Source: an optimization exercise on an open RTL-to-GDS flow (aim: small area). Production flows keep margins and buffers that such runs may drop.
RTL that was checked went through simulation tests only; none was proved equivalent to the original.
The series may have gaps, and a smaller design here may also do less where the tests do not look.
Only the layout flow was run in runs 4 and 5; the RTL was not checked for function there.
No driver is modelled on the clock port, so clocking that relies on it looks cheaper here than on a real chip.
Power is estimated from default activity; no workload was simulated.

Run 1, nets reached from selected ports:
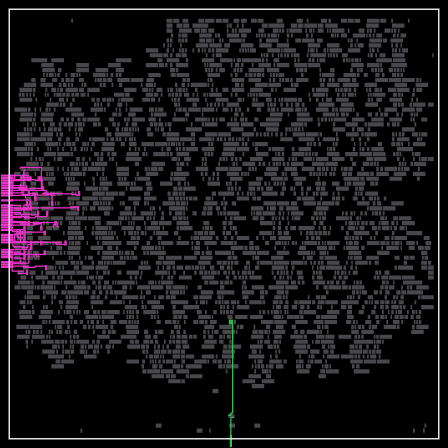
Run 1, the worst timing path:
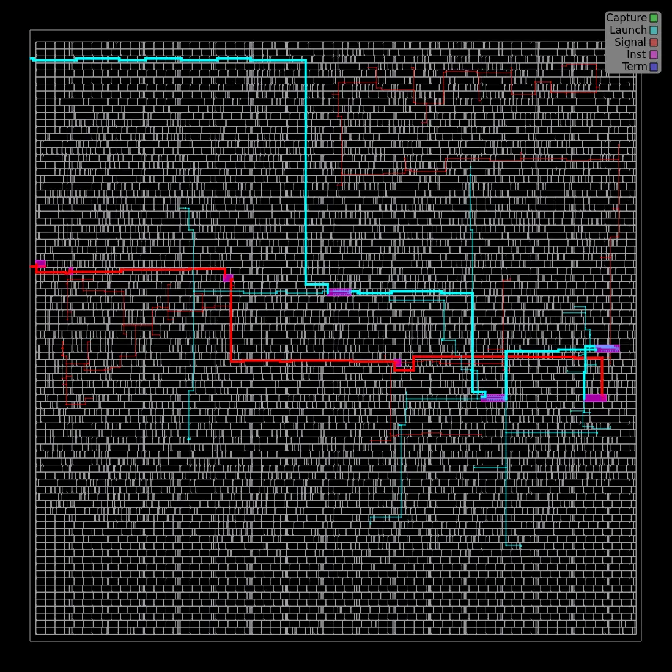
Run 1, cells colored by class:
Bar = 50 µm.
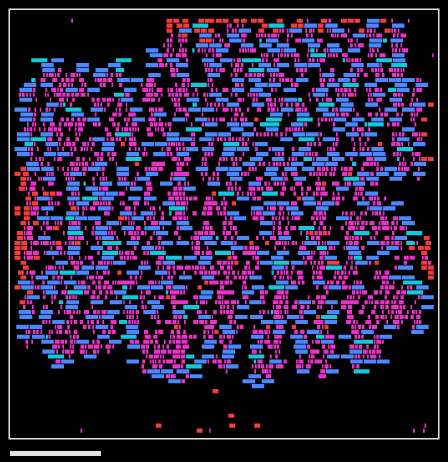
Run 1, pin map:
Bar = 50 µm. Pins as bars across the die edge, other pins in gray.
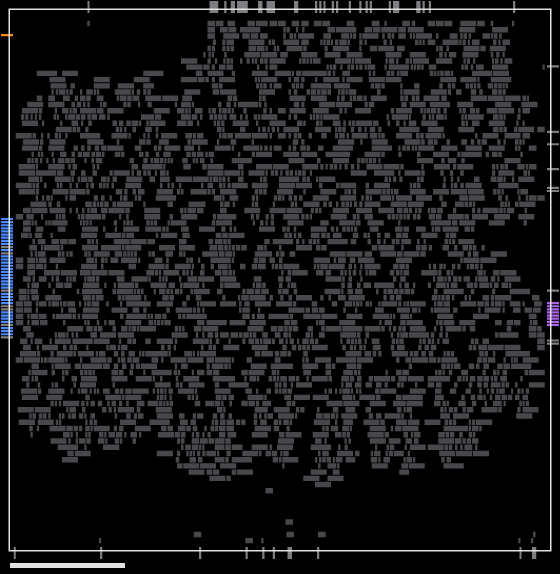
[flow/run.sh]
#!/bin/bash
# synth_recipe.tcl (not shown) runs the flow's synth.tcl, then flattens the netlist and writes it again
# the make line also repeats each setting of config.mk as NAME=value (left out here)
make -C /OpenROAD-flow-scripts/flow DESIGN_CONFIG=/design/flow/config.mk WORK_HOME=/design/flow/orfs CLKGATE_MAP_FILE= SYNTH_SCRIPT=/design/flow/synth_recipe.tcl finish
[flow/config.mk]
export PLATFORM = sky130hd
export DESIGN_NAME = sd_card_controller
export DESIGN_NICKNAME = sd_card_controller
export VERILOG_FILES = /design/flow/design.v
export SDC_FILE = /design/flow/constraint.sdc
export NUM_CORES = 4
export LEC_CHECK = 0
export CAP_MARGIN = 20
export CORE_MARGIN = 2
export CORE_UTILIZATION = 40
export SLEW_MARGIN = 20
[flow/constraint.sdc]
create_clock -name core_clock -period 10.0 [get_ports {i_clk}]
set_input_delay 2.0000 -clock core_clock [delete_from_list [all_inputs] [get_ports {i_clk}]]
set_output_delay 2.0000 -clock core_clock [all_outputs]
set_load 0.01 [all_outputs]
[flow/design.v]
module clock_divider(
  input i_clk,
  input i_rst,
  output o_clk,
  output o_tick,
  input i_mode
);
localparam Clk_200KHz = 1'b0, Clk_12_5Mhz = 1'b1;
reg [7:0] r_counter_400KHz;
reg [7:0] r_counter_12_5MHz;
reg r_clk_out;
assign o_clk = r_clk_out;
assign o_tick = !r_clk_out && ((i_mode == Clk_200KHz) ? (r_counter_400KHz == 8'd125) : (r_counter_12_5MHz == 8'd1));
always @(posedge i_clk) begin
  if (i_rst) begin
    r_counter_400KHz <= 8'b0;
    r_counter_12_5MHz <= 8'b0;
    r_clk_out <= 1'b0;
  end
  else
  case (i_mode)
    Clk_200KHz: begin
      if (r_counter_400KHz == 8'd125) begin
        r_counter_400KHz <= 8'd1;
        r_clk_out <= ~r_clk_out;
      end
      else r_counter_400KHz <= r_counter_400KHz + 1'b1;
    end
    Clk_12_5Mhz: begin
      if (r_counter_12_5MHz == 8'd1) begin
        r_counter_12_5MHz <= 8'd0;
        r_clk_out <= ~r_clk_out;
      end
      else r_counter_12_5MHz <= r_counter_12_5MHz + 1'b1;
    end
  endcase
end
endmodule
module sd_card_cmd(
  input i_clk,
  input i_rst,
  input i_en,
  input i_send_cmd,
  input [2:0] i_cmd_select,
  input [31:0] i_cmd_arg,
  input io_sd_response,
  output o_confirm_pin,
  output o_CMD_OUTPUT,
  output [7:0] o_response_status
);
  reg [7:0] r_state;
  reg [47:0] r_cmd_code;
  reg [7:0] r_bit_counter;
  reg r_confirm_pin;
  reg [7:0] r_R1_response;
  reg [39:0] r_R3_response;
  reg [7:0] r_response_status;
  reg [7:0] r_rsp_type;
  reg [7:0] r_saved_rsp;
  reg r_cmd_sending;
  wire [47:0] w_cmd0 = { 2'b01, 6'd0, 32'h0 , 8'h95};
  wire [47:0] w_cmd16 = { 2'b01, 6'd16, i_cmd_arg , 8'h95};
  wire [47:0] w_cmd17 = { 2'b01, 6'd17, i_cmd_arg , 8'h95};
  wire [47:0] w_cmd41 = { 2'b01, 6'd41, 32'h0 , 8'h95};
  wire [47:0] w_cmd55 = { 2'b01, 6'd55, 32'h0 , 8'h95};
  wire [47:0] w_cmd24 = { 2'b01, 6'd24, i_cmd_arg , 8'h95};
  wire [47:0] w_cmd58 = { 2'b01, 6'd58, 32'h0 , 8'h95};
  localparam NO_CMD = 3'h0, CMD0 = 3'h1, CMD16 = 3'h2, CMD17 = 3'h3, CMD24 = 3'h4, CMD55 = 3'h5, CMD58 = 3'h6, CMD41 = 3'h7;
  localparam rsp_R1 = 8'd1, rsp_R3 = 8'd2;
  localparam Idle = 8'd0, Select_Cmd = 8'd1, Send_Cmd = 8'd2, Get_Rsp = 8'd3, Good_Rsp = 8'd4, Error = 8'd5;
  localparam No_rsp = 8'd0, No_error = 8'd1, Idle_error = 8'd2, Parameter_error = 8'd3, Address_error = 8'd4, Erase_sequence_error = 8'd5, Crc_error = 8'd6, Illegal_Command = 8'd7, Erase_reset = 8'd8;
  assign o_confirm_pin = r_confirm_pin;
  assign o_CMD_OUTPUT = r_cmd_sending ? r_cmd_code[47] : 1'b1;
  assign o_response_status = r_response_status;
  always @(posedge i_clk) begin
    if (i_rst) begin
      r_state <= 8'b0;
      r_cmd_code <= 48'b0;
      r_bit_counter <= 8'b0;
      r_confirm_pin <= 1'b0;
      r_R1_response <= 8'hFF;
      r_R3_response <= 40'hFFFFFFFFFF;
      r_response_status <= 8'b0;
      r_rsp_type <= 8'b0;
      r_saved_rsp <= 8'b0;
      r_cmd_sending <= 1'b0;
    end
    else if (i_en) begin
    if (r_confirm_pin) r_confirm_pin <= 1'b0;
    r_R1_response <= { r_R1_response[6:0], io_sd_response };
    r_R3_response <= { r_R3_response[38:0], io_sd_response };
    case (r_state)
      Idle: begin
        if (i_send_cmd) r_state <= Select_Cmd;
      end
      Select_Cmd: begin
        case (i_cmd_select)
          CMD0: begin
            r_cmd_code <= w_cmd0;
            r_rsp_type <= rsp_R1;
          end
          CMD16: begin
            r_cmd_code <= w_cmd16;
            r_rsp_type <= rsp_R1;
          end
          CMD17: begin
            r_cmd_code <= w_cmd17;
            r_rsp_type <= rsp_R1;
          end
          CMD24: begin
            r_cmd_code <= w_cmd24;
            r_rsp_type <= rsp_R1;
          end
          CMD55: begin
            r_cmd_code <= w_cmd55;
            r_rsp_type <= rsp_R1;
          end
          CMD58: begin
            r_cmd_code <= w_cmd58;
            r_rsp_type <= rsp_R3;
          end
          CMD41: begin
            r_cmd_code <= w_cmd41;
            r_rsp_type <= rsp_R1;
          end
        endcase
        r_state <= Send_Cmd;
        r_cmd_sending <= 1'b1;
      end
      Send_Cmd: begin
        if (r_bit_counter == 8'd47) begin
          r_bit_counter <= 8'b0;
          r_cmd_sending <= 1'b0;
          r_state <= Get_Rsp;
        end
        else begin
          r_bit_counter <= r_bit_counter + 1;
          r_cmd_code <= { r_cmd_code[46:0] , 1'b0};
        end
        if (r_bit_counter == 8'd46)  r_confirm_pin <= 1'b1;
      end
      Get_Rsp: begin
        case (r_rsp_type)
          rsp_R1: begin  
            if (!r_R1_response[7]) begin
              if (r_R1_response[6] || r_R1_response[5] || r_R1_response[4] || r_R1_response[3] || r_R1_response[2] || r_R1_response[1] || r_R1_response[0]) begin
                r_saved_rsp <= r_R1_response;
                r_state <= Error;
              end
              else r_state <= Good_Rsp;
              r_R1_response <= 8'hFF;
            end
          end
          rsp_R3: begin
            if (!r_R3_response[39]) begin
              if (r_R3_response[38] || r_R3_response[37] || r_R3_response[36] || r_R3_response[35] || r_R3_response[34] || r_R3_response[33] || r_R3_response[32]) begin 
                r_saved_rsp <= r_R3_response [7:0];
                r_state <= Error;  
              end
              else r_state <= Good_Rsp;
              r_R3_response <= 40'hFFFFFFFFFF;
            end
          end
        endcase
      end
      Good_Rsp: begin
        r_confirm_pin <= 1'b1;
        r_response_status <= No_error;
        r_state <= Idle;
      end
      Error: begin
        r_confirm_pin <= 1'b1;
        r_state <= Idle;
        if (r_saved_rsp[0]) r_response_status <= Idle_error;
        else if (r_saved_rsp[1]) r_response_status <= Erase_reset;
        else if (r_saved_rsp[2]) r_response_status <= Illegal_Command;
        else if (r_saved_rsp[3]) r_response_status <= Crc_error;
        else if (r_saved_rsp[4]) r_response_status <= Erase_sequence_error;
        else if (r_saved_rsp[5]) r_response_status <= Address_error;
        else if (r_saved_rsp[6]) r_response_status <= Parameter_error;
      end
    endcase
  end
  end
endmodule
module sd_card_init(
  input i_clk,
  input i_rst,
  input i_en,
  output o_init_finished,
  output o_sd_cs,
  output o_send_cmd,
  output [2:0] o_cmd_select,
  output [31:0] o_cmd_arg,
  input i_confirm_pin,
  input [7:0] i_response_status
);
  reg [7:0] r_state;
  localparam Asertcs = 8'd0, Delay75 = 8'd1, Delay16 = 8'd2, CMD0_send = 8'd3, CMD55_send = 8'd4, CMD41_send = 8'd5, CMD58_send = 8'd6, Set_clk_max = 8'd7, Init_done = 8'd8, Ups = 8'hFF;
  reg r_init_finished;
  reg r_sd_cs;
  reg [7:0] r_delay_counter; 
  reg [7:0] r_error_code;
  reg [7:0] r_cmd_send_sub_state;
  localparam Cmd_send_select = 8'd0, Cmd_send_drive_pin = 8'd2, Cmd_send_confirm_wait = 8'd3, Cmd_send_response = 8'd4, Cmd_send_done = 8'd5, Cmd_send_error = 8'd6;
  reg [2:0] r_cmd;
  reg [31:0] r_cmd_arg;
  reg r_send_cmd;
  localparam NO_CMD = 3'h0, CMD0 = 3'h1, CMD16 = 3'h2, CMD17 = 3'h3, CMD24 = 3'h4, CMD55 = 3'h5, CMD58 = 3'h6, CMD41 = 3'h7;
  localparam Rsp_no_rsp = 8'd0, Rsp_no_error = 8'd1, Rsp_idle_error = 8'd2, Rsp_Parameter_error = 8'd3, Rsp_address_error = 8'd4, Rsp_erase_sequence_error = 8'd5, Rsp_crc_error = 8'd6, Rsp_illegal_command = 8'd7, Rsp_erase_reset = 8'd8;
  assign o_init_finished = r_init_finished;
  assign o_sd_cs = r_sd_cs;
  assign o_cmd_arg = r_cmd_arg;
  assign o_send_cmd = r_send_cmd;
  assign o_cmd_select = r_cmd;
  always @(posedge i_clk) begin
    if (i_rst) begin
      r_state <= 8'd0;
      r_init_finished <= 1'b0;
      r_sd_cs <= 1'b0;
      r_delay_counter <= 8'b0;
      r_error_code <= 8'd0;
      r_cmd_send_sub_state <= 8'b0;
      r_cmd <= 3'b0;
      r_cmd_arg <= 32'b0;
      r_send_cmd <= 1'b0;
    end
    else if (i_en) begin
    case (r_state)
          Asertcs: begin
            r_sd_cs <= 1'b1;
            r_delay_counter <= 8'b0;
            r_state <= Delay75;
          end
          Delay75: begin
            if (r_delay_counter == 8'd75) begin
              r_delay_counter <= 8'b0;
              r_sd_cs <= 1'b0;
              r_state <= Delay16;
            end
            else r_delay_counter <= r_delay_counter + 8'd1;
          end
          Delay16: begin
            if (r_delay_counter == 8'd15) begin
              r_delay_counter <= 8'b0;
              r_state <= CMD0_send;
            end
            else r_delay_counter <= r_delay_counter + 8'd1;
          end
          CMD0_send: begin
            case (r_cmd_send_sub_state)
              Cmd_send_select: begin
                r_cmd <= CMD0;  
                r_cmd_arg <= 32'b0;  
                r_send_cmd <=  1'b1;
                r_cmd_send_sub_state <= Cmd_send_drive_pin;
              end
              Cmd_send_drive_pin: begin
                r_send_cmd <= 1'b0;
                r_cmd_send_sub_state <= Cmd_send_confirm_wait;
              end
              Cmd_send_confirm_wait: begin
                if (i_confirm_pin) begin
                  r_cmd <= NO_CMD;
                  r_cmd_send_sub_state <= Cmd_send_response;
                end
              end
              Cmd_send_response: begin
                if (i_confirm_pin) begin
                  if (i_response_status == Rsp_no_error) r_cmd_send_sub_state <= Cmd_send_done;
                  else begin
                    r_error_code <= i_response_status;
                    r_cmd_send_sub_state <= Cmd_send_error;
                  end
                end
              end
              Cmd_send_error: begin
                r_sd_cs <= 1'b1;
                r_cmd_send_sub_state <= Cmd_send_select;
                case (r_error_code) 
                  Rsp_idle_error: r_state <= CMD55_send;
                  Rsp_erase_reset: r_state <= Ups;
                  Rsp_illegal_command: r_state <= Ups;
                  Rsp_crc_error: r_state <= Ups;
                  Rsp_erase_sequence_error: r_state <= Ups;
                  Rsp_address_error: r_state <= Ups;
                  Rsp_Parameter_error: r_state <= Ups;
                endcase
              end
              Cmd_send_done: begin
                r_sd_cs <= 1'b1;
                r_cmd_send_sub_state <= Cmd_send_select;
                r_state <= CMD55_send;  
              end
            endcase
          end
          CMD55_send: begin
            case (r_cmd_send_sub_state)
              Cmd_send_select: begin
                r_sd_cs <= 1'b0;
                r_cmd <= CMD55;  
                r_cmd_arg <= 32'b0;  
                r_send_cmd <=  1'b1;
                r_cmd_send_sub_state <= Cmd_send_drive_pin;
              end
              Cmd_send_drive_pin: begin
                r_send_cmd <= 1'b0;
                r_cmd_send_sub_state <= Cmd_send_confirm_wait;
              end
              Cmd_send_confirm_wait: begin
                if (i_confirm_pin) begin
                  r_cmd <= NO_CMD;
                  r_cmd_send_sub_state <= Cmd_send_response;
                end
              end
              Cmd_send_response: begin
                if (i_confirm_pin) begin
                  if (i_response_status == Rsp_no_error) r_cmd_send_sub_state <= Cmd_send_done;
                  else begin
                    r_error_code <= i_response_status;
                    r_cmd_send_sub_state <= Cmd_send_error;
                  end
                end
              end
              Cmd_send_error: begin
                r_sd_cs <= 1'b1;
                r_cmd_send_sub_state <= Cmd_send_select;
                case (r_error_code) 
                  Rsp_idle_error: r_state <= CMD41_send;
                  Rsp_erase_reset: r_state <= Ups;
                  Rsp_illegal_command: r_state <= Ups;
                  Rsp_crc_error: r_state <= Ups;
                  Rsp_erase_sequence_error: r_state <= Ups;
                  Rsp_address_error: r_state <= Ups;
                  Rsp_Parameter_error: r_state <= Ups;
                endcase
              end
              Cmd_send_done: begin
                r_sd_cs <= 1'b1;
                r_cmd_send_sub_state <= Cmd_send_select;
                r_state <= CMD41_send;  
              end
            endcase
          end
          CMD41_send: begin
            case (r_cmd_send_sub_state)
              Cmd_send_select: begin
                r_sd_cs <= 1'b0;
                r_cmd <= CMD41;  
                r_cmd_arg <= 32'b0;  
                r_send_cmd <=  1'b1;
                r_cmd_send_sub_state <= Cmd_send_drive_pin;
              end
              Cmd_send_drive_pin: begin
                r_send_cmd <= 1'b0;
                r_cmd_send_sub_state <= Cmd_send_confirm_wait;
              end
              Cmd_send_confirm_wait: begin
                if (i_confirm_pin) begin
                  r_cmd <= NO_CMD;
                  r_cmd_send_sub_state <= Cmd_send_response;
                end
              end
              Cmd_send_response: begin
                if (i_confirm_pin) begin
                  if (i_response_status == Rsp_no_error) r_cmd_send_sub_state <= Cmd_send_done;
                  else begin
                    r_error_code <= i_response_status;
                    r_cmd_send_sub_state <= Cmd_send_error;
                  end
                end
              end
              Cmd_send_error: begin
                r_sd_cs <= 1'b1;
                r_cmd_send_sub_state <= Cmd_send_select;
                case (r_error_code) 
                  Rsp_idle_error: r_state <= CMD55_send;
                  Rsp_erase_reset: r_state <= Ups;
                  Rsp_illegal_command: r_state <= Ups;
                  Rsp_crc_error: r_state <= Ups;
                  Rsp_erase_sequence_error: r_state <= Ups;
                  Rsp_address_error: r_state <= Ups;
                  Rsp_Parameter_error: r_state <= Ups;
                endcase
              end
              Cmd_send_done: begin
                r_sd_cs <= 1'b1;
                r_cmd_send_sub_state <= Cmd_send_select;
                r_state <= CMD58_send;  
              end
            endcase
          end
          CMD58_send: begin
            case (r_cmd_send_sub_state)
              Cmd_send_select: begin
                r_sd_cs <= 1'b0;
                r_cmd <= CMD58;  
                r_cmd_arg <= 32'b0;  
                r_send_cmd <=  1'b1;
                r_cmd_send_sub_state <= Cmd_send_drive_pin;
              end
              Cmd_send_drive_pin: begin
                r_send_cmd <= 1'b0;
                r_cmd_send_sub_state <= Cmd_send_confirm_wait;
              end
              Cmd_send_confirm_wait: begin
                if (i_confirm_pin) begin
                  r_cmd <= NO_CMD;
                  r_cmd_send_sub_state <= Cmd_send_response;
                end
              end
              Cmd_send_response: begin
                if (i_confirm_pin) begin
                  if (i_response_status == Rsp_no_error) r_cmd_send_sub_state <= Cmd_send_done;
                  else begin
                    r_error_code <= i_response_status;
                    r_cmd_send_sub_state <= Cmd_send_error;
                  end
                end
              end
              Cmd_send_error: begin
                r_sd_cs <= 1'b1;
                r_cmd_send_sub_state <= Cmd_send_select;
                case (r_error_code) 
                  Rsp_idle_error: r_state <= Ups;
                  Rsp_erase_reset: r_state <= Ups;
                  Rsp_illegal_command: r_state <= Ups;
                  Rsp_crc_error: r_state <= Ups;
                  Rsp_erase_sequence_error: r_state <= Ups;
                  Rsp_address_error: r_state <= Ups;
                  Rsp_Parameter_error: r_state <= Ups;
                endcase
              end
              Cmd_send_done: begin
                r_sd_cs <= 1'b1;
                r_cmd_send_sub_state <= Cmd_send_select;
                r_state <= Set_clk_max;  
              end
            endcase
          end
          Set_clk_max: begin
            r_init_finished <= 1'b1;
            r_state <= Init_done;
          end
          Ups: begin
            r_state <= Ups;
          end
          Init_done: r_state <= Init_done;
    endcase
  end
  end
endmodule
module sd_card_read(
  input i_clk,
  input i_rst,
  input i_en,
  input [31:0] i_addr,
  input [7:0] i_accept_register,
  output [7:0] o_status,
  output [7:0] o_data,
  output [31:0] o_addr,
  output o_wr_nrd,
  input i_start_read,
  output o_read_done,
  output o_send_cmd,
  output [2:0] o_cmd_select,
  output [31:0] o_cmd_arg,
  input i_confirm_pin,
  input [7:0] i_response_status
);
  reg [7:0] r_statusreg;
  reg r_read_done;
  reg [7:0] r_data;
  reg [31:0] r_addr;
  reg r_wr_nrd;
  reg [7:0] r_cmd_send_sub_state;
  localparam Cmd_send_select = 8'd0, Cmd_send_drive_pin = 8'd2, Cmd_send_confirm_wait = 8'd3, Cmd_send_response = 8'd4, Cmd_send_done = 8'd5, Cmd_send_error = 8'd6;
  reg r_send_cmd;
  reg [2:0] r_cmd;
  reg [31:0] r_cmd_arg;
  localparam NO_CMD = 3'h0, CMD0 = 3'h1, CMD16 = 3'h2, CMD17 = 3'h3, CMD24 = 3'h4, CMD55 = 3'h5, CMD58 = 3'h6, CMD41 = 3'h7;
  localparam Rsp_no_rsp = 8'd0, Rsp_no_error = 8'd1, Rsp_idle_error = 8'd2, Rsp_Parameter_error = 8'd3, Rsp_address_error = 8'd4, Rsp_erase_sequence_error = 8'd5, Rsp_crc_error = 8'd6, Rsp_illegal_command = 8'd7, Rsp_erase_reset = 8'd8;
  reg [31:0] r_byte_counter;
  reg [7:0] r_shifting_one;
  reg [7:0] r_error_code;
  reg [7:0] r_error_save_register;
  reg [7:0] r_status;
  localparam R_error_card_locked = 8'd1, R_error_out_of_range = 8'd2, R_error_card_ECC_failed = 8'd3, R_error_card_controller_error = 8'd4, R_error_unspecified_error = 8'd5;
  reg [7:0] r_state;
  localparam Read_Idle = 8'd0, Read_CMD17_send = 8'd1, Read_data = 8'd2, Read_data_accept = 8'd3, Read_done = 8'd4, Read_status_done = 8'd5, Read_error = 8'hFF;
  reg [7:0] r_read_accept_state;
  assign o_status = r_status;
  assign o_data = r_data;
  assign o_addr = r_addr;
  assign o_wr_nrd = r_wr_nrd;
  assign o_send_cmd = r_send_cmd;
  assign o_cmd_arg = r_cmd_arg;
  assign o_cmd_select = r_cmd;
  assign o_read_done = r_read_done;
  always @(posedge i_clk) begin
    if (i_rst) begin
      r_statusreg <= 8'b0;
      r_read_done <= 8'b0;
      r_data <= 8'b0;
      r_addr <= 32'b0;
      r_wr_nrd <= 1'b0;
      r_cmd_send_sub_state <= 8'b0;
      r_send_cmd <= 1'b0;
      r_cmd <= 3'b0;
      r_cmd_arg <= 32'b0;
      r_byte_counter <= 32'd0;
      r_shifting_one <= 8'd0;
      r_error_code <= 8'd0;
      r_error_save_register <= 8'd0;
      r_status <= 8'd0;
      r_state <= 8'd0;
      r_read_accept_state <= 8'd0;
    end
    else if (i_en) begin
    r_shifting_one <= {r_shifting_one[6:0], r_shifting_one[7]};
    case (r_state)
      Read_Idle: begin
        if (i_start_read) r_state <= Read_CMD17_send;
      end
      Read_CMD17_send: begin
        case (r_cmd_send_sub_state)
          Cmd_send_select: begin
            r_cmd <= CMD17;  
            r_cmd_arg <= i_addr;  
            r_send_cmd <=  1'b1;
            r_cmd_send_sub_state <= Cmd_send_drive_pin;
          end
          Cmd_send_drive_pin: begin
            r_send_cmd <= 1'b0;
            r_cmd_send_sub_state <= Cmd_send_confirm_wait;
          end
          Cmd_send_confirm_wait: begin
            if (i_confirm_pin) begin
              r_cmd <= NO_CMD;
              r_cmd_send_sub_state <= Cmd_send_response;
            end
          end
          Cmd_send_response: begin
            if (i_confirm_pin) begin
              r_shifting_one <= 8'h04;
              if (i_response_status == Rsp_no_error) r_cmd_send_sub_state <= Cmd_send_done;
              else begin
                r_error_code <= i_response_status;
                r_cmd_send_sub_state <= Cmd_send_error;
              end
            end
          end
          Cmd_send_error: begin
            r_cmd_send_sub_state <= Cmd_send_select;
            case (r_error_code)  
              Rsp_idle_error: r_state <= Read_error;
              Rsp_erase_reset: r_state <= Read_error;
              Rsp_illegal_command: r_state <= Read_error;
              Rsp_crc_error: r_state <= Read_error;
              Rsp_erase_sequence_error: r_state <= Read_error;
              Rsp_address_error: r_state <= Read_error;
              Rsp_Parameter_error: r_state <= Read_error;
            endcase
          end
          Cmd_send_done: begin
            r_cmd_send_sub_state <= Cmd_send_select;
            r_state <= Read_data_accept;  
          end
        endcase
      end
      Read_data_accept: begin
        case (r_read_accept_state)
          8'd0: begin
            if (r_shifting_one[7]) begin
              if (i_accept_register == 8'hFE) begin
                r_shifting_one <= 8'd0;
                r_read_accept_state <= 8'd1;
              end
              else if (i_accept_register[7] == 1'b0 && i_accept_register[6] == 1'b0 && i_accept_register[5] == 1'b0) begin 
                r_shifting_one <= 8'd0;
                r_error_save_register <= i_accept_register;
                r_read_accept_state <= 8'd29;
              end
            end
          end
          8'd1, 8'd2, 8'd3, 8'd4, 8'd5, 8'd6, 8'd7: begin
            r_wr_nrd <= 1'b0;
            r_read_accept_state <= r_read_accept_state + 8'd1;
          end
          8'd8: begin
            r_data <= i_accept_register;
            r_addr <= r_byte_counter;
            r_wr_nrd <= 1'b1;
            if (r_byte_counter == 32'd511) begin
              r_byte_counter <= 32'd0;
              r_read_accept_state <= 8'd10;
            end
            else begin
              r_byte_counter <= r_byte_counter + 32'd1;
              r_read_accept_state <= 8'd1;
            end
          end
          8'd10: begin
            r_wr_nrd <= 1'b0;
            r_read_accept_state <= r_read_accept_state + 8'd1;
          end
          8'd11, 8'd12, 8'd13, 8'd14, 8'd15, 8'd16, 8'd17, 8'd18, 8'd19, 8'd20, 8'd21, 8'd22, 8'd23, 8'd24, 8'd25: r_read_accept_state <= r_read_accept_state + 8'd1; 
          8'd26: begin
            r_read_accept_state <= 8'd0;
            r_state <= Read_done;
          end
          8'd29: begin  
            r_error_code <= 8'd0;
            r_read_accept_state <= 8'd0;
            r_state <= Read_error;
            if (r_error_save_register[4]) r_error_code <= R_error_card_locked;
            else if (r_error_save_register[3]) r_error_code <= R_error_out_of_range;
            else if (r_error_save_register[2]) r_error_code <= R_error_card_ECC_failed;
            else if (r_error_save_register[1]) r_error_code <= R_error_card_controller_error;
            else if (r_error_save_register[0]) r_error_code <= R_error_unspecified_error;
          end
        endcase
      end
      Read_done: begin
        r_status <= 8'd1;  
        r_read_done <= 1'b1;
        r_state <= Read_status_done;
      end
      Read_status_done: begin
        r_read_done <= 1'b0;
        r_state <= Read_Idle;
      end
      Read_error: r_state <= Read_error;
    endcase
  end
  end
endmodule
module sd_card_write(
  input i_clk,
  input i_rst,
  input i_en,
  input [31:0] i_addr,
  output [7:0] o_status,
  output [31:0] o_addr,
  output o_wr_nrd,
  input [7:0] i_data,
  input [7:0] i_accept_register,
  output o_cmd_line_select,
  output o_write_data_output,
  input i_sd_DO,
  input i_start_write,
  output o_write_done,
  output o_send_cmd,
  output [2:0] o_cmd_select,
  output [31:0] o_cmd_arg,
  input i_confirm_pin,
  input [7:0] i_response_status
);
  reg [7:0] r_state;
  localparam Write_Idle = 8'd0, Write_CMD24_send = 8'd1, Write_send_data = 8'd2, Write_busy_wait = 8'd3, Write_status_done = 8'd4, Write_Error = 8'hFF;
  reg r_cmd_line_select;
  reg [7:0] r_write_data_output;
  reg [7:0] r_cmd_send_sub_state;
  localparam Cmd_send_select = 8'd0, Cmd_send_drive_pin = 8'd2, Cmd_send_confirm_wait = 8'd3, Cmd_send_response = 8'd4, Cmd_send_done = 8'd5, Cmd_send_error = 8'd6;
  reg [2:0] r_cmd;
  reg [31:0] r_cmd_arg;
  reg r_send_cmd;
  localparam NO_CMD = 3'h0, CMD0 = 3'h1, CMD16 = 3'h2, CMD17 = 3'h3, CMD24 = 3'h4, CMD55 = 3'h5, CMD58 = 3'h6, CMD41 = 3'h7;
  localparam Rsp_no_rsp = 8'd0, Rsp_no_error = 8'd1, Rsp_idle_error = 8'd2, Rsp_Parameter_error = 8'd3, Rsp_address_error = 8'd4, Rsp_erase_sequence_error = 8'd5, Rsp_crc_error = 8'd6, Rsp_illegal_command = 8'd7, Rsp_erase_reset = 8'd8;
  reg [7:0] r_error_code;
  reg [7:0] r_error_save_register;
  reg [7:0] r_status;
  localparam R_error_card_locked = 8'd1, R_error_out_of_range = 8'd2, R_error_card_ECC_failed = 8'd3, R_error_card_controller_error = 8'd4, R_error_unspecified_error = 8'd5;
  reg [31:0] r_byte_counter;
  reg [7:0] r_shifting_one;
  reg [7:0] r_statusreg;
  reg r_write_done;
  reg [7:0] r_data;
  reg [31:0] r_addr;
  reg r_wr_nrd;
  localparam Status_read_complete = 8'd1, Status_write_complete = 8'd2, Status_write_error = 8'd3;
  reg [7:0] r_write_send_data_state;
  reg [7:0] r_write_data_response_token;
  assign o_status = r_status;
  assign o_addr = r_addr;
  assign o_wr_nrd = r_wr_nrd;
  assign o_send_cmd = r_send_cmd;
  assign o_cmd_arg = r_cmd_arg;
  assign o_cmd_select = r_cmd;
  assign o_write_done = r_write_done;
  assign o_cmd_line_select = r_cmd_line_select;
  assign o_write_data_output = r_write_data_output[7];
  always @(posedge i_clk) begin
    if (i_rst) begin
      r_state <= 8'b0;
      r_cmd_line_select <= 1'b0;
      r_write_data_output <= 8'b0;
      r_cmd_send_sub_state <= 8'b0;
      r_cmd <= 3'b0;
      r_cmd_arg <= 32'b0;
      r_send_cmd <= 1'b0;
      r_error_code <= 8'd0;
      r_error_save_register <= 8'd0;
      r_status <= 8'd0;
      r_byte_counter <= 32'd0;
      r_shifting_one <= 8'd0;
      r_statusreg <= 8'b0;
      r_write_done <= 8'b0;
      r_data <= 8'b0;
      r_addr <= 32'b0;
      r_wr_nrd <= 1'b0;
      r_write_send_data_state <= 8'd0;
      r_write_data_response_token <= 8'd0;
    end
    else if (i_en) begin
    if (r_cmd_line_select) r_write_data_output <= {r_write_data_output[6:0] , r_write_data_output[7]};
    r_shifting_one <= {r_shifting_one[6:0], r_shifting_one[7]};
    case (r_state)
      Write_Idle: begin
        if (i_start_write) r_state <= Write_CMD24_send;
      end
      Write_CMD24_send: begin
        case (r_cmd_send_sub_state)
          Cmd_send_select: begin
            r_cmd <= CMD24;  
            r_cmd_arg <= i_addr;  
            r_send_cmd <=  1'b1;
            r_cmd_send_sub_state <= Cmd_send_drive_pin;
          end
          Cmd_send_drive_pin: begin
            r_send_cmd <= 1'b0;
            r_cmd_send_sub_state <= Cmd_send_confirm_wait;
          end
          Cmd_send_confirm_wait: begin
            if (i_confirm_pin) begin
              r_cmd <= NO_CMD;
              r_cmd_send_sub_state <= Cmd_send_response;
            end
          end
          Cmd_send_response: begin
            if (i_confirm_pin) begin
              r_shifting_one <= 8'h04;
              if (i_response_status == Rsp_no_error) r_cmd_send_sub_state <= Cmd_send_done;
              else begin
                r_error_code <= i_response_status;
                r_cmd_send_sub_state <= Cmd_send_error;
              end
            end
          end
          Cmd_send_error: begin
            r_cmd_send_sub_state <= Cmd_send_select;
            case (r_error_code) 
              Rsp_idle_error: r_state <= Write_Error;
              Rsp_erase_reset: r_state <= Write_Error;
              Rsp_illegal_command: r_state <= Write_Error;
              Rsp_crc_error: r_state <= Write_Error;
              Rsp_erase_sequence_error: r_state <= Write_Error;
              Rsp_address_error: r_state <= Write_Error;
              Rsp_Parameter_error: r_state <= Write_Error;
            endcase
          end
          Cmd_send_done: begin
            r_cmd_send_sub_state <= Cmd_send_select;
            r_state <= Write_send_data;  
          end
        endcase
      end
      Write_send_data: begin
        case (r_write_send_data_state)
          8'd0: begin
            if (r_shifting_one[6]) begin
              r_cmd_line_select <= 1'b1;
              r_write_data_output <= 8'hFE;
              r_write_send_data_state <= 8'd1;
              r_byte_counter <= 32'd0;
            end
          end
          8'd1: begin
            if (r_shifting_one[5]) begin
              if (r_byte_counter == 32'd512) begin  
                r_byte_counter <= 32'd0;
                r_write_send_data_state <= 8'd2;
              end
              else begin
                r_addr <= r_byte_counter;
                r_byte_counter <= r_byte_counter + 32'd1;
              end
            end
            else if (r_shifting_one[6]) r_write_data_output <= i_data;
          end
          8'd2: begin
            r_write_data_output <= 8'hFF;
            r_write_send_data_state <= 8'd3;
          end
          8'd3: if (r_shifting_one[6]) r_write_send_data_state <= 8'd4;
          8'd4: if (r_shifting_one[6]) r_write_send_data_state <= 8'd5;
          8'd5: begin
            if (r_shifting_one[6]) begin
              r_shifting_one <= 8'd0;
              r_write_data_output <= 8'd0;
              r_cmd_line_select <= 1'b0;
              r_write_send_data_state <= 8'd6;
            end
          end
          8'd6: begin
            r_write_data_response_token <= i_accept_register;
            r_write_send_data_state <= 8'd7;
          end
          8'd7: begin
            case (r_write_data_response_token[3:1])
              3'b010: begin  
                r_write_send_data_state <= 8'd0;
                r_statusreg <= Status_write_complete;
                r_state <= Write_busy_wait;
              end
              3'b101: begin  
                r_write_send_data_state <= 8'd0;
                r_statusreg <= Status_write_error;
                r_state <= Write_busy_wait;
              end
              3'b110: begin  
                r_write_send_data_state <= 8'd0;
                r_statusreg <= Status_write_error;
                r_state <= Write_busy_wait;
              end
              default: begin
                r_write_send_data_state <= 8'd0;
                r_statusreg <= Status_write_error;
                r_state <= Write_busy_wait;
              end
            endcase
          end
        endcase
      end
      Write_busy_wait: begin
        if (i_sd_DO) begin
          r_write_done <= 1'b1;
          r_state <= Write_status_done;
        end
      end
      Write_status_done: begin
        r_write_done <= 1'b0;
        r_state <= Write_Idle;
      end
      Write_Error: r_state <= Write_Error;
    endcase
  end
  end
endmodule
module sd_card_controller(
  input i_clk,
  input i_rst,
  input [31:0] i_addr,
  input [7:0] i_controlreg,
  input [7:0] i_data,
  output [7:0] o_statusreg,
  output o_write_statusreg,
  output [7:0] o_data,
  output [31:0] o_addr,
  output o_wr_nrd,
  output o_req,
  input i_SD_DAT0_DO,
  output o_SD_DAT3_nCS,
  output o_SD_DAT3_nCS_oe,
  output o_SD_CMD_DI,
  output o_SD_CMD_DI_oe,
  output o_SD_CLK,
  input i_SD_WP_N
);
  reg [7:0] r_state;
  reg [7:0] r_sub_states;
  localparam Init = 8'b0, Idle = 8'h01, Read = 8'h02, Write = 8'h03; 
  localparam ctrlreg_no_operation = 8'd0, ctrlreg_read_operation = 8'd1, ctrlreg_write_operation = 8'd2;
  wire w_cmd_line_select;
  wire w_write_data_output;
  wire w_CMD_OUTPUT;
  wire w_send_cmd;
  wire w_send_cmd_Read;
  wire w_send_cmd_Write;
  wire w_send_cmd_Init;
  wire [7:0] w_response_status;
  wire [2:0] w_cmd_select;
  wire [2:0] w_cmd_select_Read;
  wire [2:0] w_cmd_select_Write;
  wire [2:0] w_cmd_select_Init;
  wire [31:0] w_cmd_arg;
  wire [31:0] w_cmd_arg_Read;
  wire [31:0] w_cmd_arg_Write;
  wire [31:0] w_cmd_arg_Init;
  wire [7:0] w_data_Read;
  wire [7:0] w_status_Read;
  wire [7:0] w_status_Write;
  wire [31:0] w_addr_Read;
  wire [31:0] w_addr_Write;
  wire w_wr_nrd;
  wire w_wr_nrd_Read;
  wire w_wr_nrd_Write;
  wire w_mode;
  wire w_sd_tick;
  wire w_confirm_pin;
  wire w_read_done;
  wire w_write_done;
  wire w_SD_CD_init_module;
  assign o_req = 1'b1;
  assign w_send_cmd = (r_state == Init) ? w_send_cmd_Init :
                      (r_state == Read) ? w_send_cmd_Read :
                      (r_state == Write) ? w_send_cmd_Write :
                      1'b0;
  assign w_cmd_select = (r_state == Init) ? w_cmd_select_Init :
                        (r_state == Read) ? w_cmd_select_Read :
                        (r_state == Write) ? w_cmd_select_Write :
                        3'b0;
  assign w_cmd_arg = (r_state == Init) ? w_cmd_arg_Init :
                     (r_state == Read) ? w_cmd_arg_Read:
                     (r_state == Write) ? w_cmd_arg_Write :
                      32'b0;
  assign o_statusreg = (r_state == Read) ? w_status_Read :
                       (r_state == Write) ? w_status_Write :
                       8'b0;
  assign o_data = w_data_Read;
  assign o_addr = (r_state == Read) ? w_addr_Read :
                  (r_state == Write) ? w_addr_Write :
                  32'b0;
  assign o_wr_nrd = (r_state == Read) ? w_wr_nrd_Read :
                    (r_state == Write) ? w_wr_nrd_Write :
                    1'b0;
  reg r_drive_SD_DI;
  reg r_drive_SD_CS;
  wire w_SD_DI;
  wire w_SD_CS;
  assign o_SD_CMD_DI = w_SD_DI;
  assign o_SD_CMD_DI_oe = r_drive_SD_DI;
  assign o_SD_DAT3_nCS = w_SD_CS;
  assign o_SD_DAT3_nCS_oe = r_drive_SD_CS;
  assign w_SD_DI = w_cmd_line_select ? w_write_data_output : w_CMD_OUTPUT;
  assign w_SD_CS = (r_state == Init) ? w_SD_CD_init_module : 1'b0;
  reg [7:0] r_accept_register;
  reg r_start_read;
  reg r_start_write;
  reg r_write_statusreg;
  wire [7:0] w_accept_register = r_accept_register;
  wire w_start_read = r_start_read;
  wire w_start_write = r_start_write;
  assign o_write_statusreg = r_write_statusreg;
  clock_divider cd(.i_clk(i_clk),.i_rst(i_rst),.o_clk(o_SD_CLK),.o_tick(w_sd_tick),.i_mode(w_mode));
  sd_card_init sci(
    .i_clk(i_clk),
    .i_rst(i_rst),
    .i_en(w_sd_tick),
    .o_init_finished(w_mode),
    .o_sd_cs(w_SD_CD_init_module),
    .o_send_cmd(w_send_cmd_Init),
    .o_cmd_select(w_cmd_select_Init),
    .o_cmd_arg(w_cmd_arg_Init),
    .i_confirm_pin(w_confirm_pin),
    .i_response_status(w_response_status)
  );
  sd_card_read scr(
    .i_clk(i_clk),
    .i_rst(i_rst),
    .i_en(w_sd_tick),
    .i_addr(i_addr),
    .i_accept_register(w_accept_register),
    .o_status(w_status_Read),
    .o_data(w_data_Read),
    .o_addr(w_addr_Read),
    .o_wr_nrd(w_wr_nrd_Read),
    .i_start_read(w_start_read),
    .o_read_done(w_read_done),
    .o_send_cmd(w_send_cmd_Read),
    .o_cmd_select(w_cmd_select_Read),
    .o_cmd_arg(w_cmd_arg_Read),
    .i_confirm_pin(w_confirm_pin),
    .i_response_status(w_response_status)
  );
  sd_card_write scw(
    .i_clk(i_clk),
    .i_rst(i_rst),
    .i_en(w_sd_tick),
    .i_addr(i_addr),
    .o_status(w_status_Write),
    .o_addr(w_addr_Write),
    .o_wr_nrd(w_wr_nrd_Write),
    .i_data(i_data),
    .i_accept_register(w_accept_register),
    .o_cmd_line_select(w_cmd_line_select),
    .o_write_data_output(w_write_data_output),
    .i_sd_DO(i_SD_DAT0_DO),
    .i_start_write(w_start_write),
    .o_write_done(w_write_done),
    .o_send_cmd(w_send_cmd_Write),
    .o_cmd_select(w_cmd_select_Write),
    .o_cmd_arg(w_cmd_arg_Write),
    .i_confirm_pin(w_confirm_pin),
    .i_response_status(w_response_status)
  );
  sd_card_cmd scc(
    .i_clk(i_clk),
    .i_rst(i_rst),
    .i_en(w_sd_tick),
    .i_send_cmd(w_send_cmd),
    .i_cmd_select(w_cmd_select),
    .i_cmd_arg(w_cmd_arg),
    .io_sd_response(i_SD_DAT0_DO),
    .o_confirm_pin(w_confirm_pin),
    .o_CMD_OUTPUT(w_CMD_OUTPUT),
    .o_response_status(w_response_status)
  );
  always @(posedge i_clk) begin
    if (i_rst) begin
      r_state <= 8'd0;
      r_sub_states <= 8'd0;
      r_drive_SD_DI <= 1'b0;
      r_drive_SD_CS <= 1'b0;
      r_accept_register <= 8'd0;
      r_start_read <= 1'b0;
      r_start_write <= 1'b0;
      r_write_statusreg <= 1'b0;
    end
    else if (w_sd_tick) begin
    r_accept_register <= { r_accept_register[6:0], i_SD_DAT0_DO };
    case (r_state)
      Init: begin
        r_drive_SD_CS <= 1'b1;
        r_drive_SD_DI <= 1'b1;
        if (w_mode) begin
          r_drive_SD_CS <= 1'b0;
          r_drive_SD_DI <= 1'b0;
          r_state <= Idle;
        end
      end
      Idle: begin
        if (i_controlreg == ctrlreg_read_operation) r_state <= Read;
        else if(i_controlreg == ctrlreg_write_operation) r_state <= Write;
      end
      Read: begin
        case (r_sub_states)
          8'd0: begin
            r_drive_SD_CS <= 1'b1;
            r_drive_SD_DI <= 1'b1;
            r_start_read <= 1'b1;
            r_sub_states <= r_sub_states + 8'd1;
          end
          8'd1: begin
            r_start_read <= 1'b0;
            if (w_read_done) begin
              r_write_statusreg <= 1'b1;
              r_sub_states <= r_sub_states + 8'd1;
            end
          end
          8'd2: begin
            r_drive_SD_CS <= 1'b0;
            r_drive_SD_DI <= 1'b0;
            r_write_statusreg <= 1'b0;
            r_sub_states <= 8'd0;
            r_state <= Idle;
          end
        endcase
      end
      Write: begin
        case (r_sub_states)
          8'd0: begin
            r_drive_SD_CS <= 1'b1;
            r_drive_SD_DI <= 1'b1;
            r_start_write <= 1'b1;
            r_sub_states <= r_sub_states + 8'd1;
          end
          8'd1: begin
            r_start_write <= 1'b0;
            if (w_write_done) begin
              r_write_statusreg <= 1'b1;
              r_sub_states <= r_sub_states + 8'd1;
            end
          end
          8'd2: begin
            r_drive_SD_CS <= 1'b0;
            r_drive_SD_DI <= 1'b0;
            r_write_statusreg <= 1'b0;
            r_sub_states <= 8'd0;
            r_state <= Idle;
          end
        endcase
      end
    endcase
  end
  end
endmodule
==> impl_metrics.tcl, run 1 <==
set metrics [dict create \
    p_seq_frac 0.485 \
    cts_hold_buf 0 \
    grt_pass1_wl_mm 92.8 \
    r2r-start "sci.r_init_finished" \
    cp-endpoint "o_addr[0]" \
    worstPathArrival_ns 3.09 \
    synthMuxAreaShare 0.0489 \
    synth_compound_area_frac 0.186 \
    ys_warn_count 6 \
    slew_violations 0 \
    seq-power_w 0.00184 \
    synth_cell_types 88 \
    ff2ff_path_depth 7 \
    reg2reg_slack_ns 6.04 \
    routed_via_density 5.55 \
    grt_overflow 0 \
    cp.required_ns 8.00 \
    n_sequential_cell 461 \
    drv_cap 0 \
    internal_power_w 0.00297 \
    finalWeightedCongestion 0.858 \
    finalSetupTns_ns 0 \
    slowest_stage "dfxtp_4" \
    grt_max_degree 137 \
    worstSkewPairLatency_ns 0.59 \
    multi_input_area_share 0.464 \
    area_delta_synth_final_pct 14.1 \
    final_common_cell "dfxtp_1" \
    cts_resized 0 \
    yosysMostFrequentCell "dfxtp_1" \
    dr.pass1.iters 5 \
    cpPeakStageDelay_ns 0.76 \
    met1_usage 0.265 \
    cp-end-kind "output port" \
    buffers 125 \
    timing.final.crit_share 0.509 \
    regArea_um2 9230 \
    combPwrFrac 0.018 \
    synthXorXnorAreaFrac 0.0330 \
    dp_slack_ns 5.43 \
    max-slew-margin-rel 0.279 \
    clkSlewWorstSetupHoldPaths_ns 0.06 \
    netSwitchingPower_w 0.000822 \
    ant_nets 0 \
    cts_buffer_depth 3 \
    fill_cells 5233 \
    place_area_um2 22800 \
    cts.sinks 461 \
    hold_ws_ns 0.452 \
    pg_clk_w 0.00188 \
    cts_tree "built" \
    wl_mm 56.8 \
    netlist_area_um2 21500 \
    syn_area_per_cell_um2 7.99 \
    root_buffer "clkbuf_16" \
    use_met2 0.335 \
    biggestCellCategory "multi-input combinational cells" \
    synthSimpleGateAreaFrac 0.243 \
    synthTopCellsByCount "dfxtp_1 (461), nand2_1 (391), a21oi_1 (329), nor2_1 (325), clkbuf_1 (154)" \
    yosysTopAreaCell "dfxtp_1" \
    largest-register "scc.r_cmd_code" \
    multi_input_gates 1991 \
    finalSetupViolCount 0 \
    async_reset_ff_frac 0 \
    swShare 0.217 \
    antenna_found_initial 0 \
    htree_levels 2 \
    synth_top_area_frac 0.430 \
    min_path_type "reg2reg" \
    synth-seq-cells 461 \
    top_regs "scc.r_cmd_code x48, scc.r_R3_response x40" \
    synth_edf_count 0 \
    min_from "scr.r_cmd_arg[18]" \
    cts_buffers 49 \
    min_path_cells 2 \
    synthAdderAreaFrac 0.0140 \
    routed.top_layer "met4" \
    layout_common_cells "dfxtp_1 (460), nand2_1 (391), a21oi_1 (328)" \
    inv_count 44 \
    p_per_area_nw_per_um2 155 \
    tap_cells 688 \
    cp-start-kind "flip-flop" \
    p_comb_w 0.0000697 \
    largest_reg_flops 48 \
    status "complete, no violations" \
    syn_inst 2688 \
    gr-usage-met3 0.0294 \
    r2r-end "scw.r_state[1]" \
    postCtsSetupBuffers 0 \
    rsz0062_at_grt "false" \
    min_to "scr.r_cmd_arg[18]" \
    drt_iter0_drc 1559 \
    synth_top_family_by_area "simple AND/OR/NAND/NOR gates" \
    max_freq_mhz 196 \
    synth_area_leaders "dfxtp_1 (43%), a21oi_1 (7.7%), nand2_1 (6.8%)" \
    power-top-group "clock" \
    wl_met3_mm 2.61 \
]
Notes on 'nets reached from selected ports' above:
[o_wr_nrd] green | bits: 1 | direction: output | edge: bottom | end cells: 1 | buffers: 1 | wire: 65.8 µm
[o_addr] magenta | bits: 32 | direction: output | edge: left | end cells: 32 | buffers: 32 | wire: 736 µm
Ports: 108
number of port buffers: 98

Notes on 'the worst timing path' above:
minimum clock period: 5.09 ns
final non-filler cell total: 3,400

Notes on 'cells colored by class' above:
[flip-flops] blue | cells: 461 | share of their area: 39%
[clock drivers and dummy loads] cyan | cells: 91 | share of their area: 7.1%
[all other logic] magenta | cells: 2,035 | share of their area: 49%
[other buffers and delay cells] red | cells: 125 | share of their area: 5.1%
design area: 24,500 µm²
Core ar.: 52,900 µm²
final core occ: 0.464
Seq/total area: 0.377
row cnt: 84

Notes on 'pin map' above:
[i_clk] orange | pins: 1 | direction: input | edge: left
[o_addr] blue | pins: 32 | direction: output | edge: left
[i_controlreg] purple | pins: 8 | direction: input | edge: right
all pins by edge: 40 left, 39 top, 17 right, 12 bottom
height of the die: 236 µm
chip width: 236 µm

Run 1, sequential cells grouped by signal name:
Other sequential cells in the stronger gray, the rest of the logic in the fainter gray.
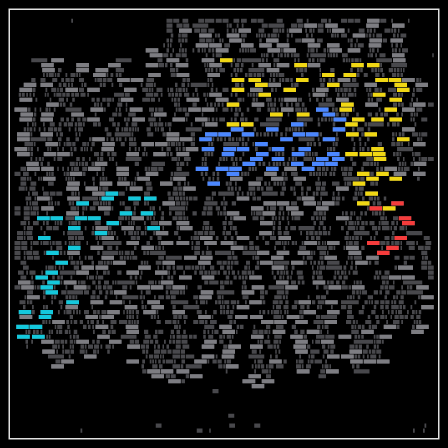

--- run 2 (changed files replaced; the others as in run 1) ---
==> flow/design.v <==
module sd_card_controller(
  input i_clk,
  input i_rst,
  input [31:0] i_addr,
  input [7:0] i_controlreg,
  input [7:0] i_data,
  output [7:0] o_statusreg,
  output o_write_statusreg,
  output [7:0] o_data,
  output [31:0] o_addr,
  output o_wr_nrd,
  output o_req,
  input i_SD_DAT0_DO,
  output o_SD_DAT3_nCS,
  output o_SD_DAT3_nCS_oe,
  output o_SD_CMD_DI,
  output o_SD_CMD_DI_oe,
  output o_SD_CLK,
  input i_SD_WP_N
);
  reg r_sclk;
  reg [6:0] r_div;
  reg r_mode;                  
  wire w_tick = !r_sclk && (r_mode ? !r_div[0] : (&r_div[6:2] && r_div[0]));
  always @(posedge i_clk) begin
    if (i_rst) begin
      r_sclk <= 1'b0;
      r_div <= 7'd0;
    end
    else if (r_mode) begin
      r_div[0] <= ~r_div[0];
      if (!r_div[0]) r_sclk <= ~r_sclk;
    end
    else if (&r_div[6:2] && r_div[0]) begin
      r_div <= 7'd1;
      r_sclk <= ~r_sclk;
    end
    else r_div <= r_div + 7'd1;
  end
  assign o_SD_CLK = r_sclk;
  assign o_req = 1'b1;
  localparam S_DELAY = 5'd0, S_XACT = 5'd1, S_RSP = 5'd2, S_POST = 5'd3, S_SETCLK = 5'd4,
             S_INITDONE = 5'd5, S_IDLE = 5'd6, S_ACCEPT = 5'd7, S_RDATA = 5'd8, S_RTAIL = 5'd9,
             S_WSTART = 5'd10, S_WDATA = 5'd11, S_WTAIL = 5'd12, S_BUSY = 5'd13, S_FIN1 = 5'd14,
             S_FIN2 = 5'd15, S_STALL = 5'd16;
  reg [4:0] r_st;
  reg [11:0] r_cnt;
  reg [7:0] r_sr;           
  reg [31:0] r_a;           
  reg [7:0] r_data;
  reg [8:0] r_oaddr;
  reg r_rd_flag, r_wr_flag;
  reg r_drive, r_cs, r_wr_nrd;
  reg r_op;                 
  reg [1:0] r_ic;           
  reg r_cls_idle, r_cls_fatal;
  wire w_r3 = !r_mode && (r_ic == 2'd3);
  wire w_det = w_r3 ? !r_a[31] : !r_sr[7];
  wire w_err = w_r3 ? |r_a[30:24] : 1'b1;
  reg [5:0] w_idx;
  always @(*) begin
    if (r_mode) w_idx = r_op ? 6'd24 : 6'd17;
    else case (r_ic)
      2'd0: w_idx = 6'd0;
      2'd1: w_idx = 6'd55;
      2'd2: w_idx = 6'd41;
      default: w_idx = 6'd58;
    endcase
  end
  wire [7:0] w_hdr = {2'b01, w_idx};
  wire [7:0] w_trl = 8'h95;
  reg w_frame;
  always @(*) begin
    case (r_cnt[5:3])
      3'd1: w_frame = w_hdr[~r_cnt[2:0]];
      3'd2, 3'd3, 3'd4, 3'd5: w_frame = r_a[31];
      3'd6: w_frame = w_trl[~r_cnt[2:0]];
      default: w_frame = 1'b1;
    endcase
  end
  wire w_wline = (r_st == S_WDATA) || (r_st == S_WTAIL && r_cnt[11:3] == 9'd0);
  assign o_SD_CMD_DI = (r_st == S_XACT) ? w_frame : w_wline ? r_sr[7] : 1'b1;
  assign o_SD_CMD_DI_oe = r_drive;
  assign o_SD_DAT3_nCS = r_cs;
  assign o_SD_DAT3_nCS_oe = r_drive;
  wire w_inop = r_mode && (r_st != S_IDLE) && (r_st != S_INITDONE);
  assign o_statusreg = {7'd0, w_inop && !r_op && r_rd_flag};
  assign o_write_statusreg = (r_st == S_FIN2);
  assign o_data = r_data;
  assign o_addr = {23'd0, r_oaddr};
  assign o_wr_nrd = r_wr_nrd;
  wire w_go_rd = (i_controlreg == 8'd1);
  wire w_go_wr = (i_controlreg == 8'd2);
  always @(posedge i_clk) begin
    if (i_rst) begin
      r_st <= S_DELAY;
      r_cnt <= 12'd0;
      r_data <= 8'd0;
      r_oaddr <= 9'd0;
      r_rd_flag <= 1'b0;
      r_wr_flag <= 1'b0;
      r_drive <= 1'b0;
      r_cs <= 1'b0;
      r_wr_nrd <= 1'b0;
      r_ic <= 2'd0;
      r_mode <= 1'b0;
    end
    else if (w_tick) begin
      r_cnt <= r_cnt + 12'd1;
      r_sr <= {r_sr[6:0], i_SD_DAT0_DO};
      case (r_st)
        S_DELAY: begin
          r_drive <= 1'b1;
          if (r_cnt == 12'd0) r_cs <= 1'b1;
          if (r_cnt == 12'd76) r_cs <= 1'b0;
          if (r_cnt == 12'd92) begin
            r_cnt <= 12'd5;
            r_st <= S_XACT;
          end
        end
        S_XACT: begin
          r_drive <= 1'b1;
          if (r_cnt == 12'd5) begin
            r_a <= r_mode ? i_addr : 32'd0;
            if (!r_mode) r_cs <= 1'b0;
          end
          if (r_cnt[5] || r_cnt[4]) r_a <= {r_a[30:0], r_sr[7]};
          if (r_cnt == 12'd55) r_st <= S_RSP;
        end
        S_RSP: begin
          r_cnt <= 12'd2;
          r_a <= {r_a[30:0], r_sr[7]};
          if (w_det) begin
            r_cls_idle <= w_err && r_sr[0];
            r_cls_fatal <= w_err && !r_sr[0] && |r_sr[6:1];
            r_st <= S_POST;
          end
        end
        S_POST: begin
          if (r_cnt == 12'd4) begin
            if (!r_mode) begin
              r_cs <= 1'b1;
              if (r_cls_fatal) r_st <= S_STALL;
              else case (r_ic)
                2'd0: begin r_ic <= 2'd1; r_st <= S_XACT; end
                2'd1: begin r_ic <= 2'd2; r_st <= S_XACT; end
                2'd2: begin r_ic <= r_cls_idle ? 2'd1 : 2'd3; r_st <= S_XACT; end
                default: r_st <= r_cls_idle ? S_STALL : S_SETCLK;
              endcase
            end
            else if (r_cls_idle || r_cls_fatal) r_st <= S_STALL;
            else r_st <= r_op ? S_WSTART : S_ACCEPT;
          end
        end
        S_SETCLK: begin
          r_mode <= 1'b1;
          r_st <= S_INITDONE;
        end
        S_INITDONE: begin
          r_drive <= 1'b0;
          r_cs <= 1'b0;
          r_st <= S_IDLE;
        end
        S_IDLE: begin
          r_cnt <= 12'd3;
          if (w_go_rd) begin
            r_op <= 1'b0;
            r_oaddr <= {9{r_rd_flag}};
            r_st <= S_XACT;
          end
          else if (w_go_wr) begin
            r_op <= 1'b1;
            r_oaddr <= {9{r_wr_flag}};
            r_st <= S_XACT;
          end
        end
        S_ACCEPT: begin
          if (r_cnt[2:0] == 3'd1) begin
            if (r_sr == 8'hFE) begin
              r_cnt <= 12'd0;
              r_st <= S_RDATA;
            end
            else if (r_sr[7:5] == 3'b000) r_st <= S_STALL;
          end
        end
        S_RDATA: begin
          r_wr_nrd <= 1'b0;
          if (r_cnt[2:0] == 3'd7) begin
            r_data <= r_sr;
            r_oaddr <= r_cnt[11:3];
            r_wr_nrd <= 1'b1;
            if (r_cnt[11:3] == 9'd511) r_st <= S_RTAIL;
          end
        end
        S_RTAIL: begin
          r_wr_nrd <= 1'b0;
          if (r_cnt == 12'd17) begin
            r_rd_flag <= 1'b1;
            r_st <= S_FIN1;
          end
        end
        S_WSTART: begin
          if (r_cnt[2:0] == 3'd0) begin
            r_sr <= 8'hFE;
            r_cnt <= 12'd0;
            r_st <= S_WDATA;
          end
        end
        S_WDATA: begin
          if (r_cnt[2:0] == 3'd6) r_oaddr <= r_cnt[11:3];
          if (r_cnt[2:0] == 3'd7) begin
            r_sr <= i_data;
            if (r_cnt[11:3] == 9'd511) r_st <= S_WTAIL;
          end
        end
        S_WTAIL: begin
          if (r_cnt == 12'd33) r_st <= S_BUSY;
        end
        S_BUSY: begin
          if (i_SD_DAT0_DO) begin
            r_wr_flag <= 1'b1;
            r_st <= S_FIN1;
          end
        end
        S_FIN1: r_st <= S_FIN2;
        S_FIN2: begin
          r_drive <= 1'b0;
          r_oaddr <= 9'd0;
          r_st <= S_IDLE;
        end
        default: ;   
      endcase
    end
  end
endmodule
Run 2, sequential cells grouped by signal name:
Other sequential cells in the stronger gray, the rest of the logic in the fainter gray.
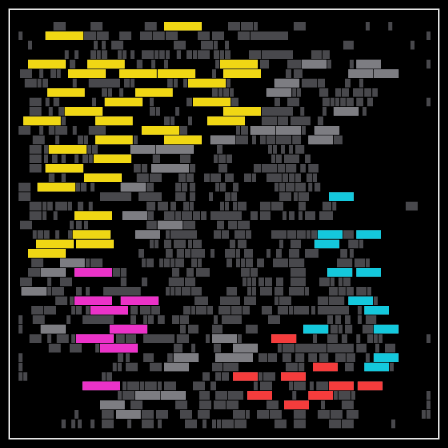
[r_oaddr] red | flops: 9
[r_sr] magenta | flops: 8 | where: bottom left
[r_cnt] cyan | flops: 12
[r_a] yellow | flops: 32
not colored: 32
register area: 2290 µm²
Seq/total area: 0.347

==> run 2 against run 1 <==
Effect of this change: register-to-register slack better by 0.66 ns; critical path depth up 4; synthesized cell count down 76%; clock skew down 0.0015 ns; global-route usage down 1.7 points; cell area down 73%; critical path type unchanged; critical endpoint is now o_SD_CMD_DI; largest cell class unchanged; highest routed layer unchanged.
==> impl_metrics.tcl, run 2 <==
set metrics [dict create \
    netlist_area_um2 5660 \
    multi_input_gates 485 \
    swShare 0.208 \
    synthSimpleGateAreaFrac 0.248 \
    tightestPinTransition_ns 0.959 \
    p_comb_w 0.0000345 \
    power-top-group "sequential cells" \
    crit_fanout 46 \
    combPwrFrac 0.042 \
    final_common_cell "nand2_1" \
    leakagePower_nw 2.46 \
    max-slew-margin-rel 0.359 \
    timing.final.crit_share 0.502 \
    ys.flop_type "dfxtp_1" \
    synth_top_area_frac 0.228 \
    core-area_um2 13900 \
    cp_num_buf_inv 3 \
    rsz0062_at_grt "false" \
    status "complete, no violations" \
    dp_slack_ns 5.31 \
    finalSetupTns_ns 0 \
    synth_cell_types 78 \
    reg2reg_slack_ns 6.70 \
    multi_input_area_um2 2930 \
    inv_count 13 \
    htree_levels 3 \
    cp_cell_sequence "buf_4 > inv_1 > nor3_1 > a311oi_1 > o22a_1 > a311o_1 > a32oi_1 > clkdlybuf4s50_1" \
    cp.required_ns 8.00 \
    clkSlewWorstSetupHoldPaths_ns 0.06 \
    synth_area_leaders "edfxtp_1 (23%), dfxtp_1 (18%), nand2_1 (6.4%)" \
    routed_via_density 5.30 \
    wl_mm 13.5 \
    n_sequential_cell 93 \
    drive_gt1_frac 0.0670 \
    cts_buffers 9 \
    dr.pass1.iters 5 \
    power.total_w 0.000812 \
    wl_met3_um 709 \
    met1Wirelength_mm 6.16 \
    worstSkewPairLatency_ns 0.36 \
    top_regs "r_a x32, r_cnt x12, r_oaddr x9" \
    cpPeakStageDelay_ns 0.59 \
    nNetsFinal 749 \
    routed.top_layer "met4" \
    stdcell_count 867 \
    hold_violations 0 \
    hpwl_mm 9.34 \
    met1_usage 0.248 \
    postLayoutCellArea_um2 6610 \
    antenna_found_initial 0 \
    drv_cap 0 \
    clkbuf_count 10 \
    fill_cells 1353 \
    p_seq_frac 0.488 \
    synth-seq-cells 93 \
    drt_drc_violations_left 0 \
    drt_iter0_drc 397 \
    cts_tree "built" \
    initial_utilization 0.408 \
    dp.cells 851 \
    buffers 80 \
    largest-register "r_a" \
    synth_compound_area_frac 0.147 \
    antennaDiodeCount 0 \
    min_path_type "reg2reg" \
    grt_max_degree 65 \
    r2r-start "r_mode" \
    worstPathArrival_ns 3.02 \
    min_to "r_wr_nrd" \
    grtUsageTotal 0.183 \
    ys_warn_count 1 \
    synthTopCellsByCount "nand2_1 (96), nor2_1 (67), dfxtp_1 (50), o21ai_0 (46), edfxtp_1 (43)" \
    post-route-util 0.476 \
    rows 43 \
    max_freq_mhz 199 \
    max-vdd-ir-drop_v 0.0000682 \
    r2r-end "r_a[7]" \
    cts_hold_buf 0 \
    tap_cells 180 \
    ant_nets 0 \
    place_area_um2 6280 \
    path_delay_family "buffers and inverters" \
    synth_top_family_by_area "simple AND/OR/NAND/NOR gates" \
    yosysTopAreaCell "edfxtp_1" \
    routedWlPerCell_um 15.6 \
    yosysMostFrequentCell "nand2_1" \
    cp.depth 8 \
    finalSetupViolCount 0 \
    pg_clk_w 0.000381 \
    area_delta_synth_final_pct 16.8 \
    internal_power_w 0.000643 \
    syn_inst 632 \
    layout_common_cells "nand2_1 (95), clkdlybuf4s50_1 (75), nor2_1 (67)" \
    min_from "r_wr_nrd" \
    setup_slack_ns 4.98 \
    min_path_cells 2 \
    gr-usage-met3 0.0291 \
    use_met2 0.287 \
    largest_reg_flops 32 \
    cp-start-kind "flip-flop" \
    seq-power_w 0.000397 \
    slowest_stage "clkdlybuf4s50_1" \
    route.vias.total 4599 \
    hold_ws_ns 0.485 \
    p_per_area_nw_per_um2 123 \
    cts_buffer_depth 2 \
    grt-busiest-layer "met2" \
    layout_min_cycle_time_ns 5.02 \
    synthMuxAreaShare 0.0479 \
    finalWeightedCongestion 0.914 \
    ff2ff_path_depth 6 \
    syn_area_per_cell_um2 8.96 \
    wl_met2_mm 6.34 \
    cts_resized 0 \
    pwr-share-clk 0.469 \
    netSwitchingPower_w 0.000169 \
    synthAdderAreaFrac 0.0331 \
    first_global_vias 4365 \
    postCtsSetupBuffers 0 \
    root_buffer "clkbuf_16" \
    async_reset_ff_frac 0 \
    slew_violations 0 \
    synthXorXnorAreaFrac 0.0201 \
    io_pins 108 \
    multi_input_area_share 0.443 \
    cts.sinks 93 \
    worstSetupStartpoint "r_mode" \
    grt_pass1_wl_mm 21.8 \
    ys_seq_area_frac 0.405 \
    critPathKind "reg2out" \
    cp-end-kind "output port" \
    cp-endpoint "o_SD_CMD_DI" \
    buffer_area_frac 0.119 \
    synth_edf_count 43 \
    grt_overflow 0 \
    worst_clock_skew_ns 0.0102 \
    clkCellAreaFrac 0.0499 \
    die_area_um2 15100 \
    biggestCellCategory "multi-input combinational cells" \
]
Run 2, pin map:
Bar = 20 µm. Pins as bars across the die edge, other pins in gray.
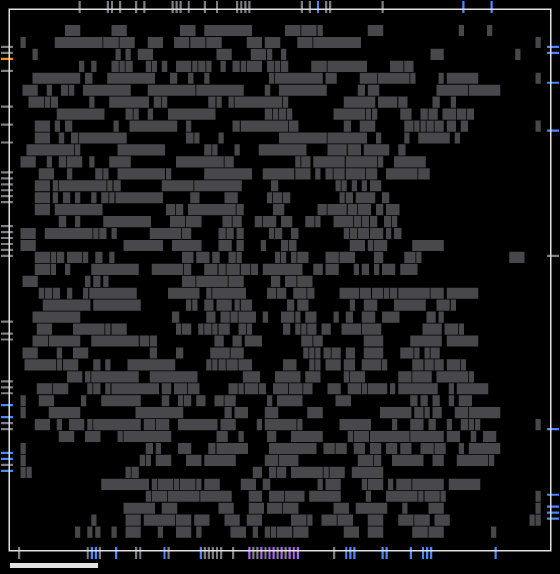
[o_addr] blue | pins: 32 | direction: output | edge: 15 bottom, 9 right, 5 left, 3 top
[i_controlreg] purple | pins: 8 | direction: input | edge: bottom
[i_clk] orange | pins: 1 | direction: input | edge: left
all pins by edge: 41 bottom, 33 left, 24 top, 10 right
chip width: 123 µm
height of the die: 123 µm
number of port buffers: 75

Run 2, the worst timing path:
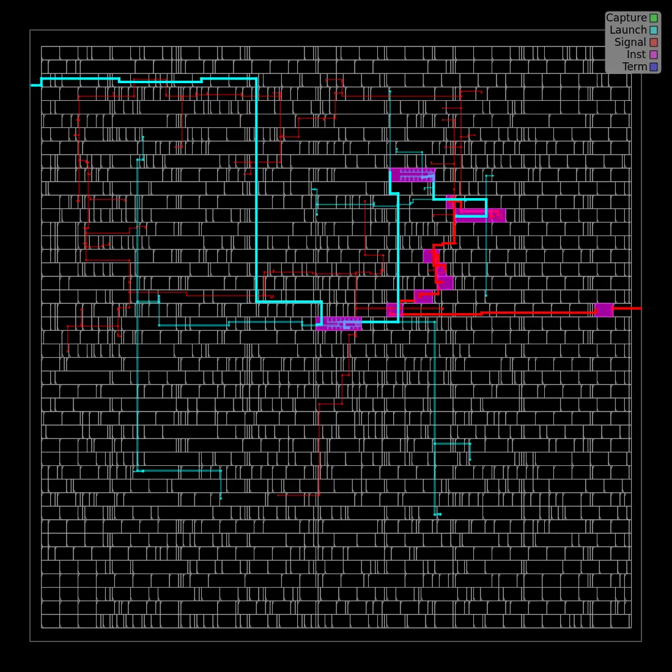

--- run 3 (changed files replaced; the others as in run 2) ---
==> flow/design.v <==
module sd_card_controller(
  input i_clk,
  input i_rst,
  input [31:0] i_addr,
  input [7:0] i_controlreg,
  input [7:0] i_data,
  output [7:0] o_statusreg,
  output o_write_statusreg,
  output [7:0] o_data,
  output [31:0] o_addr,
  output o_wr_nrd,
  output o_req,
  input i_SD_DAT0_DO,
  output o_SD_DAT3_nCS,
  output o_SD_DAT3_nCS_oe,
  output o_SD_CMD_DI,
  output o_SD_CMD_DI_oe,
  output o_SD_CLK,
  input i_SD_WP_N
);
  reg r_sclk;
  reg [6:0] r_div;
  reg r_mode;                  
  wire w_tick = !r_sclk && (r_mode ? !r_div[0] : (&r_div[6:2] && r_div[0]));
  always @(posedge i_clk) begin
    if (i_rst) begin
      r_sclk <= 1'b0;
      r_div <= 7'd0;
    end
    else if (r_mode) begin
      r_div[0] <= ~r_div[0];
      if (!r_div[0]) r_sclk <= ~r_sclk;
    end
    else if (&r_div[6:2] && r_div[0]) begin
      r_div <= 7'd1;
      r_sclk <= ~r_sclk;
    end
    else r_div <= r_div + 7'd1;
  end
  assign o_SD_CLK = r_sclk;
  assign o_req = 1'b1;
  localparam S_DELAY = 5'd0, S_XACT = 5'd1, S_RSP = 5'd2, S_POST = 5'd3, S_SETCLK = 5'd4,
             S_INITDONE = 5'd5, S_IDLE = 5'd6, S_ACCEPT = 5'd7, S_RDATA = 5'd8, S_RTAIL = 5'd9,
             S_WSTART = 5'd10, S_WDATA = 5'd11, S_WTAIL = 5'd12, S_BUSY = 5'd13, S_FIN1 = 5'd14,
             S_FIN2 = 5'd15, S_STALL = 5'd16;
  reg [4:0] r_st;
  reg [11:0] r_cnt;
  reg [7:0] r_sr;           
  reg [31:0] r_a;           
  reg [7:0] r_data;
  reg r_rd_flag, r_wr_flag;
  reg r_drive, r_cs, r_wr_nrd;
  reg r_op;                 
  reg [1:0] r_ic;           
  reg r_cls_idle, r_cls_fatal;
  wire w_r3 = !r_mode && (r_ic == 2'd3);
  wire w_det = w_r3 ? !r_a[31] : !r_sr[7];
  wire w_err = w_r3 ? |r_a[30:24] : 1'b1;
  reg [5:0] w_idx;
  always @(*) begin
    if (r_mode) w_idx = r_op ? 6'd24 : 6'd17;
    else case (r_ic)
      2'd0: w_idx = 6'd0;
      2'd1: w_idx = 6'd55;
      2'd2: w_idx = 6'd41;
      default: w_idx = 6'd58;
    endcase
  end
  wire [7:0] w_hdr = {2'b01, w_idx};
  wire [7:0] w_trl = 8'h95;
  reg w_frame;
  always @(*) begin
    case (r_cnt[5:3])
      3'd1: w_frame = w_hdr[~r_cnt[2:0]];
      3'd2, 3'd3, 3'd4, 3'd5: w_frame = r_a[31] & r_mode;
      3'd6: w_frame = w_trl[~r_cnt[2:0]];
      default: w_frame = 1'b1;
    endcase
  end
  wire w_wline = (r_st == S_WDATA) || (r_st == S_WTAIL);
  assign o_SD_CMD_DI = (r_st == S_XACT) ? w_frame : w_wline ? r_sr[7] : 1'b1;
  assign o_SD_CMD_DI_oe = r_drive;
  assign o_SD_DAT3_nCS = r_cs;
  assign o_SD_DAT3_nCS_oe = r_drive;
  wire w_inop = r_mode && (r_st != S_IDLE) && (r_st != S_INITDONE);
  wire w_flag = r_op ? r_wr_flag : r_rd_flag;
  wire w_all1 = &r_cnt[11:3];
  wire w_dp = (r_st == S_RDATA) || (r_st == S_WDATA);
  wire [8:0] w_oaddr = w_dp ? (r_cnt[11:3] & {9{r_flag_or}}) : {9{(r_st == S_RTAIL) || (w_inop && w_flag)}};
  wire r_flag_or = w_flag || !w_all1;
  assign o_statusreg = {7'd0, w_inop && !r_op && r_rd_flag};
  assign o_write_statusreg = (r_st == S_FIN2);
  assign o_data = r_data;
  assign o_addr = {23'd0, w_oaddr};
  assign o_wr_nrd = r_wr_nrd;
  wire w_go_rd = (i_controlreg == 8'd1);
  wire w_go_wr = (i_controlreg == 8'd2);
  always @(posedge i_clk) begin
    if (i_rst) begin
      r_st <= S_DELAY;
      r_cnt <= 12'd0;
      r_data <= 8'd0;
      r_rd_flag <= 1'b0;
      r_wr_flag <= 1'b0;
      r_drive <= 1'b0;
      r_cs <= 1'b0;
      r_wr_nrd <= 1'b0;
      r_ic <= 2'd0;
      r_mode <= 1'b0;
    end
    else if (w_tick) begin
      r_cnt <= r_cnt + 12'd1;
      r_sr <= {r_sr[6:0], w_wline | i_SD_DAT0_DO};
      case (r_st)
        S_DELAY: begin
          r_drive <= 1'b1;
          if (!r_cnt[6]) r_cs <= 1'b1;
          else if (r_cnt[3] && r_cnt[2]) r_cs <= 1'b0;        
          if (r_cnt[6] && r_cnt[4] && r_cnt[3] && r_cnt[2]) begin    
            r_cnt <= 12'd5;
            r_st <= S_XACT;
          end
        end
        S_XACT: begin
          r_drive <= 1'b1;
          r_cs <= 1'b0;
          if (r_cnt[5:0] == 6'd5) r_a <= i_addr;
          if (r_cnt[5] || r_cnt[4]) r_a <= {r_a[30:0], r_sr[7]};
          if (r_cnt[5] && r_cnt[4] && r_cnt[2] && r_cnt[1] && r_cnt[0]) r_st <= S_RSP;    
        end
        S_RSP: begin
          r_cnt <= 12'd2;
          r_a <= {r_a[30:0], r_sr[7]};
          if (w_det) begin
            r_cls_idle <= w_err && r_sr[0];
            r_cls_fatal <= w_err && !r_sr[0] && |r_sr[6:1];
            r_st <= S_POST;
          end
        end
        S_POST: begin
          if (r_cnt[2]) begin
            if (!r_mode) begin
              r_cs <= 1'b1;
              if (r_cls_fatal) r_st <= S_STALL;
              else case (r_ic)
                2'd0: begin r_ic <= 2'd1; r_st <= S_XACT; end
                2'd1: begin r_ic <= 2'd2; r_st <= S_XACT; end
                2'd2: begin r_ic <= r_cls_idle ? 2'd1 : 2'd3; r_st <= S_XACT; end
                default: r_st <= r_cls_idle ? S_STALL : S_SETCLK;
              endcase
            end
            else if (r_cls_idle || r_cls_fatal) r_st <= S_STALL;
            else r_st <= r_op ? S_WSTART : S_ACCEPT;
          end
        end
        S_SETCLK: begin
          r_mode <= 1'b1;
          r_st <= S_INITDONE;
        end
        S_INITDONE: begin
          r_drive <= 1'b0;
          r_cs <= 1'b0;
          r_st <= S_IDLE;
        end
        S_IDLE: begin
          r_cnt <= 12'd3;
          r_op <= !w_go_rd;
          if (w_go_rd || w_go_wr) r_st <= S_XACT;
        end
        S_ACCEPT: begin
          if (r_cnt[2:0] == 3'd1) begin
            if (r_sr == 8'hFE) begin
              r_cnt <= 12'd4088;
              r_st <= S_RDATA;
            end
            else if (r_sr[7:5] == 3'b000) r_st <= S_STALL;
          end
        end
        S_RDATA: begin
          r_wr_nrd <= 1'b0;
          if (r_cnt[2:0] == 3'd7) begin
            r_data <= r_sr;
            r_wr_nrd <= 1'b1;
            if (r_cnt[11:3] == 9'd510) r_st <= S_RTAIL;
          end
        end
        S_RTAIL: begin
          r_wr_nrd <= 1'b0;
          if (!r_cnt[11] && r_cnt[3] && r_cnt[0]) begin    
            r_rd_flag <= 1'b1;
            r_st <= S_FIN1;
          end
        end
        S_WSTART: begin
          if (r_cnt[2:0] == 3'd0) begin
            r_sr <= 8'hFE;
            r_cnt <= 12'd4089;
            r_st <= S_WDATA;
          end
        end
        S_WDATA: begin
          if (r_cnt[2:0] == 3'd7 && r_cnt[11:3] == 9'd510) r_wr_flag <= 1'b1;    
          if (r_cnt[2:0] == 3'd0) begin
            r_sr <= i_data;
            if (w_all1) r_st <= S_WTAIL;
          end
        end
        S_WTAIL: begin
          if (!r_cnt[11] && r_cnt[4] && r_cnt[3] && r_cnt[1]) r_st <= S_BUSY;    
        end
        S_BUSY: begin
          if (i_SD_DAT0_DO) r_st <= S_FIN1;
        end
        S_FIN1: r_st <= S_FIN2;
        S_FIN2: begin
          r_drive <= 1'b0;
          r_st <= S_IDLE;
        end
        default: ;   
      endcase
    end
  end
endmodule
Run 3, the worst timing path:
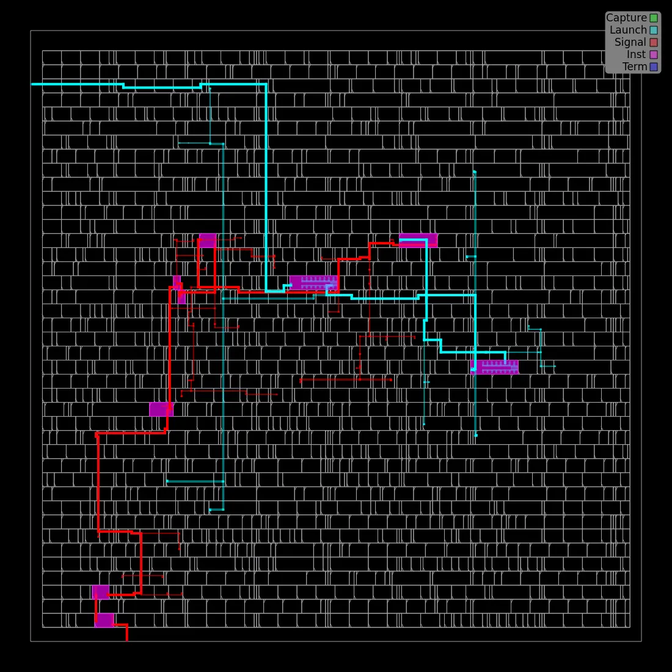
setup ws final: 4.75 ns
final core occ: 0.490

==> run 3 against run 2 <==
Effect of this change: sequential power is 8.6% lower; clock skew hardly changed; combinational power is 9.9% higher; die area is 7.7% lower; critical path depth is 2 lower; critical endpoint is now o_addr[5]; clock power is 4% lower; core utilization is 1.4 points higher; power is 5.8% lower; critical path type unchanged; highest routed layer unchanged; still clean; maximum frequency is 4.4% lower; wire length is 2.1% lower; largest cell class unchanged.
==> impl_metrics.tcl, run 3 <==
set metrics [dict create \
    status "complete, no violations" \
    largest_reg_flops 32 \
    use_met2 0.307 \
    finalSetupViolCount 0 \
    synth_area_leaders "edfxtp_1 (25%), dfxtp_1 (16%), mux2_2 (6.7%)" \
    cp_num_buf_inv 1 \
    cts.sinks 84 \
    combPwrFrac 0.050 \
    layout_min_cycle_time_ns 5.25 \
    syn_area_per_cell_um2 9.78 \
    cp-endpoint "o_addr[5]" \
    drv_cap 0 \
    async_reset_ff_frac 0 \
    min_path_cells 2 \
    inv_count 17 \
    ys.flop_type "edfxtp_1" \
    synthMuxAreaShare 0.0900 \
    max-slew-margin-rel 0.321 \
    wl_met3_um 714 \
    critPathKind "reg2out" \
    synth-seq-cells 84 \
    antenna_found_initial 0 \
    final_common_cell "clkdlybuf4s50_1" \
    cts_tree "built" \
    finalWeightedCongestion 0.931 \
    internal_power_w 0.000606 \
    hold_ws_ns 0.488 \
    r2r-start "r_st[1]" \
    layout_common_cells "clkdlybuf4s50_1 (75), nor2_1 (52), edfxtp_1 (43)" \
    tap_cells 172 \
    cts_buffers 9 \
    buffer_area_frac 0.128 \
    yosysMostFrequentCell "nor2_1" \
    met1_usage 0.250 \
    postCtsSetupBuffers 0 \
    r2r-end "r_a[17]" \
    power.total_w 0.000765 \
    synthXorXnorAreaFrac 0.0134 \
    rsz0062_at_grt "false" \
    nNetsFinal 653 \
    largest-register "r_a" \
    cp.depth 6 \
    clkCellAreaFrac 0.0519 \
    ys_warn_count 1 \
    core-area_um2 12700 \
    drt_iter0_drc 329 \
    synthAdderAreaFrac 0.0240 \
    slew_violations 0 \
    swShare 0.208 \
    place_area_um2 5890 \
    routed_via_density 5.54 \
    max_freq_mhz 191 \
    grt_max_degree 39 \
    rows 41 \
    cpPeakStageDelay_ns 0.82 \
    met1Wirelength_mm 5.97 \
    cts_hold_buf 0 \
    worstSetupStartpoint "r_st[1]" \
    dp.cells 752 \
    ys_seq_area_frac 0.405 \
    cp-start-kind "flip-flop" \
    regArea_um2 2110 \
    initial_utilization 0.411 \
    synth_cell_types 83 \
    stdcell_count 768 \
    p_per_area_nw_per_um2 123 \
    netSwitchingPower_w 0.000159 \
    numPortBuffers 75 \
    grt_overflow 0 \
    crit_fanout 19 \
    multi_input_area_share 0.435 \
    tightestPinTransition_ns 1.01 \
    multi_input_area_um2 2710 \
    postLayoutCellArea_um2 6210 \
    p_seq_frac 0.475 \
    syn_inst 533 \
    cp-end-kind "output port" \
    dr.pass1.iters 4 \
    die_area_um2 14000 \
    fill_cells 1220 \
    route.vias.total 4256 \
    synth_edf_count 43 \
    ff2ff_path_depth 5 \
    pwr-share-clk 0.476 \
    gr-usage-met3 0.0333 \
    finalSetupTns_ns 0 \
    synthSimpleGateAreaFrac 0.196 \
    synth_compound_area_frac 0.170 \
    synthTopCellsByCount "nor2_1 (53), edfxtp_1 (43), dfxtp_1 (41), buf_4 (33), mux2_2 (31)" \
    worstSkewPairLatency_ns 0.35 \
    min_to "r_wr_flag" \
    pg_clk_w 0.000364 \
    cp.required_ns 8.00 \
    routed.top_layer "met4" \
    dp_slack_ns 5.19 \
    min_path_type "reg2reg" \
    worst_clock_skew_ns 0.0101 \
    htree_levels 3 \
    seq-power_w 0.000363 \
    reg2reg_slack_ns 7.10 \
    hpwl_mm 9.17 \
    worstPathArrival_ns 3.25 \
    seq_share 0.340 \
    grtUsageTotal 0.191 \
    clkSlewWorstSetupHoldPaths_ns 0.07 \
    first_global_vias 4230 \
    synth_top_family_by_area "simple AND/OR/NAND/NOR gates" \
]
Run 3, pin map:
Bar = 20 µm. Pins as bars across the die edge, other pins in gray.
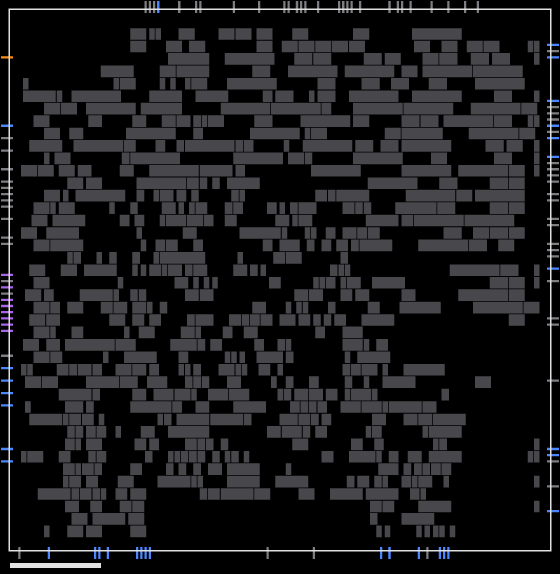
[i_controlreg] purple | pins: 8 | direction: input | edge: left
[o_addr] blue | pins: 32 | direction: output | edge: 14 bottom, 10 right, 7 left, 1 top
[i_clk] orange | pins: 1 | direction: input | edge: left
all pins by edge: 32 right, 30 left, 28 top, 18 bottom
height of the die: 118 µm
chip width: 118 µm

Run 3, cells colored by class:
Bar = 20 µm.
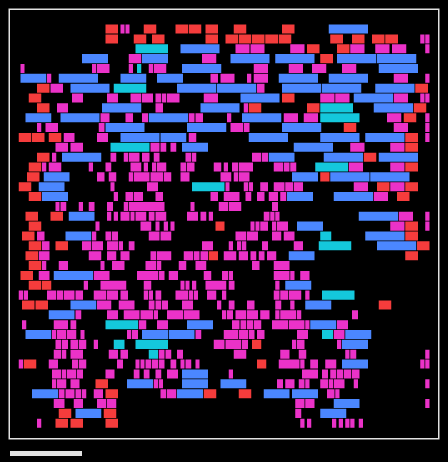

==> run 4: a larger rewrite; changed files in full <==
removed: flow/run.sh
==> flow/design.v <==
module sd_card_controller(
  input i_clk,
  input i_rst,
  input [31:0] i_addr,
  input [7:0] i_controlreg,
  input [7:0] i_data,
  output [7:0] o_statusreg,
  output o_write_statusreg,
  output [7:0] o_data,
  output [31:0] o_addr,
  output o_wr_nrd,
  output o_req,
  input i_SD_DAT0_DO,
  output o_SD_DAT3_nCS,
  output o_SD_DAT3_nCS_oe,
  output o_SD_CMD_DI,
  output o_SD_CMD_DI_oe,
  output o_SD_CLK,
  input i_SD_WP_N
);
  reg r_sclk;
  reg [6:0] r_div;
  reg r_mode;                  
  wire w_tick = !r_sclk && (r_mode ? !r_div[0] : (&r_div[6:2] && r_div[0]));
  always @(posedge i_clk) begin
    if (i_rst) begin
      r_sclk <= 1'b0;
      r_div <= 7'd0;
    end
    else if (r_mode) begin
      r_div[0] <= ~r_div[0];
      if (!r_div[0]) r_sclk <= ~r_sclk;
    end
    else if (&r_div[6:2] && r_div[0]) begin
      r_div <= 7'd1;
      r_sclk <= ~r_sclk;
    end
    else r_div <= r_div + 7'd1;
  end
  assign o_SD_CLK = r_sclk;
  assign o_req = 1'b1;
  localparam S_DELAY = 4'd0, S_XACT = 4'd1, S_RSP = 4'd2, S_SETCLK = 4'd3, S_INITDONE = 4'd4,
             S_IDLE = 4'd5, S_ACCEPT = 4'd6, S_RDATA = 4'd7, S_RTAIL = 4'd8, S_WSTART = 4'd9,
             S_WDATA = 4'd10, S_WTAIL = 4'd11, S_BUSY = 4'd12, S_FIN = 4'd13, S_STALL = 4'd14;
  reg [3:0] r_st;
  reg [11:0] r_cnt;
  reg [7:0] r_sr;           
  reg [31:0] r_a;           
  reg [7:0] r_data;
  reg r_rd_flag, r_wr_flag;
  reg r_drive, r_cs, r_wr_nrd;
  reg r_op;                 
  reg [1:0] r_ic;           
  wire w_r3 = !r_mode && (r_ic == 2'd3);
  wire w_det = w_r3 ? !r_a[31] : !r_sr[7];
  wire w_err = w_r3 ? |r_a[30:24] : 1'b1;
  wire w_idle = w_err && r_sr[0];                        
  wire w_fatal = w_err && !r_sr[0] && |r_sr[6:1];        
  reg [5:0] w_idx;
  always @(*) begin
    if (r_mode) w_idx = r_op ? 6'd24 : 6'd17;
    else case (r_ic)
      2'd0: w_idx = 6'd0;
      2'd1: w_idx = 6'd55;
      2'd2: w_idx = 6'd41;
      default: w_idx = 6'd58;
    endcase
  end
  wire [7:0] w_hdr = {2'b01, w_idx};
  wire [7:0] w_trl = 8'h95;
  reg w_frame;
  always @(*) begin
    case (r_cnt[5:3])
      3'd1: w_frame = w_hdr[~r_cnt[2:0]];
      3'd2, 3'd3, 3'd4, 3'd5: w_frame = r_a[31] & r_mode;
      3'd6: w_frame = w_trl[~r_cnt[2:0]];
      default: w_frame = 1'b1;
    endcase
  end
  wire w_wline = (r_st == S_WDATA) || (r_st == S_WTAIL);
  assign o_SD_CMD_DI = (r_st == S_XACT) ? w_frame : w_wline ? r_sr[7] : 1'b1;
  assign o_SD_CMD_DI_oe = r_drive;
  assign o_SD_DAT3_nCS = r_cs;
  assign o_SD_DAT3_nCS_oe = r_drive;
  wire w_inop = r_mode && (r_st != S_IDLE) && (r_st != S_INITDONE);
  wire w_flag = r_op ? r_wr_flag : r_rd_flag;
  wire w_all1 = &r_cnt[11:3];
  wire w_dp = (r_st == S_RDATA) || (r_st == S_WDATA);
  wire w_flag_or = w_flag || !w_all1;
  wire [8:0] w_oaddr = w_dp ? (r_cnt[11:3] & {9{w_flag_or}}) : {9{(r_st == S_RTAIL) || (w_inop && w_flag)}};
  assign o_statusreg = {7'd0, w_inop && !r_op && r_rd_flag};
  assign o_write_statusreg = (r_st == S_FIN) && r_cnt[0];
  assign o_data = r_data;
  assign o_addr = {23'd0, w_oaddr};
  assign o_wr_nrd = r_wr_nrd;
  wire w_go_rd = (i_controlreg == 8'd1);
  wire w_go_wr = (i_controlreg == 8'd2);
  always @(posedge i_clk) begin
    if (i_rst) begin
      r_st <= S_DELAY;
      r_cnt <= 12'd0;
      r_data <= 8'd0;
      r_rd_flag <= 1'b0;
      r_wr_flag <= 1'b0;
      r_drive <= 1'b0;
      r_wr_nrd <= 1'b0;
      r_ic <= 2'd0;
      r_mode <= 1'b0;
    end
    else if (w_tick) begin
      r_cnt <= r_cnt + 12'd1;
      r_sr <= {r_sr[6:0], w_wline | i_SD_DAT0_DO};
      if (!r_mode && r_st != S_DELAY && r_cnt[5:0] == 6'd4) r_cs <= 1'b1;
      case (r_st)
        S_DELAY: begin
          r_drive <= 1'b1;
          if (!r_cnt[6]) r_cs <= 1'b1;
          else if (r_cnt[3] && r_cnt[2]) r_cs <= 1'b0;        
          if (r_cnt[6] && r_cnt[4] && r_cnt[3] && r_cnt[2]) begin    
            r_cnt <= 12'd5;
            r_st <= S_XACT;
          end
        end
        S_XACT: begin
          r_drive <= 1'b1;
          if (r_cnt[5:0] == 6'd5) begin
            r_a <= i_addr;
            r_cs <= 1'b0;
          end
          if (r_cnt[5] || r_cnt[4]) r_a <= {r_a[30:0], r_sr[7]};
          if (r_cnt[5] && r_cnt[4] && r_cnt[2] && r_cnt[1] && r_cnt[0]) r_st <= S_RSP;    
        end
        S_RSP: begin
          r_cnt <= 12'd2;
          r_a <= {r_a[30:0], r_sr[7]};
          if (w_det) begin
            if (!r_mode) begin
              if (w_fatal) r_st <= S_STALL;
              else case (r_ic)
                2'd0: begin r_ic <= 2'd1; r_st <= S_XACT; end
                2'd1: begin r_ic <= 2'd2; r_st <= S_XACT; end
                2'd2: begin r_ic <= w_idle ? 2'd1 : 2'd3; r_st <= S_XACT; end
                default: r_st <= w_idle ? S_STALL : S_SETCLK;
              endcase
            end
            else if (w_idle || w_fatal) r_st <= S_STALL;
            else r_st <= r_op ? S_WSTART : S_ACCEPT;
          end
        end
        S_SETCLK: begin
          if (r_cnt[2] && r_cnt[0]) begin
            r_mode <= 1'b1;
            r_st <= S_INITDONE;
          end
        end
        S_INITDONE: begin
          r_drive <= 1'b0;
          r_cs <= 1'b0;
          r_st <= S_IDLE;
        end
        S_IDLE: begin
          r_cnt <= 12'd3;
          r_op <= !w_go_rd;
          if (w_go_rd || w_go_wr) r_st <= S_XACT;
        end
        S_ACCEPT: begin
          if (r_cnt[2:0] == 3'd1) begin
            if (r_sr == 8'hFE) begin
              r_cnt <= 12'd4088;
              r_st <= S_RDATA;
            end
            else if (r_sr[7:5] == 3'b000) r_st <= S_STALL;
          end
        end
        S_RDATA: begin
          r_wr_nrd <= 1'b0;
          if (r_cnt[2:0] == 3'd7) begin
            r_data <= r_sr;
            r_wr_nrd <= 1'b1;
            if (r_cnt[11:3] == 9'd510) r_st <= S_RTAIL;
          end
        end
        S_RTAIL: begin
          r_wr_nrd <= 1'b0;
          if (!r_cnt[11] && r_cnt[3] && r_cnt[0]) begin    
            r_rd_flag <= 1'b1;
            r_st <= S_FIN;
          end
        end
        S_WSTART: begin
          if (r_cnt[2:0] == 3'd0) begin
            r_sr <= 8'hFE;
            r_cnt <= 12'd4089;
            r_st <= S_WDATA;
          end
        end
        S_WDATA: begin
          if (r_cnt[2:0] == 3'd7 && r_cnt[11:3] == 9'd510) r_wr_flag <= 1'b1;    
          if (r_cnt[2:0] == 3'd0) begin
            r_sr <= i_data;
            if (w_all1) r_st <= S_WTAIL;
          end
        end
        S_WTAIL: begin
          if (!r_cnt[11] && r_cnt[4] && r_cnt[3] && r_cnt[1]) r_st <= S_BUSY;    
        end
        S_BUSY: begin
          r_cnt <= 12'd10;
          if (i_SD_DAT0_DO) r_st <= S_FIN;
        end
        S_FIN: begin
          if (r_cnt[0]) begin
            r_drive <= 1'b0;
            r_st <= S_IDLE;
          end
        end
        default: ;   
      endcase
    end
  end
endmodule
==> flow/flow/run.sh <==
#!/bin/bash
# Layout: the standard ORFS flow (standard.sh, standard synthesis unchanged) with two
# changes: port buffers use the smallest buffer cell, and the clock tree is built from
# clkbuf_8 without dummy loads. Each ORFS step keeps its full log under orfs/logs/;
# make's own output goes to orfs_make.log.
set -euo pipefail
bash standard.sh \
  "BUFFER_PORTS_ARGS=-buffer_cell sky130_fd_sc_hd__buf_1" \
  "CTS_ARGS=-sink_clustering_enable -repair_clock_nets -buf_list sky130_fd_sc_hd__clkbuf_8 -dont_use_dummy_load" \
  finish > orfs_make.log 2>&1
==> flow/standard.sh <==
#!/bin/bash
# synth_recipe.tcl (not shown) runs the flow's synth.tcl, then flattens the netlist and writes it again
# the make line also repeats each setting of config.mk as NAME=value (left out here)
make -C /OpenROAD-flow-scripts/flow DESIGN_CONFIG=/design/flow/config.mk WORK_HOME=/design/flow/orfs CLKGATE_MAP_FILE= SYNTH_SCRIPT=/design/flow/synth_recipe.tcl "${@:-finish}"
Run 4, cells colored by class:
Bar = 20 µm.
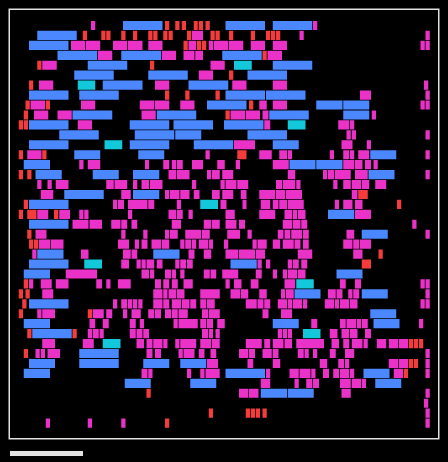
[cells driving clock nets] cyan | cells: 9 | share of their area: 2.3%
[all other logic] magenta | cells: 431 | share of their area: 53%
[other buffers and delay cells] red | cells: 79 | share of their area: 5.9%
[flip-flops] blue | cells: 81 | share of their area: 39%
Core ar.: 12,600 µm²
Seq/total area: 0.372
final core occ: 0.437
row cnt: 41
design area: 5490 µm²

Run 4, sequential cells grouped by signal name:
Other sequential cells in the stronger gray, the rest of the logic in the fainter gray.
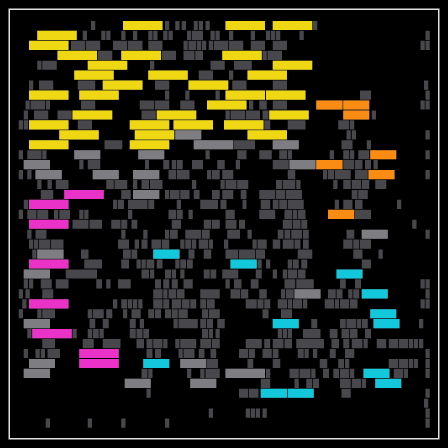
[r_sr] magenta | flops: 8
[r_div] orange | flops: 7
[r_cnt] cyan | flops: 12
[r_a] yellow | flops: 32
not colored: 22
register area: 2040 µm²
sequential power: 0.000351 W

==> run 4 against run 3 <==
Effect of this change: still clean on timing, DRC and antenna; core utilization down 5.4 points; clock power down 48%; register-to-register slack worse by 0.16 ns; global-route usage about the same; area after synthesis down 1.8%; critical path type unchanged; critical endpoint is now o_addr[1].
==> impl_metrics.tcl, run 4 <==
set metrics [dict create \
    reg2reg_slack_ns 6.94 \
    die_y_um 117 \
    min_to "r_wr_nrd" \
    die_w_um 117 \
    tap_cells 172 \
    synth_top_family_by_area "compound AO/OA/AOI/OAI gates" \
    finalWeightedCongestion 0.946 \
    routedWlPerCell_um 16.6 \
    grt_pass1_wl_mm 20.1 \
    synth_edf_count 42 \
    internal_power_w 0.000443 \
    netlist_area_um2 5120 \
    multi_input_area_share 0.503 \
    cts_tree "built" \
    multi_input_area_um2 2760 \
    numPortBuffers 75 \
    dp.cells 763 \
    r2r-start "r_mode" \
    synth_top_area_frac 0.246 \
    grt_max_degree 39 \
    max_freq_mhz 197 \
    wl_met2_mm 5.96 \
    synthMuxAreaShare 0.101 \
    largest-register "r_a" \
    cts_buffers 9 \
    worst_clock_skew_ns 0.0184 \
    synthAdderAreaFrac 0.0244 \
    min_path_type "reg2reg" \
    pwr-share-clk 0.333 \
    grt-busiest-layer "met2" \
    n_sequential_cell 81 \
    initial_utilization 0.407 \
    worstPathArrival_ns 3.07 \
    max-vdd-ir-drop_v 0.0000670 \
    synth_compound_area_frac 0.190 \
    power-top-group "sequential cells" \
    root_buffer "clkbuf_8" \
    antenna_found_initial 0 \
    inv_count 9 \
    die_area_um2 13700 \
    ys_seq_area_frac 0.399 \
    worstSetupStartpoint "r_st[0]" \
    synthTopCellsByCount "nor2_1 (52), edfxtp_1 (42), a21oi_1 (40), dfxtp_1 (39), nand2_1 (37)" \
    p_seq_frac 0.617 \
    critPathKind "reg2out" \
    netSwitchingPower_w 0.000127 \
    min_path_cells 2 \
    nNetsFinal 664 \
    leakagePower_nw 1.93 \
    ys.flop_type "edfxtp_1" \
    hold_ws_ns 0.457 \
    area_delta_synth_final_pct 7.26 \
    met1_usage 0.254 \
    crit_fanout 25 \
    cts_hold_buf 0 \
    grtUsageTotal 0.191 \
    swShare 0.222 \
    place_area_um2 5370 \
    min_from "r_wr_nrd" \
    top_regs "r_a x32, r_cnt x12" \
    cp-endpoint "o_addr[1]" \
    synthSimpleGateAreaFrac 0.186 \
    dp_slack_ns 5.39 \
    io_pins 108 \
    ys_warn_count 1 \
    cts.sinks 81 \
    pg_clk_w 0.000190 \
    hold_violations 0 \
    layout_common_cells "buf_1 (75), nor2_1 (52), edfxtp_1 (42)" \
    wl_mm 12.8 \
    syn_inst 547 \
    status "complete, no violations" \
    synth-seq-cells 81 \
    cpPeakStageDelay_ns 0.90 \
    stdcell_count 772 \
    tightestPinTransition_ns 0.999 \
    slew_violations 0 \
    cp.required_ns 8.00 \
    htree_levels 3 \
    gr-usage-met3 0.0355 \
    power.total_w 0.000569 \
    clkSlewWorstSetupHoldPaths_ns 0.07 \
    buffers 79 \
    use_met2 0.297 \
    ff2ff_path_depth 5 \
    clkCellAreaFrac 0.0226 \
    yosysTopAreaCell "edfxtp_1" \
    setup_slack_ns 4.93 \
    biggestCellCategory "multi-input combinational cells" \
    max-slew-margin-rel 0.333 \
    multi_input_gates 422 \
    rsz0062_at_grt "false" \
    largest_reg_flops 32 \
    hpwl_mm 9.03 \
    synth_cell_types 66 \
    postCtsSetupBuffers 0 \
    finalSetupViolCount 0 \
    final_common_cell "buf_1" \
    finalSetupTns_ns 0 \
    path_delay_family "flip-flops" \
    cts_resized 0 \
    yosysMostFrequentCell "nor2_1" \
    route.vias.total 4384 \
    async_reset_ff_frac 0 \
    drv_cap 0 \
    cp-end-kind "output port" \
    wl_met3_um 876 \
    combPwrFrac 0.049 \
    drt_drc_violations_left 0 \
]
Run 4, nets reached from selected ports:
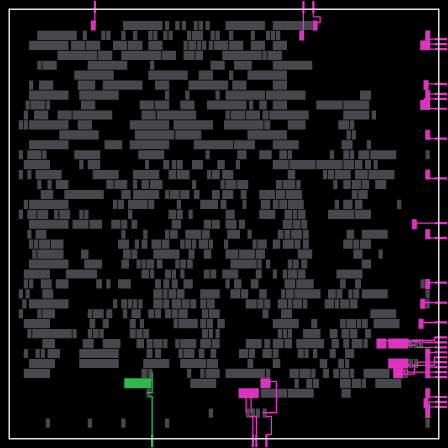

--- run 5 (diff from run 4) ---
==> flow/flow/run.sh (replaced) <==
#!/bin/bash
# Layout: the standard ORFS flow (standard.sh, standard synthesis unchanged) with two
# changes: port buffers use the smallest buffer cell, and the clock tree is built from
# clkbuf_16 without dummy loads. Each ORFS step keeps its full log under orfs/logs/;
# make's own output goes to orfs_make.log.
set -euo pipefail
bash standard.sh \
  "BUFFER_PORTS_ARGS=-buffer_cell sky130_fd_sc_hd__buf_1" \
  "CTS_ARGS=-sink_clustering_enable -repair_clock_nets -buf_list sky130_fd_sc_hd__clkbuf_16 -dont_use_dummy_load" \
  finish > orfs_make.log 2>&1
Run 5, nets reached from selected ports:
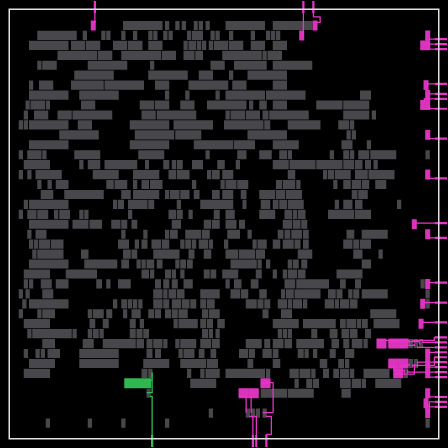
[o_addr] magenta | bits: 32 | direction: output | edge: 26 right, 3 bottom, 3 top | end cells: 32 | buffers: 9 | wire: 194 µm
[o_wr_nrd] green | bits: 1 | direction: output | edge: bottom | end cells: 1 | buffers: 1 | wire: 18.8 µm

Run 5, the worst timing path:
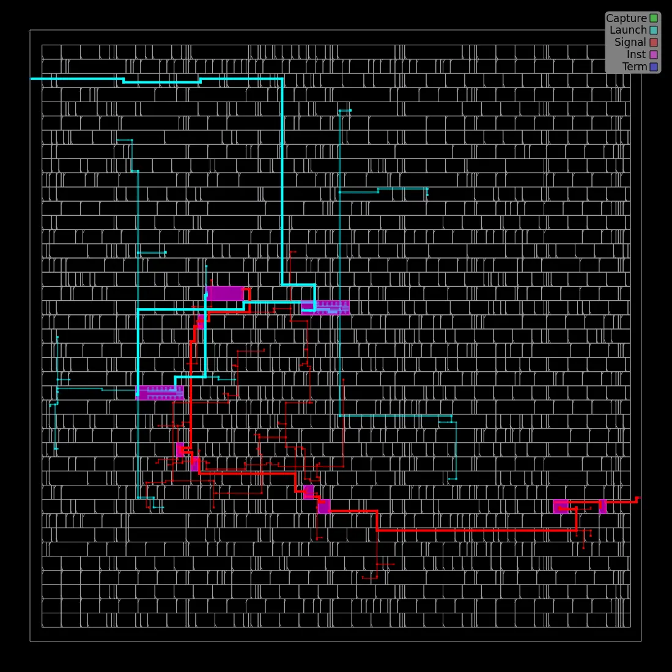
final non-filler cell total: 772
minimum clock period: 5.05 ns

==> run 5 against run 4 <==
Effect of this change: still clean; wire length is 0.16% lower; first-iteration DRC count down 2.3%; via count shrank 1.5%; core utilization is 0.81 points higher; critical path type unchanged.
==> impl_metrics.tcl, run 5 <==
set metrics [dict create \
    crit_fanout 25 \
    ys_seq_area_frac 0.399 \
    routedWlPerCell_um 16.5 \
    dp_slack_ns 5.39 \
    place_area_um2 5370 \
    post-route-util 0.445 \
    worstSetupStartpoint "r_st[0]" \
    min_path_cells 2 \
    drv_cap 0 \
    cts_buffers 9 \
    layout_common_cells "buf_1 (75), nor2_1 (52), edfxtp_1 (42)" \
    worstSkewPairLatency_ns 0.35 \
    ys_warn_count 1 \
    die_y_um 117 \
    cp_num_buf_inv 2 \
    synthTopCellsByCount "nor2_1 (52), edfxtp_1 (42), a21oi_1 (40), dfxtp_1 (39), nand2_1 (37)" \
    ys.flop_type "edfxtp_1" \
    pwr-share-clk 0.422 \
    dp.cells 763 \
    largest_reg_flops 32 \
    root_buffer "clkbuf_16" \
    swShare 0.208 \
    cp-end-kind "output port" \
    max_freq_mhz 198 \
    cts_hold_buf 0 \
    seq-power_w 0.000352 \
    synthMuxAreaShare 0.101 \
    min_to "r_wr_nrd" \
    clkCellAreaFrac 0.0403 \
    path_delay_family "flip-flops" \
    multi_input_gates 422 \
    drt_drc_violations_left 0 \
    use_met2 0.301 \
    clkSlewWorstSetupHoldPaths_ns 0.05 \
    inv_count 9 \
    tightestPinTransition_ns 0.999 \
    r2r-end "r_a[0]" \
    drive_gt1_frac 0.0950 \
    gr-usage-met3 0.0391 \
    cp.required_ns 8.00 \
    async_reset_ff_frac 0 \
    power-top-group "sequential cells" \
    cts.sinks 81 \
    seq_share 0.365 \
    grt-busiest-layer "met2" \
    max-slew-margin-rel 0.332 \
    first_global_vias 3969 \
    routed_via_density 5.59 \
    multi_input_area_share 0.494 \
    synth_top_family_by_area "compound AO/OA/AOI/OAI gates" \
    postCtsSetupBuffers 0 \
    setup_slack_ns 4.95 \
    numPortBuffers 75 \
    wl_met2_mm 5.98 \
    synth_edf_count 42 \
    buffers 79 \
    p_seq_frac 0.535 \
    reg2reg_slack_ns 6.93 \
    r2r-start "r_mode" \
    cp-start-kind "flip-flop" \
    grt_pass1_wl_mm 20.1 \
    cp_cell_sequence "clkinv_1 > nand2_1 > nor2_1 > a21oi_1 > and3_1 > a21o_1 > buf_1" \
    worst_clock_skew_ns 0.0128 \
    cpPeakStageDelay_ns 0.91 \
    finalSetupViolCount 0 \
    yosysMostFrequentCell "nor2_1" \
    regArea_um2 2040 \
    wl_mm 12.8 \
    slew_violations 0 \
    leakagePower_nw 1.98 \
    largest-register "r_a" \
    ant_nets 0 \
    top_regs "r_a x32, r_cnt x12" \
    synth_compound_area_frac 0.190 \
    final_common_cell "buf_1" \
    route.vias.total 4318 \
    synthXorXnorAreaFrac 0.0137 \
    yosysTopAreaCell "edfxtp_1" \
    antenna_found_initial 0 \
    timing.final.crit_share 0.505 \
    postLayoutCellArea_um2 5590 \
    met1_usage 0.253 \
    rsz0062_at_grt "false" \
    synth_cell_types 66 \
    htree_levels 3 \
    hpwl_mm 9.03 \
    finalSetupTns_ns 0 \
    worstPathArrival_ns 3.05 \
    status "complete, no violations" \
    grtUsageTotal 0.191 \
    slowest_stage "dfxtp_1" \
    multi_input_area_um2 2760 \
    cp-endpoint "o_addr[1]" \
    cp.depth 7 \
    cts_buffer_depth 2 \
    area_delta_synth_final_pct 9.24 \
    internal_power_w 0.000521 \
    synth_area_leaders "edfxtp_1 (25%), dfxtp_1 (15%), mux2_2 (7.3%)" \
    grt_max_degree 39 \
    syn_inst 547 \
    wl_met3_um 808 \
    routed.top_layer "met4" \
    hold_violations 0 \
]
Run 5, cells colored by class:
Bar = 20 µm.
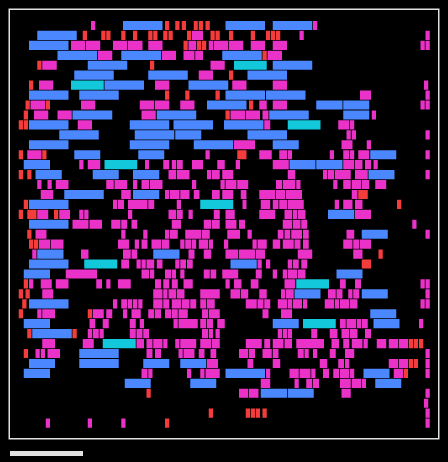

--- run 6 (diff from run 5) ---
--- a/flow/design.v
+++ b/flow/design.v
@@ -20,22 +20,12 @@
 );
   reg r_sclk;
-  reg [6:0] r_div;
+  reg r_div0, r_div6;
+  reg [4:0] r_p;
+  reg [6:0] r_c;
   reg r_mode;                  
-  wire w_tick = !r_sclk && (r_mode ? !r_div[0] : (&r_div[6:2] && r_div[0]));
-  always @(posedge i_clk) begin
-    if (i_rst) begin
-      r_sclk <= 1'b0;
-      r_div <= 7'd0;
-    end
-    else if (r_mode) begin
-      r_div[0] <= ~r_div[0];
-      if (!r_div[0]) r_sclk <= ~r_sclk;
-    end
-    else if (&r_div[6:2] && r_div[0]) begin
-      r_div <= 7'd1;
-      r_sclk <= ~r_sclk;
-    end
-    else r_div <= r_div + 7'd1;
-  end
+  wire [6:0] w_div = {r_div6, r_p, r_div0};
+  wire w_div_end = r_div6 && (&r_p[4:1]) && r_div0;     
+  wire w_tick = !r_sclk && (r_mode ? !r_div0 : w_div_end);
+  wire [11:0] r_cnt = {r_p, r_c};
   assign o_SD_CLK = r_sclk;
   assign o_req = 1'b1;
@@ -44,5 +34,4 @@
              S_WDATA = 4'd10, S_WTAIL = 4'd11, S_BUSY = 4'd12, S_FIN = 4'd13, S_STALL = 4'd14;
   reg [3:0] r_st;
-  reg [11:0] r_cnt;
   reg [7:0] r_sr;           
   reg [31:0] r_a;           
@@ -96,8 +85,13 @@
   wire w_go_rd = (i_controlreg == 8'd1);
   wire w_go_wr = (i_controlreg == 8'd2);
+  reg [11:0] w_cnt_nx;
   always @(posedge i_clk) begin
     if (i_rst) begin
       r_st <= S_DELAY;
-      r_cnt <= 12'd0;
+      r_sclk <= 1'b0;
+      r_div0 <= 1'b0;
+      r_div6 <= 1'b0;
+      r_p <= 5'd0;
+      r_c <= 7'd0;
       r_data <= 8'd0;
       r_rd_flag <= 1'b0;
@@ -108,6 +102,16 @@
       r_mode <= 1'b0;
     end
-    else if (w_tick) begin
-      r_cnt <= r_cnt + 12'd1;
+    else begin
+    if (r_mode) begin
+      r_div0 <= ~r_div0;
+      if (!r_div0) r_sclk <= ~r_sclk;
+    end
+    else if (w_div_end) begin
+      {r_div6, r_p, r_div0} <= 7'd1;
+      r_sclk <= ~r_sclk;
+    end
+    else {r_div6, r_p, r_div0} <= w_div + 7'd1;
+    if (w_tick) begin
+      w_cnt_nx = r_cnt + 12'd1;
       r_sr <= {r_sr[6:0], w_wline | i_SD_DAT0_DO};
       if (!r_mode && r_st != S_DELAY && r_cnt[5:0] == 6'd4) r_cs <= 1'b1;
@@ -118,5 +122,5 @@
           else if (r_cnt[3] && r_cnt[2]) r_cs <= 1'b0;        
           if (r_cnt[6] && r_cnt[4] && r_cnt[3] && r_cnt[2]) begin    
-            r_cnt <= 12'd5;
+            w_cnt_nx = 12'd5;
             r_st <= S_XACT;
           end
@@ -132,5 +136,5 @@
         end
         S_RSP: begin
-          r_cnt <= 12'd2;
+          w_cnt_nx = 12'd2;
           r_a <= {r_a[30:0], r_sr[7]};
           if (w_det) begin
@@ -160,5 +164,5 @@
         end
         S_IDLE: begin
-          r_cnt <= 12'd3;
+          w_cnt_nx = 12'd3;
           r_op <= !w_go_rd;
           if (w_go_rd || w_go_wr) r_st <= S_XACT;
@@ -167,5 +171,5 @@
           if (r_cnt[2:0] == 3'd1) begin
             if (r_sr == 8'hFE) begin
-              r_cnt <= 12'd4088;
+              w_cnt_nx = 12'd4088;
               r_st <= S_RDATA;
             end
@@ -191,5 +195,5 @@
           if (r_cnt[2:0] == 3'd0) begin
             r_sr <= 8'hFE;
-            r_cnt <= 12'd4089;
+            w_cnt_nx = 12'd4089;
             r_st <= S_WDATA;
           end
@@ -206,5 +210,5 @@
         end
         S_BUSY: begin
-          r_cnt <= 12'd10;
+          w_cnt_nx = 12'd10;
           if (i_SD_DAT0_DO) r_st <= S_FIN;
         end
@@ -217,4 +221,7 @@
         default: ;   
       endcase
+      r_c <= w_cnt_nx[6:0];
+      if (r_mode) r_p <= w_cnt_nx[11:7];
+    end
     end
   end
==> flow/flow/run.sh (replaced) <==
#!/bin/bash
# Layout: the standard ORFS flow (standard.sh, standard synthesis unchanged) with two
# changes: port buffers use the smallest buffer cell, and the clock tree is built from
# clkbuf_8 without dummy loads. Each ORFS step keeps its full log under orfs/logs/;
# make's own output goes to orfs_make.log.
set -euo pipefail
bash standard.sh \
  "BUFFER_PORTS_ARGS=-buffer_cell sky130_fd_sc_hd__buf_1" \
  "CTS_ARGS=-sink_clustering_enable -repair_clock_nets -buf_list sky130_fd_sc_hd__clkbuf_8 -dont_use_dummy_load" \
  finish > orfs_make.log 2>&1
Run 6, cells colored by class:
Bar = 20 µm.
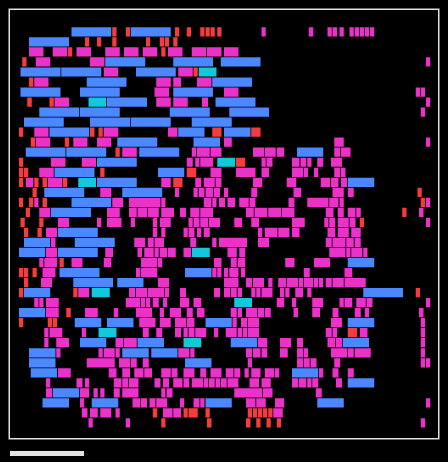
[all other logic] magenta | cells: 420 | share of their area: 54%
[cells driving clock nets] cyan | cells: 9 | share of their area: 2.4%
[other buffers and delay cells] red | cells: 82 | share of their area: 6.4%
[flip-flops] blue | cells: 76 | share of their area: 37%
design area: 5400 µm²
row cnt: 40
Seq/total area: 0.359

Run 6, pin map:
Bar = 20 µm. Pins as bars across the die edge, other pins in gray.
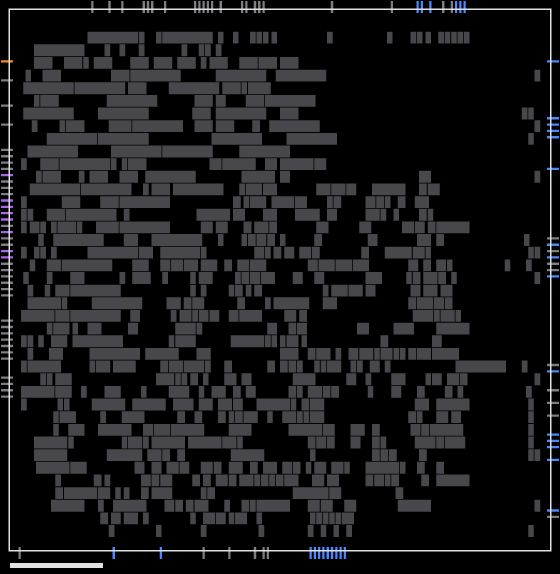
[i_clk] orange | pins: 1 | direction: input | edge: left
[i_controlreg] purple | pins: 8 | direction: input | edge: left
[o_addr] blue | pins: 32 | direction: output | edge: 15 right, 11 bottom, 6 top
all pins by edge: 39 left, 28 top, 24 right, 17 bottom
height of the die: 116 µm
chip width: 116 µm

==> run 6 against run 5 <==
Effect of this change: die area down 1.7%; global-route usage up 0.72 points; worst hold slack better by 0.033 ns; area after synthesis down 1.8%; clock power down 34%; register-to-register slack worse by 0.46 ns; synthesized cell count down 2.2%; largest cell class unchanged.
==> impl_metrics.tcl, run 6 <==
set metrics [dict create \
    status "complete, no violations" \
    routed.top_layer "met4" \
    yosysTopAreaCell "edfxtp_1" \
    netSwitchingPower_w 0.000120 \
    die_area_um2 13500 \
    drv_cap 0 \
    finalSetupViolCount 0 \
    pg_clk_w 0.000182 \
    drive_gt1_frac 0.123 \
    swShare 0.221 \
    clkCellAreaFrac 0.0229 \
    tap_cells 168 \
    grt_overflow 0 \
    multi_input_gates 411 \
    synth_area_leaders "edfxtp_1 (25%), dfxtp_1 (14%), mux2_2 (7.6%)" \
    timing.final.crit_share 0.453 \
    post-route-util 0.444 \
    synthSimpleGateAreaFrac 0.197 \
    tightestPinTransition_ns 1.02 \
    routedWlPerCell_um 17.3 \
    p_comb_w 0.0000276 \
    grt_pass1_wl_mm 20.6 \
    largest-register "r_a" \
    dp.cells 746 \
    syn_area_per_cell_um2 9.39 \
    reg2reg_slack_ns 6.47 \
    cp-end-kind "output port" \
    r2r-start "r_mode" \
    multi_input_area_um2 2760 \
    max_freq_mhz 221 \
    largest_reg_flops 32 \
    synthXorXnorAreaFrac 0.0174 \
    ys_warn_count 1 \
    ant_nets 0 \
    synth_cell_types 71 \
    met1Wirelength_mm 6.13 \
    top_regs "r_a x32, r_data x8, r_sr x8" \
    ff2ff_path_depth 6 \
    netlist_area_um2 5030 \
    buffers 82 \
    async_reset_ff_frac 0 \
    crit_fanout 13 \
    gr-usage-met3 0.0343 \
    antenna_found_initial 0 \
    area_delta_synth_final_pct 7.49 \
    cp.required_ns 8.00 \
    cpPeakStageDelay_ns 0.60 \
    worstSkewPairLatency_ns 0.36 \
    dp_slack_ns 5.71 \
    synth-seq-cells 76 \
    hpwl_mm 9.41 \
    worst_clock_skew_ns 0.0284 \
    synthTopCellsByCount "nor2_1 (48), edfxtp_1 (42), a21oi_1 (37), buf_4 (35)" \
    setup_slack_ns 5.47 \
    max-slew-margin-rel 0.315 \
    p_per_area_nw_per_um2 100 \
    power.total_w 0.000541 \
    place_area_um2 5280 \
    power-top-group "sequential cells" \
    slowest_stage "dfxtp_1" \
    cp-endpoint "o_SD_CMD_DI" \
    n_sequential_cell 76 \
    inv_count 9 \
    syn_inst 535 \
    rsz0062_at_grt "false" \
    synthMuxAreaShare 0.100 \
    min_path_cells 2 \
    worstSetupStartpoint "r_c[4]" \
    dr.pass1.iters 6 \
    layout_common_cells "buf_1 (75), nor2_1 (48), edfxtp_1 (42)" \
    grtUsageTotal 0.198 \
    finalSetupTns_ns 0 \
    cts_tree "built" \
    drt_iter0_drc 360 \
    drt_drc_violations_left 0 \
    leakagePower_nw 1.89 \
    cts.sinks 76 \
    p_seq_frac 0.613 \
    cts_hold_buf 0 \
    slew_violations 0 \
    routed_via_density 5.59 \
    pwr-share-clk 0.336 \
    io_pins 108 \
    buffer_area_frac 0.0618 \
    final_common_cell "buf_1" \
    use_met2 0.299 \
    clkSlewWorstSetupHoldPaths_ns 0.07 \
    fill_cells 1190 \
    synth_compound_area_frac 0.185 \
]
Run 6, nets reached from selected ports:
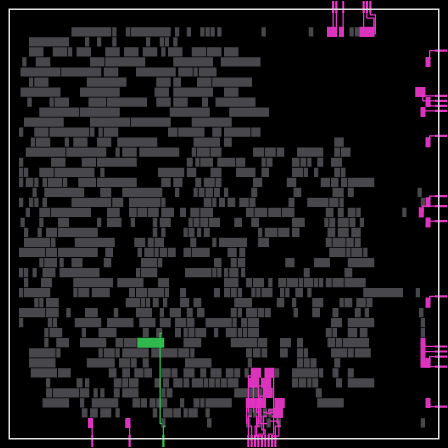

--- run 7 (diff from run 6) ---
--- a/flow/design.v
+++ b/flow/design.v
@@ -38,5 +38,5 @@
   reg [7:0] r_data;
   reg r_rd_flag, r_wr_flag;
-  reg r_drive, r_cs, r_wr_nrd;
+  reg r_cs;
   reg r_op;                 
   reg [1:0] r_ic;           
@@ -69,7 +69,9 @@
   wire w_wline = (r_st == S_WDATA) || (r_st == S_WTAIL);
   assign o_SD_CMD_DI = (r_st == S_XACT) ? w_frame : w_wline ? r_sr[7] : 1'b1;
-  assign o_SD_CMD_DI_oe = r_drive;
+  wire w_drive = !((r_st == S_IDLE) || (r_st == S_DELAY && r_cnt[6:0] == 7'd40) ||
+                   (r_st == S_XACT && r_mode && r_cnt[5:0] == 6'd3));
+  assign o_SD_CMD_DI_oe = w_drive;
   assign o_SD_DAT3_nCS = r_cs;
-  assign o_SD_DAT3_nCS_oe = r_drive;
+  assign o_SD_DAT3_nCS_oe = w_drive;
   wire w_inop = r_mode && (r_st != S_IDLE) && (r_st != S_INITDONE);
   wire w_flag = r_op ? r_wr_flag : r_rd_flag;
@@ -82,5 +84,5 @@
   assign o_data = r_data;
   assign o_addr = {23'd0, w_oaddr};
-  assign o_wr_nrd = r_wr_nrd;
+  assign o_wr_nrd = (r_cnt[2:0] == 3'd0) && ((r_st == S_RDATA) ? !w_all1 : ((r_st == S_RTAIL) && w_all1));
   wire w_go_rd = (i_controlreg == 8'd1);
   wire w_go_wr = (i_controlreg == 8'd2);
@@ -93,10 +95,8 @@
       r_div6 <= 1'b0;
       r_p <= 5'd0;
-      r_c <= 7'd0;
+      r_c <= 7'd40;
       r_data <= 8'd0;
       r_rd_flag <= 1'b0;
       r_wr_flag <= 1'b0;
-      r_drive <= 1'b0;
-      r_wr_nrd <= 1'b0;
       r_ic <= 2'd0;
       r_mode <= 1'b0;
@@ -118,14 +118,9 @@
       case (r_st)
         S_DELAY: begin
-          r_drive <= 1'b1;
-          if (!r_cnt[6]) r_cs <= 1'b1;
-          else if (r_cnt[3] && r_cnt[2]) r_cs <= 1'b0;        
-          if (r_cnt[6] && r_cnt[4] && r_cnt[3] && r_cnt[2]) begin    
-            w_cnt_nx = 12'd5;
-            r_st <= S_XACT;
-          end
+          if (r_cnt[5] && !r_cnt[6]) r_cs <= 1'b1;
+          else if (r_cnt[6] && r_cnt[5] && r_cnt[4] && r_cnt[2]) r_cs <= 1'b0;    
+          if (r_cnt[6:2] == 5'd1) r_st <= S_XACT;     
         end
         S_XACT: begin
-          r_drive <= 1'b1;
           if (r_cnt[5:0] == 6'd5) begin
             r_a <= i_addr;
@@ -159,5 +154,4 @@
         end
         S_INITDONE: begin
-          r_drive <= 1'b0;
           r_cs <= 1'b0;
           r_st <= S_IDLE;
@@ -178,13 +172,10 @@
         end
         S_RDATA: begin
-          r_wr_nrd <= 1'b0;
           if (r_cnt[2:0] == 3'd7) begin
             r_data <= r_sr;
-            r_wr_nrd <= 1'b1;
             if (r_cnt[11:3] == 9'd510) r_st <= S_RTAIL;
           end
         end
         S_RTAIL: begin
-          r_wr_nrd <= 1'b0;
           if (!r_cnt[11] && r_cnt[3] && r_cnt[0]) begin    
             r_rd_flag <= 1'b1;
@@ -215,6 +206,5 @@
         S_FIN: begin
           if (r_cnt[0]) begin
-            r_drive <= 1'b0;
-            r_st <= S_IDLE;
+              r_st <= S_IDLE;
           end
         end
==> flow/flow/run.sh (replaced) <==
#!/bin/bash
# Layout: the standard ORFS flow (standard.sh), with three changes that leave the design's
# registers exactly as the standard synthesis makes them:
#  - synthesis is synth_recipe.tcl, but ABC maps the combinational logic with an area-oriented
#    script (flow/abc_area.script) instead of ORFS's delay-oriented one;
#  - port buffers use the smallest buffer cell (buf_1);
#  - the clock tree is built from clkbuf_8, without dummy loads.
# Each ORFS step writes its full log under orfs/logs/; make's own output goes to orfs_make.log.
set -euo pipefail
here=$(pwd)
{
  echo 'proc abc {args} {'
  echo '  set i [lsearch -exact $args -script]'
  echo '  if {$i >= 0} { set args [lreplace $args $i [expr {$i + 1}] -script $::env(AREA_ABC_SCRIPT)] }'
  echo '  yosys abc {*}$args'
  echo '}'
  cat synth_recipe.tcl
} > area_synth.tcl
export AREA_ABC_SCRIPT="$here/flow/abc_area.script"
bash standard.sh \
  "SYNTH_SCRIPT=$here/area_synth.tcl" \
  "BUFFER_PORTS_ARGS=-buffer_cell sky130_fd_sc_hd__buf_1" \
  "CTS_ARGS=-sink_clustering_enable -repair_clock_nets -buf_list sky130_fd_sc_hd__clkbuf_8 -dont_use_dummy_load" \
  finish > orfs_make.log 2>&1
==> flow/flow/abc_area.script (new file) <==
strash
dch -f
amap
topo
stime -c
dnsize -c
Run 7, nets reached from selected ports:
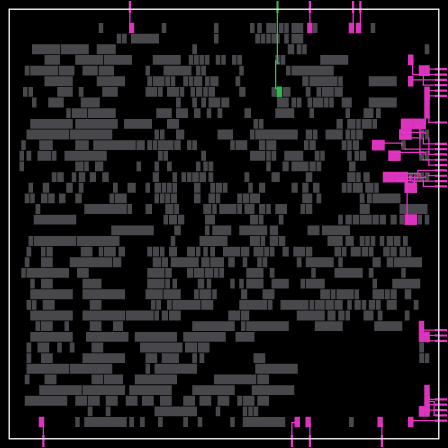
[o_addr] magenta | bits: 32 | direction: output | edge: 24 right, 4 bottom, 4 top | end cells: 32 | buffers: 9 | wire: 226 µm
[o_wr_nrd] green | bits: 1 | direction: output | edge: top | end cells: 1 | buffers: 1 | wire: 22.0 µm

Run 7, cells colored by class:
Bar = 20 µm.
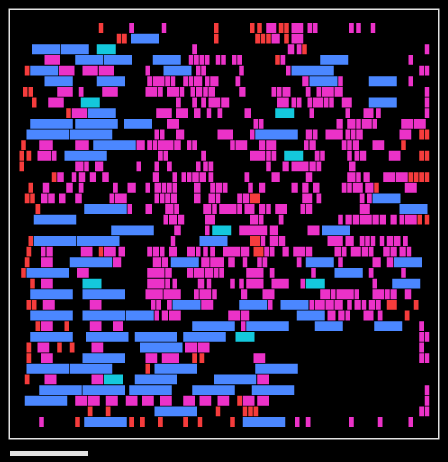
[other buffers and delay cells] red | cells: 79 | share of their area: 6.6%
[cells driving clock nets] cyan | cells: 9 | share of their area: 2.6%
[all other logic] magenta | cells: 429 | share of their area: 51%
[flip-flops] blue | cells: 74 | share of their area: 40%
design area: 4930 µm²
Seq/total area: 0.386
row cnt: 38
Core ar.: 10,800 µm²
final core occ: 0.455

==> run 7 against run 6 <==
Effect of this change: still clean; first-iteration DRC count decreased by 10%; final cell count decreased by 3.2%; clock power increased by 3%; global-route usage increased by 1.7 points; combinational power decreased by 21%; sequential power decreased by 3%; setup slack got worse by 0.61 ns; maximum frequency decreased by 12%; clock skew decreased by 0.010 ns; critical path type unchanged; critical endpoint unchanged; largest cell class unchanged; highest routed layer unchanged.
==> impl_metrics.tcl, run 7 <==
set metrics [dict create \
    multi_input_gates 370 \
    hpwl_mm 8.95 \
    routedWlPerCell_um 16.7 \
    synth-seq-cells 74 \
    hold_ws_ns 0.473 \
    synth_compound_area_frac 0.249 \
    ant_nets 0 \
    cts.sinks 74 \
    swShare 0.231 \
    cp-end-kind "output port" \
    max-slew-margin-rel 0.307 \
    route.vias.total 4053 \
    ff2ff_path_depth 7 \
    cts_hold_buf 0 \
    fill_cells 1131 \
    wl_met2_mm 5.43 \
    pwr-share-clk 0.354 \
    internal_power_w 0.000407 \
    p_per_area_nw_per_um2 108 \
    path_delay_family "compound AO/OA/AOI/OAI gates" \
    worstPathArrival_ns 3.13 \
    worstSkewPairLatency_ns 0.37 \
    cp.depth 12 \
    multi_input_area_share 0.445 \
    first_global_vias 3854 \
    dr.pass1.iters 5 \
    antennaDiodeCount 0 \
    drv_cap 0 \
    finalSetupViolCount 0 \
    syn_area_per_cell_um2 8.77 \
    synth_edf_count 42 \
    postCtsSetupBuffers 0 \
    root_buffer "clkbuf_8" \
    power-top-group "sequential cells" \
    tap_cells 140 \
    netSwitchingPower_w 0.000123 \
    worstSetupStartpoint "r_mode" \
    regArea_um2 1900 \
    r2r-end "r_a[31]" \
    area_delta_synth_final_pct 11.1 \
    final_common_cell "nor2_1" \
    top_regs "r_a x32, r_data x8, r_sr x8" \
    multi_input_area_um2 2200 \
    r2r-start "r_mode" \
    max_freq_mhz 195 \
    wl_met3_um 838 \
    synthMuxAreaShare 0 \
    die_area_um2 11900 \
    cpPeakStageDelay_ns 0.63 \
    netlist_area_um2 4440 \
    max-vdd-ir-drop_v 0.0000816 \
    clkSlewWorstSetupHoldPaths_ns 0.08 \
    cp.required_ns 8.00 \
    grtUsageTotal 0.215 \
    stdcell_count 731 \
    grt_overflow 0 \
    wl_mm 12.2 \
    cts_resized 0 \
    hold_violations 0 \
    leakagePower_nw 1.61 \
    syn_inst 506 \
    p_comb_w 0.0000218 \
    pg_clk_w 0.000187 \
    grt_pass1_wl_mm 19.4 \
    synthAdderAreaFrac 0.0367 \
    cts_buffers 9 \
    layout_common_cells "nor2_1 (85), buf_1 (75), clkinv_1 (59)" \
    numPortBuffers 75 \
    buffers 79 \
    largest_reg_flops 32 \
    combPwrFrac 0.041 \
    routed_via_density 5.54 \
    initial_utilization 0.409 \
    clkCellAreaFrac 0.0251 \
    buffer_area_frac 0.0632 \
    cp-endpoint "o_SD_CMD_DI" \
    synth_cell_types 41 \
    setup_slack_ns 4.87 \
    met1Wirelength_mm 5.61 \
    grt-busiest-layer "met2" \
    routed.top_layer "met4" \
    gr-usage-met3 0.0522 \
    cp_num_buf_inv 2 \
    dp_slack_ns 5.28 \
    rsz0062_at_grt "false" \
    die_y_um 109 \
    cp_cell_sequence "clkinv_1 > nor2_1 > nor3_1 > a2111oi_0 > nor2_1 > o22ai_1 > nor2_1 > a31oi_1 > nand2_1 > nand2_1 > o21ai_0 > buf_1" \
    finalWeightedCongestion 0.976 \
    synth_top_area_frac 0.284 \
    clkbuf_count 9 \
    drt_iter0_drc 324 \
    finalSetupTns_ns 0 \
    yosysMostFrequentCell "nor2_1" \
    synthXorXnorAreaFrac 0 \
    tightestPinTransition_ns 1.04 \
    drive_gt1_frac 0.0254 \
    place_area_um2 4810 \
    htree_levels 3 \
    grt_max_degree 34 \
    status "complete, no violations" \
    nNetsFinal 658 \
    die_w_um 109 \
    ys.flop_type "edfxtp_1" \
    biggestCellCategory "multi-input combinational cells" \
    ys_seq_area_frac 0.429 \
    min_path_type "reg2reg" \
    p_seq_frac 0.605 \
    async_reset_ff_frac 0 \
    layout_min_cycle_time_ns 5.13 \
    critPathKind "reg2out" \
    drt_drc_violations_left 0 \
    inv_count 59 \
    met1_usage 0.285 \
    antenna_found_initial 0 \
    use_met2 0.343 \
    min_to "r_sclk" \
    power.total_w 0.000530 \
    worst_clock_skew_ns 0.0182 \
]
Run 7, pin map:
Bar = 20 µm. Pins as bars across the die edge, other pins in gray.
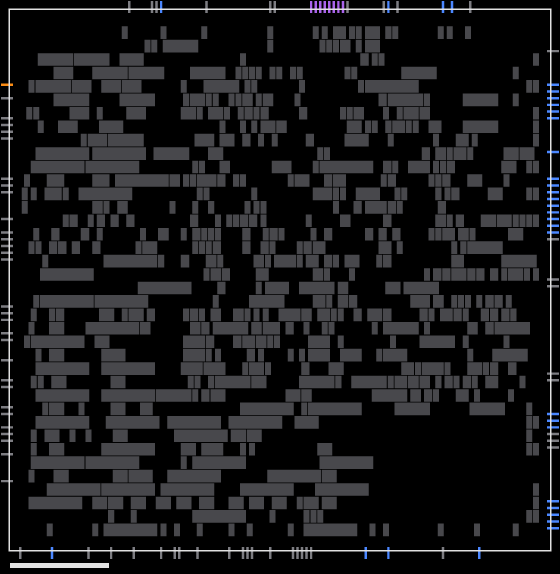

--- run 8 (diff from run 7) ---
--- a/flow/design.v
+++ b/flow/design.v
@@ -32,5 +32,6 @@
   localparam S_DELAY = 4'd0, S_XACT = 4'd1, S_RSP = 4'd2, S_SETCLK = 4'd3, S_INITDONE = 4'd4,
              S_IDLE = 4'd5, S_ACCEPT = 4'd6, S_RDATA = 4'd7, S_RTAIL = 4'd8, S_WSTART = 4'd9,
-             S_WDATA = 4'd10, S_WTAIL = 4'd11, S_BUSY = 4'd12, S_FIN = 4'd13, S_STALL = 4'd14;
+             S_WDATA = 4'd10, S_WTAIL = 4'd11, S_BUSY = 4'd12, S_FIN1 = 4'd13, S_FIN2 = 4'd14,
+             S_STALL = 4'd15;
   reg [3:0] r_st;
   reg [7:0] r_sr;           
@@ -81,5 +82,5 @@
   wire [8:0] w_oaddr = w_dp ? (r_cnt[11:3] & {9{w_flag_or}}) : {9{(r_st == S_RTAIL) || (w_inop && w_flag)}};
   assign o_statusreg = {7'd0, w_inop && !r_op && r_rd_flag};
-  assign o_write_statusreg = (r_st == S_FIN) && r_cnt[0];
+  assign o_write_statusreg = (r_st == S_FIN2);
   assign o_data = r_data;
   assign o_addr = {23'd0, w_oaddr};
@@ -180,5 +181,5 @@
           if (!r_cnt[11] && r_cnt[3] && r_cnt[0]) begin    
             r_rd_flag <= 1'b1;
-            r_st <= S_FIN;
+            r_st <= S_FIN1;
           end
         end
@@ -201,12 +202,8 @@
         end
         S_BUSY: begin
-          w_cnt_nx = 12'd10;
-          if (i_SD_DAT0_DO) r_st <= S_FIN;
-        end
-        S_FIN: begin
-          if (r_cnt[0]) begin
-              r_st <= S_IDLE;
-          end
-        end
+          if (i_SD_DAT0_DO) r_st <= S_FIN1;
+        end
+        S_FIN1: r_st <= S_FIN2;
+        S_FIN2: r_st <= S_IDLE;
         default: ;   
       endcase
--- a/flow/flow/run.sh
+++ b/flow/flow/run.sh
@@ -1,9 +1,11 @@
 #!/bin/bash
-# Layout: the standard ORFS flow (standard.sh), with three changes that leave the design's
+# Layout: the standard ORFS flow (standard.sh), with four changes that leave the design's
 # registers exactly as the standard synthesis makes them:
 #  - synthesis is synth_recipe.tcl, but ABC maps the combinational logic with an area-oriented
 #    script (flow/abc_area.script) instead of ORFS's delay-oriented one;
 #  - port buffers use the smallest buffer cell (buf_1);
-#  - the clock tree is built from clkbuf_8, without dummy loads.
+#  - the clock tree is built from clkbuf_8, without dummy loads;
+#  - constant outputs share the tie cells synthesis makes (SKIP_REPAIR_TIE_FANOUT) instead of
+#    getting one tie cell each.
 # Each ORFS step writes its full log under orfs/logs/; make's own output goes to orfs_make.log.
 set -euo pipefail
@@ -22,3 +24,4 @@
   "BUFFER_PORTS_ARGS=-buffer_cell sky130_fd_sc_hd__buf_1" \
   "CTS_ARGS=-sink_clustering_enable -repair_clock_nets -buf_list sky130_fd_sc_hd__clkbuf_8 -dont_use_dummy_load" \
+  SKIP_REPAIR_TIE_FANOUT=1 \
   finish > orfs_make.log 2>&1
==> flow/flow/abc_area.script (replaced) <==
strash
ifraig
dc2
dch -f
amap -m
topo
stime -c
dnsize -c
Run 8, pin map:
Bar = 20 µm. Pins as bars across the die edge, other pins in gray.
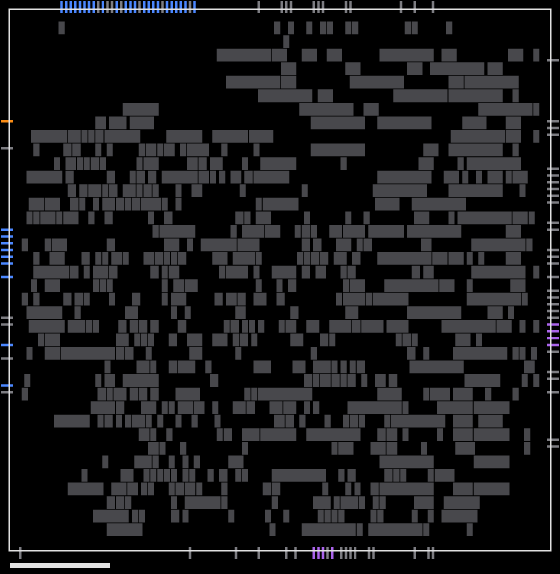
[o_addr] blue | pins: 32 | direction: output | edge: 23 top, 9 left
[i_controlreg] purple | pins: 8 | direction: input | edge: 4 bottom, 4 right
[i_clk] orange | pins: 1 | direction: input | edge: left
all pins by edge: 42 top, 31 right, 20 bottom, 15 left
height of the die: 108 µm
chip width: 108 µm

==> run 8 against run 7 <==
Effect of this change: still clean; core utilization fell by 1.5 points; clock power fell by 4%; maximum frequency increased by 5.3%; non-clock buffer count fell by 1; largest cell class unchanged; highest routed layer unchanged.
==> impl_metrics.tcl, run 8 <==
set metrics [dict create \
    ff2ff_path_depth 9 \
    async_reset_ff_frac 0 \
    drive_gt1_frac 0.0272 \
    biggestCellCategory "multi-input combinational cells" \
    crit_fanout 13 \
    worstSetupStartpoint "r_mode" \
    buffer_area_frac 0.0643 \
    finalWeightedCongestion 0.881 \
    postCtsSetupBuffers 0 \
    root_buffer "clkbuf_8" \
    synthMuxAreaShare 0 \
    cts_buffer_depth 2 \
    initial_utilization 0.405 \
    yosysMostFrequentCell "nor2_1" \
    grt-busiest-layer "met2" \
    ant_nets 0 \
    p_per_area_nw_per_um2 117 \
    drt_iter0_drc 265 \
    final_common_cell "nor2_1" \
    clkSlewWorstSetupHoldPaths_ns 0.07 \
    use_met2 0.327 \
    syn_inst 497 \
    rsz0062_at_grt "false" \
    cts_buffers 9 \
    pg_clk_w 0.000180 \
    routed_via_density 5.61 \
    synth_compound_area_frac 0.261 \
    swShare 0.246 \
    clkCellAreaFrac 0.0262 \
    r2r-start "r_p[1]" \
    power.total_w 0.000553 \
    cts.sinks 74 \
    place_area_um2 4600 \
    min_path_type "reg2reg" \
    cp.required_ns 8.00 \
    largest_reg_flops 32 \
    max-vdd-ir-drop_v 0.0000771 \
    slowest_stage "dfxtp_1" \
    cpPeakStageDelay_ns 0.62 \
    io_pins 108 \
    grtUsageTotal 0.213 \
    multi_input_area_share 0.423 \
    netlist_area_um2 4350 \
    numPortBuffers 75 \
    synth-seq-cells 74 \
    top_regs "r_a x32, r_data x8, r_sr x8" \
    synth_cell_types 39 \
    finalSetupViolCount 0 \
    seq_share 0.402 \
    r2r-end "r_data[3]" \
    die_area_um2 11700 \
    worst_clock_skew_ns 0.0219 \
    cp-start-kind "flip-flop" \
    netSwitchingPower_w 0.000136 \
    worstPathArrival_ns 2.88 \
    rows 38 \
    multi_input_gates 331 \
    cp_cell_sequence "clkinv_1 > nor2_1 > nor3_1 > a311oi_1 > o21ai_0 > nand3_1 > o211ai_1 > o21a_1 > buf_1" \
    met1_usage 0.298 \
    route.vias.total 3881 \
    grt_pass1_wl_mm 19.2 \
    largest-register "r_a" \
    first_global_vias 3765 \
    min_from "r_sclk" \
    min_path_cells 2 \
    pwr-share-clk 0.326 \
    postLayoutCellArea_um2 4730 \
    worstSkewPairLatency_ns 0.37 \
    nNetsFinal 616 \
    drt_drc_violations_left 0 \
    synth_top_area_frac 0.290 \
    status "complete, no violations" \
    path_delay_family "buffers and inverters" \
    p_seq_frac 0.594 \
    dp_slack_ns 5.55 \
    routed.top_layer "met4" \
    hold_violations 0 \
    met1Wirelength_mm 5.66 \
    ys_seq_area_frac 0.437 \
    htree_levels 3 \
    leakagePower_nw 1.57 \
    cts_tree "built" \
    routedWlPerCell_um 17.2 \
    max_freq_mhz 205 \
    seq-power_w 0.000328 \
    cp.depth 9 \
    antenna_found_initial 0 \
    regArea_um2 1900 \
    wl_mm 11.9 \
    slew_violations 0 \
    area_delta_synth_final_pct 8.62 \
    wl_met2_mm 5.33 \
    syn_area_per_cell_um2 8.76 \
    p_comb_w 0.0000445 \
    tightestPinTransition_ns 0.978 \
    grt_overflow 0 \
    synthAdderAreaFrac 0.0287 \
    fill_cells 1126 \
    cp-end-kind "output port" \
    critPathKind "reg2out" \
    synthXorXnorAreaFrac 0 \
    buffers 78 \
    power-top-group "sequential cells" \
    cp_num_buf_inv 2 \
    clkbuf_count 9 \
    synthSimpleGateAreaFrac 0.164 \
    dr.pass1.iters 5 \
    synth_top_family_by_area "compound AO/OA/AOI/OAI gates" \
    core-area_um2 10700 \
    antennaDiodeCount 0 \
    cts_resized 0 \
    ys.flop_type "edfxtp_1" \
    multi_input_area_um2 2000 \
    min_to "r_sclk" \
    hold_ws_ns 0.485 \
    drv_cap 0 \
    synth_edf_count 42 \
    synth_area_leaders "edfxtp_1 (29%), dfxtp_1 (15%), nor2_1 (6.7%)" \
    yosysTopAreaCell "edfxtp_1" \
    dp.cells 683 \
    reg2reg_slack_ns 6.23 \
    tap_cells 140 \
    cp-endpoint "o_SD_CMD_DI" \
    synthTopCellsByCount "nor2_1 (78), clkinv_1 (60), edfxtp_1 (42), buf_4 (32), dfxtp_1 (32)" \
    max-slew-margin-rel 0.348 \
    cts_hold_buf 0 \
    ys_warn_count 1 \
    hpwl_mm 8.86 \
    combPwrFrac 0.081 \
    grt_max_degree 35 \
    inv_count 60 \
    n_sequential_cell 74 \
    wl_met3_um 832 \
    timing.final.crit_share 0.488 \
    gr-usage-met3 0.0627 \
    layout_common_cells "nor2_1 (77), buf_1 (75), clkinv_1 (60)" \
    internal_power_w 0.000416 \
]
Run 8, the worst timing path:
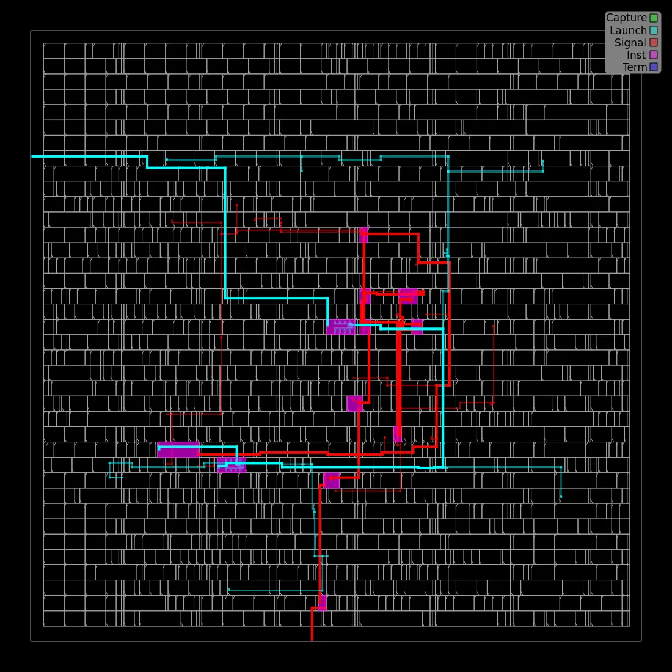
final non-filler cell total: 692
TNS Setup: 0 ns
final core occ: 0.440
setup ws final: 5.12 ns
minimum clock period: 4.88 ns

Run 8, nets reached from selected ports:
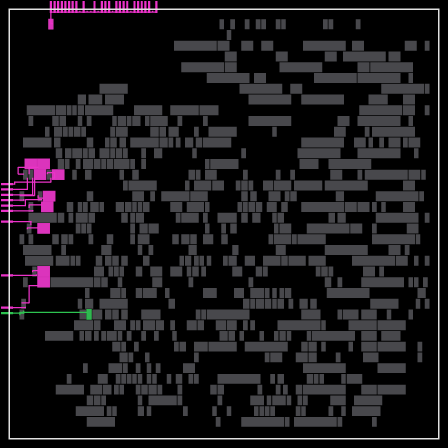

--- run 9 (diff from run 8) ---
--- a/flow/flow/run.sh
+++ b/flow/flow/run.sh
@@ -3,5 +3,6 @@
 # registers exactly as the standard synthesis makes them:
 #  - synthesis is synth_recipe.tcl, but ABC maps the combinational logic with an area-oriented
-#    script (flow/abc_area.script) instead of ORFS's delay-oriented one;
+#    script (flow/abc_area.script: deep AIG optimisation, then area mapping) instead of ORFS's
+#    delay-oriented one;
 #  - port buffers use the smallest buffer cell (buf_1);
 #  - the clock tree is built from clkbuf_8, without dummy loads;
==> flow/flow/abc_area.script (replaced) <==
strash
&get -n
&deepsyn -J 200 -T 120
&put
dch -f
amap -m
topo
stime -c
dnsize -c
Run 9, nets reached from selected ports:
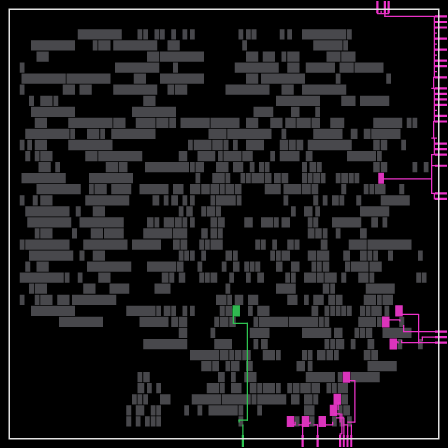
[o_wr_nrd] green | bits: 1 | direction: output | edge: bottom | end cells: 1 | buffers: 1 | wire: 36.3 µm
[o_addr] magenta | bits: 32 | direction: output | edge: 23 right, 6 bottom, 3 top | end cells: 10 | buffers: 9 | wire: 179 µm

Run 9, sequential cells grouped by signal name:
Other sequential cells in the stronger gray, the rest of the logic in the fainter gray.
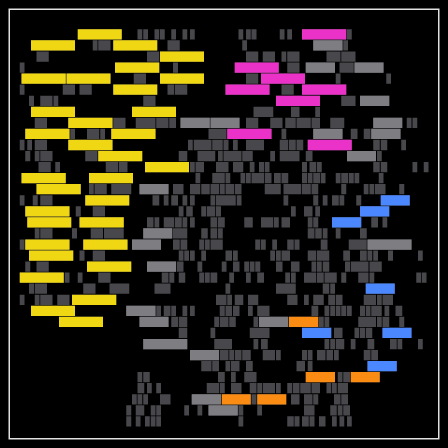
[r_p] orange | flops: 5
[r_sr] magenta | flops: 8
[r_a] yellow | flops: 32
[r_c] blue | flops: 7
final core occ: 0.453
sequential power: 0.000324 W
Seq/total area: 0.425
register area: 1900 µm²

==> run 9 against run 8 <==
Effect of this change: setup slack lost 0.24 ns; die area is 5.5% lower; combinational power decreased by 14%; area after synthesis down 5.7%; sequential power shrank 1%; global-route usage shrank 1.5 points; clock skew grew 0.0080 ns; power is 2.7% lower.
==> impl_metrics.tcl, run 9 <==
set metrics [dict create \
    postLayoutCellArea_um2 4470 \
    status "complete, no violations" \
    slew_violations 0 \
    cp-end-kind "output port" \
    leakagePower_nw 1.39 \
    synth_compound_area_frac 0.236 \
    setup_slack_ns 4.88 \
    dp.cells 633 \
    async_reset_ff_frac 0 \
    grtUsageTotal 0.198 \
    clkCellAreaFrac 0.0277 \
    worst_clock_skew_ns 0.0299 \
    largest-register "r_a" \
    min_to "r_wr_flag" \
    largest_reg_flops 32 \
    swShare 0.229 \
    grt_max_degree 34 \
    first_global_vias 3497 \
    htree_levels 3 \
    cp-endpoint "o_addr[6]" \
    synthMuxAreaShare 0 \
    top_regs "r_a x32, r_data x8, r_sr x8" \
    wl_met3_um 964 \
    max-slew-margin-rel 0.353 \
    ys.flop_type "edfxtp_1" \
    nNetsFinal 573 \
    min_path_cells 2 \
    cpPeakStageDelay_ns 0.57 \
    power.total_w 0.000538 \
    tightestPinTransition_ns 0.960 \
    hold_violations 0 \
    root_buffer "clkbuf_8" \
    routedWlPerCell_um 16.7 \
    p_per_area_nw_per_um2 120 \
    use_met2 0.298 \
    synth-seq-cells 74 \
    routed_via_density 5.64 \
    cp-start-kind "flip-flop" \
    path_delay_family "simple AND/OR/NAND/NOR gates" \
    syn_area_per_cell_um2 9.06 \
    hold_ws_ns 0.439 \
    fill_cells 978 \
    finalSetupViolCount 0 \
    io_pins 108 \
    synthAdderAreaFrac 0.0305 \
    ant_nets 0 \
    yosysMostFrequentCell "nor2_1" \
    place_area_um2 4350 \
    die_area_um2 11100 \
    cts_tree "built" \
    antenna_found_initial 0 \
    die_w_um 105 \
    drt_iter0_drc 223 \
    ys_warn_count 1 \
    n_sequential_cell 74 \
    grt-busiest-layer "met2" \
    r2r-end "r_data[6]" \
    netlist_area_um2 4100 \
    tap_cells 133 \
    ys_seq_area_frac 0.463 \
    hpwl_mm 8.12 \
    wl_met2_mm 4.83 \
    pwr-share-clk 0.326 \
    min_from "r_wr_flag" \
    synth_edf_count 42 \
    dr.pass1.iters 7 \
    stdcell_count 642 \
    synth_top_area_frac 0.307 \
    syn_inst 453 \
    r2r-start "r_mode" \
    inv_count 50 \
    p_seq_frac 0.603 \
    synthXorXnorAreaFrac 0.00213 \
    initial_utilization 0.416 \
    multi_input_area_um2 1780 \
    layout_min_cycle_time_ns 5.12 \
    max_freq_mhz 195 \
    worstPathArrival_ns 3.12 \
    synthTopCellsByCount "nor2_1 (59), clkinv_1 (50), edfxtp_1 (42), o22a_1 (39), o21ai_0 (35)" \
    wl_mm 10.7 \
    min_path_type "reg2reg" \
    route.vias.total 3623 \
    antennaDiodeCount 0 \
    layout_common_cells "buf_1 (75), nor2_1 (57), clkinv_1 (50)" \
    postCtsSetupBuffers 0 \
    gr-usage-met3 0.0482 \
]
Run 9, the worst timing path:
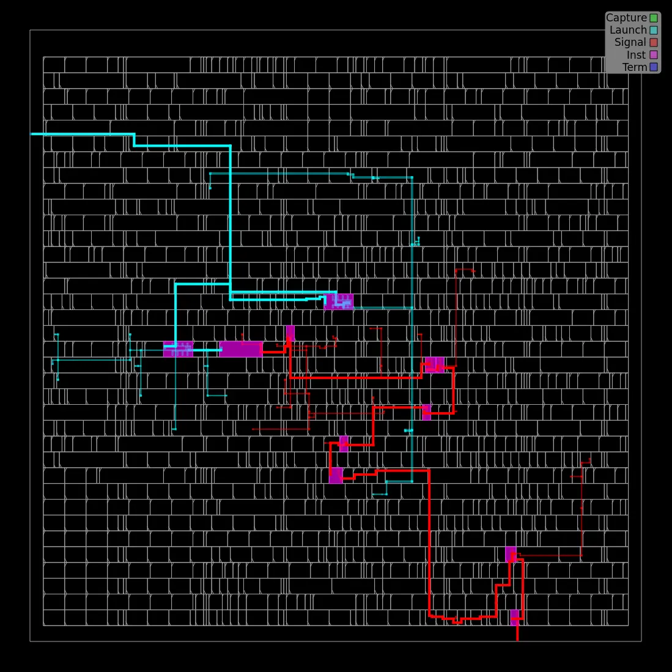

--- run 10 (diff from run 9) ---
--- a/flow/design.v
+++ b/flow/design.v
@@ -42,5 +42,5 @@
   reg r_op;                 
   reg [1:0] r_ic;           
-  wire w_r3 = !r_mode && (r_ic == 2'd3);
+  wire w_r3 = !r_mode && (r_ic == 2'd2);
   wire w_det = w_r3 ? !r_a[31] : !r_sr[7];
   wire w_err = w_r3 ? |r_a[30:24] : 1'b1;
@@ -53,5 +53,5 @@
       2'd0: w_idx = 6'd0;
       2'd1: w_idx = 6'd55;
-      2'd2: w_idx = 6'd41;
+      2'd3: w_idx = 6'd41;
       default: w_idx = 6'd58;
     endcase
@@ -136,11 +136,8 @@
           if (w_det) begin
             if (!r_mode) begin
-              if (w_fatal) r_st <= S_STALL;
-              else case (r_ic)
-                2'd0: begin r_ic <= 2'd1; r_st <= S_XACT; end
-                2'd1: begin r_ic <= 2'd2; r_st <= S_XACT; end
-                2'd2: begin r_ic <= w_idle ? 2'd1 : 2'd3; r_st <= S_XACT; end
-                default: r_st <= w_idle ? S_STALL : S_SETCLK;
-              endcase
+              if (!w_fatal) r_ic <= {r_ic[0] & (!r_ic[1] | !w_idle), !r_ic[1] | w_idle};
+              if (w_fatal || (r_ic == 2'd2 && w_idle)) r_st <= S_STALL;
+              else if (r_ic == 2'd2) r_st <= S_SETCLK;
+              else r_st <= S_XACT;
             end
             else if (w_idle || w_fatal) r_st <= S_STALL;
@@ -160,5 +157,5 @@
         S_IDLE: begin
           w_cnt_nx = 12'd3;
-          r_op <= !w_go_rd;
+          r_op <= i_controlreg[1];    
           if (w_go_rd || w_go_wr) r_st <= S_XACT;
         end
Run 10, the worst timing path:
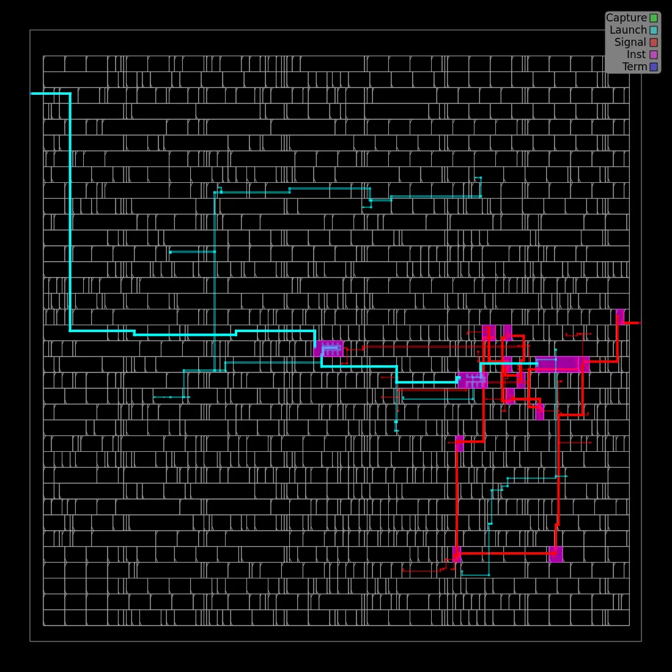
final non-filler cell total: 646
minimum clock period: 5.12 ns
setup ws final: 4.88 ns
final core occ: 0.451

Run 10, nets reached from selected ports:
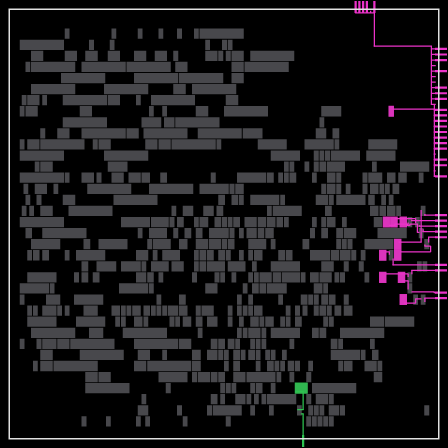
[o_wr_nrd] green | bits: 1 | direction: output | edge: bottom | end cells: 1 | buffers: 1 | wire: 13.7 µm
[o_addr] magenta | bits: 32 | direction: output | edge: 27 right, 5 top | end cells: 10 | buffers: 9 | wire: 189 µm

==> run 10 against run 9 <==
Effect of this change: still clean on timing, DRC and antenna; die area decreased by 0.35%; synthesized cell count increased by 1.1%; final cell count increased by 0.62%; sequential share of layout area increased by 0.22 points; flip-flop and latch count unchanged; power decreased by 2.9%; maximum frequency about the same; core utilization decreased by 0.23 points; critical path type unchanged; largest cell class unchanged.
==> impl_metrics.tcl, run 10 <==
set metrics [dict create \
    status "complete, no violations" \
    synthMuxAreaShare 0 \
    power-top-group "sequential cells" \
    cts.sinks 74 \
    yosysMostFrequentCell "nor2_1" \
    place_area_um2 4320 \
    clkSlewWorstSetupHoldPaths_ns 0.06 \
    n_sequential_cell 74 \
    buffers 78 \
    cts_buffer_depth 2 \
    synth_top_family_by_area "compound AO/OA/AOI/OAI gates" \
    netSwitchingPower_w 0.000115 \
    syn_area_per_cell_um2 8.93 \
    hpwl_mm 7.64 \
    postCtsSetupBuffers 0 \
    max-slew-margin-rel 0.323 \
    wl_met3_um 800 \
    crit_fanout 9 \
    drive_gt1_frac 0.0273 \
    die_w_um 105 \
    wl_mm 10.5 \
    seq-power_w 0.000320 \
    multi_input_gates 297 \
    tap_cells 133 \
    fill_cells 1027 \
    synth_compound_area_frac 0.228 \
    syn_inst 458 \
    htree_levels 3 \
    r2r-start "r_mode" \
    io_pins 108 \
    ys_warn_count 1 \
    postLayoutCellArea_um2 4450 \
    synth_top_area_frac 0.308 \
    rows 36 \
    p_per_area_nw_per_um2 117 \
    finalSetupTns_ns 0 \
    internal_power_w 0.000407 \
    cts_buffers 9 \
    route.vias.total 3582 \
    power.total_w 0.000522 \
    largest_reg_flops 32 \
    hold_violations 0 \
    min_path_cells 1 \
    cp-end-kind "output port" \
    min_path_type "reg2reg" \
    async_reset_ff_frac 0 \
    layout_common_cells "buf_1 (75), nor2_1 (71), clkinv_1 (55)" \
    cp-start-kind "flip-flop" \
    cts_resized 0 \
    wl_met2_mm 4.74 \
    ff2ff_path_depth 11 \
    synthTopCellsByCount "nor2_1 (73), clkinv_1 (55), edfxtp_1 (42), nand2_1 (33)" \
    clkbuf_count 9 \
    cp_cell_sequence "clkinv_1 > nor2_1 > clkinv_1 > nor2_1 > clkinv_1 > or3_1 > nor2_1 > clkinv_1 > o22ai_1 > o21ai_0 > buf_1" \
    slew_violations 0 \
    max-vdd-ir-drop_v 0.0000666 \
    nNetsFinal 577 \
    numPortBuffers 75 \
    dp.cells 637 \
    routed.top_layer "met4" \
    synthSimpleGateAreaFrac 0.165 \
    synth-seq-cells 74 \
    grtUsageTotal 0.191 \
    grt_pass1_wl_mm 16.8 \
    core-area_um2 9860 \
    synth_cell_types 40 \
    buffer_area_frac 0.0684 \
    cp.required_ns 8.00 \
    initial_utilization 0.415 \
    antenna_found_initial 0 \
    cp_num_buf_inv 5 \
    final_common_cell "buf_1" \
    area_delta_synth_final_pct 8.78 \
    tightestPinTransition_ns 1.01 \
    cts_tree "built" \
    grt_max_degree 35 \
    root_buffer "clkbuf_8" \
    grt_overflow 0 \
]
Run 10, pin map:
Bar = 20 µm. Pins as bars across the die edge, other pins in gray.
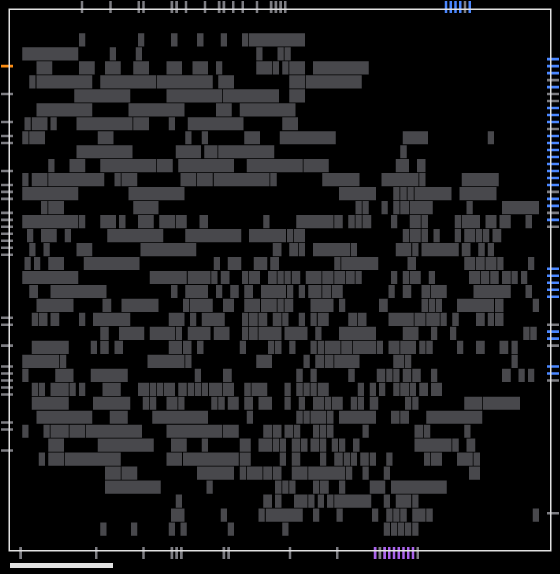

--- run 11 (diff from run 10) ---
--- a/flow/design.v
+++ b/flow/design.v
@@ -102,4 +102,5 @@
       r_ic <= 2'd0;
       r_mode <= 1'b0;
+      r_cs <= 1'b0;
     end
     else begin
Run 11, pin map:
Bar = 20 µm. Pins as bars across the die edge, other pins in gray.
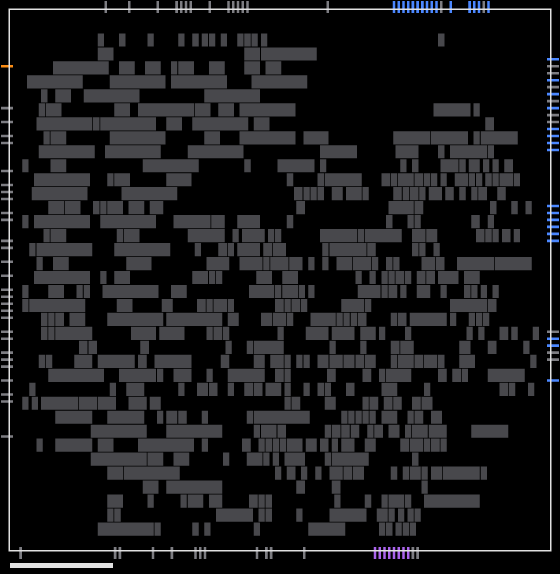
[o_addr] blue | pins: 32 | direction: output | edge: 17 right, 15 top
[i_controlreg] purple | pins: 8 | direction: input | edge: bottom
[i_clk] orange | pins: 1 | direction: input | edge: left
all pins by edge: 31 top, 29 left, 26 right, 22 bottom
height of the die: 105 µm
chip width: 105 µm

==> run 11 against run 10 <==
Effect of this change: still clean; flip-flop and latch count stayed put; sequential power hardly changed; worst hold slack better by 0.015 ns; wire length is 0.40% lower; global-route usage is 0.63 points higher; core utilization is 0.10 points higher; critical endpoint is now o_addr[7]; largest cell class unchanged.
==> impl_metrics.tcl, run 11 <==
set metrics [dict create \
    r2r-end "r_data[2]" \
    met1Wirelength_mm 4.71 \
    ys_seq_area_frac 0.463 \
    synthTopCellsByCount "nor2_1 (77), clkinv_1 (46), edfxtp_1 (41), o22a_1 (41), dfxtp_1 (33)" \
    pg_clk_w 0.000183 \
    ant_nets 0 \
    cts_buffers 9 \
    dp_slack_ns 5.20 \
    cp_common_cell "clkinv_1" \
    yosysMostFrequentCell "nor2_1" \
    cts.sinks 74 \
    grtUsageTotal 0.197 \
    place_area_um2 4330 \
    setup_slack_ns 4.87 \
    wl_met2_mm 4.74 \
    rows 36 \
    synth_edf_count 41 \
    initial_utilization 0.415 \
    netSwitchingPower_w 0.000120 \
    yosysTopAreaCell "edfxtp_1" \
    postLayoutCellArea_um2 4460 \
    buffers 78 \
    seq_share 0.424 \
    max_freq_mhz 195 \
    multi_input_area_share 0.404 \
    cp.depth 8 \
    tightestPinTransition_ns 1.00 \
    netlist_area_um2 4090 \
    critPathKind "reg2out" \
    drive_gt1_frac 0.0277 \
    grt_pass1_wl_mm 17.4 \
    slew_violations 0 \
    cp-endpoint "o_addr[7]" \
    swShare 0.227 \
    multi_input_gates 299 \
    finalSetupViolCount 0 \
    r2r-start "r_mode" \
    finalSetupTns_ns 0 \
    hpwl_mm 7.63 \
    biggestCellCategory "sequential cells" \
    status "complete, no violations" \
    antennaDiodeCount 0 \
    ys.flop_type "edfxtp_1" \
    p_seq_frac 0.607 \
    synth_top_area_frac 0.301 \
    numPortBuffers 75 \
    min_path_cells 1 \
    first_global_vias 3478 \
    drt_iter0_drc 191 \
    core-area_um2 9860 \
    cts_tree "built" \
    clkCellAreaFrac 0.0278 \
    stdcell_count 639 \
    synth_top_family_by_area "compound AO/OA/AOI/OAI gates" \
    max-slew-margin-rel 0.330 \
    finalWeightedCongestion 0.925 \
    leakagePower_nw 1.38 \
    area_delta_synth_final_pct 8.99 \
    worst_clock_skew_ns 0.0226 \
    internal_power_w 0.000408 \
    wl_met3_um 827 \
    hold_violations 0 \
    synth_compound_area_frac 0.241 \
    ys_warn_count 1 \
    min_from "r_div6" \
    cp-start-kind "flip-flop" \
    htree_levels 3 \
    routedWlPerCell_um 16.3 \
    worstPathArrival_ns 3.13 \
    async_reset_ff_frac 0 \
    cts_hold_buf 0 \
    syn_inst 451 \
    synth_area_leaders "edfxtp_1 (30%), dfxtp_1 (16%), o22a_1 (8.8%)" \
    cpPeakStageDelay_ns 0.59 \
    n_sequential_cell 74 \
    top_regs "r_a x32, r_data x8, r_sr x8" \
    largest_reg_flops 32 \
    hold_ws_ns 0.486 \
    tap_cells 133 \
    ff2ff_path_depth 12 \
    gr-usage-met3 0.0437 \
    grt_overflow 0 \
    synth_cell_types 40 \
    io_pins 108 \
    cp_num_buf_inv 3 \
    route.vias.total 3605 \
    synth-seq-cells 74 \
    timing.final.crit_share 0.513 \
    clkSlewWorstSetupHoldPaths_ns 0.07 \
    crit_fanout 9 \
    power-top-group "sequential cells" \
    reg2reg_slack_ns 5.67 \
    synthMuxAreaShare 0 \
    layout_min_cycle_time_ns 5.13 \
    wl_mm 10.4 \
    synthSimpleGateAreaFrac 0.163 \
    cp_cell_sequence "clkinv_1 > nor2_1 > clkinv_1 > or4_1 > or2_0 > o22ai_1 > o21ai_0 > buf_1" \
    grt-busiest-layer "met2" \
    routed_via_density 5.64 \
    cts_resized 0 \
    final_common_cell "nor2_1" \
    multi_input_area_um2 1800 \
    largest-register "r_a" \
    die_area_um2 11100 \
    cp-end-kind "output port" \
    dp.cells 630 \
    power.total_w 0.000528 \
    buffer_area_frac 0.0682 \
    max-vdd-ir-drop_v 0.0000711 \
    clkbuf_count 9 \
    postCtsSetupBuffers 0 \
    pwr-share-clk 0.347 \
    use_met2 0.309 \
    synthAdderAreaFrac 0.0306 \
    cp.required_ns 8.00 \
    grt_max_degree 34 \
    met1_usage 0.271 \
    nNetsFinal 570 \
    synthXorXnorAreaFrac 0 \
    routed.top_layer "met4" \
    drv_cap 0 \
    p_comb_w 0.0000241 \
    dr.pass1.iters 6 \
    drt_drc_violations_left 0 \
    root_buffer "clkbuf_8" \
    antenna_found_initial 0 \
    fill_cells 995 \
    rsz0062_at_grt "false" \
    inv_count 46 \
    cts_buffer_depth 2 \
    p_per_area_nw_per_um2 118 \
    min_path_type "reg2reg" \
    layout_common_cells "nor2_1 (76), buf_1 (75), clkinv_1 (46)" \
    slowest_stage "or4_1" \
    worstSetupStartpoint "r_c[4]" \
    combPwrFrac 0.046 \
    min_to "r_div6" \
    syn_area_per_cell_um2 9.07 \
    path_delay_family "simple AND/OR/NAND/NOR gates" \
    worstSkewPairLatency_ns 0.35 \
]
Run 11, sequential cells grouped by signal name:
Other sequential cells in the stronger gray, the rest of the logic in the fainter gray.
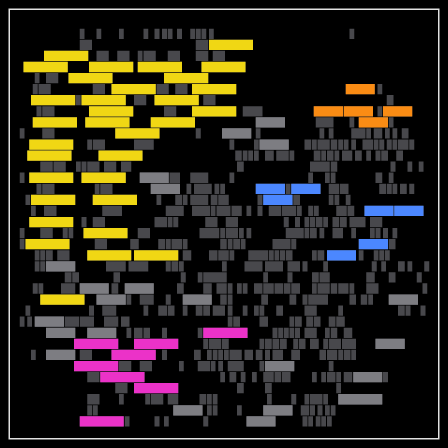
[r_p] orange | flops: 5 | where: top right
[r_sr] magenta | flops: 8 | where: bottom left
[r_c] blue | flops: 7 | where: right middle
[r_a] yellow | flops: 32
not colored: 22
sequential power: 0.000320 W
register area: 1890 µm²
final core occ: 0.452

Run 11, nets reached from selected ports:
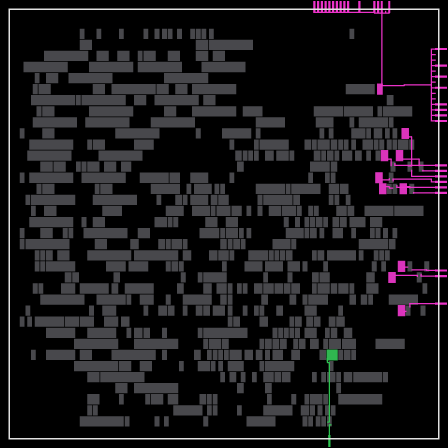

--- run 12 (diff from run 11) ---
--- a/flow/flow/run.sh
+++ b/flow/flow/run.sh
@@ -6,5 +6,7 @@
 #    delay-oriented one;
 #  - port buffers use the smallest buffer cell (buf_1);
-#  - the clock tree is built from clkbuf_8, without dummy loads;
+#  - the clock tree is one clkbuf_8 root driving 9 clkbuf_4 leaves, each leaf driving the
+#    flip-flops of one area of the layout (flow/clock_buffer.tcl, run as ORFS's PRE_CTS_TCL
+#    hook, so TritonCTS finds nothing left to build);
 #  - constant outputs share the tie cells synthesis makes (SKIP_REPAIR_TIE_FANOUT) instead of
 #    getting one tie cell each.
@@ -21,8 +23,10 @@
 } > area_synth.tcl
 export AREA_ABC_SCRIPT="$here/flow/abc_area.script"
+export CLOCK_ROOT_CELL=sky130_fd_sc_hd__clkbuf_8 CLOCK_LEAF_CELL=sky130_fd_sc_hd__clkbuf_4 CLOCK_GROUPS=9
 bash standard.sh \
   "SYNTH_SCRIPT=$here/area_synth.tcl" \
   "BUFFER_PORTS_ARGS=-buffer_cell sky130_fd_sc_hd__buf_1" \
-  "CTS_ARGS=-sink_clustering_enable -repair_clock_nets -buf_list sky130_fd_sc_hd__clkbuf_8 -dont_use_dummy_load" \
+  "PRE_CTS_TCL=$here/flow/clock_buffer.tcl" \
+  "CTS_ARGS=-clk_nets i_clk -repair_clock_nets -buf_list sky130_fd_sc_hd__clkbuf_8 -dont_use_dummy_load" \
   SKIP_REPAIR_TIE_FANOUT=1 \
   finish > orfs_make.log 2>&1
==> flow/flow/clock_buffer.tcl (new file) <==
# Clock distribution: the flip-flops are split by position into groups (k-means); each group
# gets one leaf clock buffer at its centroid, and one root buffer at the centre of the leaves,
# driven from the clock port, drives the leaves.
set cell $::env(CLOCK_LEAF_CELL)
set ngroups $::env(CLOCK_GROUPS)
set block [ord::get_db_block]
set db [ord::get_db]
set clk [$block findNet i_clk]
set m [$db findMaster $cell]
set sinks {}
set xs {}
set ys {}
foreach it [$clk getITerms] {
  set bb [[$it getInst] getBBox]
  lappend sinks $it
  lappend xs [expr {([$bb xMin] + [$bb xMax]) / 2.0}]
  lappend ys [expr {([$bb yMin] + [$bb yMax]) / 2.0}]
}
set n [llength $sinks]
# initial centres: sinks spread through the list sorted by x+y
set order [lsort -real -indices [lmap x $xs y $ys {expr {$x + $y}}]]
set cx {}
set cy {}
for {set g 0} {$g < $ngroups} {incr g} {
  set i [lindex $order [expr {int(($g + 0.5) * $n / $ngroups)}]]
  lappend cx [lindex $xs $i]
  lappend cy [lindex $ys $i]
}
for {set iter 0} {$iter < 30} {incr iter} {
  set assign {}
  for {set i 0} {$i < $n} {incr i} {
    set best 0
    set bd 1e30
    for {set g 0} {$g < $ngroups} {incr g} {
      set d [expr {abs([lindex $xs $i] - [lindex $cx $g]) + abs([lindex $ys $i] - [lindex $cy $g])}]
      if {$d < $bd} { set bd $d; set best $g }
    }
    lappend assign $best
  }
  for {set g 0} {$g < $ngroups} {incr g} {
    set sx 0.0; set sy 0.0; set k 0
    for {set i 0} {$i < $n} {incr i} {
      if {[lindex $assign $i] == $g} {
        set sx [expr {$sx + [lindex $xs $i]}]
        set sy [expr {$sy + [lindex $ys $i]}]
        incr k
      }
    }
    if {$k > 0} { lset cx $g [expr {$sx / $k}]; lset cy $g [expr {$sy / $k}] }
  }
}
set root [odb::dbInst_create $block [$db findMaster $::env(CLOCK_ROOT_CELL)] clkroot_buf]
set rnet [odb::dbNet_create $block clkroot_net]
$rnet setSigType CLOCK
[$root findITerm A] connect $clk
[$root findITerm X] connect $rnet
set rx 0.0
set ry 0.0
for {set g 0} {$g < $ngroups} {incr g} {
  set rx [expr {$rx + [lindex $cx $g] / $ngroups}]
  set ry [expr {$ry + [lindex $cy $g] / $ngroups}]
}
$root setLocation [expr {int($rx)}] [expr {int($ry)}]
$root setPlacementStatus PLACED
for {set g 0} {$g < $ngroups} {incr g} {
  set buf [odb::dbInst_create $block $m clkleaf_buf_$g]
  set net [odb::dbNet_create $block clkleaf_net_$g]
  $net setSigType CLOCK
  set k 0
  for {set i 0} {$i < $n} {incr i} {
    if {[lindex $assign $i] == $g} {
      set it [lindex $sinks $i]
      $it disconnect
      $it connect $net
      incr k
    }
  }
  [$buf findITerm A] connect $rnet
  [$buf findITerm X] connect $net
  $buf setLocation [expr {int([lindex $cx $g])}] [expr {int([lindex $cy $g])}]
  $buf setPlacementStatus PLACED
  puts "clock buffer $g ($cell): $k flip-flops"
}
Run 12, nets reached from selected ports:
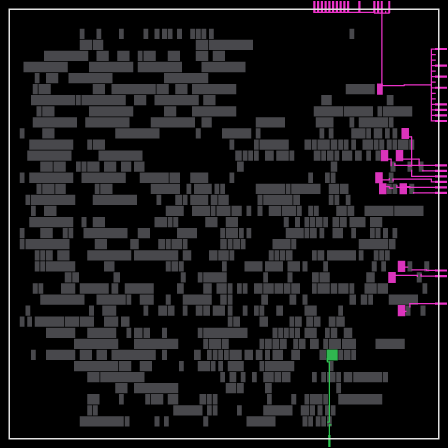
[o_wr_nrd] green | bits: 1 | direction: output | edge: bottom | end cells: 1 | buffers: 1 | wire: 19.9 µm
[o_addr] magenta | bits: 32 | direction: output | edge: 17 right, 15 top | end cells: 10 | buffers: 9 | wire: 181 µm

Run 12, the worst timing path:
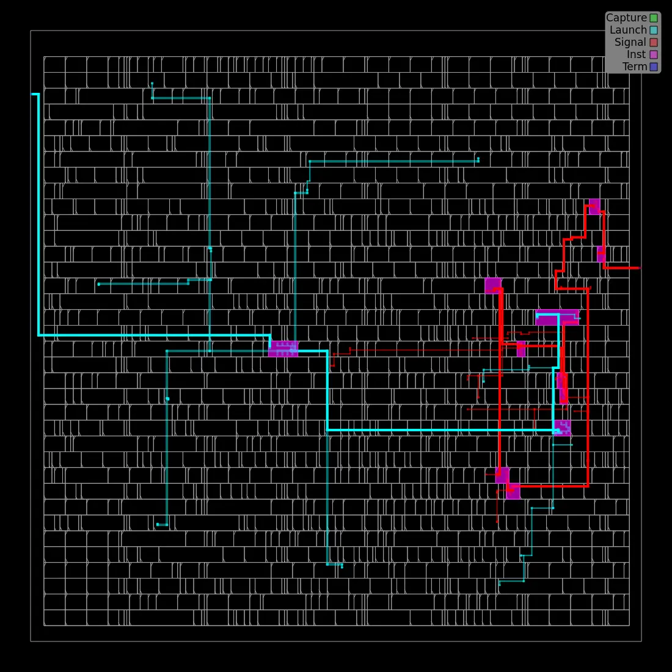
final non-filler cell total: 640
minimum clock period: 5.19 ns
setup ws final: 4.81 ns
final core occ: 0.448

==> run 12 against run 11 <==
Effect of this change: clock power is about 20% lower; still clean on timing, DRC and antenna; largest cell class unchanged; clock skew is 0.0021 ns higher; setup slack worse by 0.059 ns.
==> impl_metrics.tcl, run 12 <==
set metrics [dict create \
    postLayoutCellArea_um2 4420 \
    synthXorXnorAreaFrac 0 \
    grtUsageTotal 0.187 \
    slowest_stage "or4_1" \
    pwr-share-clk 0.298 \
    power-top-group "sequential cells" \
    worstSkewPairLatency_ns 0.38 \
    cp_common_cell "clkinv_1" \
    postCtsSetupBuffers 0 \
    tap_cells 133 \
    timing.final.crit_share 0.519 \
    grt_pass1_wl_mm 17.3 \
    gr-usage-met3 0.0256 \
    status "complete, no violations" \
    die_w_um 105 \
    grt-busiest-layer "met2" \
    synth_compound_area_frac 0.241 \
    rsz0062_at_grt "false" \
    slew_violations 0 \
    yosysTopAreaCell "edfxtp_1" \
    ys.flop_type "edfxtp_1" \
    multi_input_gates 299 \
    finalSetupViolCount 0 \
    initial_utilization 0.415 \
    power.total_w 0.000491 \
    hold_violations 0 \
    ys_warn_count 1 \
    pg_clk_w 0.000147 \
    layout_common_cells "nor2_1 (76), buf_1 (75), clkinv_1 (46)" \
    max-slew-margin-rel 0.335 \
    fill_cells 999 \
    ant_nets 0 \
    max-vdd-ir-drop_v 0.0000659 \
    synth_top_family_by_area "compound AO/OA/AOI/OAI gates" \
    clkSlewWorstSetupHoldPaths_ns 0.10 \
    synthSimpleGateAreaFrac 0.163 \
    worst_clock_skew_ns 0.0247 \
    combPwrFrac 0.049 \
    cts_hold_buf 0 \
    cp-endpoint "o_addr[7]" \
    hpwl_mm 7.63 \
    tightestPinTransition_ns 0.996 \
    async_reset_ff_frac 0 \
    synthAdderAreaFrac 0.0306 \
    finalSetupTns_ns 0 \
    worstPathArrival_ns 3.19 \
    max_freq_mhz 193 \
    route.vias.total 3595 \
    top_regs "r_a x32, r_data x8, r_sr x8" \
    numPortBuffers 75 \
    r2r-start "r_mode" \
    drt_iter0_drc 240 \
    finalWeightedCongestion 0.925 \
    multi_input_area_um2 1800 \
    antenna_found_initial 0 \
    synth_top_area_frac 0.301 \
    cts_resized 0 \
    dr.pass1.iters 5 \
    cpPeakStageDelay_ns 0.59 \
    r2r-end "r_data[5]" \
    inv_count 46 \
    met1_usage 0.268 \
    io_pins 108 \
    syn_inst 451 \
    critPathKind "reg2out" \
    routed_via_density 5.62 \
    die_area_um2 11100 \
    grt_max_degree 34 \
    cp_num_buf_inv 3 \
    wl_met3_um 849 \
    synth_edf_count 41 \
    area_delta_synth_final_pct 7.95 \
    worstSetupStartpoint "r_c[4]" \
    min_path_type "reg2reg" \
    use_met2 0.304 \
    min_from "r_div6" \
    grt_overflow 0 \
    synthTopCellsByCount "nor2_1 (77), clkinv_1 (46), edfxtp_1 (41), o22a_1 (41), dfxtp_1 (33)" \
    routedWlPerCell_um 16.2 \
    regArea_um2 1890 \
    synth_cell_types 40 \
    yosysMostFrequentCell "nor2_1" \
    first_global_vias 3476 \
    p_seq_frac 0.652 \
    synthMuxAreaShare 0 \
    die_y_um 105 \
    netlist_area_um2 4090 \
    met1Wirelength_mm 4.72 \
    path_delay_family "simple AND/OR/NAND/NOR gates" \
    ys_seq_area_frac 0.463 \
    nNetsFinal 571 \
    largest_reg_flops 32 \
    seq_share 0.428 \
    dp.cells 630 \
    p_per_area_nw_per_um2 111 \
    min_path_cells 1 \
    swShare 0.229 \
    drt_drc_violations_left 0 \
    p_comb_w 0.0000242 \
    wl_mm 10.4 \
    drv_cap 0 \
    synth-seq-cells 74 \
    synth_area_leaders "edfxtp_1 (30%), dfxtp_1 (16%), o22a_1 (8.8%)" \
    cp.depth 8 \
    cp.required_ns 8.00 \
    drive_gt1_frac 0.0296 \
    crit_fanout 9 \
    core-area_um2 9860 \
    largest-register "r_a" \
    final_common_cell "nor2_1" \
    syn_area_per_cell_um2 9.07 \
    biggestCellCategory "sequential cells" \
    reg2reg_slack_ns 5.68 \
    multi_input_area_share 0.407 \
    antennaDiodeCount 0 \
    cp_cell_sequence "clkinv_1 > nor2_1 > clkinv_1 > or4_1 > or2_0 > o22ai_1 > o21ai_0 > buf_1" \
    n_sequential_cell 74 \
    place_area_um2 4330 \
    ff2ff_path_depth 12 \
    dp_slack_ns 5.20 \
    wl_met2_mm 4.60 \
    cp-start-kind "flip-flop" \
    cp-end-kind "output port" \
    routed.top_layer "met4" \
    internal_power_w 0.000378 \
    rows 36 \
    hold_ws_ns 0.490 \
    min_to "r_div6" \
    seq-power_w 0.000320 \
    leakagePower_nw 1.36 \
    netSwitchingPower_w 0.000113 \
]
Run 12, cells colored by class:
Bar = 20 µm.
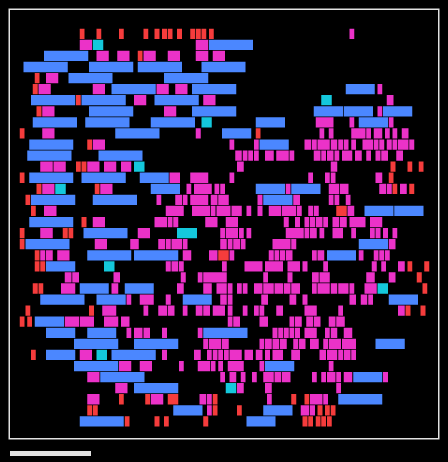

--- run 13 (diff from run 12) ---
--- a/flow/design.v
+++ b/flow/design.v
@@ -42,5 +42,5 @@
   reg r_op;                 
   reg [1:0] r_ic;           
-  wire w_r3 = !r_mode && (r_ic == 2'd2);
+  wire w_r3 = !r_mode && (r_ic == 2'd3);
   wire w_det = w_r3 ? !r_a[31] : !r_sr[7];
   wire w_err = w_r3 ? |r_a[30:24] : 1'b1;
@@ -53,5 +53,5 @@
       2'd0: w_idx = 6'd0;
       2'd1: w_idx = 6'd55;
-      2'd3: w_idx = 6'd41;
+      2'd2: w_idx = 6'd41;
       default: w_idx = 6'd58;
     endcase
@@ -102,5 +102,4 @@
       r_ic <= 2'd0;
       r_mode <= 1'b0;
-      r_cs <= 1'b0;
     end
     else begin
@@ -137,8 +136,11 @@
           if (w_det) begin
             if (!r_mode) begin
-              if (!w_fatal) r_ic <= {r_ic[0] & (!r_ic[1] | !w_idle), !r_ic[1] | w_idle};
-              if (w_fatal || (r_ic == 2'd2 && w_idle)) r_st <= S_STALL;
-              else if (r_ic == 2'd2) r_st <= S_SETCLK;
-              else r_st <= S_XACT;
+              if (w_fatal) r_st <= S_STALL;
+              else case (r_ic)
+                2'd0: begin r_ic <= 2'd1; r_st <= S_XACT; end
+                2'd1: begin r_ic <= 2'd2; r_st <= S_XACT; end
+                2'd2: begin r_ic <= w_idle ? 2'd1 : 2'd3; r_st <= S_XACT; end
+                default: r_st <= w_idle ? S_STALL : S_SETCLK;
+              endcase
             end
             else if (w_idle || w_fatal) r_st <= S_STALL;
@@ -158,5 +160,5 @@
         S_IDLE: begin
           w_cnt_nx = 12'd3;
-          r_op <= i_controlreg[1];    
+          r_op <= !w_go_rd;
           if (w_go_rd || w_go_wr) r_st <= S_XACT;
         end
==> flow/flow/run.sh (replaced) <==
#!/bin/bash
# Layout: the standard ORFS flow (standard.sh), with these changes, none of which touches the
# design's registers as the standard synthesis makes them:
#  - synthesis is synth_recipe.tcl, but ABC maps the combinational logic with an area-oriented
#    script (flow/abc_area.script) instead of ORFS's delay-oriented one;
#  - port buffers use the smallest buffer cell (buf_1);
#  - the clock tree is four clkbuf_16 buffers, each driving the flip-flops of one area of the
#    layout straight from the clock port (flow/clock_buffer.tcl,
#    run as ORFS's PRE_CTS_TCL hook, so TritonCTS finds nothing left to build);
#  - constant outputs share the tie cells synthesis makes (SKIP_REPAIR_TIE_FANOUT) instead of
#    getting one tie cell each.
# Each ORFS step writes its full log under orfs/logs/; make's own output goes to orfs_make.log.
set -euo pipefail
here=$(pwd)
{
  echo 'proc abc {args} {'
  echo '  set i [lsearch -exact $args -script]'
  echo '  if {$i >= 0} { set args [lreplace $args $i [expr {$i + 1}] -script $::env(AREA_ABC_SCRIPT)] }'
  echo '  yosys abc {*}$args'
  echo '}'
  cat synth_recipe.tcl
} > area_synth.tcl
export AREA_ABC_SCRIPT="$here/flow/abc_area.script"
export CLOCK_LEAF_CELL=sky130_fd_sc_hd__clkbuf_16
bash standard.sh \
  "SYNTH_SCRIPT=$here/area_synth.tcl" \
  "BUFFER_PORTS_ARGS=-buffer_cell sky130_fd_sc_hd__buf_1" \
  "PRE_CTS_TCL=$here/flow/clock_buffer.tcl" \
  "CTS_ARGS=-clk_nets i_clk -repair_clock_nets -buf_list sky130_fd_sc_hd__clkbuf_8 -dont_use_dummy_load" \
  SKIP_REPAIR_TIE_FANOUT=1 \
  finish > orfs_make.log 2>&1
==> flow/flow/abc_area.script (replaced) <==
strash
ifraig
dc2
dch -f
amap -m
topo
stime -c
dnsize -c
--- a/flow/flow/clock_buffer.tcl
+++ b/flow/flow/clock_buffer.tcl
@@ -1,7 +1,6 @@
-# Clock distribution: the flip-flops are split by position into groups (k-means); each group
-# gets one leaf clock buffer at its centroid, and one root buffer at the centre of the leaves,
-# driven from the clock port, drives the leaves.
+# Clock distribution: the flip-flops are split by position into four groups (k-means), and each
+# group gets one clock buffer at its centroid, driven straight from the clock port.
 set cell $::env(CLOCK_LEAF_CELL)
-set ngroups $::env(CLOCK_GROUPS)
+set ngroups 4
 set block [ord::get_db_block]
 set db [ord::get_db]
@@ -50,17 +49,4 @@
   }
 }
-set root [odb::dbInst_create $block [$db findMaster $::env(CLOCK_ROOT_CELL)] clkroot_buf]
-set rnet [odb::dbNet_create $block clkroot_net]
-$rnet setSigType CLOCK
-[$root findITerm A] connect $clk
-[$root findITerm X] connect $rnet
-set rx 0.0
-set ry 0.0
-for {set g 0} {$g < $ngroups} {incr g} {
-  set rx [expr {$rx + [lindex $cx $g] / $ngroups}]
-  set ry [expr {$ry + [lindex $cy $g] / $ngroups}]
-}
-$root setLocation [expr {int($rx)}] [expr {int($ry)}]
-$root setPlacementStatus PLACED
 for {set g 0} {$g < $ngroups} {incr g} {
   set buf [odb::dbInst_create $block $m clkleaf_buf_$g]
@@ -76,5 +62,5 @@
     }
   }
-  [$buf findITerm A] connect $rnet
+  [$buf findITerm A] connect $clk
   [$buf findITerm X] connect $net
   $buf setLocation [expr {int([lindex $cx $g])}] [expr {int([lindex $cy $g])}]
Run 13, cells colored by class:
Bar = 20 µm.
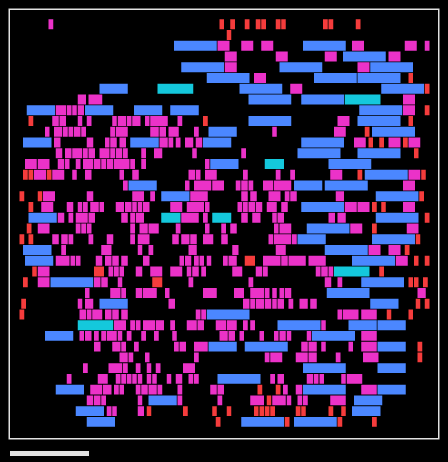
[all other logic] magenta | cells: 391 | share of their area: 49%
[flip-flops] blue | cells: 74 | share of their area: 42%
[cells driving clock nets] cyan | cells: 7 | share of their area: 3.1%
[other buffers and delay cells] red | cells: 78 | share of their area: 6.7%
design area: 4750 µm²
final core occ: 0.442

Run 13, nets reached from selected ports:
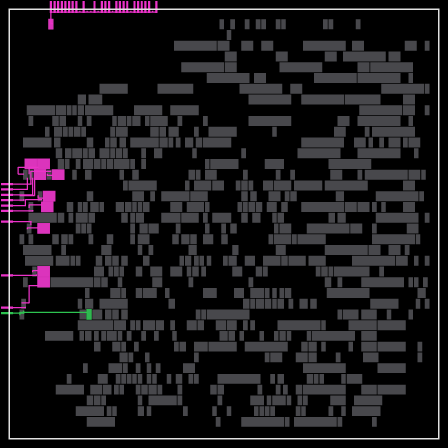
[o_addr] magenta | bits: 32 | direction: output | edge: 23 top, 9 left | end cells: 10 | buffers: 9 | wire: 140 µm
[o_wr_nrd] green | bits: 1 | direction: output | edge: left | end cells: 1 | buffers: 1 | wire: 21.2 µm

==> run 13 against run 12 <==
Effect of this change: final cell count increased by 7.8%; setup slack gained 0.29 ns; sequential share of layout area decreased by 2.8 points; maximum frequency is 5.8% higher; critical path type unchanged; worst hold slack lost 0.0065 ns; flip-flop and latch count stayed put.
==> impl_metrics.tcl, run 13 <==
set metrics [dict create \
    synthAdderAreaFrac 0.0287 \
    die_area_um2 11700 \
    layout_common_cells "nor2_1 (77), buf_1 (75), clkinv_1 (60)" \
    dp.cells 683 \
    p_seq_frac 0.576 \
    place_area_um2 4600 \
    cp_num_buf_inv 2 \
    final_common_cell "nor2_1" \
    worstPathArrival_ns 2.91 \
    tap_cells 140 \
    ys_warn_count 1 \
    stdcell_count 690 \
    largest-register "r_a" \
    wl_met2_mm 5.29 \
    p_comb_w 0.0000444 \
    largest_reg_flops 32 \
    async_reset_ff_frac 0 \
    ant_nets 0 \
    internal_power_w 0.000434 \
    synthMuxAreaShare 0 \
    rsz0062_at_grt "false" \
    combPwrFrac 0.078 \
    wl_mm 11.8 \
    pwr-share-clk 0.346 \
    cp-start-kind "flip-flop" \
    min_path_type "reg2reg" \
    status "complete, no violations" \
    r2r-start "r_p[1]" \
    min_from "r_sclk" \
    ys_seq_area_frac 0.437 \
    hold_ws_ns 0.484 \
    syn_inst 497 \
    regArea_um2 1900 \
    die_w_um 108 \
    drt_drc_violations_left 0 \
    power-top-group "sequential cells" \
    p_per_area_nw_per_um2 120 \
    synth-seq-cells 74 \
    hpwl_mm 8.86 \
    seq-power_w 0.000328 \
    finalSetupViolCount 0 \
    core-area_um2 10700 \
    wl_met3_um 709 \
    seq_share 0.401 \
    gr-usage-met3 0.0319 \
    synth_cell_types 39 \
    syn_area_per_cell_um2 8.76 \
    biggestCellCategory "multi-input combinational cells" \
    tightestPinTransition_ns 0.939 \
    max-vdd-ir-drop_v 0.0000980 \
    max-slew-margin-rel 0.374 \
    dp_slack_ns 5.55 \
    min_path_cells 2 \
    grt-busiest-layer "met2" \
    fill_cells 1118 \
    swShare 0.237 \
    synth_top_family_by_area "compound AO/OA/AOI/OAI gates" \
    netSwitchingPower_w 0.000135 \
    ys.flop_type "edfxtp_1" \
    pg_clk_w 0.000197 \
]

==> afterwards: timing with drivers on the ports <==
The results above use ideal ports. As a check the final layouts listed here were re-extracted and re-timed, cells and wires unchanged.
Step 1: set_driving_cell puts a clkbuf_16 on i_clk and a buf_2 on each other input, an assumption about the parent block.
Step 2 adds t to the input delays and takes it off the output delays; t is the mean of the earliest and latest rising clock arrival at the registers after step 1. Input paths then give back, and output paths get back, about the clock's delay inside the block.
Slacks: ideal / step 1 / step 2; pairs: ideal / step 1.
run	shift t [ns]	slack for setup (ns)	hold WS [ns]	worst setup path after step 2	worst register clock-pin slew, ns
run 1	0.640	4.905 / 4.851 / 5.491	0.452 / 0.452 / 0.452	register to output	0.06 / 0.06
run 2	0.390	4.982 / 4.942 / 5.332	0.485 / 0.485 / 0.485	register to output	0.07 / 0.07
run 3	0.380	4.751 / 4.715 / 5.095	0.488 / 0.488 / 0.488	register to output	0.07 / 0.07
run 4	0.397	4.933 / 4.899 / 5.296	0.457 / 0.457 / 0.457	register to output	0.09 / 0.09
run 5	0.379	4.952 / 4.913 / 5.291	0.454 / 0.454 / 0.454	register to output	0.06 / 0.06
run 6	0.385	5.474 / 5.437 / 5.717	0.488 / 0.488 / 0.488	input to register	0.09 / 0.09
run 7	0.400	4.866 / 4.831 / 5.231	0.473 / 0.473 / 0.473	register to output	0.08 / 0.08
run 8	0.387	5.124 / 5.092 / 5.479	0.485 / 0.485 / 0.485	register to output	0.08 / 0.08
run 9	0.371	4.882 / 4.850 / 5.221	0.439 / 0.439 / 0.439	register to output	0.09 / 0.09
run 10	0.372	4.881 / 4.848 / 4.750	0.472 / 0.472 / 0.472	input to register	0.09 / 0.09
run 11	0.371	4.866 / 4.834 / 5.205	0.486 / 0.486 / 0.486	register to output	0.09 / 0.09
run 12	0.400	4.807 / 4.776 / 5.177	0.490 / 0.490 / 0.490	register to output	0.10 / 0.10
run 13	0.449	5.094 / 5.062 / 5.511	0.484 / 0.484 / 0.484	register to output	0.10 / 0.10
After both steps setup and hold are still met in every run listed. The setup slack of run 10, which loses most, moves by -0.033 ns with the drivers and by -0.131 ns with both steps.
